What follows belongs to an exercise in optimizing a design on an open flow for small area and a short achievable clock period; a production flow would make more cautious choices.
At most, simulation tests tie the RTL to the original design; equivalence was not proved.
Not every run is shown, and edits may drop behaviour that the tests do not exercise.
The RTL of runs 3 to 6 was laid out without a check of its function.

File: design/flow/flow/run.sh
#!/bin/bash
# Own layout flow: the standard flow (standard.sh), with one extra step
# between synthesis and floorplan: flow/polfix.py removes the needless
# inverters that Yosys's full-adder extraction leaves around full-adder cells
# (a full adder is self-dual, so each may be built in either polarity).
# Registers, ports and all other cells are kept as synthesis made them.
# Each tool's output goes to a log file of its own in the work folder.
set -euo pipefail
cd "$(dirname "$0")/.."
R=orfs/results/${FLOW_PLATFORM:-sky130hd}/Multiplier/base
# Port buffers: buf_4 instead of the delay cell buffer_ports picks by default
# (every port still gets its own buffer).
PORTBUF="BUFFER_PORTS_ARGS=-buffer_cell sky130_fd_sc_hd__buf_4"
bash standard.sh "$PORTBUF" synth > flow_synth.log 2>&1
cp "$R/1_2_yosys.v" 1_2_yosys.std.v
python3 flow/polfix.py 1_2_yosys.std.v 1_2_yosys.pol.v > flow_polfix.log 2>&1
cp 1_2_yosys.pol.v "$R/1_2_yosys.v"
rm -f "$R/1_synth.odb" "$R/1_synth.sdc"
bash standard.sh "$PORTBUF" finish > flow_finish.log 2>&1
File: design/flow/flow/polfix.py
#!/usr/bin/env python3
"""Remove needless inverters around full-adder cells in a Yosys netlist.

Yosys's extract_fa leaves many inverters between sky130 full-adder cells.  A
full adder is self-dual, fa(~a, ~b, ~c) = ~fa(a, b, c) on both outputs, so each
full adder may be built in either polarity.  This script resolves every net to
a (root signal, parity) pair through chains of inverters, picks a polarity for
each full adder that needs few inverters (local search), deletes the old
inverters and adds one inverter per root signal that some load needs inverted.
Registers, ports and all other cells keep their function and names.

usage: polfix.py IN.v OUT.v
"""
import re
import sys
import random

OUT_PINS = {'X', 'Y', 'Q', 'Q_N', 'SUM', 'COUT', 'HI', 'LO'}

src = open(sys.argv[1]).read()

mod_m = re.search(r'\bmodule\s+(\S+)\s*\((.*?)\);', src, re.S)
ports = set(p.strip() for p in mod_m.group(2).split(','))
port_bases = set(ports)

inst_re = re.compile(r'^(\s*)(sky130_fd_sc_hd__\w+)\s+(\\\S+\s|\S+)\s*\((.*?)\);\n', re.S | re.M)
pin_re = re.compile(r'\.(\w+)\(\s*(.*?)\s*\)(?=\s*[,)]|\s*$)', re.S)

cells = []  # dict(type, name, pins{pin: net}, span)
for m in inst_re.finditer(src):
    typ, name, body = m.group(2), m.group(3).strip(), m.group(4)
    pins = {}
    for pm in re.finditer(r'\.(\w+)\(([^()]*)\)', body):
        pins[pm.group(1)] = pm.group(2).strip()
    cells.append({'type': typ, 'name': name, 'pins': pins, 'span': m.span()})


def is_port_net(n):
    base = n.split('[')[0].strip()
    return base in port_bases


def is_inv(c):
    return re.match(r'sky130_fd_sc_hd__(inv|clkinv)_\d+$', c['type']) is not None


def is_fa(c):
    return re.match(r'sky130_fd_sc_hd__fa_\d+$', c['type']) is not None


driver = {}
loads = {}
for i, c in enumerate(cells):
    for p, n in c['pins'].items():
        if p in OUT_PINS:
            driver[n] = (i, p)
        else:
            loads.setdefault(n, []).append((i, p))

# inverters we may remove: output net is not a port, input is a real net
free = set()
for i, c in enumerate(cells):
    if is_inv(c):
        y = c['pins']['Y']
        a = c['pins']['A']
        if not is_port_net(y) and not a.startswith("1'") and a != 'clock':
            free.add(i)


def root(n):
    par = 0
    seen = 0
    while n in driver and driver[n][0] in free:
        n = cells[driver[n][0]]['pins']['A']
        par ^= 1
        seen += 1
        if seen > 1000:
            raise SystemExit('inverter loop')
    return n, par


# requirements: (cell index, pin) -> (root net, parity); only pins of kept cells
req = {}
for i, c in enumerate(cells):
    if i in free:
        continue
    for p, n in c['pins'].items():
        if p in OUT_PINS:
            continue
        req[(i, p)] = root(n)

fa_idx = [i for i, c in enumerate(cells) if is_fa(c) and i not in free]
x = {i: 0 for i in fa_idx}
root_fa = {}
for i in fa_idx:
    for p in ('SUM', 'COUT'):
        root_fa[cells[i]['pins'][p]] = i

by_root = {}
for (i, p), (r, par) in req.items():
    by_root.setdefault(r, []).append((i, p, par))


def phys(r):
    f = root_fa.get(r)
    return x[f] if f is not None else 0


def root_cost(r):
    ph = phys(r)
    for (i, p, par) in by_root.get(r, []):
        need = par ^ x.get(i, 0)
        if need != ph:
            return 1
    return 0


def fa_roots(i):
    rs = set()
    for p in ('SUM', 'COUT'):
        rs.add(cells[i]['pins'][p])
    for p in ('A', 'B', 'CIN'):
        rs.add(req[(i, p)][0])
    return rs


def total():
    return sum(root_cost(r) for r in by_root)


before = total()
orig_inv = len(free)
best = before
random.seed(1)
for sweep in range(50):
    improved = False
    order = list(fa_idx)
    random.shuffle(order)
    for i in order:
        rs = fa_roots(i)
        c0 = sum(root_cost(r) for r in rs)
        x[i] ^= 1
        c1 = sum(root_cost(r) for r in rs)
        if c1 < c0 or (c1 == c0 and random.random() < 0.1 and sweep < 40):
            if c1 < c0:
                improved = True
        else:
            x[i] ^= 1
    if not improved and sweep >= 40:
        break
after = total()
sys.stderr.write(f'inverters: {orig_inv} removable, {before} needed as is, {after} after flipping '
                 f'{sum(x.values())} of {len(fa_idx)} full adders\n')

def esc(n):
    return n + ' ' if n.startswith('\\') else n


# build the new netlist
new_inv = {}
k = 0
for r in sorted(by_root):
    if root_cost(r):
        k += 1
        new_inv[r] = f'_polinv{k}_'

conn = {}
for (i, p), (r, par) in req.items():
    need = par ^ x.get(i, 0)
    conn[(i, p)] = r if need == phys(r) else new_inv[r]

pieces = []
pos = 0
for i, c in enumerate(cells):
    s, e = c['span']
    pieces.append(src[pos:s])
    pos = e
    if i in free:
        continue
    text = src[s:e]
    if any((i, p) in conn for p in c['pins']):
        def fix(m, i=i):
            p = m.group(1)
            if (i, p) in conn:
                return f'.{p}({esc(conn[(i, p)])})'
            return m.group(0)
        text = re.sub(r'\.(\w+)\(([^()]*)\)', fix, text)
    pieces.append(text)
rest = src[pos:]
# declare the new nets and add the inverters before endmodule
add = []
for r, y in new_inv.items():
    add.append(f'  wire {y};\n')
for r, y in new_inv.items():
    add.append(f'  sky130_fd_sc_hd__inv_1 {y}inst (\n    .A({esc(r)}),\n    .Y({y})\n  );\n')
idx = rest.rfind('endmodule')
rest = rest[:idx] + ''.join(add) + rest[idx:]
open(sys.argv[2], 'w').write(''.join(pieces) + rest)
File: design/flow/standard.sh
#!/bin/bash
# synth_recipe.tcl (not shown) runs the flow's synth.tcl, then flattens the netlist and writes it again
# the make line also repeats each setting of config.mk as NAME=value (left out here)
make -C /OpenROAD-flow-scripts/flow DESIGN_CONFIG=/design/flow/config.mk WORK_HOME=/design/flow/orfs CLKGATE_MAP_FILE= SYNTH_SCRIPT=/design/flow/synth_recipe.tcl "${@:-finish}"
File: design/flow/config.mk
export PLATFORM = sky130hd
export DESIGN_NAME = Multiplier
export DESIGN_NICKNAME = Multiplier
export VERILOG_FILES = /design/flow/design.v
export SDC_FILE = /design/flow/constraint.sdc
export NUM_CORES = 4
export LEC_CHECK = 0
export ABC_AREA = 1
export CAP_MARGIN = 20
export CORE_MARGIN = 2
export CORE_UTILIZATION = 40
export CTS_BUF_LIST = sky130_fd_sc_hd__clkbuf_4 sky130_fd_sc_hd__clkbuf_8
export SETUP_SLACK_MARGIN = 2.0
export SLEW_MARGIN = 20
File: design/flow/constraint.sdc
create_clock -name core_clock -period 5.6 [get_ports {clock}]
set_input_delay 1.1200 -clock core_clock [delete_from_list [all_inputs] [get_ports {clock}]]
set_output_delay 1.1200 -clock core_clock [all_outputs]
set_load 0.01 [all_outputs]
File: design/flow/design.v
module MulCore(
  input         clock,
  input  [31:0] io_a,
  input  [31:0] io_b,
  input  [1:0]  io_op,
  output [31:0] io_res
);
  wire sa = (io_op != 2'h3);
  wire sb = ~io_op[1];
  wire hi = (io_op != 2'h0);
  wire bx = sb & io_b[31];
  wire [33:0] B = {bx, bx, io_b};
  wire [32:0] A = {io_a, 1'b0};
  wire corr = io_a[31] & ~sa;
  wire one0 = A[1] ^ A[0];
  wire two0 = (A[2] & ~A[1] & ~A[0]) | (~A[2] & A[1] & A[0]);
  wire neg0 = A[2];
  wire [33:0] pp0;
  wire [33:0] y0 = ~(B ^ {34{neg0}});
  wire on0 = ~one0;
  wire tn0 = ~two0;
  wire ng0 = neg0 & (one0 | two0);
  assign pp0[0] = ~((on0 | y0[0]) & (tn0 | ~neg0));
  assign pp0[1] = ~((on0 | y0[1]) & (tn0 | y0[0]));
  assign pp0[2] = ~((on0 | y0[2]) & (tn0 | y0[1]));
  assign pp0[3] = ~((on0 | y0[3]) & (tn0 | y0[2]));
  assign pp0[4] = ~((on0 | y0[4]) & (tn0 | y0[3]));
  assign pp0[5] = ~((on0 | y0[5]) & (tn0 | y0[4]));
  assign pp0[6] = ~((on0 | y0[6]) & (tn0 | y0[5]));
  assign pp0[7] = ~((on0 | y0[7]) & (tn0 | y0[6]));
  assign pp0[8] = ~((on0 | y0[8]) & (tn0 | y0[7]));
  assign pp0[9] = ~((on0 | y0[9]) & (tn0 | y0[8]));
  assign pp0[10] = ~((on0 | y0[10]) & (tn0 | y0[9]));
  assign pp0[11] = ~((on0 | y0[11]) & (tn0 | y0[10]));
  assign pp0[12] = ~((on0 | y0[12]) & (tn0 | y0[11]));
  assign pp0[13] = ~((on0 | y0[13]) & (tn0 | y0[12]));
  assign pp0[14] = ~((on0 | y0[14]) & (tn0 | y0[13]));
  assign pp0[15] = ~((on0 | y0[15]) & (tn0 | y0[14]));
  assign pp0[16] = ~((on0 | y0[16]) & (tn0 | y0[15]));
  assign pp0[17] = ~((on0 | y0[17]) & (tn0 | y0[16]));
  assign pp0[18] = ~((on0 | y0[18]) & (tn0 | y0[17]));
  assign pp0[19] = ~((on0 | y0[19]) & (tn0 | y0[18]));
  assign pp0[20] = ~((on0 | y0[20]) & (tn0 | y0[19]));
  assign pp0[21] = ~((on0 | y0[21]) & (tn0 | y0[20]));
  assign pp0[22] = ~((on0 | y0[22]) & (tn0 | y0[21]));
  assign pp0[23] = ~((on0 | y0[23]) & (tn0 | y0[22]));
  assign pp0[24] = ~((on0 | y0[24]) & (tn0 | y0[23]));
  assign pp0[25] = ~((on0 | y0[25]) & (tn0 | y0[24]));
  assign pp0[26] = ~((on0 | y0[26]) & (tn0 | y0[25]));
  assign pp0[27] = ~((on0 | y0[27]) & (tn0 | y0[26]));
  assign pp0[28] = ~((on0 | y0[28]) & (tn0 | y0[27]));
  assign pp0[29] = ~((on0 | y0[29]) & (tn0 | y0[28]));
  assign pp0[30] = ~((on0 | y0[30]) & (tn0 | y0[29]));
  assign pp0[31] = ~((on0 | y0[31]) & (tn0 | y0[30]));
  assign pp0[32] = ~((on0 | y0[32]) & (tn0 | y0[31]));
  assign pp0[33] = ~((on0 | y0[33]) & (tn0 | y0[32]));
  wire npp0 = ~pp0[33];
  wire one1 = A[3] ^ A[2];
  wire two1 = (A[4] & ~A[3] & ~A[2]) | (~A[4] & A[3] & A[2]);
  wire neg1 = A[4];
  wire [33:0] pp1;
  wire [33:0] y1 = ~(B ^ {34{neg1}});
  wire on1 = ~one1;
  wire tn1 = ~two1;
  wire ng1 = neg1 & (one1 | two1);
  assign pp1[0] = ~((on1 | y1[0]) & (tn1 | ~neg1));
  assign pp1[1] = ~((on1 | y1[1]) & (tn1 | y1[0]));
  assign pp1[2] = ~((on1 | y1[2]) & (tn1 | y1[1]));
  assign pp1[3] = ~((on1 | y1[3]) & (tn1 | y1[2]));
  assign pp1[4] = ~((on1 | y1[4]) & (tn1 | y1[3]));
  assign pp1[5] = ~((on1 | y1[5]) & (tn1 | y1[4]));
  assign pp1[6] = ~((on1 | y1[6]) & (tn1 | y1[5]));
  assign pp1[7] = ~((on1 | y1[7]) & (tn1 | y1[6]));
  assign pp1[8] = ~((on1 | y1[8]) & (tn1 | y1[7]));
  assign pp1[9] = ~((on1 | y1[9]) & (tn1 | y1[8]));
  assign pp1[10] = ~((on1 | y1[10]) & (tn1 | y1[9]));
  assign pp1[11] = ~((on1 | y1[11]) & (tn1 | y1[10]));
  assign pp1[12] = ~((on1 | y1[12]) & (tn1 | y1[11]));
  assign pp1[13] = ~((on1 | y1[13]) & (tn1 | y1[12]));
  assign pp1[14] = ~((on1 | y1[14]) & (tn1 | y1[13]));
  assign pp1[15] = ~((on1 | y1[15]) & (tn1 | y1[14]));
  assign pp1[16] = ~((on1 | y1[16]) & (tn1 | y1[15]));
  assign pp1[17] = ~((on1 | y1[17]) & (tn1 | y1[16]));
  assign pp1[18] = ~((on1 | y1[18]) & (tn1 | y1[17]));
  assign pp1[19] = ~((on1 | y1[19]) & (tn1 | y1[18]));
  assign pp1[20] = ~((on1 | y1[20]) & (tn1 | y1[19]));
  assign pp1[21] = ~((on1 | y1[21]) & (tn1 | y1[20]));
  assign pp1[22] = ~((on1 | y1[22]) & (tn1 | y1[21]));
  assign pp1[23] = ~((on1 | y1[23]) & (tn1 | y1[22]));
  assign pp1[24] = ~((on1 | y1[24]) & (tn1 | y1[23]));
  assign pp1[25] = ~((on1 | y1[25]) & (tn1 | y1[24]));
  assign pp1[26] = ~((on1 | y1[26]) & (tn1 | y1[25]));
  assign pp1[27] = ~((on1 | y1[27]) & (tn1 | y1[26]));
  assign pp1[28] = ~((on1 | y1[28]) & (tn1 | y1[27]));
  assign pp1[29] = ~((on1 | y1[29]) & (tn1 | y1[28]));
  assign pp1[30] = ~((on1 | y1[30]) & (tn1 | y1[29]));
  assign pp1[31] = ~((on1 | y1[31]) & (tn1 | y1[30]));
  assign pp1[32] = ~((on1 | y1[32]) & (tn1 | y1[31]));
  assign pp1[33] = ~((on1 | y1[33]) & (tn1 | y1[32]));
  wire npp1 = ~pp1[33];
  wire one2 = A[5] ^ A[4];
  wire two2 = (A[6] & ~A[5] & ~A[4]) | (~A[6] & A[5] & A[4]);
  wire neg2 = A[6];
  wire [33:0] pp2;
  wire [33:0] y2 = ~(B ^ {34{neg2}});
  wire on2 = ~one2;
  wire tn2 = ~two2;
  wire ng2 = neg2 & (one2 | two2);
  assign pp2[0] = ~((on2 | y2[0]) & (tn2 | ~neg2));
  assign pp2[1] = ~((on2 | y2[1]) & (tn2 | y2[0]));
  assign pp2[2] = ~((on2 | y2[2]) & (tn2 | y2[1]));
  assign pp2[3] = ~((on2 | y2[3]) & (tn2 | y2[2]));
  assign pp2[4] = ~((on2 | y2[4]) & (tn2 | y2[3]));
  assign pp2[5] = ~((on2 | y2[5]) & (tn2 | y2[4]));
  assign pp2[6] = ~((on2 | y2[6]) & (tn2 | y2[5]));
  assign pp2[7] = ~((on2 | y2[7]) & (tn2 | y2[6]));
  assign pp2[8] = ~((on2 | y2[8]) & (tn2 | y2[7]));
  assign pp2[9] = ~((on2 | y2[9]) & (tn2 | y2[8]));
  assign pp2[10] = ~((on2 | y2[10]) & (tn2 | y2[9]));
  assign pp2[11] = ~((on2 | y2[11]) & (tn2 | y2[10]));
  assign pp2[12] = ~((on2 | y2[12]) & (tn2 | y2[11]));
  assign pp2[13] = ~((on2 | y2[13]) & (tn2 | y2[12]));
  assign pp2[14] = ~((on2 | y2[14]) & (tn2 | y2[13]));
  assign pp2[15] = ~((on2 | y2[15]) & (tn2 | y2[14]));
  assign pp2[16] = ~((on2 | y2[16]) & (tn2 | y2[15]));
  assign pp2[17] = ~((on2 | y2[17]) & (tn2 | y2[16]));
  assign pp2[18] = ~((on2 | y2[18]) & (tn2 | y2[17]));
  assign pp2[19] = ~((on2 | y2[19]) & (tn2 | y2[18]));
  assign pp2[20] = ~((on2 | y2[20]) & (tn2 | y2[19]));
  assign pp2[21] = ~((on2 | y2[21]) & (tn2 | y2[20]));
  assign pp2[22] = ~((on2 | y2[22]) & (tn2 | y2[21]));
  assign pp2[23] = ~((on2 | y2[23]) & (tn2 | y2[22]));
  assign pp2[24] = ~((on2 | y2[24]) & (tn2 | y2[23]));
  assign pp2[25] = ~((on2 | y2[25]) & (tn2 | y2[24]));
  assign pp2[26] = ~((on2 | y2[26]) & (tn2 | y2[25]));
  assign pp2[27] = ~((on2 | y2[27]) & (tn2 | y2[26]));
  assign pp2[28] = ~((on2 | y2[28]) & (tn2 | y2[27]));
  assign pp2[29] = ~((on2 | y2[29]) & (tn2 | y2[28]));
  assign pp2[30] = ~((on2 | y2[30]) & (tn2 | y2[29]));
  assign pp2[31] = ~((on2 | y2[31]) & (tn2 | y2[30]));
  assign pp2[32] = ~((on2 | y2[32]) & (tn2 | y2[31]));
  assign pp2[33] = ~((on2 | y2[33]) & (tn2 | y2[32]));
  wire npp2 = ~pp2[33];
  wire one3 = A[7] ^ A[6];
  wire two3 = (A[8] & ~A[7] & ~A[6]) | (~A[8] & A[7] & A[6]);
  wire neg3 = A[8];
  wire [33:0] pp3;
  wire [33:0] y3 = ~(B ^ {34{neg3}});
  wire on3 = ~one3;
  wire tn3 = ~two3;
  wire ng3 = neg3 & (one3 | two3);
  assign pp3[0] = ~((on3 | y3[0]) & (tn3 | ~neg3));
  assign pp3[1] = ~((on3 | y3[1]) & (tn3 | y3[0]));
  assign pp3[2] = ~((on3 | y3[2]) & (tn3 | y3[1]));
  assign pp3[3] = ~((on3 | y3[3]) & (tn3 | y3[2]));
  assign pp3[4] = ~((on3 | y3[4]) & (tn3 | y3[3]));
  assign pp3[5] = ~((on3 | y3[5]) & (tn3 | y3[4]));
  assign pp3[6] = ~((on3 | y3[6]) & (tn3 | y3[5]));
  assign pp3[7] = ~((on3 | y3[7]) & (tn3 | y3[6]));
  assign pp3[8] = ~((on3 | y3[8]) & (tn3 | y3[7]));
  assign pp3[9] = ~((on3 | y3[9]) & (tn3 | y3[8]));
  assign pp3[10] = ~((on3 | y3[10]) & (tn3 | y3[9]));
  assign pp3[11] = ~((on3 | y3[11]) & (tn3 | y3[10]));
  assign pp3[12] = ~((on3 | y3[12]) & (tn3 | y3[11]));
  assign pp3[13] = ~((on3 | y3[13]) & (tn3 | y3[12]));
  assign pp3[14] = ~((on3 | y3[14]) & (tn3 | y3[13]));
  assign pp3[15] = ~((on3 | y3[15]) & (tn3 | y3[14]));
  assign pp3[16] = ~((on3 | y3[16]) & (tn3 | y3[15]));
  assign pp3[17] = ~((on3 | y3[17]) & (tn3 | y3[16]));
  assign pp3[18] = ~((on3 | y3[18]) & (tn3 | y3[17]));
  assign pp3[19] = ~((on3 | y3[19]) & (tn3 | y3[18]));
  assign pp3[20] = ~((on3 | y3[20]) & (tn3 | y3[19]));
  assign pp3[21] = ~((on3 | y3[21]) & (tn3 | y3[20]));
  assign pp3[22] = ~((on3 | y3[22]) & (tn3 | y3[21]));
  assign pp3[23] = ~((on3 | y3[23]) & (tn3 | y3[22]));
  assign pp3[24] = ~((on3 | y3[24]) & (tn3 | y3[23]));
  assign pp3[25] = ~((on3 | y3[25]) & (tn3 | y3[24]));
  assign pp3[26] = ~((on3 | y3[26]) & (tn3 | y3[25]));
  assign pp3[27] = ~((on3 | y3[27]) & (tn3 | y3[26]));
  assign pp3[28] = ~((on3 | y3[28]) & (tn3 | y3[27]));
  assign pp3[29] = ~((on3 | y3[29]) & (tn3 | y3[28]));
  assign pp3[30] = ~((on3 | y3[30]) & (tn3 | y3[29]));
  assign pp3[31] = ~((on3 | y3[31]) & (tn3 | y3[30]));
  assign pp3[32] = ~((on3 | y3[32]) & (tn3 | y3[31]));
  assign pp3[33] = ~((on3 | y3[33]) & (tn3 | y3[32]));
  wire npp3 = ~pp3[33];
  wire one4 = A[9] ^ A[8];
  wire two4 = (A[10] & ~A[9] & ~A[8]) | (~A[10] & A[9] & A[8]);
  wire neg4 = A[10];
  wire [33:0] pp4;
  wire [33:0] y4 = ~(B ^ {34{neg4}});
  wire on4 = ~one4;
  wire tn4 = ~two4;
  wire ng4 = neg4 & (one4 | two4);
  assign pp4[0] = ~((on4 | y4[0]) & (tn4 | ~neg4));
  assign pp4[1] = ~((on4 | y4[1]) & (tn4 | y4[0]));
  assign pp4[2] = ~((on4 | y4[2]) & (tn4 | y4[1]));
  assign pp4[3] = ~((on4 | y4[3]) & (tn4 | y4[2]));
  assign pp4[4] = ~((on4 | y4[4]) & (tn4 | y4[3]));
  assign pp4[5] = ~((on4 | y4[5]) & (tn4 | y4[4]));
  assign pp4[6] = ~((on4 | y4[6]) & (tn4 | y4[5]));
  assign pp4[7] = ~((on4 | y4[7]) & (tn4 | y4[6]));
  assign pp4[8] = ~((on4 | y4[8]) & (tn4 | y4[7]));
  assign pp4[9] = ~((on4 | y4[9]) & (tn4 | y4[8]));
  assign pp4[10] = ~((on4 | y4[10]) & (tn4 | y4[9]));
  assign pp4[11] = ~((on4 | y4[11]) & (tn4 | y4[10]));
  assign pp4[12] = ~((on4 | y4[12]) & (tn4 | y4[11]));
  assign pp4[13] = ~((on4 | y4[13]) & (tn4 | y4[12]));
  assign pp4[14] = ~((on4 | y4[14]) & (tn4 | y4[13]));
  assign pp4[15] = ~((on4 | y4[15]) & (tn4 | y4[14]));
  assign pp4[16] = ~((on4 | y4[16]) & (tn4 | y4[15]));
  assign pp4[17] = ~((on4 | y4[17]) & (tn4 | y4[16]));
  assign pp4[18] = ~((on4 | y4[18]) & (tn4 | y4[17]));
  assign pp4[19] = ~((on4 | y4[19]) & (tn4 | y4[18]));
  assign pp4[20] = ~((on4 | y4[20]) & (tn4 | y4[19]));
  assign pp4[21] = ~((on4 | y4[21]) & (tn4 | y4[20]));
  assign pp4[22] = ~((on4 | y4[22]) & (tn4 | y4[21]));
  assign pp4[23] = ~((on4 | y4[23]) & (tn4 | y4[22]));
  assign pp4[24] = ~((on4 | y4[24]) & (tn4 | y4[23]));
  assign pp4[25] = ~((on4 | y4[25]) & (tn4 | y4[24]));
  assign pp4[26] = ~((on4 | y4[26]) & (tn4 | y4[25]));
  assign pp4[27] = ~((on4 | y4[27]) & (tn4 | y4[26]));
  assign pp4[28] = ~((on4 | y4[28]) & (tn4 | y4[27]));
  assign pp4[29] = ~((on4 | y4[29]) & (tn4 | y4[28]));
  assign pp4[30] = ~((on4 | y4[30]) & (tn4 | y4[29]));
  assign pp4[31] = ~((on4 | y4[31]) & (tn4 | y4[30]));
  assign pp4[32] = ~((on4 | y4[32]) & (tn4 | y4[31]));
  assign pp4[33] = ~((on4 | y4[33]) & (tn4 | y4[32]));
  wire npp4 = ~pp4[33];
  wire one5 = A[11] ^ A[10];
  wire two5 = (A[12] & ~A[11] & ~A[10]) | (~A[12] & A[11] & A[10]);
  wire neg5 = A[12];
  wire [33:0] pp5;
  wire [33:0] y5 = ~(B ^ {34{neg5}});
  wire on5 = ~one5;
  wire tn5 = ~two5;
  wire ng5 = neg5 & (one5 | two5);
  assign pp5[0] = ~((on5 | y5[0]) & (tn5 | ~neg5));
  assign pp5[1] = ~((on5 | y5[1]) & (tn5 | y5[0]));
  assign pp5[2] = ~((on5 | y5[2]) & (tn5 | y5[1]));
  assign pp5[3] = ~((on5 | y5[3]) & (tn5 | y5[2]));
  assign pp5[4] = ~((on5 | y5[4]) & (tn5 | y5[3]));
  assign pp5[5] = ~((on5 | y5[5]) & (tn5 | y5[4]));
  assign pp5[6] = ~((on5 | y5[6]) & (tn5 | y5[5]));
  assign pp5[7] = ~((on5 | y5[7]) & (tn5 | y5[6]));
  assign pp5[8] = ~((on5 | y5[8]) & (tn5 | y5[7]));
  assign pp5[9] = ~((on5 | y5[9]) & (tn5 | y5[8]));
  assign pp5[10] = ~((on5 | y5[10]) & (tn5 | y5[9]));
  assign pp5[11] = ~((on5 | y5[11]) & (tn5 | y5[10]));
  assign pp5[12] = ~((on5 | y5[12]) & (tn5 | y5[11]));
  assign pp5[13] = ~((on5 | y5[13]) & (tn5 | y5[12]));
  assign pp5[14] = ~((on5 | y5[14]) & (tn5 | y5[13]));
  assign pp5[15] = ~((on5 | y5[15]) & (tn5 | y5[14]));
  assign pp5[16] = ~((on5 | y5[16]) & (tn5 | y5[15]));
  assign pp5[17] = ~((on5 | y5[17]) & (tn5 | y5[16]));
  assign pp5[18] = ~((on5 | y5[18]) & (tn5 | y5[17]));
  assign pp5[19] = ~((on5 | y5[19]) & (tn5 | y5[18]));
  assign pp5[20] = ~((on5 | y5[20]) & (tn5 | y5[19]));
  assign pp5[21] = ~((on5 | y5[21]) & (tn5 | y5[20]));
  assign pp5[22] = ~((on5 | y5[22]) & (tn5 | y5[21]));
  assign pp5[23] = ~((on5 | y5[23]) & (tn5 | y5[22]));
  assign pp5[24] = ~((on5 | y5[24]) & (tn5 | y5[23]));
  assign pp5[25] = ~((on5 | y5[25]) & (tn5 | y5[24]));
  assign pp5[26] = ~((on5 | y5[26]) & (tn5 | y5[25]));
  assign pp5[27] = ~((on5 | y5[27]) & (tn5 | y5[26]));
  assign pp5[28] = ~((on5 | y5[28]) & (tn5 | y5[27]));
  assign pp5[29] = ~((on5 | y5[29]) & (tn5 | y5[28]));
  assign pp5[30] = ~((on5 | y5[30]) & (tn5 | y5[29]));
  assign pp5[31] = ~((on5 | y5[31]) & (tn5 | y5[30]));
  assign pp5[32] = ~((on5 | y5[32]) & (tn5 | y5[31]));
  assign pp5[33] = ~((on5 | y5[33]) & (tn5 | y5[32]));
  wire npp5 = ~pp5[33];
  wire one6 = A[13] ^ A[12];
  wire two6 = (A[14] & ~A[13] & ~A[12]) | (~A[14] & A[13] & A[12]);
  wire neg6 = A[14];
  wire [33:0] pp6;
  wire [33:0] y6 = ~(B ^ {34{neg6}});
  wire on6 = ~one6;
  wire tn6 = ~two6;
  wire ng6 = neg6 & (one6 | two6);
  assign pp6[0] = ~((on6 | y6[0]) & (tn6 | ~neg6));
  assign pp6[1] = ~((on6 | y6[1]) & (tn6 | y6[0]));
  assign pp6[2] = ~((on6 | y6[2]) & (tn6 | y6[1]));
  assign pp6[3] = ~((on6 | y6[3]) & (tn6 | y6[2]));
  assign pp6[4] = ~((on6 | y6[4]) & (tn6 | y6[3]));
  assign pp6[5] = ~((on6 | y6[5]) & (tn6 | y6[4]));
  assign pp6[6] = ~((on6 | y6[6]) & (tn6 | y6[5]));
  assign pp6[7] = ~((on6 | y6[7]) & (tn6 | y6[6]));
  assign pp6[8] = ~((on6 | y6[8]) & (tn6 | y6[7]));
  assign pp6[9] = ~((on6 | y6[9]) & (tn6 | y6[8]));
  assign pp6[10] = ~((on6 | y6[10]) & (tn6 | y6[9]));
  assign pp6[11] = ~((on6 | y6[11]) & (tn6 | y6[10]));
  assign pp6[12] = ~((on6 | y6[12]) & (tn6 | y6[11]));
  assign pp6[13] = ~((on6 | y6[13]) & (tn6 | y6[12]));
  assign pp6[14] = ~((on6 | y6[14]) & (tn6 | y6[13]));
  assign pp6[15] = ~((on6 | y6[15]) & (tn6 | y6[14]));
  assign pp6[16] = ~((on6 | y6[16]) & (tn6 | y6[15]));
  assign pp6[17] = ~((on6 | y6[17]) & (tn6 | y6[16]));
  assign pp6[18] = ~((on6 | y6[18]) & (tn6 | y6[17]));
  assign pp6[19] = ~((on6 | y6[19]) & (tn6 | y6[18]));
  assign pp6[20] = ~((on6 | y6[20]) & (tn6 | y6[19]));
  assign pp6[21] = ~((on6 | y6[21]) & (tn6 | y6[20]));
  assign pp6[22] = ~((on6 | y6[22]) & (tn6 | y6[21]));
  assign pp6[23] = ~((on6 | y6[23]) & (tn6 | y6[22]));
  assign pp6[24] = ~((on6 | y6[24]) & (tn6 | y6[23]));
  assign pp6[25] = ~((on6 | y6[25]) & (tn6 | y6[24]));
  assign pp6[26] = ~((on6 | y6[26]) & (tn6 | y6[25]));
  assign pp6[27] = ~((on6 | y6[27]) & (tn6 | y6[26]));
  assign pp6[28] = ~((on6 | y6[28]) & (tn6 | y6[27]));
  assign pp6[29] = ~((on6 | y6[29]) & (tn6 | y6[28]));
  assign pp6[30] = ~((on6 | y6[30]) & (tn6 | y6[29]));
  assign pp6[31] = ~((on6 | y6[31]) & (tn6 | y6[30]));
  assign pp6[32] = ~((on6 | y6[32]) & (tn6 | y6[31]));
  assign pp6[33] = ~((on6 | y6[33]) & (tn6 | y6[32]));
  wire npp6 = ~pp6[33];
  wire one7 = A[15] ^ A[14];
  wire two7 = (A[16] & ~A[15] & ~A[14]) | (~A[16] & A[15] & A[14]);
  wire neg7 = A[16];
  wire [33:0] pp7;
  wire [33:0] y7 = ~(B ^ {34{neg7}});
  wire on7 = ~one7;
  wire tn7 = ~two7;
  wire ng7 = neg7 & (one7 | two7);
  assign pp7[0] = ~((on7 | y7[0]) & (tn7 | ~neg7));
  assign pp7[1] = ~((on7 | y7[1]) & (tn7 | y7[0]));
  assign pp7[2] = ~((on7 | y7[2]) & (tn7 | y7[1]));
  assign pp7[3] = ~((on7 | y7[3]) & (tn7 | y7[2]));
  assign pp7[4] = ~((on7 | y7[4]) & (tn7 | y7[3]));
  assign pp7[5] = ~((on7 | y7[5]) & (tn7 | y7[4]));
  assign pp7[6] = ~((on7 | y7[6]) & (tn7 | y7[5]));
  assign pp7[7] = ~((on7 | y7[7]) & (tn7 | y7[6]));
  assign pp7[8] = ~((on7 | y7[8]) & (tn7 | y7[7]));
  assign pp7[9] = ~((on7 | y7[9]) & (tn7 | y7[8]));
  assign pp7[10] = ~((on7 | y7[10]) & (tn7 | y7[9]));
  assign pp7[11] = ~((on7 | y7[11]) & (tn7 | y7[10]));
  assign pp7[12] = ~((on7 | y7[12]) & (tn7 | y7[11]));
  assign pp7[13] = ~((on7 | y7[13]) & (tn7 | y7[12]));
  assign pp7[14] = ~((on7 | y7[14]) & (tn7 | y7[13]));
  assign pp7[15] = ~((on7 | y7[15]) & (tn7 | y7[14]));
  assign pp7[16] = ~((on7 | y7[16]) & (tn7 | y7[15]));
  assign pp7[17] = ~((on7 | y7[17]) & (tn7 | y7[16]));
  assign pp7[18] = ~((on7 | y7[18]) & (tn7 | y7[17]));
  assign pp7[19] = ~((on7 | y7[19]) & (tn7 | y7[18]));
  assign pp7[20] = ~((on7 | y7[20]) & (tn7 | y7[19]));
  assign pp7[21] = ~((on7 | y7[21]) & (tn7 | y7[20]));
  assign pp7[22] = ~((on7 | y7[22]) & (tn7 | y7[21]));
  assign pp7[23] = ~((on7 | y7[23]) & (tn7 | y7[22]));
  assign pp7[24] = ~((on7 | y7[24]) & (tn7 | y7[23]));
  assign pp7[25] = ~((on7 | y7[25]) & (tn7 | y7[24]));
  assign pp7[26] = ~((on7 | y7[26]) & (tn7 | y7[25]));
  assign pp7[27] = ~((on7 | y7[27]) & (tn7 | y7[26]));
  assign pp7[28] = ~((on7 | y7[28]) & (tn7 | y7[27]));
  assign pp7[29] = ~((on7 | y7[29]) & (tn7 | y7[28]));
  assign pp7[30] = ~((on7 | y7[30]) & (tn7 | y7[29]));
  assign pp7[31] = ~((on7 | y7[31]) & (tn7 | y7[30]));
  assign pp7[32] = ~((on7 | y7[32]) & (tn7 | y7[31]));
  assign pp7[33] = ~((on7 | y7[33]) & (tn7 | y7[32]));
  wire npp7 = ~pp7[33];
  wire one8 = A[17] ^ A[16];
  wire two8 = (A[18] & ~A[17] & ~A[16]) | (~A[18] & A[17] & A[16]);
  wire neg8 = A[18];
  wire [33:0] pp8;
  wire [33:0] y8 = ~(B ^ {34{neg8}});
  wire on8 = ~one8;
  wire tn8 = ~two8;
  wire ng8 = neg8 & (one8 | two8);
  assign pp8[0] = ~((on8 | y8[0]) & (tn8 | ~neg8));
  assign pp8[1] = ~((on8 | y8[1]) & (tn8 | y8[0]));
  assign pp8[2] = ~((on8 | y8[2]) & (tn8 | y8[1]));
  assign pp8[3] = ~((on8 | y8[3]) & (tn8 | y8[2]));
  assign pp8[4] = ~((on8 | y8[4]) & (tn8 | y8[3]));
  assign pp8[5] = ~((on8 | y8[5]) & (tn8 | y8[4]));
  assign pp8[6] = ~((on8 | y8[6]) & (tn8 | y8[5]));
  assign pp8[7] = ~((on8 | y8[7]) & (tn8 | y8[6]));
  assign pp8[8] = ~((on8 | y8[8]) & (tn8 | y8[7]));
  assign pp8[9] = ~((on8 | y8[9]) & (tn8 | y8[8]));
  assign pp8[10] = ~((on8 | y8[10]) & (tn8 | y8[9]));
  assign pp8[11] = ~((on8 | y8[11]) & (tn8 | y8[10]));
  assign pp8[12] = ~((on8 | y8[12]) & (tn8 | y8[11]));
  assign pp8[13] = ~((on8 | y8[13]) & (tn8 | y8[12]));
  assign pp8[14] = ~((on8 | y8[14]) & (tn8 | y8[13]));
  assign pp8[15] = ~((on8 | y8[15]) & (tn8 | y8[14]));
  assign pp8[16] = ~((on8 | y8[16]) & (tn8 | y8[15]));
  assign pp8[17] = ~((on8 | y8[17]) & (tn8 | y8[16]));
  assign pp8[18] = ~((on8 | y8[18]) & (tn8 | y8[17]));
  assign pp8[19] = ~((on8 | y8[19]) & (tn8 | y8[18]));
  assign pp8[20] = ~((on8 | y8[20]) & (tn8 | y8[19]));
  assign pp8[21] = ~((on8 | y8[21]) & (tn8 | y8[20]));
  assign pp8[22] = ~((on8 | y8[22]) & (tn8 | y8[21]));
  assign pp8[23] = ~((on8 | y8[23]) & (tn8 | y8[22]));
  assign pp8[24] = ~((on8 | y8[24]) & (tn8 | y8[23]));
  assign pp8[25] = ~((on8 | y8[25]) & (tn8 | y8[24]));
  assign pp8[26] = ~((on8 | y8[26]) & (tn8 | y8[25]));
  assign pp8[27] = ~((on8 | y8[27]) & (tn8 | y8[26]));
  assign pp8[28] = ~((on8 | y8[28]) & (tn8 | y8[27]));
  assign pp8[29] = ~((on8 | y8[29]) & (tn8 | y8[28]));
  assign pp8[30] = ~((on8 | y8[30]) & (tn8 | y8[29]));
  assign pp8[31] = ~((on8 | y8[31]) & (tn8 | y8[30]));
  assign pp8[32] = ~((on8 | y8[32]) & (tn8 | y8[31]));
  assign pp8[33] = ~((on8 | y8[33]) & (tn8 | y8[32]));
  wire npp8 = ~pp8[33];
  wire one9 = A[19] ^ A[18];
  wire two9 = (A[20] & ~A[19] & ~A[18]) | (~A[20] & A[19] & A[18]);
  wire neg9 = A[20];
  wire [33:0] pp9;
  wire [33:0] y9 = ~(B ^ {34{neg9}});
  wire on9 = ~one9;
  wire tn9 = ~two9;
  wire ng9 = neg9 & (one9 | two9);
  assign pp9[0] = ~((on9 | y9[0]) & (tn9 | ~neg9));
  assign pp9[1] = ~((on9 | y9[1]) & (tn9 | y9[0]));
  assign pp9[2] = ~((on9 | y9[2]) & (tn9 | y9[1]));
  assign pp9[3] = ~((on9 | y9[3]) & (tn9 | y9[2]));
  assign pp9[4] = ~((on9 | y9[4]) & (tn9 | y9[3]));
  assign pp9[5] = ~((on9 | y9[5]) & (tn9 | y9[4]));
  assign pp9[6] = ~((on9 | y9[6]) & (tn9 | y9[5]));
  assign pp9[7] = ~((on9 | y9[7]) & (tn9 | y9[6]));
  assign pp9[8] = ~((on9 | y9[8]) & (tn9 | y9[7]));
  assign pp9[9] = ~((on9 | y9[9]) & (tn9 | y9[8]));
  assign pp9[10] = ~((on9 | y9[10]) & (tn9 | y9[9]));
  assign pp9[11] = ~((on9 | y9[11]) & (tn9 | y9[10]));
  assign pp9[12] = ~((on9 | y9[12]) & (tn9 | y9[11]));
  assign pp9[13] = ~((on9 | y9[13]) & (tn9 | y9[12]));
  assign pp9[14] = ~((on9 | y9[14]) & (tn9 | y9[13]));
  assign pp9[15] = ~((on9 | y9[15]) & (tn9 | y9[14]));
  assign pp9[16] = ~((on9 | y9[16]) & (tn9 | y9[15]));
  assign pp9[17] = ~((on9 | y9[17]) & (tn9 | y9[16]));
  assign pp9[18] = ~((on9 | y9[18]) & (tn9 | y9[17]));
  assign pp9[19] = ~((on9 | y9[19]) & (tn9 | y9[18]));
  assign pp9[20] = ~((on9 | y9[20]) & (tn9 | y9[19]));
  assign pp9[21] = ~((on9 | y9[21]) & (tn9 | y9[20]));
  assign pp9[22] = ~((on9 | y9[22]) & (tn9 | y9[21]));
  assign pp9[23] = ~((on9 | y9[23]) & (tn9 | y9[22]));
  assign pp9[24] = ~((on9 | y9[24]) & (tn9 | y9[23]));
  assign pp9[25] = ~((on9 | y9[25]) & (tn9 | y9[24]));
  assign pp9[26] = ~((on9 | y9[26]) & (tn9 | y9[25]));
  assign pp9[27] = ~((on9 | y9[27]) & (tn9 | y9[26]));
  assign pp9[28] = ~((on9 | y9[28]) & (tn9 | y9[27]));
  assign pp9[29] = ~((on9 | y9[29]) & (tn9 | y9[28]));
  assign pp9[30] = ~((on9 | y9[30]) & (tn9 | y9[29]));
  assign pp9[31] = ~((on9 | y9[31]) & (tn9 | y9[30]));
  assign pp9[32] = ~((on9 | y9[32]) & (tn9 | y9[31]));
  assign pp9[33] = ~((on9 | y9[33]) & (tn9 | y9[32]));
  wire npp9 = ~pp9[33];
  wire one10 = A[21] ^ A[20];
  wire two10 = (A[22] & ~A[21] & ~A[20]) | (~A[22] & A[21] & A[20]);
  wire neg10 = A[22];
  wire [33:0] pp10;
  wire [33:0] y10 = ~(B ^ {34{neg10}});
  wire on10 = ~one10;
  wire tn10 = ~two10;
  wire ng10 = neg10 & (one10 | two10);
  assign pp10[0] = ~((on10 | y10[0]) & (tn10 | ~neg10));
  assign pp10[1] = ~((on10 | y10[1]) & (tn10 | y10[0]));
  assign pp10[2] = ~((on10 | y10[2]) & (tn10 | y10[1]));
  assign pp10[3] = ~((on10 | y10[3]) & (tn10 | y10[2]));
  assign pp10[4] = ~((on10 | y10[4]) & (tn10 | y10[3]));
  assign pp10[5] = ~((on10 | y10[5]) & (tn10 | y10[4]));
  assign pp10[6] = ~((on10 | y10[6]) & (tn10 | y10[5]));
  assign pp10[7] = ~((on10 | y10[7]) & (tn10 | y10[6]));
  assign pp10[8] = ~((on10 | y10[8]) & (tn10 | y10[7]));
  assign pp10[9] = ~((on10 | y10[9]) & (tn10 | y10[8]));
  assign pp10[10] = ~((on10 | y10[10]) & (tn10 | y10[9]));
  assign pp10[11] = ~((on10 | y10[11]) & (tn10 | y10[10]));
  assign pp10[12] = ~((on10 | y10[12]) & (tn10 | y10[11]));
  assign pp10[13] = ~((on10 | y10[13]) & (tn10 | y10[12]));
  assign pp10[14] = ~((on10 | y10[14]) & (tn10 | y10[13]));
  assign pp10[15] = ~((on10 | y10[15]) & (tn10 | y10[14]));
  assign pp10[16] = ~((on10 | y10[16]) & (tn10 | y10[15]));
  assign pp10[17] = ~((on10 | y10[17]) & (tn10 | y10[16]));
  assign pp10[18] = ~((on10 | y10[18]) & (tn10 | y10[17]));
  assign pp10[19] = ~((on10 | y10[19]) & (tn10 | y10[18]));
  assign pp10[20] = ~((on10 | y10[20]) & (tn10 | y10[19]));
  assign pp10[21] = ~((on10 | y10[21]) & (tn10 | y10[20]));
  assign pp10[22] = ~((on10 | y10[22]) & (tn10 | y10[21]));
  assign pp10[23] = ~((on10 | y10[23]) & (tn10 | y10[22]));
  assign pp10[24] = ~((on10 | y10[24]) & (tn10 | y10[23]));
  assign pp10[25] = ~((on10 | y10[25]) & (tn10 | y10[24]));
  assign pp10[26] = ~((on10 | y10[26]) & (tn10 | y10[25]));
  assign pp10[27] = ~((on10 | y10[27]) & (tn10 | y10[26]));
  assign pp10[28] = ~((on10 | y10[28]) & (tn10 | y10[27]));
  assign pp10[29] = ~((on10 | y10[29]) & (tn10 | y10[28]));
  assign pp10[30] = ~((on10 | y10[30]) & (tn10 | y10[29]));
  assign pp10[31] = ~((on10 | y10[31]) & (tn10 | y10[30]));
  assign pp10[32] = ~((on10 | y10[32]) & (tn10 | y10[31]));
  assign pp10[33] = ~((on10 | y10[33]) & (tn10 | y10[32]));
  wire npp10 = ~pp10[33];
  wire one11 = A[23] ^ A[22];
  wire two11 = (A[24] & ~A[23] & ~A[22]) | (~A[24] & A[23] & A[22]);
  wire neg11 = A[24];
  wire [33:0] pp11;
  wire [33:0] y11 = ~(B ^ {34{neg11}});
  wire on11 = ~one11;
  wire tn11 = ~two11;
  wire ng11 = neg11 & (one11 | two11);
  assign pp11[0] = ~((on11 | y11[0]) & (tn11 | ~neg11));
  assign pp11[1] = ~((on11 | y11[1]) & (tn11 | y11[0]));
  assign pp11[2] = ~((on11 | y11[2]) & (tn11 | y11[1]));
  assign pp11[3] = ~((on11 | y11[3]) & (tn11 | y11[2]));
  assign pp11[4] = ~((on11 | y11[4]) & (tn11 | y11[3]));
  assign pp11[5] = ~((on11 | y11[5]) & (tn11 | y11[4]));
  assign pp11[6] = ~((on11 | y11[6]) & (tn11 | y11[5]));
  assign pp11[7] = ~((on11 | y11[7]) & (tn11 | y11[6]));
  assign pp11[8] = ~((on11 | y11[8]) & (tn11 | y11[7]));
  assign pp11[9] = ~((on11 | y11[9]) & (tn11 | y11[8]));
  assign pp11[10] = ~((on11 | y11[10]) & (tn11 | y11[9]));
  assign pp11[11] = ~((on11 | y11[11]) & (tn11 | y11[10]));
  assign pp11[12] = ~((on11 | y11[12]) & (tn11 | y11[11]));
  assign pp11[13] = ~((on11 | y11[13]) & (tn11 | y11[12]));
  assign pp11[14] = ~((on11 | y11[14]) & (tn11 | y11[13]));
  assign pp11[15] = ~((on11 | y11[15]) & (tn11 | y11[14]));
  assign pp11[16] = ~((on11 | y11[16]) & (tn11 | y11[15]));
  assign pp11[17] = ~((on11 | y11[17]) & (tn11 | y11[16]));
  assign pp11[18] = ~((on11 | y11[18]) & (tn11 | y11[17]));
  assign pp11[19] = ~((on11 | y11[19]) & (tn11 | y11[18]));
  assign pp11[20] = ~((on11 | y11[20]) & (tn11 | y11[19]));
  assign pp11[21] = ~((on11 | y11[21]) & (tn11 | y11[20]));
  assign pp11[22] = ~((on11 | y11[22]) & (tn11 | y11[21]));
  assign pp11[23] = ~((on11 | y11[23]) & (tn11 | y11[22]));
  assign pp11[24] = ~((on11 | y11[24]) & (tn11 | y11[23]));
  assign pp11[25] = ~((on11 | y11[25]) & (tn11 | y11[24]));
  assign pp11[26] = ~((on11 | y11[26]) & (tn11 | y11[25]));
  assign pp11[27] = ~((on11 | y11[27]) & (tn11 | y11[26]));
  assign pp11[28] = ~((on11 | y11[28]) & (tn11 | y11[27]));
  assign pp11[29] = ~((on11 | y11[29]) & (tn11 | y11[28]));
  assign pp11[30] = ~((on11 | y11[30]) & (tn11 | y11[29]));
  assign pp11[31] = ~((on11 | y11[31]) & (tn11 | y11[30]));
  assign pp11[32] = ~((on11 | y11[32]) & (tn11 | y11[31]));
  assign pp11[33] = ~((on11 | y11[33]) & (tn11 | y11[32]));
  wire npp11 = ~pp11[33];
  wire one12 = A[25] ^ A[24];
  wire two12 = (A[26] & ~A[25] & ~A[24]) | (~A[26] & A[25] & A[24]);
  wire neg12 = A[26];
  wire [33:0] pp12;
  wire [33:0] y12 = ~(B ^ {34{neg12}});
  wire on12 = ~one12;
  wire tn12 = ~two12;
  wire ng12 = neg12 & (one12 | two12);
  assign pp12[0] = ~((on12 | y12[0]) & (tn12 | ~neg12));
  assign pp12[1] = ~((on12 | y12[1]) & (tn12 | y12[0]));
  assign pp12[2] = ~((on12 | y12[2]) & (tn12 | y12[1]));
  assign pp12[3] = ~((on12 | y12[3]) & (tn12 | y12[2]));
  assign pp12[4] = ~((on12 | y12[4]) & (tn12 | y12[3]));
  assign pp12[5] = ~((on12 | y12[5]) & (tn12 | y12[4]));
  assign pp12[6] = ~((on12 | y12[6]) & (tn12 | y12[5]));
  assign pp12[7] = ~((on12 | y12[7]) & (tn12 | y12[6]));
  assign pp12[8] = ~((on12 | y12[8]) & (tn12 | y12[7]));
  assign pp12[9] = ~((on12 | y12[9]) & (tn12 | y12[8]));
  assign pp12[10] = ~((on12 | y12[10]) & (tn12 | y12[9]));
  assign pp12[11] = ~((on12 | y12[11]) & (tn12 | y12[10]));
  assign pp12[12] = ~((on12 | y12[12]) & (tn12 | y12[11]));
  assign pp12[13] = ~((on12 | y12[13]) & (tn12 | y12[12]));
  assign pp12[14] = ~((on12 | y12[14]) & (tn12 | y12[13]));
  assign pp12[15] = ~((on12 | y12[15]) & (tn12 | y12[14]));
  assign pp12[16] = ~((on12 | y12[16]) & (tn12 | y12[15]));
  assign pp12[17] = ~((on12 | y12[17]) & (tn12 | y12[16]));
  assign pp12[18] = ~((on12 | y12[18]) & (tn12 | y12[17]));
  assign pp12[19] = ~((on12 | y12[19]) & (tn12 | y12[18]));
  assign pp12[20] = ~((on12 | y12[20]) & (tn12 | y12[19]));
  assign pp12[21] = ~((on12 | y12[21]) & (tn12 | y12[20]));
  assign pp12[22] = ~((on12 | y12[22]) & (tn12 | y12[21]));
  assign pp12[23] = ~((on12 | y12[23]) & (tn12 | y12[22]));
  assign pp12[24] = ~((on12 | y12[24]) & (tn12 | y12[23]));
  assign pp12[25] = ~((on12 | y12[25]) & (tn12 | y12[24]));
  assign pp12[26] = ~((on12 | y12[26]) & (tn12 | y12[25]));
  assign pp12[27] = ~((on12 | y12[27]) & (tn12 | y12[26]));
  assign pp12[28] = ~((on12 | y12[28]) & (tn12 | y12[27]));
  assign pp12[29] = ~((on12 | y12[29]) & (tn12 | y12[28]));
  assign pp12[30] = ~((on12 | y12[30]) & (tn12 | y12[29]));
  assign pp12[31] = ~((on12 | y12[31]) & (tn12 | y12[30]));
  assign pp12[32] = ~((on12 | y12[32]) & (tn12 | y12[31]));
  assign pp12[33] = ~((on12 | y12[33]) & (tn12 | y12[32]));
  wire npp12 = ~pp12[33];
  wire one13 = A[27] ^ A[26];
  wire two13 = (A[28] & ~A[27] & ~A[26]) | (~A[28] & A[27] & A[26]);
  wire neg13 = A[28];
  wire [33:0] pp13;
  wire [33:0] y13 = ~(B ^ {34{neg13}});
  wire on13 = ~one13;
  wire tn13 = ~two13;
  wire ng13 = neg13 & (one13 | two13);
  assign pp13[0] = ~((on13 | y13[0]) & (tn13 | ~neg13));
  assign pp13[1] = ~((on13 | y13[1]) & (tn13 | y13[0]));
  assign pp13[2] = ~((on13 | y13[2]) & (tn13 | y13[1]));
  assign pp13[3] = ~((on13 | y13[3]) & (tn13 | y13[2]));
  assign pp13[4] = ~((on13 | y13[4]) & (tn13 | y13[3]));
  assign pp13[5] = ~((on13 | y13[5]) & (tn13 | y13[4]));
  assign pp13[6] = ~((on13 | y13[6]) & (tn13 | y13[5]));
  assign pp13[7] = ~((on13 | y13[7]) & (tn13 | y13[6]));
  assign pp13[8] = ~((on13 | y13[8]) & (tn13 | y13[7]));
  assign pp13[9] = ~((on13 | y13[9]) & (tn13 | y13[8]));
  assign pp13[10] = ~((on13 | y13[10]) & (tn13 | y13[9]));
  assign pp13[11] = ~((on13 | y13[11]) & (tn13 | y13[10]));
  assign pp13[12] = ~((on13 | y13[12]) & (tn13 | y13[11]));
  assign pp13[13] = ~((on13 | y13[13]) & (tn13 | y13[12]));
  assign pp13[14] = ~((on13 | y13[14]) & (tn13 | y13[13]));
  assign pp13[15] = ~((on13 | y13[15]) & (tn13 | y13[14]));
  assign pp13[16] = ~((on13 | y13[16]) & (tn13 | y13[15]));
  assign pp13[17] = ~((on13 | y13[17]) & (tn13 | y13[16]));
  assign pp13[18] = ~((on13 | y13[18]) & (tn13 | y13[17]));
  assign pp13[19] = ~((on13 | y13[19]) & (tn13 | y13[18]));
  assign pp13[20] = ~((on13 | y13[20]) & (tn13 | y13[19]));
  assign pp13[21] = ~((on13 | y13[21]) & (tn13 | y13[20]));
  assign pp13[22] = ~((on13 | y13[22]) & (tn13 | y13[21]));
  assign pp13[23] = ~((on13 | y13[23]) & (tn13 | y13[22]));
  assign pp13[24] = ~((on13 | y13[24]) & (tn13 | y13[23]));
  assign pp13[25] = ~((on13 | y13[25]) & (tn13 | y13[24]));
  assign pp13[26] = ~((on13 | y13[26]) & (tn13 | y13[25]));
  assign pp13[27] = ~((on13 | y13[27]) & (tn13 | y13[26]));
  assign pp13[28] = ~((on13 | y13[28]) & (tn13 | y13[27]));
  assign pp13[29] = ~((on13 | y13[29]) & (tn13 | y13[28]));
  assign pp13[30] = ~((on13 | y13[30]) & (tn13 | y13[29]));
  assign pp13[31] = ~((on13 | y13[31]) & (tn13 | y13[30]));
  assign pp13[32] = ~((on13 | y13[32]) & (tn13 | y13[31]));
  assign pp13[33] = ~((on13 | y13[33]) & (tn13 | y13[32]));
  wire npp13 = ~pp13[33];
  wire one14 = A[29] ^ A[28];
  wire two14 = (A[30] & ~A[29] & ~A[28]) | (~A[30] & A[29] & A[28]);
  wire neg14 = A[30];
  wire [33:0] pp14;
  wire [33:0] y14 = ~(B ^ {34{neg14}});
  wire on14 = ~one14;
  wire tn14 = ~two14;
  wire ng14 = neg14 & (one14 | two14);
  assign pp14[0] = ~((on14 | y14[0]) & (tn14 | ~neg14));
  assign pp14[1] = ~((on14 | y14[1]) & (tn14 | y14[0]));
  assign pp14[2] = ~((on14 | y14[2]) & (tn14 | y14[1]));
  assign pp14[3] = ~((on14 | y14[3]) & (tn14 | y14[2]));
  assign pp14[4] = ~((on14 | y14[4]) & (tn14 | y14[3]));
  assign pp14[5] = ~((on14 | y14[5]) & (tn14 | y14[4]));
  assign pp14[6] = ~((on14 | y14[6]) & (tn14 | y14[5]));
  assign pp14[7] = ~((on14 | y14[7]) & (tn14 | y14[6]));
  assign pp14[8] = ~((on14 | y14[8]) & (tn14 | y14[7]));
  assign pp14[9] = ~((on14 | y14[9]) & (tn14 | y14[8]));
  assign pp14[10] = ~((on14 | y14[10]) & (tn14 | y14[9]));
  assign pp14[11] = ~((on14 | y14[11]) & (tn14 | y14[10]));
  assign pp14[12] = ~((on14 | y14[12]) & (tn14 | y14[11]));
  assign pp14[13] = ~((on14 | y14[13]) & (tn14 | y14[12]));
  assign pp14[14] = ~((on14 | y14[14]) & (tn14 | y14[13]));
  assign pp14[15] = ~((on14 | y14[15]) & (tn14 | y14[14]));
  assign pp14[16] = ~((on14 | y14[16]) & (tn14 | y14[15]));
  assign pp14[17] = ~((on14 | y14[17]) & (tn14 | y14[16]));
  assign pp14[18] = ~((on14 | y14[18]) & (tn14 | y14[17]));
  assign pp14[19] = ~((on14 | y14[19]) & (tn14 | y14[18]));
  assign pp14[20] = ~((on14 | y14[20]) & (tn14 | y14[19]));
  assign pp14[21] = ~((on14 | y14[21]) & (tn14 | y14[20]));
  assign pp14[22] = ~((on14 | y14[22]) & (tn14 | y14[21]));
  assign pp14[23] = ~((on14 | y14[23]) & (tn14 | y14[22]));
  assign pp14[24] = ~((on14 | y14[24]) & (tn14 | y14[23]));
  assign pp14[25] = ~((on14 | y14[25]) & (tn14 | y14[24]));
  assign pp14[26] = ~((on14 | y14[26]) & (tn14 | y14[25]));
  assign pp14[27] = ~((on14 | y14[27]) & (tn14 | y14[26]));
  assign pp14[28] = ~((on14 | y14[28]) & (tn14 | y14[27]));
  assign pp14[29] = ~((on14 | y14[29]) & (tn14 | y14[28]));
  assign pp14[30] = ~((on14 | y14[30]) & (tn14 | y14[29]));
  assign pp14[31] = ~((on14 | y14[31]) & (tn14 | y14[30]));
  assign pp14[32] = ~((on14 | y14[32]) & (tn14 | y14[31]));
  assign pp14[33] = ~((on14 | y14[33]) & (tn14 | y14[32]));
  wire npp14 = ~pp14[33];
  wire one15 = A[31] ^ A[30];
  wire two15 = (A[32] & ~A[31] & ~A[30]) | (~A[32] & A[31] & A[30]);
  wire neg15 = A[32];
  wire [33:0] pp15;
  wire [33:0] y15 = ~(B ^ {34{neg15}});
  wire on15 = ~one15;
  wire tn15 = ~two15;
  wire ng15 = neg15 & (one15 | two15);
  assign pp15[0] = ~((on15 | y15[0]) & (tn15 | ~neg15));
  assign pp15[1] = ~((on15 | y15[1]) & (tn15 | y15[0]));
  assign pp15[2] = ~((on15 | y15[2]) & (tn15 | y15[1]));
  assign pp15[3] = ~((on15 | y15[3]) & (tn15 | y15[2]));
  assign pp15[4] = ~((on15 | y15[4]) & (tn15 | y15[3]));
  assign pp15[5] = ~((on15 | y15[5]) & (tn15 | y15[4]));
  assign pp15[6] = ~((on15 | y15[6]) & (tn15 | y15[5]));
  assign pp15[7] = ~((on15 | y15[7]) & (tn15 | y15[6]));
  assign pp15[8] = ~((on15 | y15[8]) & (tn15 | y15[7]));
  assign pp15[9] = ~((on15 | y15[9]) & (tn15 | y15[8]));
  assign pp15[10] = ~((on15 | y15[10]) & (tn15 | y15[9]));
  assign pp15[11] = ~((on15 | y15[11]) & (tn15 | y15[10]));
  assign pp15[12] = ~((on15 | y15[12]) & (tn15 | y15[11]));
  assign pp15[13] = ~((on15 | y15[13]) & (tn15 | y15[12]));
  assign pp15[14] = ~((on15 | y15[14]) & (tn15 | y15[13]));
  assign pp15[15] = ~((on15 | y15[15]) & (tn15 | y15[14]));
  assign pp15[16] = ~((on15 | y15[16]) & (tn15 | y15[15]));
  assign pp15[17] = ~((on15 | y15[17]) & (tn15 | y15[16]));
  assign pp15[18] = ~((on15 | y15[18]) & (tn15 | y15[17]));
  assign pp15[19] = ~((on15 | y15[19]) & (tn15 | y15[18]));
  assign pp15[20] = ~((on15 | y15[20]) & (tn15 | y15[19]));
  assign pp15[21] = ~((on15 | y15[21]) & (tn15 | y15[20]));
  assign pp15[22] = ~((on15 | y15[22]) & (tn15 | y15[21]));
  assign pp15[23] = ~((on15 | y15[23]) & (tn15 | y15[22]));
  assign pp15[24] = ~((on15 | y15[24]) & (tn15 | y15[23]));
  assign pp15[25] = ~((on15 | y15[25]) & (tn15 | y15[24]));
  assign pp15[26] = ~((on15 | y15[26]) & (tn15 | y15[25]));
  assign pp15[27] = ~((on15 | y15[27]) & (tn15 | y15[26]));
  assign pp15[28] = ~((on15 | y15[28]) & (tn15 | y15[27]));
  assign pp15[29] = ~((on15 | y15[29]) & (tn15 | y15[28]));
  assign pp15[30] = ~((on15 | y15[30]) & (tn15 | y15[29]));
  assign pp15[31] = ~((on15 | y15[31]) & (tn15 | y15[30]));
  assign pp15[32] = ~((on15 | y15[32]) & (tn15 | y15[31]));
  assign pp15[33] = ~((on15 | y15[33]) & (tn15 | y15[32]));
  wire npp15 = ~pp15[33];
  wire cr0 = corr & B[0];
  wire cr1 = corr & B[1];
  wire cr2 = corr & B[2];
  wire cr3 = corr & B[3];
  wire cr4 = corr & B[4];
  wire cr5 = corr & B[5];
  wire cr6 = corr & B[6];
  wire cr7 = corr & B[7];
  wire cr8 = corr & B[8];
  wire cr9 = corr & B[9];
  wire cr10 = corr & B[10];
  wire cr11 = corr & B[11];
  wire cr12 = corr & B[12];
  wire cr13 = corr & B[13];
  wire cr14 = corr & B[14];
  wire cr15 = corr & B[15];
  wire cr16 = corr & B[16];
  wire cr17 = corr & B[17];
  wire cr18 = corr & B[18];
  wire cr19 = corr & B[19];
  wire cr20 = corr & B[20];
  wire cr21 = corr & B[21];
  wire cr22 = corr & B[22];
  wire cr23 = corr & B[23];
  wire cr24 = corr & B[24];
  wire cr25 = corr & B[25];
  wire cr26 = corr & B[26];
  wire cr27 = corr & B[27];
  wire cr28 = corr & B[28];
  wire cr29 = corr & B[29];
  wire cr30 = corr & B[30];
  wire cr31 = corr & B[31];
  wire s1, k2;
  assign {k2, s1} = ng1 + pp0[2] + pp1[0];
  wire s3, k4;
  assign {k4, s3} = ng2 + pp0[4] + pp1[2];
  wire s5, k6;
  assign {k6, s5} = pp0[5] + pp1[3] + pp2[1];
  wire s7, k8;
  assign {k8, s7} = ng3 + pp0[6] + pp1[4];
  wire s9, k10;
  assign {k10, s9} = pp0[7] + pp1[5] + pp2[3];
  wire s11, k12;
  assign {k12, s11} = ng4 + pp0[8] + pp1[6];
  wire s13, k14;
  assign {k14, s13} = pp2[4] + pp3[2] + pp4[0];
  wire s15, k16;
  assign {k16, s15} = pp0[9] + pp1[7] + pp2[5];
  wire s17, k18;
  assign {k18, s17} = ng5 + pp0[10] + pp1[8];
  wire s19, k20;
  assign {k20, s19} = pp2[6] + pp3[4] + pp4[2];
  wire s21, k22;
  assign {k22, s21} = pp0[11] + pp1[9] + pp2[7];
  wire s23, k24;
  assign {k24, s23} = pp3[5] + pp4[3] + pp5[1];
  wire s25, k26;
  assign {k26, s25} = ng6 + pp0[12] + pp1[10];
  wire s27, k28;
  assign {k28, s27} = pp2[8] + pp3[6] + pp4[4];
  wire s29, k30;
  assign {k30, s29} = pp0[13] + pp1[11] + pp2[9];
  wire s31, k32;
  assign {k32, s31} = pp3[7] + pp4[5] + pp5[3];
  wire s33, k34;
  assign {k34, s33} = ng7 + pp0[14] + pp1[12];
  wire s35, k36;
  assign {k36, s35} = pp2[10] + pp3[8] + pp4[6];
  wire s37, k38;
  assign {k38, s37} = pp5[4] + pp6[2] + pp7[0];
  wire s39, k40;
  assign {k40, s39} = pp0[15] + pp1[13] + pp2[11];
  wire s41, k42;
  assign {k42, s41} = pp3[9] + pp4[7] + pp5[5];
  wire s43, k44;
  assign {k44, s43} = ng8 + pp0[16] + pp1[14];
  wire s45, k46;
  assign {k46, s45} = pp2[12] + pp3[10] + pp4[8];
  wire s47, k48;
  assign {k48, s47} = pp5[6] + pp6[4] + pp7[2];
  wire s49, k50;
  assign {k50, s49} = pp0[17] + pp1[15] + pp2[13];
  wire s51, k52;
  assign {k52, s51} = pp3[11] + pp4[9] + pp5[7];
  wire s53, k54;
  assign {k54, s53} = pp6[5] + pp7[3] + pp8[1];
  wire s55, k56;
  assign {k56, s55} = ng9 + pp0[18] + pp1[16];
  wire s57, k58;
  assign {k58, s57} = pp2[14] + pp3[12] + pp4[10];
  wire s59, k60;
  assign {k60, s59} = pp5[8] + pp6[6] + pp7[4];
  wire s61, k62;
  assign {k62, s61} = pp0[19] + pp1[17] + pp2[15];
  wire s63, k64;
  assign {k64, s63} = pp3[13] + pp4[11] + pp5[9];
  wire s65, k66;
  assign {k66, s65} = pp6[7] + pp7[5] + pp8[3];
  wire s67, k68;
  assign {k68, s67} = ng10 + pp0[20] + pp1[18];
  wire s69, k70;
  assign {k70, s69} = pp2[16] + pp3[14] + pp4[12];
  wire s71, k72;
  assign {k72, s71} = pp5[10] + pp6[8] + pp7[6];
  wire s73, k74;
  assign {k74, s73} = pp8[4] + pp9[2] + pp10[0];
  wire s75, k76;
  assign {k76, s75} = pp0[21] + pp1[19] + pp2[17];
  wire s77, k78;
  assign {k78, s77} = pp3[15] + pp4[13] + pp5[11];
  wire s79, k80;
  assign {k80, s79} = pp6[9] + pp7[7] + pp8[5];
  wire s81, k82;
  assign {k82, s81} = ng11 + pp0[22] + pp1[20];
  wire s83, k84;
  assign {k84, s83} = pp2[18] + pp3[16] + pp4[14];
  wire s85, k86;
  assign {k86, s85} = pp5[12] + pp6[10] + pp7[8];
  wire s87, k88;
  assign {k88, s87} = pp8[6] + pp9[4] + pp10[2];
  wire s89, k90;
  assign {k90, s89} = pp0[23] + pp1[21] + pp2[19];
  wire s91, k92;
  assign {k92, s91} = pp3[17] + pp4[15] + pp5[13];
  wire s93, k94;
  assign {k94, s93} = pp6[11] + pp7[9] + pp8[7];
  wire s95, k96;
  assign {k96, s95} = pp9[5] + pp10[3] + pp11[1];
  wire s97, k98;
  assign {k98, s97} = ng12 + pp0[24] + pp1[22];
  wire s99, k100;
  assign {k100, s99} = pp2[20] + pp3[18] + pp4[16];
  wire s101, k102;
  assign {k102, s101} = pp5[14] + pp6[12] + pp7[10];
  wire s103, k104;
  assign {k104, s103} = pp8[8] + pp9[6] + pp10[4];
  wire s105, k106;
  assign {k106, s105} = pp0[25] + pp1[23] + pp2[21];
  wire s107, k108;
  assign {k108, s107} = pp3[19] + pp4[17] + pp5[15];
  wire s109, k110;
  assign {k110, s109} = pp6[13] + pp7[11] + pp8[9];
  wire s111, k112;
  assign {k112, s111} = pp9[7] + pp10[5] + pp11[3];
  wire s113, k114;
  assign {k114, s113} = ng13 + pp0[26] + pp1[24];
  wire s115, k116;
  assign {k116, s115} = pp2[22] + pp3[20] + pp4[18];
  wire s117, k118;
  assign {k118, s117} = pp5[16] + pp6[14] + pp7[12];
  wire s119, k120;
  assign {k120, s119} = pp8[10] + pp9[8] + pp10[6];
  wire s121, k122;
  assign {k122, s121} = pp11[4] + pp12[2] + pp13[0];
  wire s123, k124;
  assign {k124, s123} = pp0[27] + pp1[25] + pp2[23];
  wire s125, k126;
  assign {k126, s125} = pp3[21] + pp4[19] + pp5[17];
  wire s127, k128;
  assign {k128, s127} = pp6[15] + pp7[13] + pp8[11];
  wire s129, k130;
  assign {k130, s129} = pp9[9] + pp10[7] + pp11[5];
  wire s131, k132;
  assign {k132, s131} = ng14 + pp0[28] + pp1[26];
  wire s133, k134;
  assign {k134, s133} = pp2[24] + pp3[22] + pp4[20];
  wire s135, k136;
  assign {k136, s135} = pp5[18] + pp6[16] + pp7[14];
  wire s137, k138;
  assign {k138, s137} = pp8[12] + pp9[10] + pp10[8];
  wire s139, k140;
  assign {k140, s139} = pp11[6] + pp12[4] + pp13[2];
  wire s141, k142;
  assign {k142, s141} = pp0[29] + pp1[27] + pp2[25];
  wire s143, k144;
  assign {k144, s143} = pp3[23] + pp4[21] + pp5[19];
  wire s145, k146;
  assign {k146, s145} = pp6[17] + pp7[15] + pp8[13];
  wire s147, k148;
  assign {k148, s147} = pp9[11] + pp10[9] + pp11[7];
  wire s149, k150;
  assign {k150, s149} = pp12[5] + pp13[3] + pp14[1];
  wire s151, k152;
  assign {k152, s151} = ng15 + pp0[30] + pp1[28];
  wire s153, k154;
  assign {k154, s153} = pp2[26] + pp3[24] + pp4[22];
  wire s155, k156;
  assign {k156, s155} = pp5[20] + pp6[18] + pp7[16];
  wire s157, k158;
  assign {k158, s157} = pp8[14] + pp9[12] + pp10[10];
  wire s159, k160;
  assign {k160, s159} = pp11[8] + pp12[6] + pp13[4];
  wire s161, k162;
  assign {k162, s161} = pp0[31] + pp1[29] + pp2[27];
  wire s163, k164;
  assign {k164, s163} = pp3[25] + pp4[23] + pp5[21];
  wire s165, k166;
  assign {k166, s165} = pp6[19] + pp7[17] + pp8[15];
  wire s167, k168;
  assign {k168, s167} = pp9[13] + pp10[11] + pp11[9];
  wire s169, k170;
  assign {k170, s169} = pp12[7] + pp13[5] + pp14[3];
  wire s171, k172;
  assign {k172, s171} = cr0 + pp0[32] + pp1[30];
  wire s173, k174;
  assign {k174, s173} = pp2[28] + pp3[26] + pp4[24];
  wire s175, k176;
  assign {k176, s175} = pp5[22] + pp6[20] + pp7[18];
  wire s177, k178;
  assign {k178, s177} = pp8[16] + pp9[14] + pp10[12];
  wire s179, k180;
  assign {k180, s179} = pp11[10] + pp12[8] + pp13[6];
  wire s181, k182;
  assign {k182, s181} = 1'b1 + cr1 + npp0;
  wire s183, k184;
  assign {k184, s183} = pp1[31] + pp2[29] + pp3[27];
  wire s185, k186;
  assign {k186, s185} = pp4[25] + pp5[23] + pp6[21];
  wire s187, k188;
  assign {k188, s187} = pp7[19] + pp8[17] + pp9[15];
  wire s189, k190;
  assign {k190, s189} = pp10[13] + pp11[11] + pp12[9];
  wire s191, k192;
  assign {k192, s191} = pp13[7] + pp14[5] + pp15[3];
  wire s193, k194;
  assign {k194, s193} = 1'b1 + cr2 + pp1[32];
  wire s195, k196;
  assign {k196, s195} = pp2[30] + pp3[28] + pp4[26];
  wire s197, k198;
  assign {k198, s197} = pp5[24] + pp6[22] + pp7[20];
  wire s199, k200;
  assign {k200, s199} = pp8[18] + pp9[16] + pp10[14];
  wire s201, k202;
  assign {k202, s201} = pp11[12] + pp12[10] + pp13[8];
  wire s203, k204;
  assign {k204, s203} = cr3 + npp1 + pp2[31];
  wire s205, k206;
  assign {k206, s205} = pp3[29] + pp4[27] + pp5[25];
  wire s207, k208;
  assign {k208, s207} = pp6[23] + pp7[21] + pp8[19];
  wire s209, k210;
  assign {k210, s209} = pp9[17] + pp10[15] + pp11[13];
  wire s211, k212;
  assign {k212, s211} = pp12[11] + pp13[9] + pp14[7];
  wire s213, k214;
  assign {k214, s213} = 1'b1 + cr4 + pp2[32];
  wire s215, k216;
  assign {k216, s215} = pp3[30] + pp4[28] + pp5[26];
  wire s217, k218;
  assign {k218, s217} = pp6[24] + pp7[22] + pp8[20];
  wire s219, k220;
  assign {k220, s219} = pp9[18] + pp10[16] + pp11[14];
  wire s221, k222;
  assign {k222, s221} = pp12[12] + pp13[10] + pp14[8];
  wire s223, k224;
  assign {k224, s223} = cr5 + npp2 + pp3[31];
  wire s225, k226;
  assign {k226, s225} = pp4[29] + pp5[27] + pp6[25];
  wire s227, k228;
  assign {k228, s227} = pp7[23] + pp8[21] + pp9[19];
  wire s229, k230;
  assign {k230, s229} = pp10[17] + pp11[15] + pp12[13];
  wire s231, k232;
  assign {k232, s231} = pp13[11] + pp14[9] + pp15[7];
  wire s233, k234;
  assign {k234, s233} = 1'b1 + cr6 + pp3[32];
  wire s235, k236;
  assign {k236, s235} = pp4[30] + pp5[28] + pp6[26];
  wire s237, k238;
  assign {k238, s237} = pp7[24] + pp8[22] + pp9[20];
  wire s239, k240;
  assign {k240, s239} = pp10[18] + pp11[16] + pp12[14];
  wire s241, k242;
  assign {k242, s241} = pp13[12] + pp14[10] + pp15[8];
  wire s243, k244;
  assign {k244, s243} = cr7 + npp3 + pp4[31];
  wire s245, k246;
  assign {k246, s245} = pp5[29] + pp6[27] + pp7[25];
  wire s247, k248;
  assign {k248, s247} = pp8[23] + pp9[21] + pp10[19];
  wire s249, k250;
  assign {k250, s249} = pp11[17] + pp12[15] + pp13[13];
  wire s251, k252;
  assign {k252, s251} = 1'b1 + cr8 + pp4[32];
  wire s253, k254;
  assign {k254, s253} = pp5[30] + pp6[28] + pp7[26];
  wire s255, k256;
  assign {k256, s255} = pp8[24] + pp9[22] + pp10[20];
  wire s257, k258;
  assign {k258, s257} = pp11[18] + pp12[16] + pp13[14];
  wire s259, k260;
  assign {k260, s259} = cr9 + npp4 + pp5[31];
  wire s261, k262;
  assign {k262, s261} = pp6[29] + pp7[27] + pp8[25];
  wire s263, k264;
  assign {k264, s263} = pp9[23] + pp10[21] + pp11[19];
  wire s265, k266;
  assign {k266, s265} = pp12[17] + pp13[15] + pp14[13];
  wire s267, k268;
  assign {k268, s267} = 1'b1 + cr10 + pp5[32];
  wire s269, k270;
  assign {k270, s269} = pp6[30] + pp7[28] + pp8[26];
  wire s271, k272;
  assign {k272, s271} = pp9[24] + pp10[22] + pp11[20];
  wire s273, k274;
  assign {k274, s273} = pp12[18] + pp13[16] + pp14[14];
  wire s275, k276;
  assign {k276, s275} = cr11 + npp5 + pp6[31];
  wire s277, k278;
  assign {k278, s277} = pp7[29] + pp8[27] + pp9[25];
  wire s279, k280;
  assign {k280, s279} = pp10[23] + pp11[21] + pp12[19];
  wire s281, k282;
  assign {k282, s281} = pp13[17] + pp14[15] + pp15[13];
  wire s283, k284;
  assign {k284, s283} = 1'b1 + cr12 + pp6[32];
  wire s285, k286;
  assign {k286, s285} = pp7[30] + pp8[28] + pp9[26];
  wire s287, k288;
  assign {k288, s287} = pp10[24] + pp11[22] + pp12[20];
  wire s289, k290;
  assign {k290, s289} = pp13[18] + pp14[16] + pp15[14];
  wire s291, k292;
  assign {k292, s291} = cr13 + npp6 + pp7[31];
  wire s293, k294;
  assign {k294, s293} = pp8[29] + pp9[27] + pp10[25];
  wire s295, k296;
  assign {k296, s295} = pp11[23] + pp12[21] + pp13[19];
  wire s297, k298;
  assign {k298, s297} = 1'b1 + cr14 + pp7[32];
  wire s299, k300;
  assign {k300, s299} = pp8[30] + pp9[28] + pp10[26];
  wire s301, k302;
  assign {k302, s301} = pp11[24] + pp12[22] + pp13[20];
  wire s303, k304;
  assign {k304, s303} = cr15 + npp7 + pp8[31];
  wire s305, k306;
  assign {k306, s305} = pp9[29] + pp10[27] + pp11[25];
  wire s307, k308;
  assign {k308, s307} = pp12[23] + pp13[21] + pp14[19];
  wire s309, k310;
  assign {k310, s309} = 1'b1 + cr16 + pp8[32];
  wire s311, k312;
  assign {k312, s311} = pp9[30] + pp10[28] + pp11[26];
  wire s313, k314;
  assign {k314, s313} = pp12[24] + pp13[22] + pp14[20];
  wire s315, k316;
  assign {k316, s315} = cr17 + npp8 + pp9[31];
  wire s317, k318;
  assign {k318, s317} = pp10[29] + pp11[27] + pp12[25];
  wire s319, k320;
  assign {k320, s319} = pp13[23] + pp14[21] + pp15[19];
  wire s321, k322;
  assign {k322, s321} = 1'b1 + cr18 + pp9[32];
  wire s323, k324;
  assign {k324, s323} = pp10[30] + pp11[28] + pp12[26];
  wire s325, k326;
  assign {k326, s325} = pp13[24] + pp14[22] + pp15[20];
  wire s327, k328;
  assign {k328, s327} = cr19 + npp9 + pp10[31];
  wire s329, k330;
  assign {k330, s329} = pp11[29] + pp12[27] + pp13[25];
  wire s331, k332;
  assign {k332, s331} = 1'b1 + cr20 + pp10[32];
  wire s333, k334;
  assign {k334, s333} = pp11[30] + pp12[28] + pp13[26];
  wire s335, k336;
  assign {k336, s335} = cr21 + npp10 + pp11[31];
  wire s337, k338;
  assign {k338, s337} = pp12[29] + pp13[27] + pp14[25];
  wire s339, k340;
  assign {k340, s339} = 1'b1 + cr22 + pp11[32];
  wire s341, k342;
  assign {k342, s341} = pp12[30] + pp13[28] + pp14[26];
  wire s343, k344;
  assign {k344, s343} = cr23 + npp11 + pp12[31];
  wire s345, k346;
  assign {k346, s345} = pp13[29] + pp14[27] + pp15[25];
  wire s347, k348;
  assign {k348, s347} = 1'b1 + cr24 + pp12[32];
  wire s349, k350;
  assign {k350, s349} = pp13[30] + pp14[28] + pp15[26];
  wire s351, k352;
  assign {k352, s351} = cr25 + npp12 + pp13[31];
  wire s353, k354;
  assign {k354, s353} = 1'b1 + cr26 + pp13[32];
  wire s355, k356;
  assign {k356, s355} = cr27 + npp13 + pp14[31];
  wire s357, k358;
  assign {k358, s357} = 1'b1 + cr28 + pp14[32];
  wire s359, k360;
  assign {k360, s359} = cr29 + npp14 + pp15[31];
  wire s361, k362;
  assign {k362, s361} = 1'b1 + cr30 + pp15[32];
  wire s363, k364;
  assign {k364, s363} = pp0[3] + pp1[1] + k2;
  wire s365, k366;
  assign {k366, s365} = pp2[2] + pp3[0] + k6;
  wire s367, k368;
  assign {k368, s367} = pp3[1] + k8 + s9;
  wire s369, k370;
  assign {k370, s369} = k10 + s11 + s13;
  wire s371, k372;
  assign {k372, s371} = pp3[3] + pp4[1] + k12;
  wire s373, k374;
  assign {k374, s373} = pp5[0] + k16 + s17;
  wire s375, k376;
  assign {k376, s375} = k18 + k20 + s21;
  wire s377, k378;
  assign {k378, s377} = pp5[2] + pp6[0] + k22;
  wire s379, k380;
  assign {k380, s379} = k24 + s25 + s27;
  wire s381, k382;
  assign {k382, s381} = pp6[1] + k26 + k28;
  wire s383, k384;
  assign {k384, s383} = k30 + k32 + s33;
  wire s385, k386;
  assign {k386, s385} = pp6[3] + pp7[1] + k34;
  wire s387, k388;
  assign {k388, s387} = k36 + k38 + s39;
  wire s389, k390;
  assign {k390, s389} = pp8[0] + k40 + k42;
  wire s391, k392;
  assign {k392, s391} = s43 + s45 + s47;
  wire s393, k394;
  assign {k394, s393} = k44 + k46 + k48;
  wire s395, k396;
  assign {k396, s395} = s49 + s51 + s53;
  wire s397, k398;
  assign {k398, s397} = pp8[2] + pp9[0] + k50;
  wire s399, k400;
  assign {k400, s399} = k52 + k54 + s55;
  wire s401, k402;
  assign {k402, s401} = pp9[1] + k56 + k58;
  wire s403, k404;
  assign {k404, s403} = k60 + s61 + s63;
  wire s405, k406;
  assign {k406, s405} = k62 + k64 + k66;
  wire s407, k408;
  assign {k408, s407} = s67 + s69 + s71;
  wire s409, k410;
  assign {k410, s409} = pp9[3] + pp10[1] + k68;
  wire s411, k412;
  assign {k412, s411} = k70 + k72 + k74;
  wire s413, k414;
  assign {k414, s413} = s75 + s77 + s79;
  wire s415, k416;
  assign {k416, s415} = pp11[0] + k76 + k78;
  wire s417, k418;
  assign {k418, s417} = k80 + s81 + s83;
  wire s419, k420;
  assign {k420, s419} = k82 + k84 + k86;
  wire s421, k422;
  assign {k422, s421} = k88 + s89 + s91;
  wire s423, k424;
  assign {k424, s423} = pp11[2] + pp12[0] + k90;
  wire s425, k426;
  assign {k426, s425} = k92 + k94 + k96;
  wire s427, k428;
  assign {k428, s427} = s97 + s99 + s101;
  wire s429, k430;
  assign {k430, s429} = pp12[1] + k98 + k100;
  wire s431, k432;
  assign {k432, s431} = k102 + k104 + s105;
  wire s433, k434;
  assign {k434, s433} = s107 + s109 + s111;
  wire s435, k436;
  assign {k436, s435} = k106 + k108 + k110;
  wire s437, k438;
  assign {k438, s437} = k112 + s113 + s115;
  wire s439, k440;
  assign {k440, s439} = s117 + s119 + s121;
  wire s441, k442;
  assign {k442, s441} = pp12[3] + pp13[1] + k114;
  wire s443, k444;
  assign {k444, s443} = k116 + k118 + k120;
  wire s445, k446;
  assign {k446, s445} = k122 + s123 + s125;
  wire s447, k448;
  assign {k448, s447} = pp14[0] + k124 + k126;
  wire s449, k450;
  assign {k450, s449} = k128 + k130 + s131;
  wire s451, k452;
  assign {k452, s451} = s133 + s135 + s137;
  wire s453, k454;
  assign {k454, s453} = k132 + k134 + k136;
  wire s455, k456;
  assign {k456, s455} = k138 + k140 + s141;
  wire s457, k458;
  assign {k458, s457} = s143 + s145 + s147;
  wire s459, k460;
  assign {k460, s459} = pp14[2] + pp15[0] + k142;
  wire s461, k462;
  assign {k462, s461} = k144 + k146 + k148;
  wire s463, k464;
  assign {k464, s463} = k150 + s151 + s153;
  wire s465, k466;
  assign {k466, s465} = s155 + s157 + s159;
  wire s467, k468;
  assign {k468, s467} = pp15[1] + k152 + k154;
  wire s469, k470;
  assign {k470, s469} = k156 + k158 + k160;
  wire s471, k472;
  assign {k472, s471} = s161 + s163 + s165;
  wire s473, k474;
  assign {k474, s473} = pp14[4] + pp15[2] + k162;
  wire s475, k476;
  assign {k476, s475} = k164 + k166 + k168;
  wire s477, k478;
  assign {k478, s477} = k170 + s171 + s173;
  wire s479, k480;
  assign {k480, s479} = s175 + s177 + s179;
  wire s481, k482;
  assign {k482, s481} = k172 + k174 + k176;
  wire s483, k484;
  assign {k484, s483} = k178 + k180 + s181;
  wire s485, k486;
  assign {k486, s485} = s183 + s185 + s187;
  wire s487, k488;
  assign {k488, s487} = pp14[6] + pp15[4] + k182;
  wire s489, k490;
  assign {k490, s489} = k184 + k186 + k188;
  wire s491, k492;
  assign {k492, s491} = k190 + k192 + s193;
  wire s493, k494;
  assign {k494, s493} = s195 + s197 + s199;
  wire s495, k496;
  assign {k496, s495} = pp15[5] + k194 + k196;
  wire s497, k498;
  assign {k498, s497} = k198 + k200 + k202;
  wire s499, k500;
  assign {k500, s499} = s203 + s205 + s207;
  wire s501, k502;
  assign {k502, s501} = pp15[6] + k204 + k206;
  wire s503, k504;
  assign {k504, s503} = k208 + k210 + k212;
  wire s505, k506;
  assign {k506, s505} = s213 + s215 + s217;
  wire s507, k508;
  assign {k508, s507} = k214 + k216 + k218;
  wire s509, k510;
  assign {k510, s509} = k220 + k222 + s223;
  wire s511, k512;
  assign {k512, s511} = s225 + s227 + s229;
  wire s513, k514;
  assign {k514, s513} = k224 + k226 + k228;
  wire s515, k516;
  assign {k516, s515} = k230 + k232 + s233;
  wire s517, k518;
  assign {k518, s517} = s235 + s237 + s239;
  wire s519, k520;
  assign {k520, s519} = pp14[11] + pp15[9] + k234;
  wire s521, k522;
  assign {k522, s521} = k236 + k238 + k240;
  wire s523, k524;
  assign {k524, s523} = k242 + s243 + s245;
  wire s525, k526;
  assign {k526, s525} = pp14[12] + pp15[10] + k244;
  wire s527, k528;
  assign {k528, s527} = k246 + k248 + k250;
  wire s529, k530;
  assign {k530, s529} = s251 + s253 + s255;
  wire s531, k532;
  assign {k532, s531} = pp15[11] + k252 + k254;
  wire s533, k534;
  assign {k534, s533} = k256 + k258 + s259;
  wire s535, k536;
  assign {k536, s535} = s261 + s263 + s265;
  wire s537, k538;
  assign {k538, s537} = pp15[12] + k260 + k262;
  wire s539, k540;
  assign {k540, s539} = k264 + k266 + s267;
  wire s541, k542;
  assign {k542, s541} = s269 + s271 + s273;
  wire s543, k544;
  assign {k544, s543} = k268 + k270 + k272;
  wire s545, k546;
  assign {k546, s545} = k274 + s275 + s277;
  wire s547, k548;
  assign {k548, s547} = k276 + k278 + k280;
  wire s549, k550;
  assign {k550, s549} = k282 + s283 + s285;
  wire s551, k552;
  assign {k552, s551} = pp14[17] + pp15[15] + k284;
  wire s553, k554;
  assign {k554, s553} = k286 + k288 + k290;
  wire s555, k556;
  assign {k556, s555} = s291 + s293 + s295;
  wire s557, k558;
  assign {k558, s557} = pp14[18] + pp15[16] + k292;
  wire s559, k560;
  assign {k560, s559} = k294 + k296 + s297;
  wire s561, k562;
  assign {k562, s561} = pp15[17] + k298 + k300;
  wire s563, k564;
  assign {k564, s563} = k302 + s303 + s305;
  wire s565, k566;
  assign {k566, s565} = pp15[18] + k304 + k306;
  wire s567, k568;
  assign {k568, s567} = k308 + s309 + s311;
  wire s569, k570;
  assign {k570, s569} = k310 + k312 + k314;
  wire s571, k572;
  assign {k572, s571} = s315 + s317 + s319;
  wire s573, k574;
  assign {k574, s573} = k316 + k318 + k320;
  wire s575, k576;
  assign {k576, s575} = s321 + s323 + s325;
  wire s577, k578;
  assign {k578, s577} = pp14[23] + pp15[21] + k322;
  wire s579, k580;
  assign {k580, s579} = k324 + k326 + s327;
  wire s581, k582;
  assign {k582, s581} = pp14[24] + pp15[22] + k328;
  wire s583, k584;
  assign {k584, s583} = k330 + s331 + s333;
  wire s585, k586;
  assign {k586, s585} = pp15[23] + k332 + k334;
  wire s587, k588;
  assign {k588, s587} = pp15[24] + k336 + k338;
  wire s589, k590;
  assign {k590, s589} = k340 + k342 + s343;
  wire s591, k592;
  assign {k592, s591} = k344 + k346 + s347;
  wire s593, k594;
  assign {k594, s593} = pp14[29] + pp15[27] + k348;
  wire s595, k596;
  assign {k596, s595} = pp14[30] + pp15[28] + k352;
  wire s597, k598;
  assign {k598, s597} = pp15[29] + k354 + s355;
  wire s599, k600;
  assign {k600, s599} = pp15[30] + k356 + s357;
  wire s601, k602;
  assign {k602, s601} = cr31 + npp15 + k362;
  wire s603, k604;
  assign {k604, s603} = s85 + s87;
  wire s605, k606;
  assign {k606, s605} = s93 + s95;
  wire s607, k608;
  assign {k608, s607} = s103 + k420;
  wire s609, k610;
  assign {k610, s609} = k424 + k426;
  wire s611, k612;
  assign {k612, s611} = k430 + k432;
  wire s613, k614;
  assign {k614, s613} = s127 + s129 + k436;
  wire s615, k616;
  assign {k616, s615} = k438 + k440;
  wire s617, k618;
  assign {k618, s617} = s139 + k442 + k444;
  wire s619, k620;
  assign {k620, s619} = k446 + s447;
  wire s621, k622;
  assign {k622, s621} = s149 + k448 + k450;
  wire s623, k624;
  assign {k624, s623} = k452 + s453;
  wire s625, k626;
  assign {k626, s625} = k454 + k456 + k458;
  wire s627, k628;
  assign {k628, s627} = s459 + s461;
  wire s629, k630;
  assign {k630, s629} = s167 + s169 + k460;
  wire s631, k632;
  assign {k632, s631} = k462 + k464 + k466;
  wire s633, k634;
  assign {k634, s633} = s467 + s469;
  wire s635, k636;
  assign {k636, s635} = k468 + k470 + k472;
  wire s637, k638;
  assign {k638, s637} = s473 + s475 + s477;
  wire s639, k640;
  assign {k640, s639} = s189 + s191 + k474;
  wire s641, k642;
  assign {k642, s641} = k476 + k478 + k480;
  wire s643, k644;
  assign {k644, s643} = s481 + s483;
  wire s645, k646;
  assign {k646, s645} = s201 + k482 + k484;
  wire s647, k648;
  assign {k648, s647} = k486 + s487 + s489;
  wire s649, k650;
  assign {k650, s649} = s491 + s493;
  wire s651, k652;
  assign {k652, s651} = s209 + s211 + k488;
  wire s653, k654;
  assign {k654, s653} = k490 + k492 + k494;
  wire s655, k656;
  assign {k656, s655} = s495 + s497 + s499;
  wire s657, k658;
  assign {k658, s657} = s219 + s221 + k496;
  wire s659, k660;
  assign {k660, s659} = k498 + k500 + s501;
  wire s661, k662;
  assign {k662, s661} = s503 + s505;
  wire s663, k664;
  assign {k664, s663} = s231 + k502 + k504;
  wire s665, k666;
  assign {k666, s665} = k506 + s507 + s509;
  wire s667, k668;
  assign {k668, s667} = s241 + k508 + k510;
  wire s669, k670;
  assign {k670, s669} = k512 + s513;
  wire s671, k672;
  assign {k672, s671} = s247 + s249 + k514;
  wire s673, k674;
  assign {k674, s673} = k516 + k518 + s519;
  wire s675, k676;
  assign {k676, s675} = s257 + k520 + k522;
  wire s677, k678;
  assign {k678, s677} = k524 + s525;
  wire s679, k680;
  assign {k680, s679} = k526 + k528 + k530;
  wire s681, k682;
  assign {k682, s681} = k532 + k534;
  wire s683, k684;
  assign {k684, s683} = s279 + s281 + k538;
  wire s685, k686;
  assign {k686, s685} = s287 + s289;
  wire s687, k688;
  assign {k688, s687} = s299 + s301;
  wire s689, k690;
  assign {k690, s689} = pp2[0] + s3 + k364;
  wire s691, k692;
  assign {k692, s691} = k14 + s15 + k370;
  wire s693, k694;
  assign {k694, s693} = s19 + k372 + s373;
  wire s695, k696;
  assign {k696, s695} = s23 + k374 + s375;
  wire s697, k698;
  assign {k698, s697} = k376 + s377 + s379;
  wire s699, k700;
  assign {k700, s699} = s29 + s31 + k378;
  wire s701, k702;
  assign {k702, s701} = s35 + s37 + k382;
  wire s703, k704;
  assign {k704, s703} = s41 + k384 + s385;
  wire s705, k706;
  assign {k706, s705} = k386 + k388 + s389;
  wire s707, k708;
  assign {k708, s707} = s57 + s59 + k394;
  wire s709, k710;
  assign {k710, s709} = s65 + k398 + k400;
  wire s711, k712;
  assign {k712, s711} = s73 + k402 + k404;
  wire s713, k714;
  assign {k714, s713} = s307 + k688 + k558;
  wire s715, k716;
  assign {k716, s715} = s313 + k562 + k564;
  wire s717, k718;
  assign {k718, s717} = k566 + k568 + s569;
  wire s719, k720;
  assign {k720, s719} = k570 + k572 + s573;
  wire s721, k722;
  assign {k722, s721} = s329 + k574 + k576;
  wire s723, k724;
  assign {k724, s723} = k578 + k580 + s581;
  wire s725, k726;
  assign {k726, s725} = s335 + s337 + k582;
  wire s727, k728;
  assign {k728, s727} = s339 + s341 + k586;
  wire s729, k730;
  assign {k730, s729} = s345 + k588 + s589;
  wire s731, k732;
  assign {k732, s731} = s349 + k590 + s591;
  wire s733, k734;
  assign {k734, s733} = k350 + s351 + k592;
  wire s735, k736;
  assign {k736, s735} = s353 + k594 + s595;
  wire s737, k738;
  assign {k738, s737} = k358 + s359 + k600;
  wire s739, k740;
  assign {k740, s739} = k390 + k392 + s393;
  wire s741, k742;
  assign {k742, s741} = k396 + s397 + s399;
  wire s743, k744;
  assign {k744, s743} = s687 + k552 + k554;
  wire s745, k746;
  assign {k746, s745} = k556 + s557 + s559;
  wire s747, k748;
  assign {k748, s747} = k560 + s561 + s563;
  wire s749, k750;
  assign {k750, s749} = k686 + k548 + k550;
  wire s751, k752;
  assign {k752, s751} = s551 + s553 + s555;
  wire s753, k754;
  assign {k754, s753} = s685 + k544 + k546;
  wire s755, k756;
  assign {k756, s755} = k540 + k542 + s543;
  wire s757, k758;
  assign {k758, s757} = k536 + s537 + s539;
  wire s759, k760;
  assign {k760, s759} = s531 + s533 + s535;
  reg hi1;
  reg q761;
  reg q762;
  reg q763;
  reg q764;
  reg q765;
  reg q766;
  reg q767;
  reg q768;
  reg q769;
  reg q770;
  reg q771;
  reg q772;
  reg q773;
  reg q774;
  reg q775;
  reg q776;
  reg q777;
  reg q778;
  reg q779;
  reg q780;
  reg q781;
  reg q782;
  reg q783;
  reg q784;
  reg q785;
  reg q786;
  reg q787;
  reg q788;
  reg q789;
  reg q790;
  reg q791;
  reg q792;
  reg q793;
  reg q794;
  reg q795;
  reg q796;
  reg q797;
  reg q798;
  reg q799;
  reg q800;
  reg q801;
  reg q802;
  reg q803;
  reg q804;
  reg q805;
  reg q806;
  reg q807;
  reg q808;
  reg q809;
  reg q810;
  reg q811;
  reg q812;
  reg q813;
  reg q814;
  reg q815;
  reg q816;
  reg q817;
  reg q818;
  reg q819;
  reg q820;
  reg q821;
  reg q822;
  reg q823;
  reg q824;
  reg q825;
  reg q826;
  reg q827;
  reg q828;
  reg q829;
  reg q830;
  reg q831;
  reg q832;
  reg q833;
  reg q834;
  reg q835;
  reg q836;
  reg q837;
  reg q838;
  reg q839;
  reg q840;
  reg q841;
  reg q842;
  reg q843;
  reg q844;
  reg q845;
  reg q846;
  reg q847;
  reg q848;
  reg q849;
  reg q850;
  reg q851;
  reg q852;
  reg q853;
  reg q854;
  reg q855;
  reg q856;
  reg q857;
  reg q858;
  reg q859;
  reg q860;
  reg q861;
  reg q862;
  reg q863;
  reg q864;
  reg q865;
  reg q866;
  reg q867;
  reg q868;
  reg q869;
  reg q870;
  reg q871;
  reg q872;
  reg q873;
  reg q874;
  reg q875;
  reg q876;
  reg q877;
  reg q878;
  reg q879;
  reg q880;
  reg q881;
  reg q882;
  reg q883;
  reg q884;
  reg q885;
  reg q886;
  reg q887;
  reg q888;
  reg q889;
  reg q890;
  reg q891;
  reg q892;
  reg q893;
  reg q894;
  reg q895;
  reg q896;
  reg q897;
  reg q898;
  reg q899;
  reg q900;
  reg q901;
  reg q902;
  reg q903;
  reg q904;
  reg q905;
  reg q906;
  reg q907;
  reg q908;
  reg q909;
  reg q910;
  reg q911;
  reg q912;
  reg q913;
  reg q914;
  reg q915;
  reg q916;
  reg q917;
  reg q918;
  reg q919;
  reg q920;
  reg q921;
  reg q922;
  reg q923;
  reg q924;
  reg q925;
  reg q926;
  reg q927;
  reg q928;
  reg q929;
  reg q930;
  reg q931;
  reg q932;
  reg q933;
  reg q934;
  reg q935;
  reg q936;
  reg q937;
  reg q938;
  reg q939;
  reg q940;
  reg q941;
  reg q942;
  reg q943;
  reg q944;
  reg q945;
  reg q946;
  reg q947;
  reg q948;
  reg q949;
  reg q950;
  reg q951;
  reg q952;
  reg q953;
  reg q954;
  reg q955;
  reg q956;
  reg q957;
  reg q958;
  reg q959;
  reg q960;
  reg q961;
  reg q962;
  reg q963;
  reg q964;
  reg q965;
  reg q966;
  reg q967;
  reg q968;
  reg q969;
  reg q970;
  reg q971;
  reg q972;
  reg q973;
  reg q974;
  reg q975;
  reg q976;
  reg q977;
  reg q978;
  reg q979;
  reg q980;
  reg q981;
  reg q982;
  reg q983;
  reg q984;
  reg q985;
  reg q986;
  reg q987;
  reg q988;
  reg q989;
  reg q990;
  reg q991;
  reg q992;
  reg q993;
  reg q994;
  reg q995;
  reg q996;
  reg q997;
  reg q998;
  reg q999;
  reg q1000;
  reg q1001;
  reg q1002;
  reg q1003;
  reg q1004;
  reg q1005;
  always @(posedge clock) begin
    hi1 <= hi;
    q761 <= ng0;
    q762 <= pp0[0];
    q763 <= pp0[1];
    q764 <= s1;
    q765 <= s363;
    q766 <= s689;
    q767 <= k4;
    q768 <= s5;
    q769 <= k690;
    q770 <= s7;
    q771 <= s365;
    q772 <= k366;
    q773 <= s367;
    q774 <= k368;
    q775 <= s369;
    q776 <= s371;
    q777 <= s691;
    q778 <= k692;
    q779 <= s693;
    q780 <= k694;
    q781 <= s695;
    q782 <= k696;
    q783 <= s697;
    q784 <= k380;
    q785 <= s381;
    q786 <= s699;
    q787 <= k698;
    q788 <= s383;
    q789 <= k700;
    q790 <= s701;
    q791 <= s387;
    q792 <= k702;
    q793 <= s703;
    q794 <= s391;
    q795 <= k704;
    q796 <= s705;
    q797 <= s395;
    q798 <= k706;
    q799 <= s739;
    q800 <= s707;
    q801 <= k740;
    q802 <= s741;
    q803 <= s401;
    q804 <= s403;
    q805 <= k708;
    q806 <= s709;
    q807 <= k742;
    q808 <= s405;
    q809 <= s407;
    q810 <= k710;
    q811 <= s711;
    q812 <= k406;
    q813 <= k408;
    q814 <= s409;
    q815 <= s411;
    q816 <= s413;
    q817 <= k712;
    q818 <= s603;
    q819 <= k410;
    q820 <= k412;
    q821 <= k414;
    q822 <= s415;
    q823 <= s417;
    q824 <= k604;
    q825 <= s605;
    q826 <= k416;
    q827 <= k418;
    q828 <= s419;
    q829 <= s421;
    q830 <= k606;
    q831 <= k422;
    q832 <= s423;
    q833 <= s425;
    q834 <= s427;
    q835 <= s607;
    q836 <= k428;
    q837 <= s429;
    q838 <= s431;
    q839 <= s433;
    q840 <= k608;
    q841 <= s609;
    q842 <= k434;
    q843 <= s435;
    q844 <= s437;
    q845 <= s439;
    q846 <= k610;
    q847 <= s611;
    q848 <= s441;
    q849 <= s443;
    q850 <= s445;
    q851 <= k612;
    q852 <= s615;
    q853 <= s613;
    q854 <= s449;
    q855 <= s451;
    q856 <= k616;
    q857 <= s619;
    q858 <= k614;
    q859 <= s617;
    q860 <= s455;
    q861 <= s457;
    q862 <= k620;
    q863 <= s623;
    q864 <= k618;
    q865 <= s621;
    q866 <= s463;
    q867 <= s465;
    q868 <= k624;
    q869 <= s627;
    q870 <= k622;
    q871 <= s625;
    q872 <= s471;
    q873 <= k628;
    q874 <= s633;
    q875 <= k626;
    q876 <= s629;
    q877 <= s631;
    q878 <= s479;
    q879 <= k634;
    q880 <= k630;
    q881 <= k632;
    q882 <= s635;
    q883 <= s637;
    q884 <= s485;
    q885 <= s643;
    q886 <= k636;
    q887 <= s639;
    q888 <= k638;
    q889 <= s641;
    q890 <= k644;
    q891 <= s649;
    q892 <= k640;
    q893 <= k642;
    q894 <= s645;
    q895 <= s647;
    q896 <= k650;
    q897 <= k646;
    q898 <= k648;
    q899 <= s651;
    q900 <= s653;
    q901 <= s655;
    q902 <= s661;
    q903 <= k652;
    q904 <= k654;
    q905 <= s657;
    q906 <= k656;
    q907 <= s659;
    q908 <= s511;
    q909 <= k662;
    q910 <= k658;
    q911 <= k660;
    q912 <= s663;
    q913 <= s665;
    q914 <= s515;
    q915 <= s517;
    q916 <= s669;
    q917 <= k664;
    q918 <= k666;
    q919 <= s667;
    q920 <= s521;
    q921 <= s523;
    q922 <= k670;
    q923 <= k668;
    q924 <= s671;
    q925 <= s673;
    q926 <= s527;
    q927 <= s529;
    q928 <= s677;
    q929 <= k672;
    q930 <= k674;
    q931 <= s675;
    q932 <= k678;
    q933 <= k676;
    q934 <= s679;
    q935 <= s759;
    q936 <= s541;
    q937 <= s681;
    q938 <= k680;
    q939 <= k760;
    q940 <= s757;
    q941 <= s545;
    q942 <= k682;
    q943 <= s683;
    q944 <= s755;
    q945 <= k758;
    q946 <= s547;
    q947 <= s549;
    q948 <= k684;
    q949 <= k756;
    q950 <= s753;
    q951 <= k754;
    q952 <= s749;
    q953 <= s751;
    q954 <= s743;
    q955 <= k750;
    q956 <= k752;
    q957 <= s745;
    q958 <= k744;
    q959 <= s713;
    q960 <= k746;
    q961 <= s747;
    q962 <= s565;
    q963 <= s567;
    q964 <= k714;
    q965 <= s715;
    q966 <= k748;
    q967 <= s571;
    q968 <= k716;
    q969 <= s717;
    q970 <= s575;
    q971 <= k718;
    q972 <= s719;
    q973 <= s577;
    q974 <= s579;
    q975 <= k720;
    q976 <= s721;
    q977 <= s583;
    q978 <= k722;
    q979 <= s723;
    q980 <= k584;
    q981 <= s585;
    q982 <= k724;
    q983 <= s725;
    q984 <= s587;
    q985 <= k726;
    q986 <= s727;
    q987 <= k728;
    q988 <= s729;
    q989 <= k730;
    q990 <= s731;
    q991 <= s593;
    q992 <= k732;
    q993 <= s733;
    q994 <= k734;
    q995 <= s735;
    q996 <= k596;
    q997 <= s597;
    q998 <= k736;
    q999 <= k598;
    q1000 <= s599;
    q1001 <= s737;
    q1002 <= k360;
    q1003 <= s361;
    q1004 <= k738;
    q1005 <= s601;
  end
  wire s1006, k1007;
  assign {k1007, s1006} = q803 + q804;
  wire s1008, k1009;
  assign {k1009, s1008} = q808 + q809;
  wire s1010, k1011;
  assign {k1011, s1010} = q812 + q813 + q814;
  wire s1012, k1013;
  assign {k1013, s1012} = q815 + q816;
  wire s1014, k1015;
  assign {k1015, s1014} = q818 + q819 + q820;
  wire s1016, k1017;
  assign {k1017, s1016} = q821 + q822 + q823;
  wire s1018, k1019;
  assign {k1019, s1018} = q824 + q825 + q826;
  wire s1020, k1021;
  assign {k1021, s1020} = q827 + q828 + q829;
  wire s1022, k1023;
  assign {k1023, s1022} = q830 + q831 + q832;
  wire s1024, k1025;
  assign {k1025, s1024} = q833 + q834 + q835;
  wire s1026, k1027;
  assign {k1027, s1026} = q836 + q837 + q838;
  wire s1028, k1029;
  assign {k1029, s1028} = q839 + q840 + q841;
  wire s1030, k1031;
  assign {k1031, s1030} = q842 + q843 + q844;
  wire s1032, k1033;
  assign {k1033, s1032} = q845 + q846 + q847;
  wire s1034, k1035;
  assign {k1035, s1034} = q848 + q849 + q850;
  wire s1036, k1037;
  assign {k1037, s1036} = q851 + q852 + q853;
  wire s1038, k1039;
  assign {k1039, s1038} = q854 + q855 + q856;
  wire s1040, k1041;
  assign {k1041, s1040} = q857 + q858 + q859;
  wire s1042, k1043;
  assign {k1043, s1042} = q860 + q861 + q862;
  wire s1044, k1045;
  assign {k1045, s1044} = q863 + q864 + q865;
  wire s1046, k1047;
  assign {k1047, s1046} = q866 + q867 + q868;
  wire s1048, k1049;
  assign {k1049, s1048} = q869 + q870 + q871;
  wire s1050, k1051;
  assign {k1051, s1050} = q872 + q873 + q874;
  wire s1052, k1053;
  assign {k1053, s1052} = q875 + q876 + q877;
  wire s1054, k1055;
  assign {k1055, s1054} = q878 + q879 + q880;
  wire s1056, k1057;
  assign {k1057, s1056} = q881 + q882 + q883;
  wire s1058, k1059;
  assign {k1059, s1058} = q884 + q885 + q886;
  wire s1060, k1061;
  assign {k1061, s1060} = q887 + q888 + q889;
  wire s1062, k1063;
  assign {k1063, s1062} = q890 + q891 + q892;
  wire s1064, k1065;
  assign {k1065, s1064} = q893 + q894 + q895;
  wire s1066, k1067;
  assign {k1067, s1066} = q896 + q897 + q898;
  wire s1068, k1069;
  assign {k1069, s1068} = q899 + q900 + q901;
  wire s1070, k1071;
  assign {k1071, s1070} = q902 + q903 + q904;
  wire s1072, k1073;
  assign {k1073, s1072} = q905 + q906 + q907;
  wire s1074, k1075;
  assign {k1075, s1074} = q908 + q909 + q910;
  wire s1076, k1077;
  assign {k1077, s1076} = q911 + q912 + q913;
  wire s1078, k1079;
  assign {k1079, s1078} = q914 + q915 + q916;
  wire s1080, k1081;
  assign {k1081, s1080} = q917 + q918 + q919;
  wire s1082, k1083;
  assign {k1083, s1082} = q920 + q921 + q922;
  wire s1084, k1085;
  assign {k1085, s1084} = q923 + q924 + q925;
  wire s1086, k1087;
  assign {k1087, s1086} = q926 + q927 + q928;
  wire s1088, k1089;
  assign {k1089, s1088} = q929 + q930 + q931;
  wire s1090, k1091;
  assign {k1091, s1090} = q932 + q933 + q934;
  wire s1092, k1093;
  assign {k1093, s1092} = q936 + q937 + q938;
  wire s1094, k1095;
  assign {k1095, s1094} = q941 + q942 + q943;
  wire s1096, k1097;
  assign {k1097, s1096} = q946 + q947 + q948;
  wire s1098, k1099;
  assign {k1099, s1098} = q962 + q963;
  wire s1100, k1101;
  assign {k1101, s1100} = q784 + q785;
  wire s1102, k1103;
  assign {k1103, s1102} = q788 + q789;
  wire s1104, k1105;
  assign {k1105, s1104} = q791 + q792;
  wire s1106, k1107;
  assign {k1107, s1106} = q794 + q795;
  wire s1108, k1109;
  assign {k1109, s1108} = q797 + q798;
  wire s1110, k1111;
  assign {k1111, s1110} = q800 + q801;
  wire s1112, k1113;
  assign {k1113, s1112} = q805 + q806 + q807;
  wire s1114, k1115;
  assign {k1115, s1114} = q810 + q811 + k1007;
  wire s1116, k1117;
  assign {k1117, s1116} = q817 + k1009 + s1012;
  wire s1118, k1119;
  assign {k1119, s1118} = k1013 + k1011 + s1014;
  wire s1120, k1121;
  assign {k1121, s1120} = k1015 + k1017 + s1018;
  wire s1122, k1123;
  assign {k1123, s1122} = k1019 + k1021 + s1022;
  wire s1124, k1125;
  assign {k1125, s1124} = k1023 + k1025 + s1026;
  wire s1126, k1127;
  assign {k1127, s1126} = k1027 + k1029 + s1030;
  wire s1128, k1129;
  assign {k1129, s1128} = k1031 + k1033 + s1034;
  wire s1130, k1131;
  assign {k1131, s1130} = k1035 + k1037 + s1038;
  wire s1132, k1133;
  assign {k1133, s1132} = k1039 + k1041 + s1042;
  wire s1134, k1135;
  assign {k1135, s1134} = k1043 + k1045 + s1046;
  wire s1136, k1137;
  assign {k1137, s1136} = k1047 + k1049 + s1050;
  wire s1138, k1139;
  assign {k1139, s1138} = k1051 + k1053 + s1054;
  wire s1140, k1141;
  assign {k1141, s1140} = k1055 + k1057 + s1058;
  wire s1142, k1143;
  assign {k1143, s1142} = k1059 + k1061 + s1062;
  wire s1144, k1145;
  assign {k1145, s1144} = k1063 + k1065 + s1066;
  wire s1146, k1147;
  assign {k1147, s1146} = k1067 + k1069 + s1070;
  wire s1148, k1149;
  assign {k1149, s1148} = k1071 + k1073 + s1074;
  wire s1150, k1151;
  assign {k1151, s1150} = k1075 + k1077 + s1078;
  wire s1152, k1153;
  assign {k1153, s1152} = k1079 + k1081 + s1082;
  wire s1154, k1155;
  assign {k1155, s1154} = k1083 + k1085 + s1086;
  wire s1156, k1157;
  assign {k1157, s1156} = q935 + k1087 + k1089;
  wire s1158, k1159;
  assign {k1159, s1158} = q939 + q940 + k1091;
  wire s1160, k1161;
  assign {k1161, s1160} = q944 + q945 + k1093;
  wire s1162, k1163;
  assign {k1163, s1162} = q949 + q950 + k1095;
  wire s1164, k1165;
  assign {k1165, s1164} = q951 + q952 + q953;
  wire s1166, k1167;
  assign {k1167, s1166} = q954 + q955 + q956;
  wire s1168, k1169;
  assign {k1169, s1168} = q958 + q959 + q960;
  wire s1170, k1171;
  assign {k1171, s1170} = q964 + q965 + q966;
  wire s1172, k1173;
  assign {k1173, s1172} = q967 + q968 + q969;
  wire s1174, k1175;
  assign {k1175, s1174} = q970 + q971;
  wire s1176, k1177;
  assign {k1177, s1176} = q973 + q974 + q975;
  wire s1178, k1179;
  assign {k1179, s1178} = q977 + q978;
  wire s1180, k1181;
  assign {k1181, s1180} = q980 + q981 + q982;
  wire s1182, k1183;
  assign {k1183, s1182} = q984 + q985;
  wire s1184, k1185;
  assign {k1185, s1184} = q767 + q768;
  wire s1186, k1187;
  assign {k1187, s1186} = q770 + q771;
  wire s1188, k1189;
  assign {k1189, s1188} = q772 + q773;
  wire s1190, k1191;
  assign {k1191, s1190} = q774 + q775;
  wire s1192, k1193;
  assign {k1193, s1192} = q776 + q777;
  wire s1194, k1195;
  assign {k1195, s1194} = q778 + q779;
  wire s1196, k1197;
  assign {k1197, s1196} = q780 + q781;
  wire s1198, k1199;
  assign {k1199, s1198} = q782 + q783;
  wire s1200, k1201;
  assign {k1201, s1200} = q786 + q787 + s1100;
  wire s1202, k1203;
  assign {k1203, s1202} = q790 + k1101 + s1102;
  wire s1204, k1205;
  assign {k1205, s1204} = q793 + k1103 + s1104;
  wire s1206, k1207;
  assign {k1207, s1206} = q796 + k1105 + s1106;
  wire s1208, k1209;
  assign {k1209, s1208} = q799 + k1107 + s1108;
  wire s1210, k1211;
  assign {k1211, s1210} = q802 + k1109 + s1110;
  wire s1212, k1213;
  assign {k1213, s1212} = k1111 + s1006 + s1112;
  wire s1214, k1215;
  assign {k1215, s1214} = s1008 + k1113 + s1114;
  wire s1216, k1217;
  assign {k1217, s1216} = s1010 + k1115 + s1116;
  wire s1218, k1219;
  assign {k1219, s1218} = s1016 + k1117 + s1118;
  wire s1220, k1221;
  assign {k1221, s1220} = s1020 + k1119 + s1120;
  wire s1222, k1223;
  assign {k1223, s1222} = s1024 + k1121 + s1122;
  wire s1224, k1225;
  assign {k1225, s1224} = s1028 + k1123 + s1124;
  wire s1226, k1227;
  assign {k1227, s1226} = s1032 + k1125 + s1126;
  wire s1228, k1229;
  assign {k1229, s1228} = s1036 + k1127 + s1128;
  wire s1230, k1231;
  assign {k1231, s1230} = s1040 + k1129 + s1130;
  wire s1232, k1233;
  assign {k1233, s1232} = s1044 + k1131 + s1132;
  wire s1234, k1235;
  assign {k1235, s1234} = s1048 + k1133 + s1134;
  wire s1236, k1237;
  assign {k1237, s1236} = s1052 + k1135 + s1136;
  wire s1238, k1239;
  assign {k1239, s1238} = s1056 + k1137 + s1138;
  wire s1240, k1241;
  assign {k1241, s1240} = s1060 + k1139 + s1140;
  wire s1242, k1243;
  assign {k1243, s1242} = s1064 + k1141 + s1142;
  wire s1244, k1245;
  assign {k1245, s1244} = s1068 + k1143 + s1144;
  wire s1246, k1247;
  assign {k1247, s1246} = s1072 + k1145 + s1146;
  wire s1248, k1249;
  assign {k1249, s1248} = s1076 + k1147 + s1148;
  wire s1250, k1251;
  assign {k1251, s1250} = s1080 + k1149 + s1150;
  wire s1252, k1253;
  assign {k1253, s1252} = s1084 + k1151 + s1152;
  wire s1254, k1255;
  assign {k1255, s1254} = s1088 + k1153 + s1154;
  wire s1256, k1257;
  assign {k1257, s1256} = s1090 + k1155 + s1156;
  wire s1258, k1259;
  assign {k1259, s1258} = s1092 + k1157 + s1158;
  wire s1260, k1261;
  assign {k1261, s1260} = s1094 + k1159 + s1160;
  wire s1262, k1263;
  assign {k1263, s1262} = s1096 + k1161 + s1162;
  wire s1264, k1265;
  assign {k1265, s1264} = k1097 + s1164 + k1163;
  wire s1266, k1267;
  assign {k1267, s1266} = q957 + k1165 + s1166;
  wire s1268, k1269;
  assign {k1269, s1268} = q961 + k1167 + s1168;
  wire s1270, k1271;
  assign {k1271, s1270} = s1098 + k1169 + s1170;
  wire s1272, k1273;
  assign {k1273, s1272} = k1099 + k1171 + s1172;
  wire s1274, k1275;
  assign {k1275, s1274} = q972 + s1174 + k1173;
  wire s1276, k1277;
  assign {k1277, s1276} = q976 + k1175 + s1176;
  wire s1278, k1279;
  assign {k1279, s1278} = q979 + s1178 + k1177;
  wire s1280, k1281;
  assign {k1281, s1280} = q983 + k1179 + s1180;
  wire s1282, k1283;
  assign {k1283, s1282} = q986 + s1182 + k1181;
  wire s1284, k1285;
  assign {k1285, s1284} = q987 + q988 + k1183;
  wire s1286, k1287;
  assign {k1287, s1286} = q989 + q990;
  wire s1288, k1289;
  assign {k1289, s1288} = q991 + q992 + q993;
  wire s1290, k1291;
  assign {k1291, s1290} = q994 + q995;
  wire s1292, k1293;
  assign {k1293, s1292} = q996 + q997 + q998;
  wire s1294, k1295;
  assign {k1295, s1294} = q999 + q1000;
  wire s1296, k1297;
  assign {k1297, s1296} = q1002 + q1003;
  wire [31:0] L_x = {k1235, k1233, k1231, k1229, k1227, k1225, k1223, k1221, k1219, k1217, k1215, k1213, k1211, k1209, k1207, k1205, k1203, k1201, k1199, k1197, k1195, k1193, k1191, k1189, k1187, k1185, q769, q766, q765, q764, q763, q761};
  wire [31:0] L_y = {s1236, s1234, s1232, s1230, s1228, s1226, s1224, s1222, s1220, s1218, s1216, s1214, s1212, s1210, s1208, s1206, s1204, s1202, s1200, s1198, s1196, s1194, s1192, s1190, s1188, s1186, s1184, 1'b0, 1'b0, 1'b0, 1'b0, q762};
  wire [31:0] L_p = L_x ^ L_y;
  wire [31:0] L_g0 = L_x & L_y;
  wire L_G1298 = L_g0[1] | (L_p[1] & L_g0[0]);
  wire L_G1299 = L_g0[3] | (L_p[3] & L_g0[2]);
  wire L_P1300 = L_p[3] & L_p[2];
  wire L_G1301 = L_g0[5] | (L_p[5] & L_g0[4]);
  wire L_P1302 = L_p[5] & L_p[4];
  wire L_G1303 = L_g0[7] | (L_p[7] & L_g0[6]);
  wire L_P1304 = L_p[7] & L_p[6];
  wire L_G1305 = L_g0[9] | (L_p[9] & L_g0[8]);
  wire L_P1306 = L_p[9] & L_p[8];
  wire L_G1307 = L_g0[11] | (L_p[11] & L_g0[10]);
  wire L_P1308 = L_p[11] & L_p[10];
  wire L_G1309 = L_g0[13] | (L_p[13] & L_g0[12]);
  wire L_P1310 = L_p[13] & L_p[12];
  wire L_G1311 = L_g0[15] | (L_p[15] & L_g0[14]);
  wire L_P1312 = L_p[15] & L_p[14];
  wire L_G1313 = L_g0[17] | (L_p[17] & L_g0[16]);
  wire L_P1314 = L_p[17] & L_p[16];
  wire L_G1315 = L_g0[19] | (L_p[19] & L_g0[18]);
  wire L_P1316 = L_p[19] & L_p[18];
  wire L_G1317 = L_g0[21] | (L_p[21] & L_g0[20]);
  wire L_P1318 = L_p[21] & L_p[20];
  wire L_G1319 = L_g0[23] | (L_p[23] & L_g0[22]);
  wire L_P1320 = L_p[23] & L_p[22];
  wire L_G1321 = L_g0[25] | (L_p[25] & L_g0[24]);
  wire L_P1322 = L_p[25] & L_p[24];
  wire L_G1323 = L_g0[27] | (L_p[27] & L_g0[26]);
  wire L_P1324 = L_p[27] & L_p[26];
  wire L_G1325 = L_g0[29] | (L_p[29] & L_g0[28]);
  wire L_P1326 = L_p[29] & L_p[28];
  wire L_G1327 = L_g0[31] | (L_p[31] & L_g0[30]);
  wire L_P1328 = L_p[31] & L_p[30];
  wire L_G1329 = L_g0[2] | (L_p[2] & L_G1298);
  wire L_G1330 = L_G1299 | (L_P1300 & L_G1298);
  wire L_G1331 = L_g0[6] | (L_p[6] & L_G1301);
  wire L_P1332 = L_p[6] & L_P1302;
  wire L_G1333 = L_G1303 | (L_P1304 & L_G1301);
  wire L_P1334 = L_P1304 & L_P1302;
  wire L_G1335 = L_g0[10] | (L_p[10] & L_G1305);
  wire L_P1336 = L_p[10] & L_P1306;
  wire L_G1337 = L_G1307 | (L_P1308 & L_G1305);
  wire L_P1338 = L_P1308 & L_P1306;
  wire L_G1339 = L_g0[14] | (L_p[14] & L_G1309);
  wire L_P1340 = L_p[14] & L_P1310;
  wire L_G1341 = L_G1311 | (L_P1312 & L_G1309);
  wire L_P1342 = L_P1312 & L_P1310;
  wire L_G1343 = L_g0[18] | (L_p[18] & L_G1313);
  wire L_P1344 = L_p[18] & L_P1314;
  wire L_G1345 = L_G1315 | (L_P1316 & L_G1313);
  wire L_P1346 = L_P1316 & L_P1314;
  wire L_G1347 = L_g0[22] | (L_p[22] & L_G1317);
  wire L_P1348 = L_p[22] & L_P1318;
  wire L_G1349 = L_G1319 | (L_P1320 & L_G1317);
  wire L_P1350 = L_P1320 & L_P1318;
  wire L_G1351 = L_g0[26] | (L_p[26] & L_G1321);
  wire L_P1352 = L_p[26] & L_P1322;
  wire L_G1353 = L_G1323 | (L_P1324 & L_G1321);
  wire L_P1354 = L_P1324 & L_P1322;
  wire L_G1355 = L_g0[30] | (L_p[30] & L_G1325);
  wire L_P1356 = L_p[30] & L_P1326;
  wire L_G1357 = L_G1327 | (L_P1328 & L_G1325);
  wire L_P1358 = L_P1328 & L_P1326;
  wire L_G1359 = L_g0[4] | (L_p[4] & L_G1330);
  wire L_G1360 = L_G1301 | (L_P1302 & L_G1330);
  wire L_G1361 = L_G1331 | (L_P1332 & L_G1330);
  wire L_G1362 = L_G1333 | (L_P1334 & L_G1330);
  wire L_G1363 = L_g0[12] | (L_p[12] & L_G1337);
  wire L_P1364 = L_p[12] & L_P1338;
  wire L_G1365 = L_G1309 | (L_P1310 & L_G1337);
  wire L_P1366 = L_P1310 & L_P1338;
  wire L_G1367 = L_G1339 | (L_P1340 & L_G1337);
  wire L_P1368 = L_P1340 & L_P1338;
  wire L_G1369 = L_G1341 | (L_P1342 & L_G1337);
  wire L_P1370 = L_P1342 & L_P1338;
  wire L_G1371 = L_g0[20] | (L_p[20] & L_G1345);
  wire L_P1372 = L_p[20] & L_P1346;
  wire L_G1373 = L_G1317 | (L_P1318 & L_G1345);
  wire L_P1374 = L_P1318 & L_P1346;
  wire L_G1375 = L_G1347 | (L_P1348 & L_G1345);
  wire L_P1376 = L_P1348 & L_P1346;
  wire L_G1377 = L_G1349 | (L_P1350 & L_G1345);
  wire L_P1378 = L_P1350 & L_P1346;
  wire L_G1379 = L_g0[28] | (L_p[28] & L_G1353);
  wire L_P1380 = L_p[28] & L_P1354;
  wire L_G1381 = L_G1325 | (L_P1326 & L_G1353);
  wire L_P1382 = L_P1326 & L_P1354;
  wire L_G1383 = L_G1355 | (L_P1356 & L_G1353);
  wire L_P1384 = L_P1356 & L_P1354;
  wire L_G1385 = L_G1357 | (L_P1358 & L_G1353);
  wire L_P1386 = L_P1358 & L_P1354;
  wire L_G1387 = L_g0[8] | (L_p[8] & L_G1362);
  wire L_G1388 = L_G1305 | (L_P1306 & L_G1362);
  wire L_G1389 = L_G1335 | (L_P1336 & L_G1362);
  wire L_G1390 = L_G1337 | (L_P1338 & L_G1362);
  wire L_G1391 = L_G1363 | (L_P1364 & L_G1362);
  wire L_G1392 = L_G1365 | (L_P1366 & L_G1362);
  wire L_G1393 = L_G1367 | (L_P1368 & L_G1362);
  wire L_G1394 = L_G1369 | (L_P1370 & L_G1362);
  wire L_G1395 = L_g0[24] | (L_p[24] & L_G1377);
  wire L_P1396 = L_p[24] & L_P1378;
  wire L_G1397 = L_G1321 | (L_P1322 & L_G1377);
  wire L_P1398 = L_P1322 & L_P1378;
  wire L_G1399 = L_G1351 | (L_P1352 & L_G1377);
  wire L_P1400 = L_P1352 & L_P1378;
  wire L_G1401 = L_G1353 | (L_P1354 & L_G1377);
  wire L_P1402 = L_P1354 & L_P1378;
  wire L_G1403 = L_G1379 | (L_P1380 & L_G1377);
  wire L_P1404 = L_P1380 & L_P1378;
  wire L_G1405 = L_G1381 | (L_P1382 & L_G1377);
  wire L_P1406 = L_P1382 & L_P1378;
  wire L_G1407 = L_G1383 | (L_P1384 & L_G1377);
  wire L_P1408 = L_P1384 & L_P1378;
  wire L_G1409 = L_G1385 | (L_P1386 & L_G1377);
  wire L_P1410 = L_P1386 & L_P1378;
  wire L_G1411 = L_g0[16] | (L_p[16] & L_G1394);
  wire L_G1412 = L_G1313 | (L_P1314 & L_G1394);
  wire L_G1413 = L_G1343 | (L_P1344 & L_G1394);
  wire L_G1414 = L_G1345 | (L_P1346 & L_G1394);
  wire L_G1415 = L_G1371 | (L_P1372 & L_G1394);
  wire L_G1416 = L_G1373 | (L_P1374 & L_G1394);
  wire L_G1417 = L_G1375 | (L_P1376 & L_G1394);
  wire L_G1418 = L_G1377 | (L_P1378 & L_G1394);
  wire L_G1419 = L_G1395 | (L_P1396 & L_G1394);
  wire L_G1420 = L_G1397 | (L_P1398 & L_G1394);
  wire L_G1421 = L_G1399 | (L_P1400 & L_G1394);
  wire L_G1422 = L_G1401 | (L_P1402 & L_G1394);
  wire L_G1423 = L_G1403 | (L_P1404 & L_G1394);
  wire L_G1424 = L_G1405 | (L_P1406 & L_G1394);
  wire L_G1425 = L_G1407 | (L_P1408 & L_G1394);
  wire L_G1426 = L_G1409 | (L_P1410 & L_G1394);
  wire [31:0] L;
  assign L[0] = L_p[0] ^ 1'b0;
  assign L[1] = L_p[1] ^ L_g0[0];
  assign L[2] = L_p[2] ^ L_G1298;
  assign L[3] = L_p[3] ^ L_G1329;
  assign L[4] = L_p[4] ^ L_G1330;
  assign L[5] = L_p[5] ^ L_G1359;
  assign L[6] = L_p[6] ^ L_G1360;
  assign L[7] = L_p[7] ^ L_G1361;
  assign L[8] = L_p[8] ^ L_G1362;
  assign L[9] = L_p[9] ^ L_G1387;
  assign L[10] = L_p[10] ^ L_G1388;
  assign L[11] = L_p[11] ^ L_G1389;
  assign L[12] = L_p[12] ^ L_G1390;
  assign L[13] = L_p[13] ^ L_G1391;
  assign L[14] = L_p[14] ^ L_G1392;
  assign L[15] = L_p[15] ^ L_G1393;
  assign L[16] = L_p[16] ^ L_G1394;
  assign L[17] = L_p[17] ^ L_G1411;
  assign L[18] = L_p[18] ^ L_G1412;
  assign L[19] = L_p[19] ^ L_G1413;
  assign L[20] = L_p[20] ^ L_G1414;
  assign L[21] = L_p[21] ^ L_G1415;
  assign L[22] = L_p[22] ^ L_G1416;
  assign L[23] = L_p[23] ^ L_G1417;
  assign L[24] = L_p[24] ^ L_G1418;
  assign L[25] = L_p[25] ^ L_G1419;
  assign L[26] = L_p[26] ^ L_G1420;
  assign L[27] = L_p[27] ^ L_G1421;
  assign L[28] = L_p[28] ^ L_G1422;
  assign L[29] = L_p[29] ^ L_G1423;
  assign L[30] = L_p[30] ^ L_G1424;
  assign L[31] = L_p[31] ^ L_G1425;
  wire L_co = L_G1426;
  wire [31:0] H_x = {q1005, q1004, q1001, s1294, k1291, s1290, k1287, s1286, s1284, k1281, k1279, k1277, k1275, k1273, k1271, k1269, k1267, s1266, k1263, k1261, k1259, k1257, k1255, k1253, k1251, k1249, k1247, k1245, k1243, k1241, k1239, k1237};
  wire [31:0] H_y = {k1297, s1296, k1295, k1293, s1292, k1289, s1288, k1285, k1283, s1282, s1280, s1278, s1276, s1274, s1272, s1270, s1268, k1265, s1264, s1262, s1260, s1258, s1256, s1254, s1252, s1250, s1248, s1246, s1244, s1242, s1240, s1238};
  wire [31:0] H_p = H_x ^ H_y;
  wire [31:0] H_g0 = H_x & H_y;
  wire H_G1427 = H_g0[1] | (H_p[1] & H_g0[0]);
  wire H_P1428 = H_p[1] & H_p[0];
  wire H_G1429 = H_g0[3] | (H_p[3] & H_g0[2]);
  wire H_P1430 = H_p[3] & H_p[2];
  wire H_G1431 = H_g0[5] | (H_p[5] & H_g0[4]);
  wire H_P1432 = H_p[5] & H_p[4];
  wire H_G1433 = H_g0[7] | (H_p[7] & H_g0[6]);
  wire H_P1434 = H_p[7] & H_p[6];
  wire H_G1435 = H_g0[9] | (H_p[9] & H_g0[8]);
  wire H_P1436 = H_p[9] & H_p[8];
  wire H_G1437 = H_g0[11] | (H_p[11] & H_g0[10]);
  wire H_P1438 = H_p[11] & H_p[10];
  wire H_G1439 = H_g0[13] | (H_p[13] & H_g0[12]);
  wire H_P1440 = H_p[13] & H_p[12];
  wire H_G1441 = H_g0[15] | (H_p[15] & H_g0[14]);
  wire H_P1442 = H_p[15] & H_p[14];
  wire H_G1443 = H_g0[17] | (H_p[17] & H_g0[16]);
  wire H_P1444 = H_p[17] & H_p[16];
  wire H_G1445 = H_g0[19] | (H_p[19] & H_g0[18]);
  wire H_P1446 = H_p[19] & H_p[18];
  wire H_G1447 = H_g0[21] | (H_p[21] & H_g0[20]);
  wire H_P1448 = H_p[21] & H_p[20];
  wire H_G1449 = H_g0[23] | (H_p[23] & H_g0[22]);
  wire H_P1450 = H_p[23] & H_p[22];
  wire H_G1451 = H_g0[25] | (H_p[25] & H_g0[24]);
  wire H_P1452 = H_p[25] & H_p[24];
  wire H_G1453 = H_g0[27] | (H_p[27] & H_g0[26]);
  wire H_P1454 = H_p[27] & H_p[26];
  wire H_G1455 = H_g0[29] | (H_p[29] & H_g0[28]);
  wire H_P1456 = H_p[29] & H_p[28];
  wire H_G1457 = H_g0[31] | (H_p[31] & H_g0[30]);
  wire H_P1458 = H_p[31] & H_p[30];
  wire H_G1459 = H_g0[2] | (H_p[2] & H_G1427);
  wire H_P1460 = H_p[2] & H_P1428;
  wire H_G1461 = H_G1429 | (H_P1430 & H_G1427);
  wire H_P1462 = H_P1430 & H_P1428;
  wire H_G1463 = H_g0[6] | (H_p[6] & H_G1431);
  wire H_P1464 = H_p[6] & H_P1432;
  wire H_G1465 = H_G1433 | (H_P1434 & H_G1431);
  wire H_P1466 = H_P1434 & H_P1432;
  wire H_G1467 = H_g0[10] | (H_p[10] & H_G1435);
  wire H_P1468 = H_p[10] & H_P1436;
  wire H_G1469 = H_G1437 | (H_P1438 & H_G1435);
  wire H_P1470 = H_P1438 & H_P1436;
  wire H_G1471 = H_g0[14] | (H_p[14] & H_G1439);
  wire H_P1472 = H_p[14] & H_P1440;
  wire H_G1473 = H_G1441 | (H_P1442 & H_G1439);
  wire H_P1474 = H_P1442 & H_P1440;
  wire H_G1475 = H_g0[18] | (H_p[18] & H_G1443);
  wire H_P1476 = H_p[18] & H_P1444;
  wire H_G1477 = H_G1445 | (H_P1446 & H_G1443);
  wire H_P1478 = H_P1446 & H_P1444;
  wire H_G1479 = H_g0[22] | (H_p[22] & H_G1447);
  wire H_P1480 = H_p[22] & H_P1448;
  wire H_G1481 = H_G1449 | (H_P1450 & H_G1447);
  wire H_P1482 = H_P1450 & H_P1448;
  wire H_G1483 = H_g0[26] | (H_p[26] & H_G1451);
  wire H_P1484 = H_p[26] & H_P1452;
  wire H_G1485 = H_G1453 | (H_P1454 & H_G1451);
  wire H_P1486 = H_P1454 & H_P1452;
  wire H_G1487 = H_g0[30] | (H_p[30] & H_G1455);
  wire H_P1488 = H_p[30] & H_P1456;
  wire H_G1489 = H_G1457 | (H_P1458 & H_G1455);
  wire H_P1490 = H_P1458 & H_P1456;
  wire H_G1491 = H_g0[4] | (H_p[4] & H_G1461);
  wire H_P1492 = H_p[4] & H_P1462;
  wire H_G1493 = H_G1431 | (H_P1432 & H_G1461);
  wire H_P1494 = H_P1432 & H_P1462;
  wire H_G1495 = H_G1463 | (H_P1464 & H_G1461);
  wire H_P1496 = H_P1464 & H_P1462;
  wire H_G1497 = H_G1465 | (H_P1466 & H_G1461);
  wire H_P1498 = H_P1466 & H_P1462;
  wire H_G1499 = H_g0[12] | (H_p[12] & H_G1469);
  wire H_P1500 = H_p[12] & H_P1470;
  wire H_G1501 = H_G1439 | (H_P1440 & H_G1469);
  wire H_P1502 = H_P1440 & H_P1470;
  wire H_G1503 = H_G1471 | (H_P1472 & H_G1469);
  wire H_P1504 = H_P1472 & H_P1470;
  wire H_G1505 = H_G1473 | (H_P1474 & H_G1469);
  wire H_P1506 = H_P1474 & H_P1470;
  wire H_G1507 = H_g0[20] | (H_p[20] & H_G1477);
  wire H_P1508 = H_p[20] & H_P1478;
  wire H_G1509 = H_G1447 | (H_P1448 & H_G1477);
  wire H_P1510 = H_P1448 & H_P1478;
  wire H_G1511 = H_G1479 | (H_P1480 & H_G1477);
  wire H_P1512 = H_P1480 & H_P1478;
  wire H_G1513 = H_G1481 | (H_P1482 & H_G1477);
  wire H_P1514 = H_P1482 & H_P1478;
  wire H_G1515 = H_g0[28] | (H_p[28] & H_G1485);
  wire H_P1516 = H_p[28] & H_P1486;
  wire H_G1517 = H_G1455 | (H_P1456 & H_G1485);
  wire H_P1518 = H_P1456 & H_P1486;
  wire H_G1519 = H_G1487 | (H_P1488 & H_G1485);
  wire H_P1520 = H_P1488 & H_P1486;
  wire H_G1521 = H_G1489 | (H_P1490 & H_G1485);
  wire H_P1522 = H_P1490 & H_P1486;
  wire H_G1523 = H_g0[8] | (H_p[8] & H_G1497);
  wire H_P1524 = H_p[8] & H_P1498;
  wire H_G1525 = H_G1435 | (H_P1436 & H_G1497);
  wire H_P1526 = H_P1436 & H_P1498;
  wire H_G1527 = H_G1467 | (H_P1468 & H_G1497);
  wire H_P1528 = H_P1468 & H_P1498;
  wire H_G1529 = H_G1469 | (H_P1470 & H_G1497);
  wire H_P1530 = H_P1470 & H_P1498;
  wire H_G1531 = H_G1499 | (H_P1500 & H_G1497);
  wire H_P1532 = H_P1500 & H_P1498;
  wire H_G1533 = H_G1501 | (H_P1502 & H_G1497);
  wire H_P1534 = H_P1502 & H_P1498;
  wire H_G1535 = H_G1503 | (H_P1504 & H_G1497);
  wire H_P1536 = H_P1504 & H_P1498;
  wire H_G1537 = H_G1505 | (H_P1506 & H_G1497);
  wire H_P1538 = H_P1506 & H_P1498;
  wire H_G1539 = H_g0[24] | (H_p[24] & H_G1513);
  wire H_P1540 = H_p[24] & H_P1514;
  wire H_G1541 = H_G1451 | (H_P1452 & H_G1513);
  wire H_P1542 = H_P1452 & H_P1514;
  wire H_G1543 = H_G1483 | (H_P1484 & H_G1513);
  wire H_P1544 = H_P1484 & H_P1514;
  wire H_G1545 = H_G1485 | (H_P1486 & H_G1513);
  wire H_P1546 = H_P1486 & H_P1514;
  wire H_G1547 = H_G1515 | (H_P1516 & H_G1513);
  wire H_P1548 = H_P1516 & H_P1514;
  wire H_G1549 = H_G1517 | (H_P1518 & H_G1513);
  wire H_P1550 = H_P1518 & H_P1514;
  wire H_G1551 = H_G1519 | (H_P1520 & H_G1513);
  wire H_P1552 = H_P1520 & H_P1514;
  wire H_G1553 = H_G1521 | (H_P1522 & H_G1513);
  wire H_P1554 = H_P1522 & H_P1514;
  wire H_G1555 = H_g0[16] | (H_p[16] & H_G1537);
  wire H_P1556 = H_p[16] & H_P1538;
  wire H_G1557 = H_G1443 | (H_P1444 & H_G1537);
  wire H_P1558 = H_P1444 & H_P1538;
  wire H_G1559 = H_G1475 | (H_P1476 & H_G1537);
  wire H_P1560 = H_P1476 & H_P1538;
  wire H_G1561 = H_G1477 | (H_P1478 & H_G1537);
  wire H_P1562 = H_P1478 & H_P1538;
  wire H_G1563 = H_G1507 | (H_P1508 & H_G1537);
  wire H_P1564 = H_P1508 & H_P1538;
  wire H_G1565 = H_G1509 | (H_P1510 & H_G1537);
  wire H_P1566 = H_P1510 & H_P1538;
  wire H_G1567 = H_G1511 | (H_P1512 & H_G1537);
  wire H_P1568 = H_P1512 & H_P1538;
  wire H_G1569 = H_G1513 | (H_P1514 & H_G1537);
  wire H_P1570 = H_P1514 & H_P1538;
  wire H_G1571 = H_G1539 | (H_P1540 & H_G1537);
  wire H_P1572 = H_P1540 & H_P1538;
  wire H_G1573 = H_G1541 | (H_P1542 & H_G1537);
  wire H_P1574 = H_P1542 & H_P1538;
  wire H_G1575 = H_G1543 | (H_P1544 & H_G1537);
  wire H_P1576 = H_P1544 & H_P1538;
  wire H_G1577 = H_G1545 | (H_P1546 & H_G1537);
  wire H_P1578 = H_P1546 & H_P1538;
  wire H_G1579 = H_G1547 | (H_P1548 & H_G1537);
  wire H_P1580 = H_P1548 & H_P1538;
  wire H_G1581 = H_G1549 | (H_P1550 & H_G1537);
  wire H_P1582 = H_P1550 & H_P1538;
  wire H_G1583 = H_G1551 | (H_P1552 & H_G1537);
  wire H_P1584 = H_P1552 & H_P1538;
  wire H_G1585 = H_G1553 | (H_P1554 & H_G1537);
  wire H_P1586 = H_P1554 & H_P1538;
  wire [31:0] hs0, hs1;
  assign hs0[0] = H_p[0];
  assign hs1[0] = ~H_p[0];
  assign hs0[1] = H_p[1] ^ H_g0[0];
  assign hs1[1] = H_p[1] ^ (H_g0[0] | H_p[0]);
  assign hs0[2] = H_p[2] ^ H_G1427;
  assign hs1[2] = H_p[2] ^ (H_G1427 | H_P1428);
  assign hs0[3] = H_p[3] ^ H_G1459;
  assign hs1[3] = H_p[3] ^ (H_G1459 | H_P1460);
  assign hs0[4] = H_p[4] ^ H_G1461;
  assign hs1[4] = H_p[4] ^ (H_G1461 | H_P1462);
  assign hs0[5] = H_p[5] ^ H_G1491;
  assign hs1[5] = H_p[5] ^ (H_G1491 | H_P1492);
  assign hs0[6] = H_p[6] ^ H_G1493;
  assign hs1[6] = H_p[6] ^ (H_G1493 | H_P1494);
  assign hs0[7] = H_p[7] ^ H_G1495;
  assign hs1[7] = H_p[7] ^ (H_G1495 | H_P1496);
  assign hs0[8] = H_p[8] ^ H_G1497;
  assign hs1[8] = H_p[8] ^ (H_G1497 | H_P1498);
  assign hs0[9] = H_p[9] ^ H_G1523;
  assign hs1[9] = H_p[9] ^ (H_G1523 | H_P1524);
  assign hs0[10] = H_p[10] ^ H_G1525;
  assign hs1[10] = H_p[10] ^ (H_G1525 | H_P1526);
  assign hs0[11] = H_p[11] ^ H_G1527;
  assign hs1[11] = H_p[11] ^ (H_G1527 | H_P1528);
  assign hs0[12] = H_p[12] ^ H_G1529;
  assign hs1[12] = H_p[12] ^ (H_G1529 | H_P1530);
  assign hs0[13] = H_p[13] ^ H_G1531;
  assign hs1[13] = H_p[13] ^ (H_G1531 | H_P1532);
  assign hs0[14] = H_p[14] ^ H_G1533;
  assign hs1[14] = H_p[14] ^ (H_G1533 | H_P1534);
  assign hs0[15] = H_p[15] ^ H_G1535;
  assign hs1[15] = H_p[15] ^ (H_G1535 | H_P1536);
  assign hs0[16] = H_p[16] ^ H_G1537;
  assign hs1[16] = H_p[16] ^ (H_G1537 | H_P1538);
  assign hs0[17] = H_p[17] ^ H_G1555;
  assign hs1[17] = H_p[17] ^ (H_G1555 | H_P1556);
  assign hs0[18] = H_p[18] ^ H_G1557;
  assign hs1[18] = H_p[18] ^ (H_G1557 | H_P1558);
  assign hs0[19] = H_p[19] ^ H_G1559;
  assign hs1[19] = H_p[19] ^ (H_G1559 | H_P1560);
  assign hs0[20] = H_p[20] ^ H_G1561;
  assign hs1[20] = H_p[20] ^ (H_G1561 | H_P1562);
  assign hs0[21] = H_p[21] ^ H_G1563;
  assign hs1[21] = H_p[21] ^ (H_G1563 | H_P1564);
  assign hs0[22] = H_p[22] ^ H_G1565;
  assign hs1[22] = H_p[22] ^ (H_G1565 | H_P1566);
  assign hs0[23] = H_p[23] ^ H_G1567;
  assign hs1[23] = H_p[23] ^ (H_G1567 | H_P1568);
  assign hs0[24] = H_p[24] ^ H_G1569;
  assign hs1[24] = H_p[24] ^ (H_G1569 | H_P1570);
  assign hs0[25] = H_p[25] ^ H_G1571;
  assign hs1[25] = H_p[25] ^ (H_G1571 | H_P1572);
  assign hs0[26] = H_p[26] ^ H_G1573;
  assign hs1[26] = H_p[26] ^ (H_G1573 | H_P1574);
  assign hs0[27] = H_p[27] ^ H_G1575;
  assign hs1[27] = H_p[27] ^ (H_G1575 | H_P1576);
  assign hs0[28] = H_p[28] ^ H_G1577;
  assign hs1[28] = H_p[28] ^ (H_G1577 | H_P1578);
  assign hs0[29] = H_p[29] ^ H_G1579;
  assign hs1[29] = H_p[29] ^ (H_G1579 | H_P1580);
  assign hs0[30] = H_p[30] ^ H_G1581;
  assign hs1[30] = H_p[30] ^ (H_G1581 | H_P1582);
  assign hs0[31] = H_p[31] ^ H_G1583;
  assign hs1[31] = H_p[31] ^ (H_G1583 | H_P1584);
  reg [31:0] rlo;
  reg [31:0] rh0;
  reg [31:0] rh1;
  reg rs1;
  reg rs0;
  reg rsl;
  always @(posedge clock) begin
    rlo <= L;
    rh0 <= hs0;
    rh1 <= hs1;
    rs1 <= hi1 & L_co;
    rs0 <= hi1 & ~L_co;
    rsl <= ~hi1;
  end
  assign io_res = ({32{rs1}} & rh1) | ({32{rs0}} & rh0) | ({32{rsl}} & rlo);
endmodule
module Multiplier(
  input         clock,
                reset,
                io_in_valid,
  input  [31:0] io_a,
                io_b,
  input  [1:0]  io_op,
  output [31:0] io_res,
  output        io_res_valid
);
  reg valid_1;
  reg valid_2;
  always @(posedge clock) begin
    if (reset) begin
      valid_1 <= 1'h0;
      valid_2 <= 1'h0;
    end
    else begin
      valid_1 <= io_in_valid;
      valid_2 <= valid_1;
    end
  end
  MulCore mulcore_inst (
    .clock  (clock),
    .io_a   (io_a),
    .io_b   (io_b),
    .io_op  (io_op),
    .io_res (io_res)
  );
  assign io_res_valid = valid_2;
endmodule
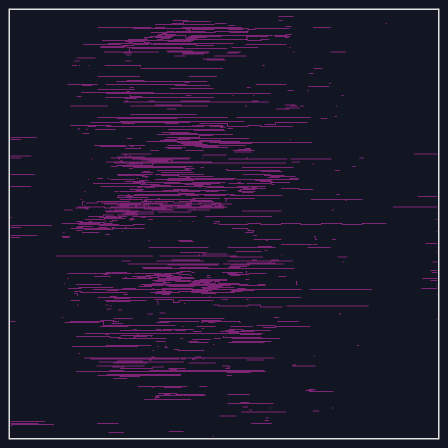
**Above:** run 1 (metal 3).
(1.5 px per um)
- share of all routed wire: 11%
- nets with wire on the layer: 355
routed vias: 24500
met3 GRT Util: 7.94%
wirelength, routed: 106000 um

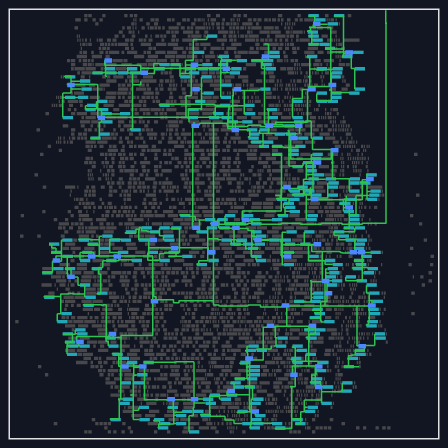
**Above:** run 1 (clock wires, drivers and flops).
(1.5 px per um)
- cells driving clock nets: blue (count 60)
- flip-flops: cyan (count 347)
- clock wires: green (length 5340 um)
- routed clock nets: 61
worst skew pair latency: 0.70 ns

==> results.sh, run 1 <==
export IMPL_rrSetupSlack_ns=2.00
export IMPL_regArea_mm2=0.00695
export IMPL_coreArea_mm2=0.0786
export IMPL_m1WireLength_um=44000
export IMPL_grt_busiest_layer="met2"
export IMPL_regToRegStartpoint="mulcore_inst.q916"
export IMPL_synth_warnings=2
export IMPL_worstSetupEndpointType="register"
export IMPL_final_setup_tns_ns=0
export IMPL_track_usage_pct=25.7
export IMPL_max_freq_mhz=278
export IMPL_cts_buffer_depth=3
export IMPL_cpPeakStageDelay_ns=0.66
export IMPL_arrival_ns=4.19
export IMPL_path_cells="fa_1 > fa_1 > fa_2 > ha_4 > nand2_2 > inv_1 > a21oi_2 > nand2_4 > nand2_4 > nand2_8 > fa_2 > inv_2 > xnor2_1 > o21ai_1 > inv_1"
export IMPL_synth_fp_nets=3983
export IMPL_cts_inserted_buffers=60
export IMPL_cts_tree="yes"
export IMPL_cts_resized=47
export IMPL_critical_path_required_ns=6.20
export IMPL_initial_core_util_pct=40.3
export IMPL_max_slew_margin_rel_pct=36.3
export IMPL_dr_wl_met3_um=11600
export IMPL_avgSynthCellArea_um2=9.54
export IMPL_grt_overflow=0
export IMPL_grt_pass1_vias=24200
export IMPL_nFillCells=7571
export IMPL_hold_viol_final=0
export IMPL_final_common_cell="xnor2_1"
export IMPL_crit_slowest_cell="fa_2"
export IMPL_cpLargestDelayFamily="adder cells"
export IMPL_met2_usage_pct=38.1
export IMPL_grt_use_met1_pct=34.6
export IMPL_seq_cells=347
export IMPL_n_tap_cell=1050
export IMPL_nNetsFinal=4026
export IMPL_grt_pass1_wl_um=156000
export IMPL_routed_via_density=5.49
export IMPL_grt_max_degree=39
export IMPL_setup_violations=0
export IMPL_highest_layer="met4"
export IMPL_synth_cells=3319
export IMPL_multi_input_area_mm2=0.0229
export IMPL_antenna_found_initial=1
export IMPL_period_share_pct=64.2
export IMPL_multi_input_area_share_pct=64.6
export IMPL_routedWlPerCell_um=23.8
export IMPL_reg2reg_depth=15
export IMPL_htreeDepth=2
export IMPL_reg_top3="mulcore_inst.rh0 x32, mulcore_inst.rh1 x32, mulcore_inst.rlo x32"
export IMPL_crit_start="mulcore_inst.q916"
export IMPL_inv_count=283
export IMPL_gp_congestion=0.912
export IMPL_fin_skew_ns=0.0264
export IMPL_seq_share_pct=19.6
export IMPL_drt_first_pass_iters=6
export IMPL_hp_class="reg2reg"
export IMPL_worstPathMaxFanout=4
export IMPL_worst_setup_path_type="reg2reg"
export IMPL_clockRootBuffer="clkbuf_8"
export IMPL_portBuffers=101
export IMPL_rsz0062_at_grt="true"
export IMPL_area_share_nonclk_buffers_pct=4.58
export IMPL_synth_area_mm2=0.0317
export IMPL_hold_ws_ns=0.400
export IMPL_post_route_util_pct=45.1
export IMPL_worstReg2RegEnd="mulcore_inst.rh1[17]"
export IMPL_wl_met2_um=45400
export IMPL_drt_iter0_markers=2254
export IMPL_status="timing/DRC/antenna clean"
export IMPL_dieWidth_um=285
export IMPL_cts_setup_buffers=35
export IMPL_drv_cap=0
export IMPL_nClkBuffers=81
export IMPL_num_multi_input_gates=2462
export IMPL_layout_drive_gt1_share_pct=13.0
export IMPL_cp_num_cells=15
export IMPL_period_minus_slack_ns=3.60
export IMPL_largestClassByArea="multi-input gates"
export IMPL_io_pins=102
export IMPL_die_area_mm2=0.0814
export IMPL_cts_hold_buf=0
export IMPL_cp_num_buf_inv=3
export IMPL_final_cell_mix="510 x xnor2_1, 494 x o22ai_1, 457 x fa_1"
export IMPL_dp_hpwl_um=78700
export IMPL_num_rows=103
export IMPL_clk_pin_slew_ns=0.07
export IMPL_drc=0
export IMPL_worst_pin_slew_ns=0.945
export IMPL_clock_sinks=347
export IMPL_die_y_um=285
export IMPL_preCtsSetupSlack_ns=0.869
export IMPL_clkCellAreaFrac_pct=4.22
export IMPL_final_antenna_net_count=0
export IMPL_drv_slew=0
export IMPL_worstSetupEndpoint="mulcore_inst.rh1[17]"
export IMPL_crit_path_start_kind="register"
export IMPL_insertedDiodeCount=1
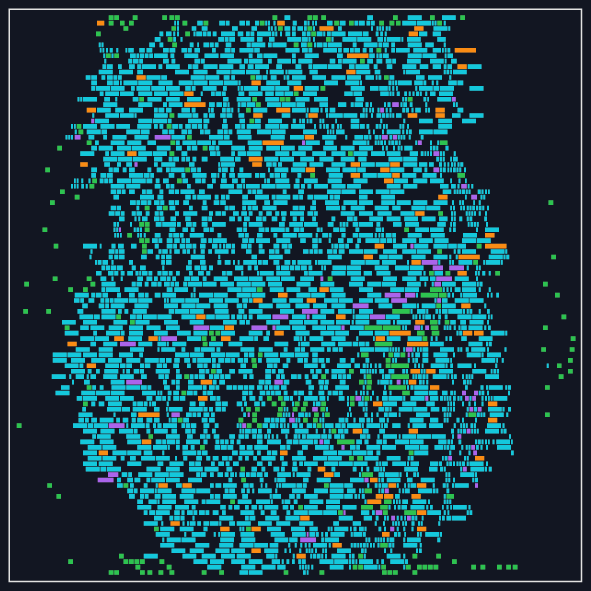
**Above:** run 1 (cells by drive strength).
(2 px per um)
- drive 1 or less: cyan (cells 2967)
- drive 2: purple (cells 80)
- drive 6 and up: orange (cells 100)
- drive 3 to 4: green (cells 262)
area delta synth->final: 12.0%
Final Instance Area: 0.0355 mm^2
final worst setup slack: 2.00 ns
Non-clk bufs: 208

[run 1: how the worst min path moves through the flow]
stage | from | end | slack, ns | depth (start not counted)
after floorplan | mulcore_inst.hi1 | mulcore_inst.rsl | 0.38 | 1
after global placement | mulcore_inst.hi1 | mulcore_inst.rsl | 0.39 | 1
after detailed placement | mulcore_inst.hi1 | mulcore_inst.rsl | 0.39 | 1
after CTS | valid_1 | valid_2 | 0.40 | 2
after global routing | mulcore_inst.hi1 | mulcore_inst.rsl | 0.42 | 1
final | valid_1 | valid_2 | 0.40 | 2
[run 1: tightest hold or removal path, stage by stage, from the launching register on]
cell	delay (ns)
dfxtp_1	0.29
inv_1	0.04
nor2_1	0.03
[run 1: metrics by stage]
step           cell area (um^2)  cells
5_1_grt                   35500   4460
4_1_cts                   35000   4431
3_5_place_dp              33000   4276
6_report                  35500   4460
2_1_floorplan             31700   3319
3_3_place_gp              33000   4276
**Run 1: congestion heat map**

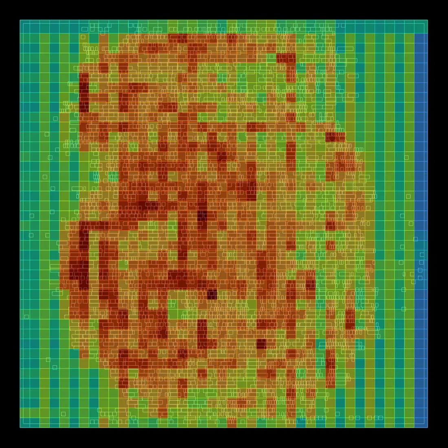

==> run 1 -> run 2 <==
--- a/design/flow/config.mk
+++ b/design/flow/config.mk
@@ -10,5 +10,4 @@
 export CORE_MARGIN = 2
 export CORE_UTILIZATION = 40
-export CTS_BUF_LIST = sky130_fd_sc_hd__clkbuf_4 sky130_fd_sc_hd__clkbuf_8
 export SETUP_SLACK_MARGIN = 2.0
 export SLEW_MARGIN = 20
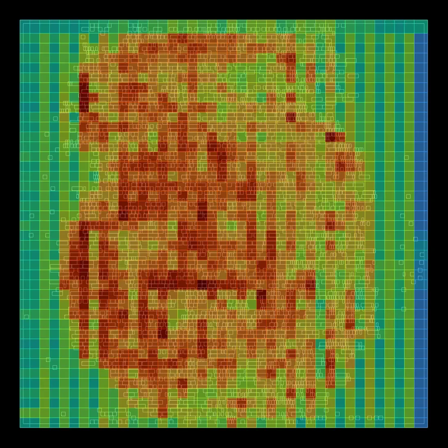
**Above:** run 2 (congestion heat map).
met3 GRT Util: 7.63%
met1 usage: 34.9%

==> run 2 against run 1 <==
- via count barely moved
- clock-buffer cell count is 26 lower
- global-route usage grew 0.096 points
- first-iteration DRC count grew 4.0%
- critical path type unchanged
- still clean
- wire length rose by 0.17%
==> results.sh, run 2 <==
export IMPL_status="timing/DRC/antenna clean"
export IMPL_preCtsSetupSlack_ns=0.869
export IMPL_wl_met2_um=45600
export IMPL_cts_buffer_depth=3
export IMPL_clock_latency_ns=0.58
export IMPL_io_pins=102
export IMPL_worstReg2RegEnd="mulcore_inst.rh1[17]"
export IMPL_area_growth_pct=11.5
export IMPL_grt_pass1_vias=24100
export IMPL_path_cells="fa_2 > fa_1 > fa_2 > ha_4 > nand2_1 > inv_2 > nand2_4 > inv_2 > nand2_2 > inv_2 > nand2_4 > nand2_4 > fa_2 > inv_2 > xnor2_1 > o21ai_1 > inv_1"
export IMPL_regToRegStartpoint="mulcore_inst.q928"
export IMPL_grt_max_degree=39
export IMPL_grt_busiest_layer="met2"
export IMPL_worstHoldPathCells=2
export IMPL_die_y_um=285
export IMPL_synth_area_mm2=0.0317
export IMPL_highest_layer="met5"
export IMPL_layout_drive_gt1_share_pct=11.9
export IMPL_multi_input_area_mm2=0.0229
export IMPL_cts_resized=60
export IMPL_worstSetupEndpointType="register"
export IMPL_min_to="valid_2"
export IMPL_clk_pin_slew_ns=0.06
export IMPL_cts_tree="yes"
export IMPL_reg2reg_depth=17
export IMPL_cpPeakStageDelay_ns=0.71
export IMPL_dr_wl_met3_um=11300
export IMPL_fin_cells=4417
export IMPL_critical_path_required_ns=6.08
export IMPL_die_area_mm2=0.0814
export IMPL_setup_violations=0
export IMPL_cpLargestDelayFamily="adder cells"
export IMPL_drv_slew=0
export IMPL_cts_inserted_buffers=41
export IMPL_drt_iter0_markers=2345
export IMPL_routed_via_density=5.54
export IMPL_period_minus_slack_ns=3.62
export IMPL_setup_ws_ns=1.98
export IMPL_grt_pass1_wl_um=156000
export IMPL_cts_setup_buffers=49
export IMPL_final_cell_mix="509 x xnor2_1, 493 x o22ai_1, 455 x fa_1"
export IMPL_drc=0
export IMPL_gp_congestion=0.912
export IMPL_max_slew_margin_rel_pct=36.2
export IMPL_synth_cells=3319
export IMPL_hold_ws_ns=0.400
export IMPL_max_freq_mhz=277
export IMPL_cts_hold_buf=0
export IMPL_crit_path_start_kind="register"
export IMPL_worst_pin_slew_ns=0.947
export IMPL_antenna_found_initial=0
export IMPL_insertedDiodeCount=0
export IMPL_met2_usage_pct=38.1
export IMPL_final_common_cell="xnor2_1"
export IMPL_reg_top3="mulcore_inst.rh0 x32, mulcore_inst.rh1 x32, mulcore_inst.rlo x32"
export IMPL_worstPathMaxFanout=4
export IMPL_hp_class="reg2reg"
export IMPL_drt_first_pass_iters=5
export IMPL_arrival_ns=4.10
export IMPL_hold_viol_final=0
export IMPL_drv_cap=0
export IMPL_rsz0062_at_grt="true"
export IMPL_clockRootBuffer="clkbuf_16"
export IMPL_final_antenna_net_count=0
export IMPL_final_setup_tns_ns=0
export IMPL_cp_num_buf_inv=5
export IMPL_nFillCells=7553
export IMPL_holdCritStartpoint="valid_1"
export IMPL_crit_top_cell="inv_2"
export IMPL_num_rows=103
export IMPL_grt_overflow=0
export IMPL_placed_cell_area_mm2=0.0330
export IMPL_initial_core_util_pct=40.3
export IMPL_dp_cells=4276
export IMPL_coreArea_mm2=0.0786
export IMPL_dieWidth_um=285
export IMPL_post_route_util_pct=44.9
export IMPL_m1WireLength_um=44000
export IMPL_synth_warnings=2
export IMPL_avgSynthCellArea_um2=9.54
export IMPL_fin_skew_ns=0.0164
export IMPL_rrSetupSlack_ns=1.98
export IMPL_worst_setup_path_type="reg2reg"
export IMPL_period_share_pct=64.6
export IMPL_dp_hpwl_um=78700
export IMPL_crit_slowest_cell="fa_2"
export IMPL_clock_sinks=347
export IMPL_synth_fp_nets=3983
export IMPL_portBuffers=101
export IMPL_nNetsFinal=4005
export IMPL_final_cell_area_mm2=0.0353
export IMPL_regArea_mm2=0.00695
export IMPL_htreeDepth=2
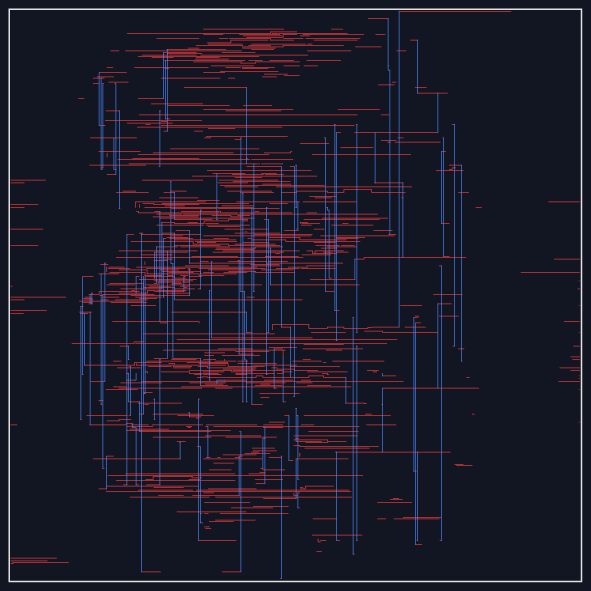
**Above:** run 2 (signal wires by layer).
(2 px per um) Two of the layers only.
- met3: red (wire length 11300 um)
- met4: blue (wire length 5110 um)
post-DR wirelength/cell: 24.0 um
routed vias: 24500
Tot GR Track Use: 25.7%
wirelength, routed: 106000 um

## run 2: cell types whose count changed in the layout (fill, tap and decap cells not counted), moves of 6 or more
cell,delta
bufinv_16,-7
clkbuf_1,+8
clkbuf_16,+42
clkbuf_4,-6
clkbuf_8,-67
clkinv_2,-7
## run 2: how the worst max path moves through the flow
stage | startpoint | to | slack (ns) | depth (start not counted)
final | mulcore_inst.q928 | mulcore_inst.rh1[17] | 1.98 | 17
after global routing | mulcore_inst.q928 | mulcore_inst.rh1[17] | 1.87 | 17
after CTS | io_a[23] | mulcore_inst.q935 | 1.97 | 10
after detailed placement | io_a[27] | mulcore_inst.q969 | 0.87 | 11
after global placement | io_a[27] | mulcore_inst.q935 | 0.89 | 11
after floorplan | mulcore_inst.q878 | mulcore_inst.rh1[17] | 1.96 | 17
## run 2: layout make-up
class / count / share of cell area, %
Multi-Input combinational cell: 2462 / 64.9
Tap cell: 1050 / 3.72
Clock buffer: 55 / 3.26
Timing Repair inverter: 13 / 0.269
Clock inverter: 14 / 0.493
Sequential cell: 347 / 19.7
Inverter: 270 / 3.01
Timing Repair Buffer: 206 / 4.62
**Run 2: cells by drive strength**

(2 px per um)
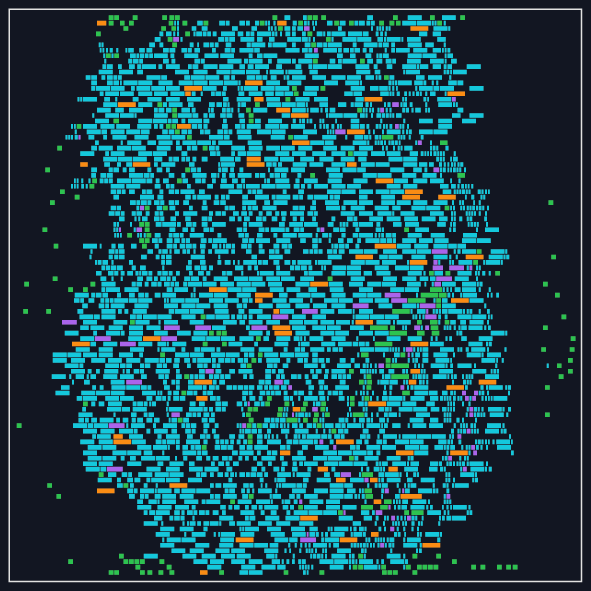

--- run 3: outline of the changes from run 2 ---
design/flow/design.v: 2723 -> 2756 lines; modules unchanged: 1
  MulCore: edited, 2692 -> 2725 lines
==> design/flow/run.sh (new file) <==
#!/bin/bash
# synth_recipe.tcl (not shown) runs the flow's synth.tcl, then flattens the netlist and writes it again
# the make line also repeats each setting of config.mk as NAME=value (left out here)
make -C /OpenROAD-flow-scripts/flow DESIGN_CONFIG=/design/flow/config.mk WORK_HOME=/design/flow/orfs CLKGATE_MAP_FILE= SYNTH_SCRIPT=/design/flow/synth_recipe.tcl finish
--- a/design/flow/config.mk
+++ b/design/flow/config.mk
@@ -6,8 +6,6 @@
 export NUM_CORES = 4
 export LEC_CHECK = 0
-export ABC_AREA = 1
 export CAP_MARGIN = 20
 export CORE_MARGIN = 2
 export CORE_UTILIZATION = 40
-export SETUP_SLACK_MARGIN = 2.0
 export SLEW_MARGIN = 20
removed: design/flow/flow/run.sh
removed: design/flow/flow/polfix.py
removed: design/flow/standard.sh
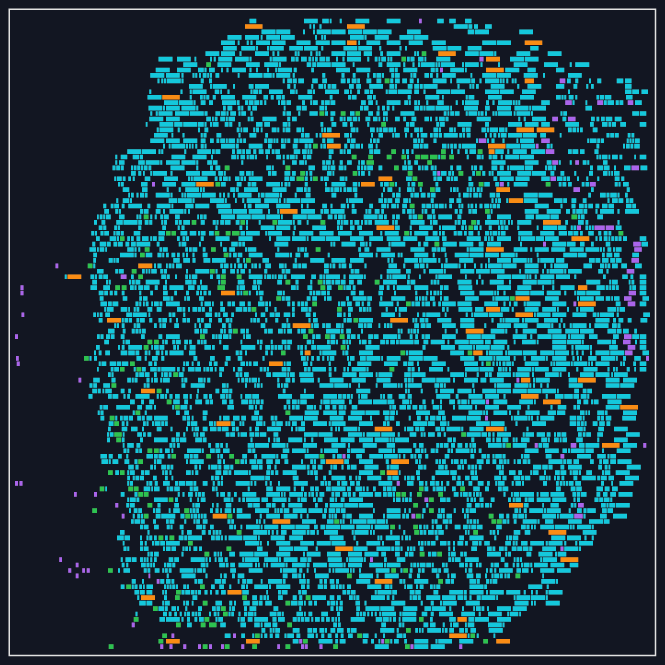
**Above:** run 3 (cells by drive strength).
(2 px per um)
- drive 2: purple (cells 95)
- drive 6 and up: orange (cells 67)
- drive 1 or less: cyan (cells 4639)
- drive 3 to 4: green (cells 210)
area delta synth->final: 7.34%
final worst setup slack: 0.394 ns
Non-clk bufs: 314

==> run 3 against run 2 <==
- still clean
- non-clock buffer count up 108
- synthesized cell count grew 60%
- sequential share of layout area fell by 5.1 points
- sequential cell count is 30 lower
- design area rose by 23%
- final cell count grew 44%
- register-to-register slack got worse by 0.51 ns
- area after synthesis up 28%
- core utilization shrank 1.5 points
==> results.sh, run 3 <==
export IMPL_status="timing/DRC/antenna clean"
export IMPL_synth_cells=5299
export IMPL_synth_area_mm2=0.0406
export IMPL_clock_sinks=317
export IMPL_post_route_util_pct=43.4
export IMPL_final_antenna_net_count=0
export IMPL_portBuffers=101
export IMPL_hold_viol_final=0
export IMPL_cpPeakStageDelay_ns=0.53
export IMPL_max_freq_mhz=192
export IMPL_grt_overflow=0
export IMPL_cpLargestDelayFamily="compound AO/OA/AOI/OAI gates"
export IMPL_met3_usage_pct=9.53
export IMPL_cp_num_buf_inv=4
export IMPL_worst_pin_slew_ns=1.12
export IMPL_final_cell_area_mm2=0.0435
export IMPL_dr_wl_met3_um=22700
export IMPL_drt_iter0_markers=6082
export IMPL_grt_use_met1_pct=43.8
export IMPL_inv_count=589
export IMPL_worst_setup_path_type="reg2out"
export IMPL_antenna_found_initial=11
export IMPL_worstSetupEndpointType="primary output"
export IMPL_nFillCells=10100
export IMPL_rsz0062_at_grt="false"
export IMPL_met2_usage_pct=45.3
export IMPL_routed_via_density=6.16
export IMPL_final_common_cell="inv_1"
export IMPL_grt_pass1_wl_um=245000
export IMPL_clk_pin_slew_ns=0.06
export IMPL_largestClassByArea="multi-input gates"
export IMPL_num_rows=116
export IMPL_highest_layer="met5"
export IMPL_max_slew_margin_rel_pct=25.3
export IMPL_insertedDiodeCount=1
export IMPL_critical_path_required_ns=4.48
export IMPL_num_multi_input_gates=3727
export IMPL_fin_skew_ns=0.0329
export IMPL_gp_congestion=0.965
export IMPL_io_pins=102
export IMPL_crit_slowest_cell="clkdlybuf4s50_1"
export IMPL_cts_resized=0
export IMPL_hp_class="reg2reg"
export IMPL_synth_fp_nets=5927
export IMPL_setup_violations=0
export IMPL_regArea_mm2=0.00635
export IMPL_period_minus_slack_ns=5.21
export IMPL_htreeDepth=2
export IMPL_drc=0
export IMPL_clock_latency_ns=0.59
export IMPL_arrival_ns=4.09
export IMPL_nClkBuffers=51
export IMPL_placed_cell_area_mm2=0.0424
export IMPL_grt_busiest_layer="met2"
export IMPL_avgSynthCellArea_um2=7.65
export IMPL_seq_share_pct=14.6
export IMPL_drt_total_wl_um=166000
export IMPL_coreArea_mm2=0.100
export IMPL_wl_met2_um=68600
export IMPL_worstPathMaxFanout=5
export IMPL_final_setup_tns_ns=0
export IMPL_die_area_mm2=0.104
export IMPL_drt_first_pass_iters=7
export IMPL_clockRootBuffer="clkbuf_16"
export IMPL_area_share_nonclk_buffers_pct=5.99
export IMPL_die_y_um=322
export IMPL_grt_pass1_vias=35800
export IMPL_cts_setup_buffers=0
export IMPL_cts_tree="yes"
export IMPL_cts_hold_buf=0
export IMPL_period_share_pct=93.0
export IMPL_seq_cells=317
export IMPL_clkCellAreaFrac_pct=2.58
export IMPL_drv_slew=0
export IMPL_reg_top3="mulcore_inst.rl x32, mulcore_inst.rxh x32, mulcore_inst.ryh x22"
export IMPL_cts_buffer_depth=3
export IMPL_grt_max_degree=121
export IMPL_m1WireLength_um=67300
export IMPL_multi_input_area_mm2=0.0295
export IMPL_drv_cap=0
export IMPL_dieWidth_um=322
export IMPL_dp_hpwl_um=123000
export IMPL_path_cells="inv_1 > fa_1 > inv_1 > fa_1 > a21oi_1 > o2111ai_1 > a21oi_1 > buf_4 > o41ai_1 > xor2_1 > mux2_2 > clkdlybuf4s50_1"
export IMPL_initial_core_util_pct=40.4
export IMPL_multi_input_area_share_pct=67.9
export IMPL_cts_inserted_buffers=36
export IMPL_hold_ws_ns=0.322
export IMPL_nNetsFinal=5613
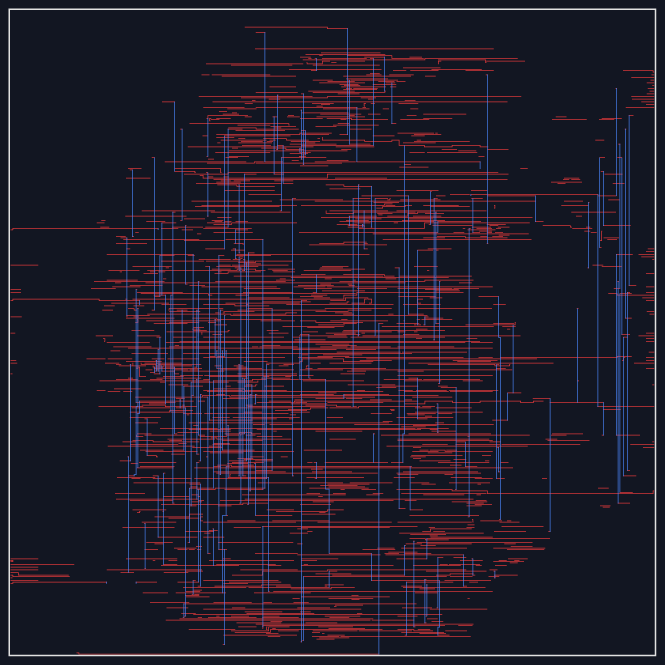
**Above:** run 3 (signal wires by layer).
(2 px per um) Two of the layers only.
- met3: red (wire length 22.7 mm)
- met4: blue (wire length 7720 um)
Tot GR Track Use: 31.5%
post-DR wirelength/cell: 26.1 um
routed vias: 39200

-- run 3: cell count changes in the layout (fill, tap and decap cells not counted), moves of 100 or more --
cell,previous run,this run
a211oi_1,0,206
a21oi_1,80,403
o21ai_0,25,451
o22ai_1,493,189
nor2_1,107,373
a22oi_1,2,331
xnor2_1,509,42
inv_1,247,584
maj3_1,0,100
-- run 3: path summary, 6_finish.rpt --
path                                           from              endpoint  slack [ns]  cells past startpoint
worst min-delay path              mulcore_inst.q984  mulcore_inst.rxh[29]        0.32                      0
worst max register to register    mulcore_inst.q840   mulcore_inst.rl[31]        1.47                     12
worst min register to register    mulcore_inst.q984  mulcore_inst.rxh[29]        0.32                      0
worst max-delay path            mulcore_inst.ryh[0]            io_res[24]        0.39                     12
-- run 3: stage by stage --
stage	instances	setup slack [ns]
2_1_floorplan	5299	1.37
4_1_cts	6368	0.404
5_1_grt	6368	0.213
3_5_place_dp	6304	0.773
6_report	6369	0.394
3_3_place_gp	6304	0.799
**Run 3: clock wires, drivers and flops**

(1 px per um)
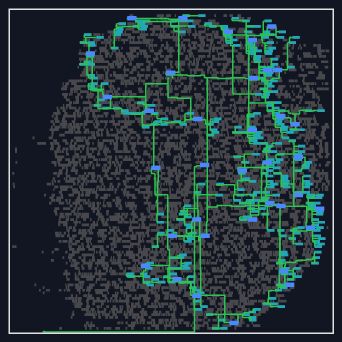

==> run 3 -> run 4 <==
--- a/design/flow/config.mk
+++ b/design/flow/config.mk
@@ -9,3 +9,4 @@
 export CORE_MARGIN = 2
 export CORE_UTILIZATION = 40
+export SETUP_SLACK_MARGIN = 1.8
 export SLEW_MARGIN = 20
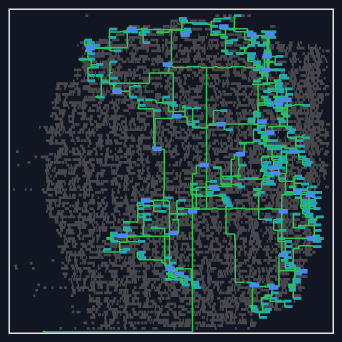
**Above:** run 4 (clock wires, drivers and flops).
(1 px per um)
- cells driving clock nets: blue (count 37)
- flip-flops: cyan (count 317)
- clock wires: green (length 4930 um)
- routed clock nets: 38
Final Skew: 0.0304 ns

==> run 4 against run 3 <==
- design area increased by 3.4%
- synthesized cell count stayed put
- highest routed layer unchanged
- non-clock buffer count up 37
- sequential cell count did not move
- die area did not move
- setup slack better by 0.89 ns
- core utilization rose by 1.5 points
==> results.sh, run 4 <==
export IMPL_synth_edf_count=0
export IMPL_fin_cells=6415
export IMPL_cts_buffer_depth=3
export IMPL_initial_core_util_pct=40.4
export IMPL_crit_path_start_kind="register"
export IMPL_cts_inserted_buffers=37
export IMPL_clk_pin_slew_ns=0.06
export IMPL_grt_pass1_wl_um=247000
export IMPL_async_reset_ff_share_pct=0
export IMPL_coreArea_mm2=0.100
export IMPL_rsz0062_at_grt="true"
export IMPL_critical_path_required_ns=4.48
export IMPL_period_share_pct=77.1
export IMPL_placed_cell_area_mm2=0.0423
export IMPL_grt_max_degree=123
export IMPL_hold_ws_ns=0.327
export IMPL_cts_tree="yes"
export IMPL_crit_slowest_cell="fa_2"
export IMPL_portBuffers=101
export IMPL_dp_cells=6297
export IMPL_synth_cell_types=81
export IMPL_track_usage_pct=31.8
export IMPL_die_y_um=322
export IMPL_drc=0
export IMPL_setup_ws_ns=1.28
export IMPL_num_rows=116
export IMPL_final_setup_tns_ns=0
export IMPL_vias=39700
export IMPL_wl_met2_um=70300
export IMPL_preCtsSetupSlack_ns=0.616
export IMPL_final_antenna_net_count=0
export IMPL_worst_pin_slew_ns=1.16
export IMPL_hold_viol_final=0
export IMPL_yosysSeqAreaShare_pct=15.6
export IMPL_final_cell_mix="573 x inv_1, 485 x fa_1, 451 x nand2_1"
export IMPL_dp_hpwl_um=123000
export IMPL_status="timing/DRC/antenna clean"
export IMPL_drt_total_wl_um=169000
export IMPL_multi_input_area_mm2=0.0303
export IMPL_yosys_area_top_type="fa_1"
export IMPL_dieWidth_um=322
export IMPL_period_minus_slack_ns=4.32
export IMPL_ys_top_cells_by_area="fa_1 24%, dfxtp_1 16%, a22oi_1 6.1%"
export IMPL_antenna_found_initial=10
export IMPL_grt_busiest_layer="met2"
export IMPL_reg_top3="mulcore_inst.rl x32, mulcore_inst.rxh x32, mulcore_inst.ryh x22"
export IMPL_path_cells="inv_2 > fa_2 > inv_2 > fa_2 > a21oi_4 > o2111ai_4 > a21oi_1 > buf_4 > o41ai_4 > xor2_2 > mux2_4 > clkdlybuf4s15_2"
export IMPL_synth_warnings=2
export IMPL_max_freq_mhz=232
export IMPL_worstSetupEndpointType="primary output"
export IMPL_setup_violations=0
export IMPL_cp_num_buf_inv=4
export IMPL_cts_resized=251
export IMPL_worst_setup_path_type="reg2out"
export IMPL_worstPathMaxFanout=4
export IMPL_cpLargestDelayFamily="compound AO/OA/AOI/OAI gates"
export IMPL_synth_fp_nets=5927
export IMPL_regArea_mm2=0.00635
export IMPL_htreeDepth=2
export IMPL_ys_top_cells_by_count="584 x inv_1, 530 x clkbuf_1, 493 x fa_1"
export IMPL_hp_class="reg2reg"
export IMPL_met3_usage_pct=9.51
export IMPL_grt_pass1_vias=36400
export IMPL_synth_most_common_cell="inv_1"
export IMPL_io_pins=102
export IMPL_ys_ff_latch=317
export IMPL_grt_use_met1_pct=43.7
export IMPL_synth_area_mm2=0.0406
export IMPL_drt_first_pass_iters=7
export IMPL_m1WireLength_um=67700
export IMPL_drv_cap=0
export IMPL_grt_overflow=0
export IMPL_drv_slew=0
export IMPL_final_common_cell="inv_1"
export IMPL_gp_congestion=0.974
export IMPL_cts_hold_buf=0
export IMPL_cpPeakStageDelay_ns=0.39
export IMPL_avgSynthCellArea_um2=7.65
export IMPL_synth_cells=5299
export IMPL_highest_layer="met5"
export IMPL_dr_wl_met3_um=22200
export IMPL_max_slew_margin_rel_pct=22.3
export IMPL_drt_iter0_markers=6029
export IMPL_met2_usage_pct=46.3
export IMPL_routedWlPerCell_um=26.3
export IMPL_clock_sinks=317
export IMPL_die_area_mm2=0.104
export IMPL_nNetsFinal=5656
export IMPL_nFillCells=9883
export IMPL_cts_setup_buffers=29
export IMPL_post_route_util_pct=44.9
export IMPL_layout_drive_gt1_share_pct=11.7
export IMPL_arrival_ns=3.20
export IMPL_synth_top_area_share_pct=24.3
export IMPL_clockRootBuffer="clkbuf_16"
export IMPL_ys_flop_type="dfxtp_1"
export IMPL_routed_via_density=6.18
export IMPL_clock_latency_ns=0.60
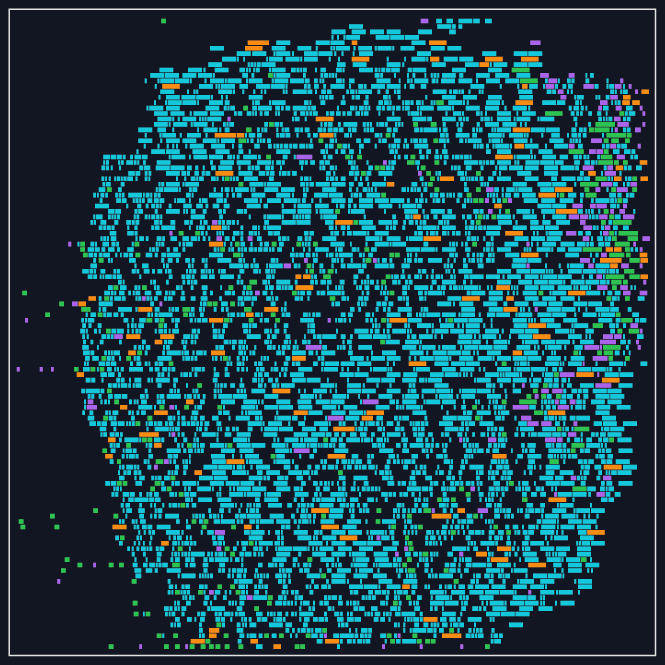
**Above:** run 4 (cells by drive strength).
(2 px per um)
- drive 6 and up: orange (cells 118)
- drive 3 to 4: green (cells 308)
- drive 1 or less: cyan (cells 4465)
- drive 2: purple (cells 163)
area delta synth->final: 11.0%
Final Instance Area: 0.0450 mm^2

run 4: cell counts after synthesis:
No cell type changed its count.
run 4: layout make-up:
| class | count | share of cell area [%] |
|---|---|---|
| Multi-Input combinational cell | 3731 | 67.4 |
| Antenna cell | 4 | 0.0222 |
| Clock buffer | 43 | 2.24 |
| Timing Repair Buffer | 351 | 6.81 |
| Timing Repair inverter | 1 | 0.0111 |
| Tap cell | 1357 | 3.77 |
| Clock inverter | 22 | 0.681 |
| Sequential cell | 317 | 14.1 |
| Inverter | 589 | 4.98 |
run 4: kinds of logic (layout without fill, tap and decap cells):
family	after synthesis	in the layout	synth area share (%)
buf+inv	1255	1006	11.7
flops	317	317	15.6
mux	28	28	0.731
xor+xnor	106	106	2.29
compound gates	1845	1845	29.1
simple gates	1089	1093	11.7
other cells	0	4	0
fa+ha+maj	659	659	28.8
run 4: path summary, 6_finish.rpt:
kind,start,endpoint,slack [ns],depth (start not counted)
max,mulcore_inst.rc,io_res[24],1.28,12
min,mulcore_inst.hi1,mulcore_inst.rhi,0.33,0
max reg2reg,mulcore_inst.q843,mulcore_inst.rl[30],1.89,12
min reg2reg,mulcore_inst.hi1,mulcore_inst.rhi,0.33,0
**Run 4: metal 3**

(1.5 px per um)
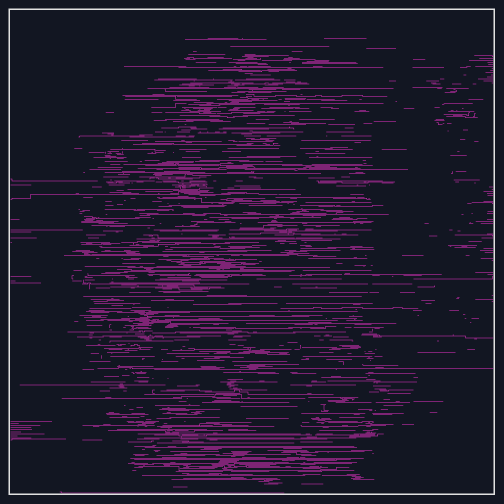

==> run 4 -> run 5 <==
--- a/design/flow/config.mk
+++ b/design/flow/config.mk
@@ -9,4 +9,4 @@
 export CORE_MARGIN = 2
 export CORE_UTILIZATION = 40
-export SETUP_SLACK_MARGIN = 1.8
+export SETUP_SLACK_MARGIN = 2.4
 export SLEW_MARGIN = 20
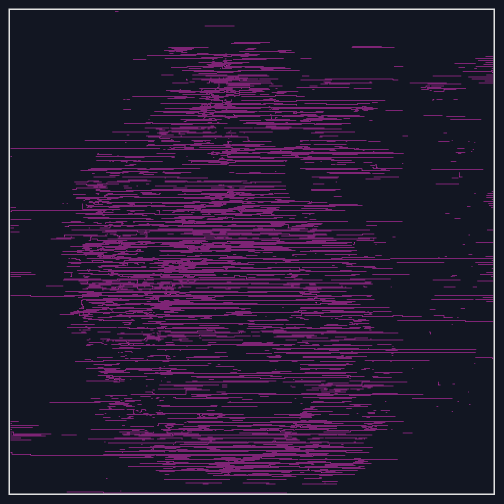
**Above:** run 5 (metal 3).
(1.5 px per um)
- nets with wire on the layer: 894
- longest straight run: 149 um
- main direction: horizontal
- wire length on this layer: 29.0 mm
- share of all routed wire: 15%
met3 GRT Util: 12.7%
routed vias: 43200

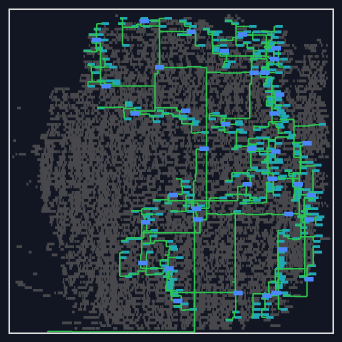
**Above:** run 5 (clock wires, drivers and flops).
(1 px per um)
- cells driving clock nets: blue (count 38)
- flip-flops: cyan (count 317)
- clock wires: green (length 5050 um)
- routed clock nets: 39
Final Skew: 0.0409 ns

==> run 5 against run 4 <==
- area after synthesis stayed put
- maximum frequency is 1.2% higher
- clock skew is 0.011 ns higher
- critical endpoint unchanged
- via count is 8.8% higher
- non-clock buffer count is 291 higher
==> results.sh, run 5 <==
export IMPL_status="timing/DRC/antenna clean"
export IMPL_yosysSeqAreaShare_pct=15.6
export IMPL_preCtsSetupSlack_ns=0.704
export IMPL_max_freq_mhz=234
export IMPL_grt_busiest_layer="met2"
export IMPL_yosys_area_top_type="fa_1"
export IMPL_dp_hpwl_um=122000
export IMPL_seq_cells=317
export IMPL_max_slew_margin_rel_pct=33.4
export IMPL_cpPeakStageDelay_ns=0.39
export IMPL_final_common_cell="inv_1"
export IMPL_nNetsFinal=5952
export IMPL_met2_usage_pct=51.6
export IMPL_portBuffers=101
export IMPL_clkCellAreaFrac_pct=2.43
export IMPL_period_share_pct=76.2
export IMPL_avgSynthCellArea_um2=7.65
export IMPL_hp_class="reg2reg"
export IMPL_grt_use_met1_pct=46.4
export IMPL_area_growth_pct=31.0
export IMPL_regArea_mm2=0.00636
export IMPL_dieWidth_um=322
export IMPL_htreeDepth=2
export IMPL_grt_overflow=0
export IMPL_worst_setup_path_type="reg2out"
export IMPL_inv_count=590
export IMPL_cts_setup_buffers=231
export IMPL_insertedDiodeCount=5
export IMPL_synth_cells=5299
export IMPL_die_y_um=322
export IMPL_cts_tree="yes"
export IMPL_multi_input_area_mm2=0.0332
export IMPL_async_reset_ff_share_pct=0
export IMPL_drt_first_pass_iters=8
export IMPL_cts_resized=1066
export IMPL_track_usage_pct=35.6
export IMPL_num_rows=116
export IMPL_ys_top_cells_by_area="fa_1 24%, dfxtp_1 16%, a22oi_1 6.1%"
export IMPL_m1WireLength_um=71100
export IMPL_grt_max_degree=57
export IMPL_synth_edf_count=0
export IMPL_grt_pass1_wl_um=274000
export IMPL_reg_top3="mulcore_inst.rl x32, mulcore_inst.rxh x32, mulcore_inst.ryh x22"
export IMPL_hold_ws_ns=0.326
export IMPL_synth_cell_types=81
export IMPL_cpLargestDelayFamily="compound AO/OA/AOI/OAI gates"
export IMPL_buffers_excl_clock=642
export IMPL_n_tap_cell=1357
export IMPL_num_multi_input_gates=3735
export IMPL_clockRootBuffer="clkbuf_16"
export IMPL_nClkBuffers=47
export IMPL_worstPathMaxFanout=4
export IMPL_nFillCells=8997
export IMPL_clock_sinks=317
export IMPL_arrival_ns=3.15
export IMPL_synth_fp_nets=5927
export IMPL_critical_path_required_ns=4.48
export IMPL_hold_viol_final=0
export IMPL_rsz0062_at_grt="true"
export IMPL_drt_total_wl_um=192000
export IMPL_final_setup_tns_ns=0
export IMPL_ys_ff_latch=317
export IMPL_period_minus_slack_ns=4.27
export IMPL_gp_congestion=0.947
export IMPL_cp_num_buf_inv=4
export IMPL_highest_layer="met5"
export IMPL_placed_cell_area_mm2=0.0431
export IMPL_cts_inserted_buffers=38
export IMPL_post_route_util_pct=53.0
export IMPL_antenna_found_initial=6
## run 5: changes by cell type in the layout (fill, tap and decap cells not counted), moves of 64 or more
| cell | before | now |
|---|---|---|
| buf_12 | 19 | 96 |
| o21ai_0 | 408 | 225 |
| fa_2 | 8 | 225 |
| buf_6 | 39 | 121 |
| inv_2 | 3 | 112 |
| fa_1 | 485 | 268 |
| o21ai_1 | 41 | 159 |
| buf_4 | 215 | 279 |
| inv_1 | 573 | 453 |
## run 5: cells by family (layout without fill, tap and decap cells)
family	after synthesis	after routing	synth area share (%)
AOI/OAI and AO/OA	1845	1845	29.1
xor gates and xnor gates	106	106	2.29
adders and majority gates	659	659	28.8
buffers and inverters	1255	1301	11.7
DFF	317	317	15.6
muxes	28	28	0.731
other	0	5	0
and+or+nand+nor	1089	1097	11.7
## run 5: path summary, 6_finish.rpt
path	from	to	slack [ns]	cells past startpoint
setup / recovery	mulcore_inst.ryh[0]	io_res[24]	1.33	12
hold / removal	mulcore_inst.hi1	mulcore_inst.rhi	0.33	0
setup reg to reg	mulcore_inst.q841	mulcore_inst.rl[30]	2.10	12
hold reg to reg	mulcore_inst.hi1	mulcore_inst.rhi	0.33	0
**Run 5: cells by drive strength**

(2 px per um)
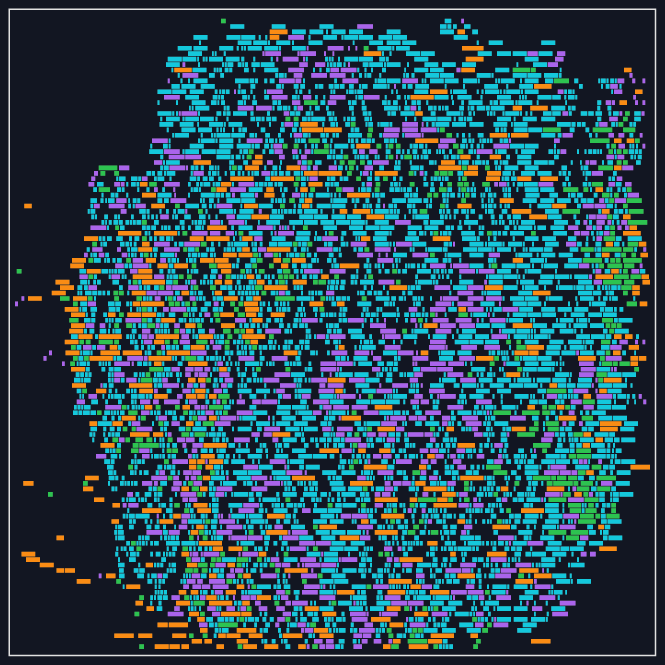

==> run 6: too many edits to list; what changed since run 5 <==
design/flow/design.v: 2756 -> 2916 lines; modules unchanged: 1
  MulCore: edited, 2725 -> 2885 lines
--- a/design/flow/config.mk
+++ b/design/flow/config.mk
@@ -9,4 +9,3 @@
 export CORE_MARGIN = 2
 export CORE_UTILIZATION = 40
-export SETUP_SLACK_MARGIN = 2.4
 export SLEW_MARGIN = 20
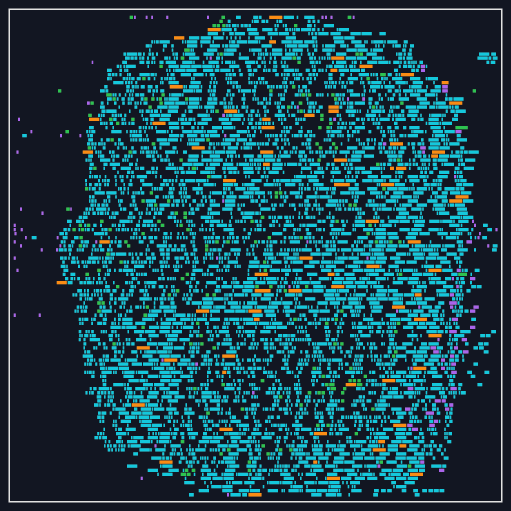
**Above:** run 6 (cells by drive strength).
(1.5 px per um)
- drive 1 or less: cyan (cells 4714)
- drive 6 and up: orange (cells 72)
- drive 3 to 4: green (cells 199)
- drive 2: purple (cells 110)
Final Instance Area: 0.0448 mm^2
Non-clk bufs: 286
area delta synth->final: 7.24%
final worst setup slack: 0.680 ns

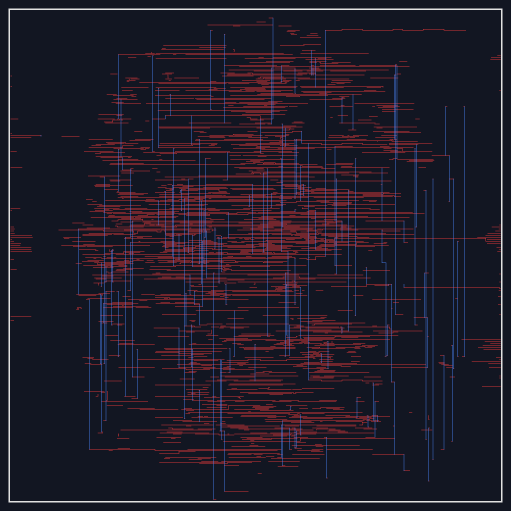
**Above:** run 6 (signal wires by layer).
(1.5 px per um) Two of the layers only.
- met3: red (wire length 22.2 mm)
- met4: blue (wire length 6330 um)
post-DR wirelength/cell: 25.9 um
Tot GR Track Use: 30.5%

==> run 6 against run 5 <==
- still clean
- clock skew is 0.021 ns lower
- non-clock buffer count shrank 356
- maximum frequency shrank 13%
- via count down 7.9%
- final cell count down 3.5%
- global-route usage is 5.1 points lower
- clock-buffer cell count rose by 15
- wire length fell by 13%
- critical path type unchanged
- largest cell class unchanged
==> results.sh, run 6 <==
export IMPL_multi_input_area_mm2=0.0291
export IMPL_drt_total_wl_um=167000
export IMPL_synth_edf_count=0
export IMPL_highest_layer="met5"
export IMPL_initial_core_util_pct=40.3
export IMPL_wl_met2_um=71000
export IMPL_synth_area_mm2=0.0418
export IMPL_clk_pin_slew_ns=0.06
export IMPL_drt_iter0_markers=6111
export IMPL_synthMuxAreaShare_pct=0.763
export IMPL_post_route_util_pct=43.2
export IMPL_period_minus_slack_ns=4.92
export IMPL_coreArea_mm2=0.104
export IMPL_worstReg2RegEnd="mulcore_inst.rl[25]"
export IMPL_hold_viol_final=0
export IMPL_yosys_area_share_simple_pct=11.2
export IMPL_fin_cells=6477
export IMPL_path_cells="inv_1 > fa_1 > inv_1 > fa_1 > a21oi_1 > nor2_2 > o2111ai_2 > nand2_1 > o31ai_1 > nand2_1 > xnor2_1 > a21oi_1 > clkdlybuf4s50_1"
export IMPL_max_slew_margin_rel_pct=17.2
export IMPL_yosys_area_top_type="fa_1"
export IMPL_cts_inserted_buffers=46
export IMPL_synth_xor_area_share_pct=2.45
export IMPL_drt_first_pass_iters=7
export IMPL_regArea_mm2=0.00795
export IMPL_gp_congestion=0.949
export IMPL_async_reset_ff_share_pct=0
export IMPL_clock_sinks=397
export IMPL_clock_latency_ns=0.62
export IMPL_io_pins=102
export IMPL_drv_slew=0
export IMPL_ys_flop_type="dfxtp_1"
export IMPL_cts_buffer_depth=3
export IMPL_nFillCells=10300
export IMPL_worstHoldPathCells=0
export IMPL_synth_fa_ha_area_share_pct=27.7
export IMPL_worstSetupEndpointType="primary output"
export IMPL_dp_cells=6391
export IMPL_nNetsFinal=5687
export IMPL_cts_resized=0
export IMPL_drc=0
export IMPL_dr_wl_met3_um=22200
export IMPL_final_setup_tns_ns=0
export IMPL_worst_pin_slew_ns=1.24
export IMPL_reg_top3="mulcore_inst.rl x32, mulcore_inst.rxh x32, mulcore_inst.ryh x22"
export IMPL_min_to="mulcore_inst.rxh[31]"
export IMPL_placed_cell_area_mm2=0.0433
export IMPL_antenna_found_initial=6
export IMPL_synth_cell_types=73
export IMPL_synth_most_common_cell="inv_1"
export IMPL_ys_top_cells_by_count="601 x inv_1, 554 x a21oi_1, 531 x clkbuf_1"
export IMPL_cpLargestDelayFamily="compound AO/OA/AOI/OAI gates"
export IMPL_crit_slowest_cell="clkdlybuf4s50_1"
export IMPL_die_area_mm2=0.107
export IMPL_avgSynthCellArea_um2=7.74
export IMPL_dp_hpwl_um=121000
export IMPL_crit_path_start_kind="register"
export IMPL_setup_violations=0
export IMPL_ys_ff_latch=397
export IMPL_grt_max_degree=70
export IMPL_cts_hold_buf=0
export IMPL_yosysSeqAreaShare_pct=19.0
export IMPL_synth_top_area_share_pct=23.6
export IMPL_die_y_um=327
export IMPL_final_common_cell="inv_1"
export IMPL_grt_overflow=0
export IMPL_layout_drive_gt1_share_pct=7.48
export IMPL_cp_num_buf_inv=3
export IMPL_final_cell_mix="600 x inv_1, 554 x a21oi_1, 499 x nor2_1"
export IMPL_fin_skew_ns=0.0197
export IMPL_regToRegStartpoint="mulcore_inst.q631"
export IMPL_rsz0062_at_grt="false"
export IMPL_period_share_pct=87.9
export IMPL_status="timing/DRC/antenna clean"
export IMPL_synth_fp_nets=6026
export IMPL_grt_pass1_vias=35700
export IMPL_cts_tree="yes"
export IMPL_hp_class="reg2reg"
export IMPL_synth_top_family_by_area="adder cells"
export IMPL_dieWidth_um=327
export IMPL_rrSetupSlack_ns=1.23
export IMPL_synth_warnings=2
export IMPL_drv_cap=0
export IMPL_clockRootBuffer="clkbuf_16"
export IMPL_synth_compound_area_share_pct=27.4
export IMPL_cpPeakStageDelay_ns=0.62
export IMPL_m1WireLength_um=67900
export IMPL_num_rows=118
export IMPL_portBuffers=101
export IMPL_arrival_ns=3.80
export IMPL_max_freq_mhz=203
export IMPL_htreeDepth=2
export IMPL_cts_setup_buffers=0
export IMPL_preCtsSetupSlack_ns=0.874
export IMPL_final_antenna_net_count=0
export IMPL_grt_pass1_wl_um=245000
export IMPL_critical_path_required_ns=4.48
export IMPL_worst_setup_path_type="reg2out"
export IMPL_routed_via_density=6.14
export IMPL_synth_cells=5398
export IMPL_vias=39800
export IMPL_ys_top_cells_by_area="fa_1 24%, dfxtp_1 19%, a21oi_1 6.6%"
export IMPL_holdCritStartpoint="mulcore_inst.q908"
export IMPL_reg2reg_depth=18
export IMPL_worstPathMaxFanout=4
export IMPL_hold_ws_ns=0.338
[run 6: cell types whose count changed after synthesis, sizes merged, moves of 80 or more]
cell / delta
dfxtp: +80
o21ai: -162
o22ai: +92
nor2: +130
a21oi: +158
a22oi: -101
a211oi: -136
a221oi: +147
[run 6: worst max-delay path by stage]
stage                             start             endpoint  depth (start not counted)  slack, ns
detailed placement              io_a[6]    mulcore_inst.q725                          9       0.87
global placement                io_a[6]    mulcore_inst.q631                         11       0.86
CTS                 mulcore_inst.ryh[0]           io_res[16]                         13       0.61
finish              mulcore_inst.ryh[0]           io_res[16]                         13       0.68
floorplan             mulcore_inst.q683  mulcore_inst.rl[31]                         18       1.76
global route        mulcore_inst.ryh[0]           io_res[30]                         13       0.46
[run 6: cell type report]
type | count | share of cell area (%)
tap | 1380 | 3.85
antenna | 2 | 0.0112
sequential | 397 | 17.7
inverter | 606 | 5.07
multi-input combinational | 3722 | 64.9
clock inverter | 22 | 0.458
clock buffer | 62 | 2.90
timing repair buffer | 286 | 5.05
[run 6: routing by layer]
layer | up-vias | track usage (%)
met5 | - | 0
met4 | 4 | 9.93
met3 | 322 | 7.88
met2 | 2665 | 44.9
met1 | 19200 | 43.4
li1 | 17600 | -

==> notes/layouts.md <==
Pictures saved along the way, in no particular order.

Metal 3.
(1.5 px per um)
picture 1
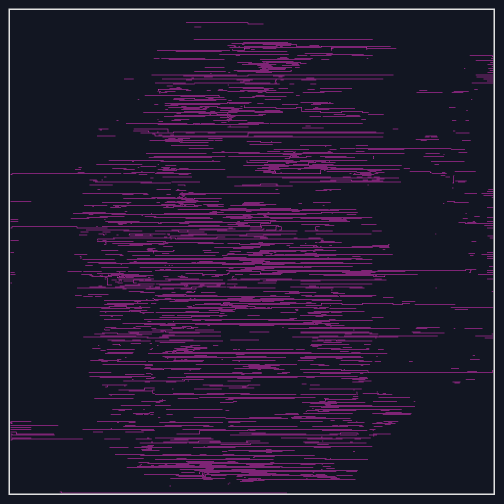
picture 2
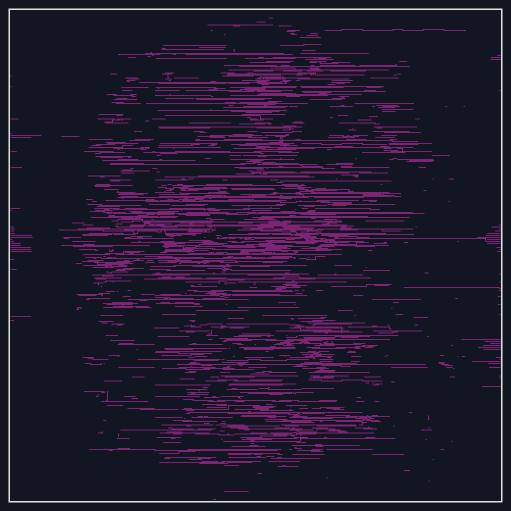
picture 3
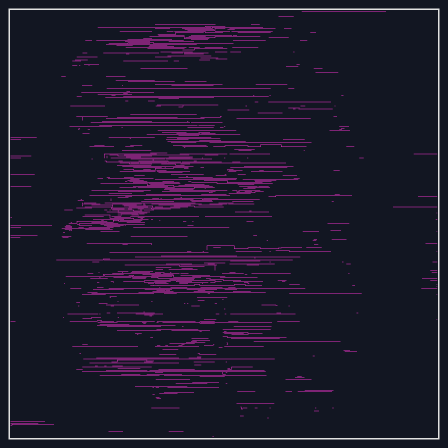
Of these, smallest die: picture 3
Picture 1 comes from run 3.
Picture 2 comes from run 6.
Picture 3 comes from run 2.

afterwards: timing with drivers on the ports:
The flow's constraints put no driver on any port. The routed layouts listed below were extracted and timed again, unchanged, in two steps.
Step 1 sets driving cells, clkbuf_16 on the clock port and buf_2 on the other inputs (assumed; they add their load-dependent delay and slew).
Step 2 moves the port delays by t, midway between the first and last clock arrival at a register: inputs arrive t later, outputs are due t later. That takes back most of the time a late clock gives input paths.
a / b / c = ideal ports / drivers / drivers and shift; a / b = the first two.
| run | shift t [ns] | setup slack, ns | worst setup path after step 2 |
|---|---|---|---|
| run 1 | 0.745 | 2.005 / 2.005 / 1.313 | input to register |
| run 2 | 0.647 | 1.985 / 1.985 / 1.429 | input to register |
| run 3 | 0.645 | 0.394 / 0.325 / 0.630 | input to register |
| run 4 | 0.651 | 1.282 / 1.212 / 1.008 | input to register |
| run 5 | 0.670 | 1.332 / 1.258 / 1.376 | input to register |
| run 6 | 0.681 | 0.680 / 0.609 / 0.774 | input to register |
After both steps every run listed still meets setup and hold. For run 1, which loses most, drivers alone change the setup slack by 0.000 ns; drivers and shift together by -0.692 ns.
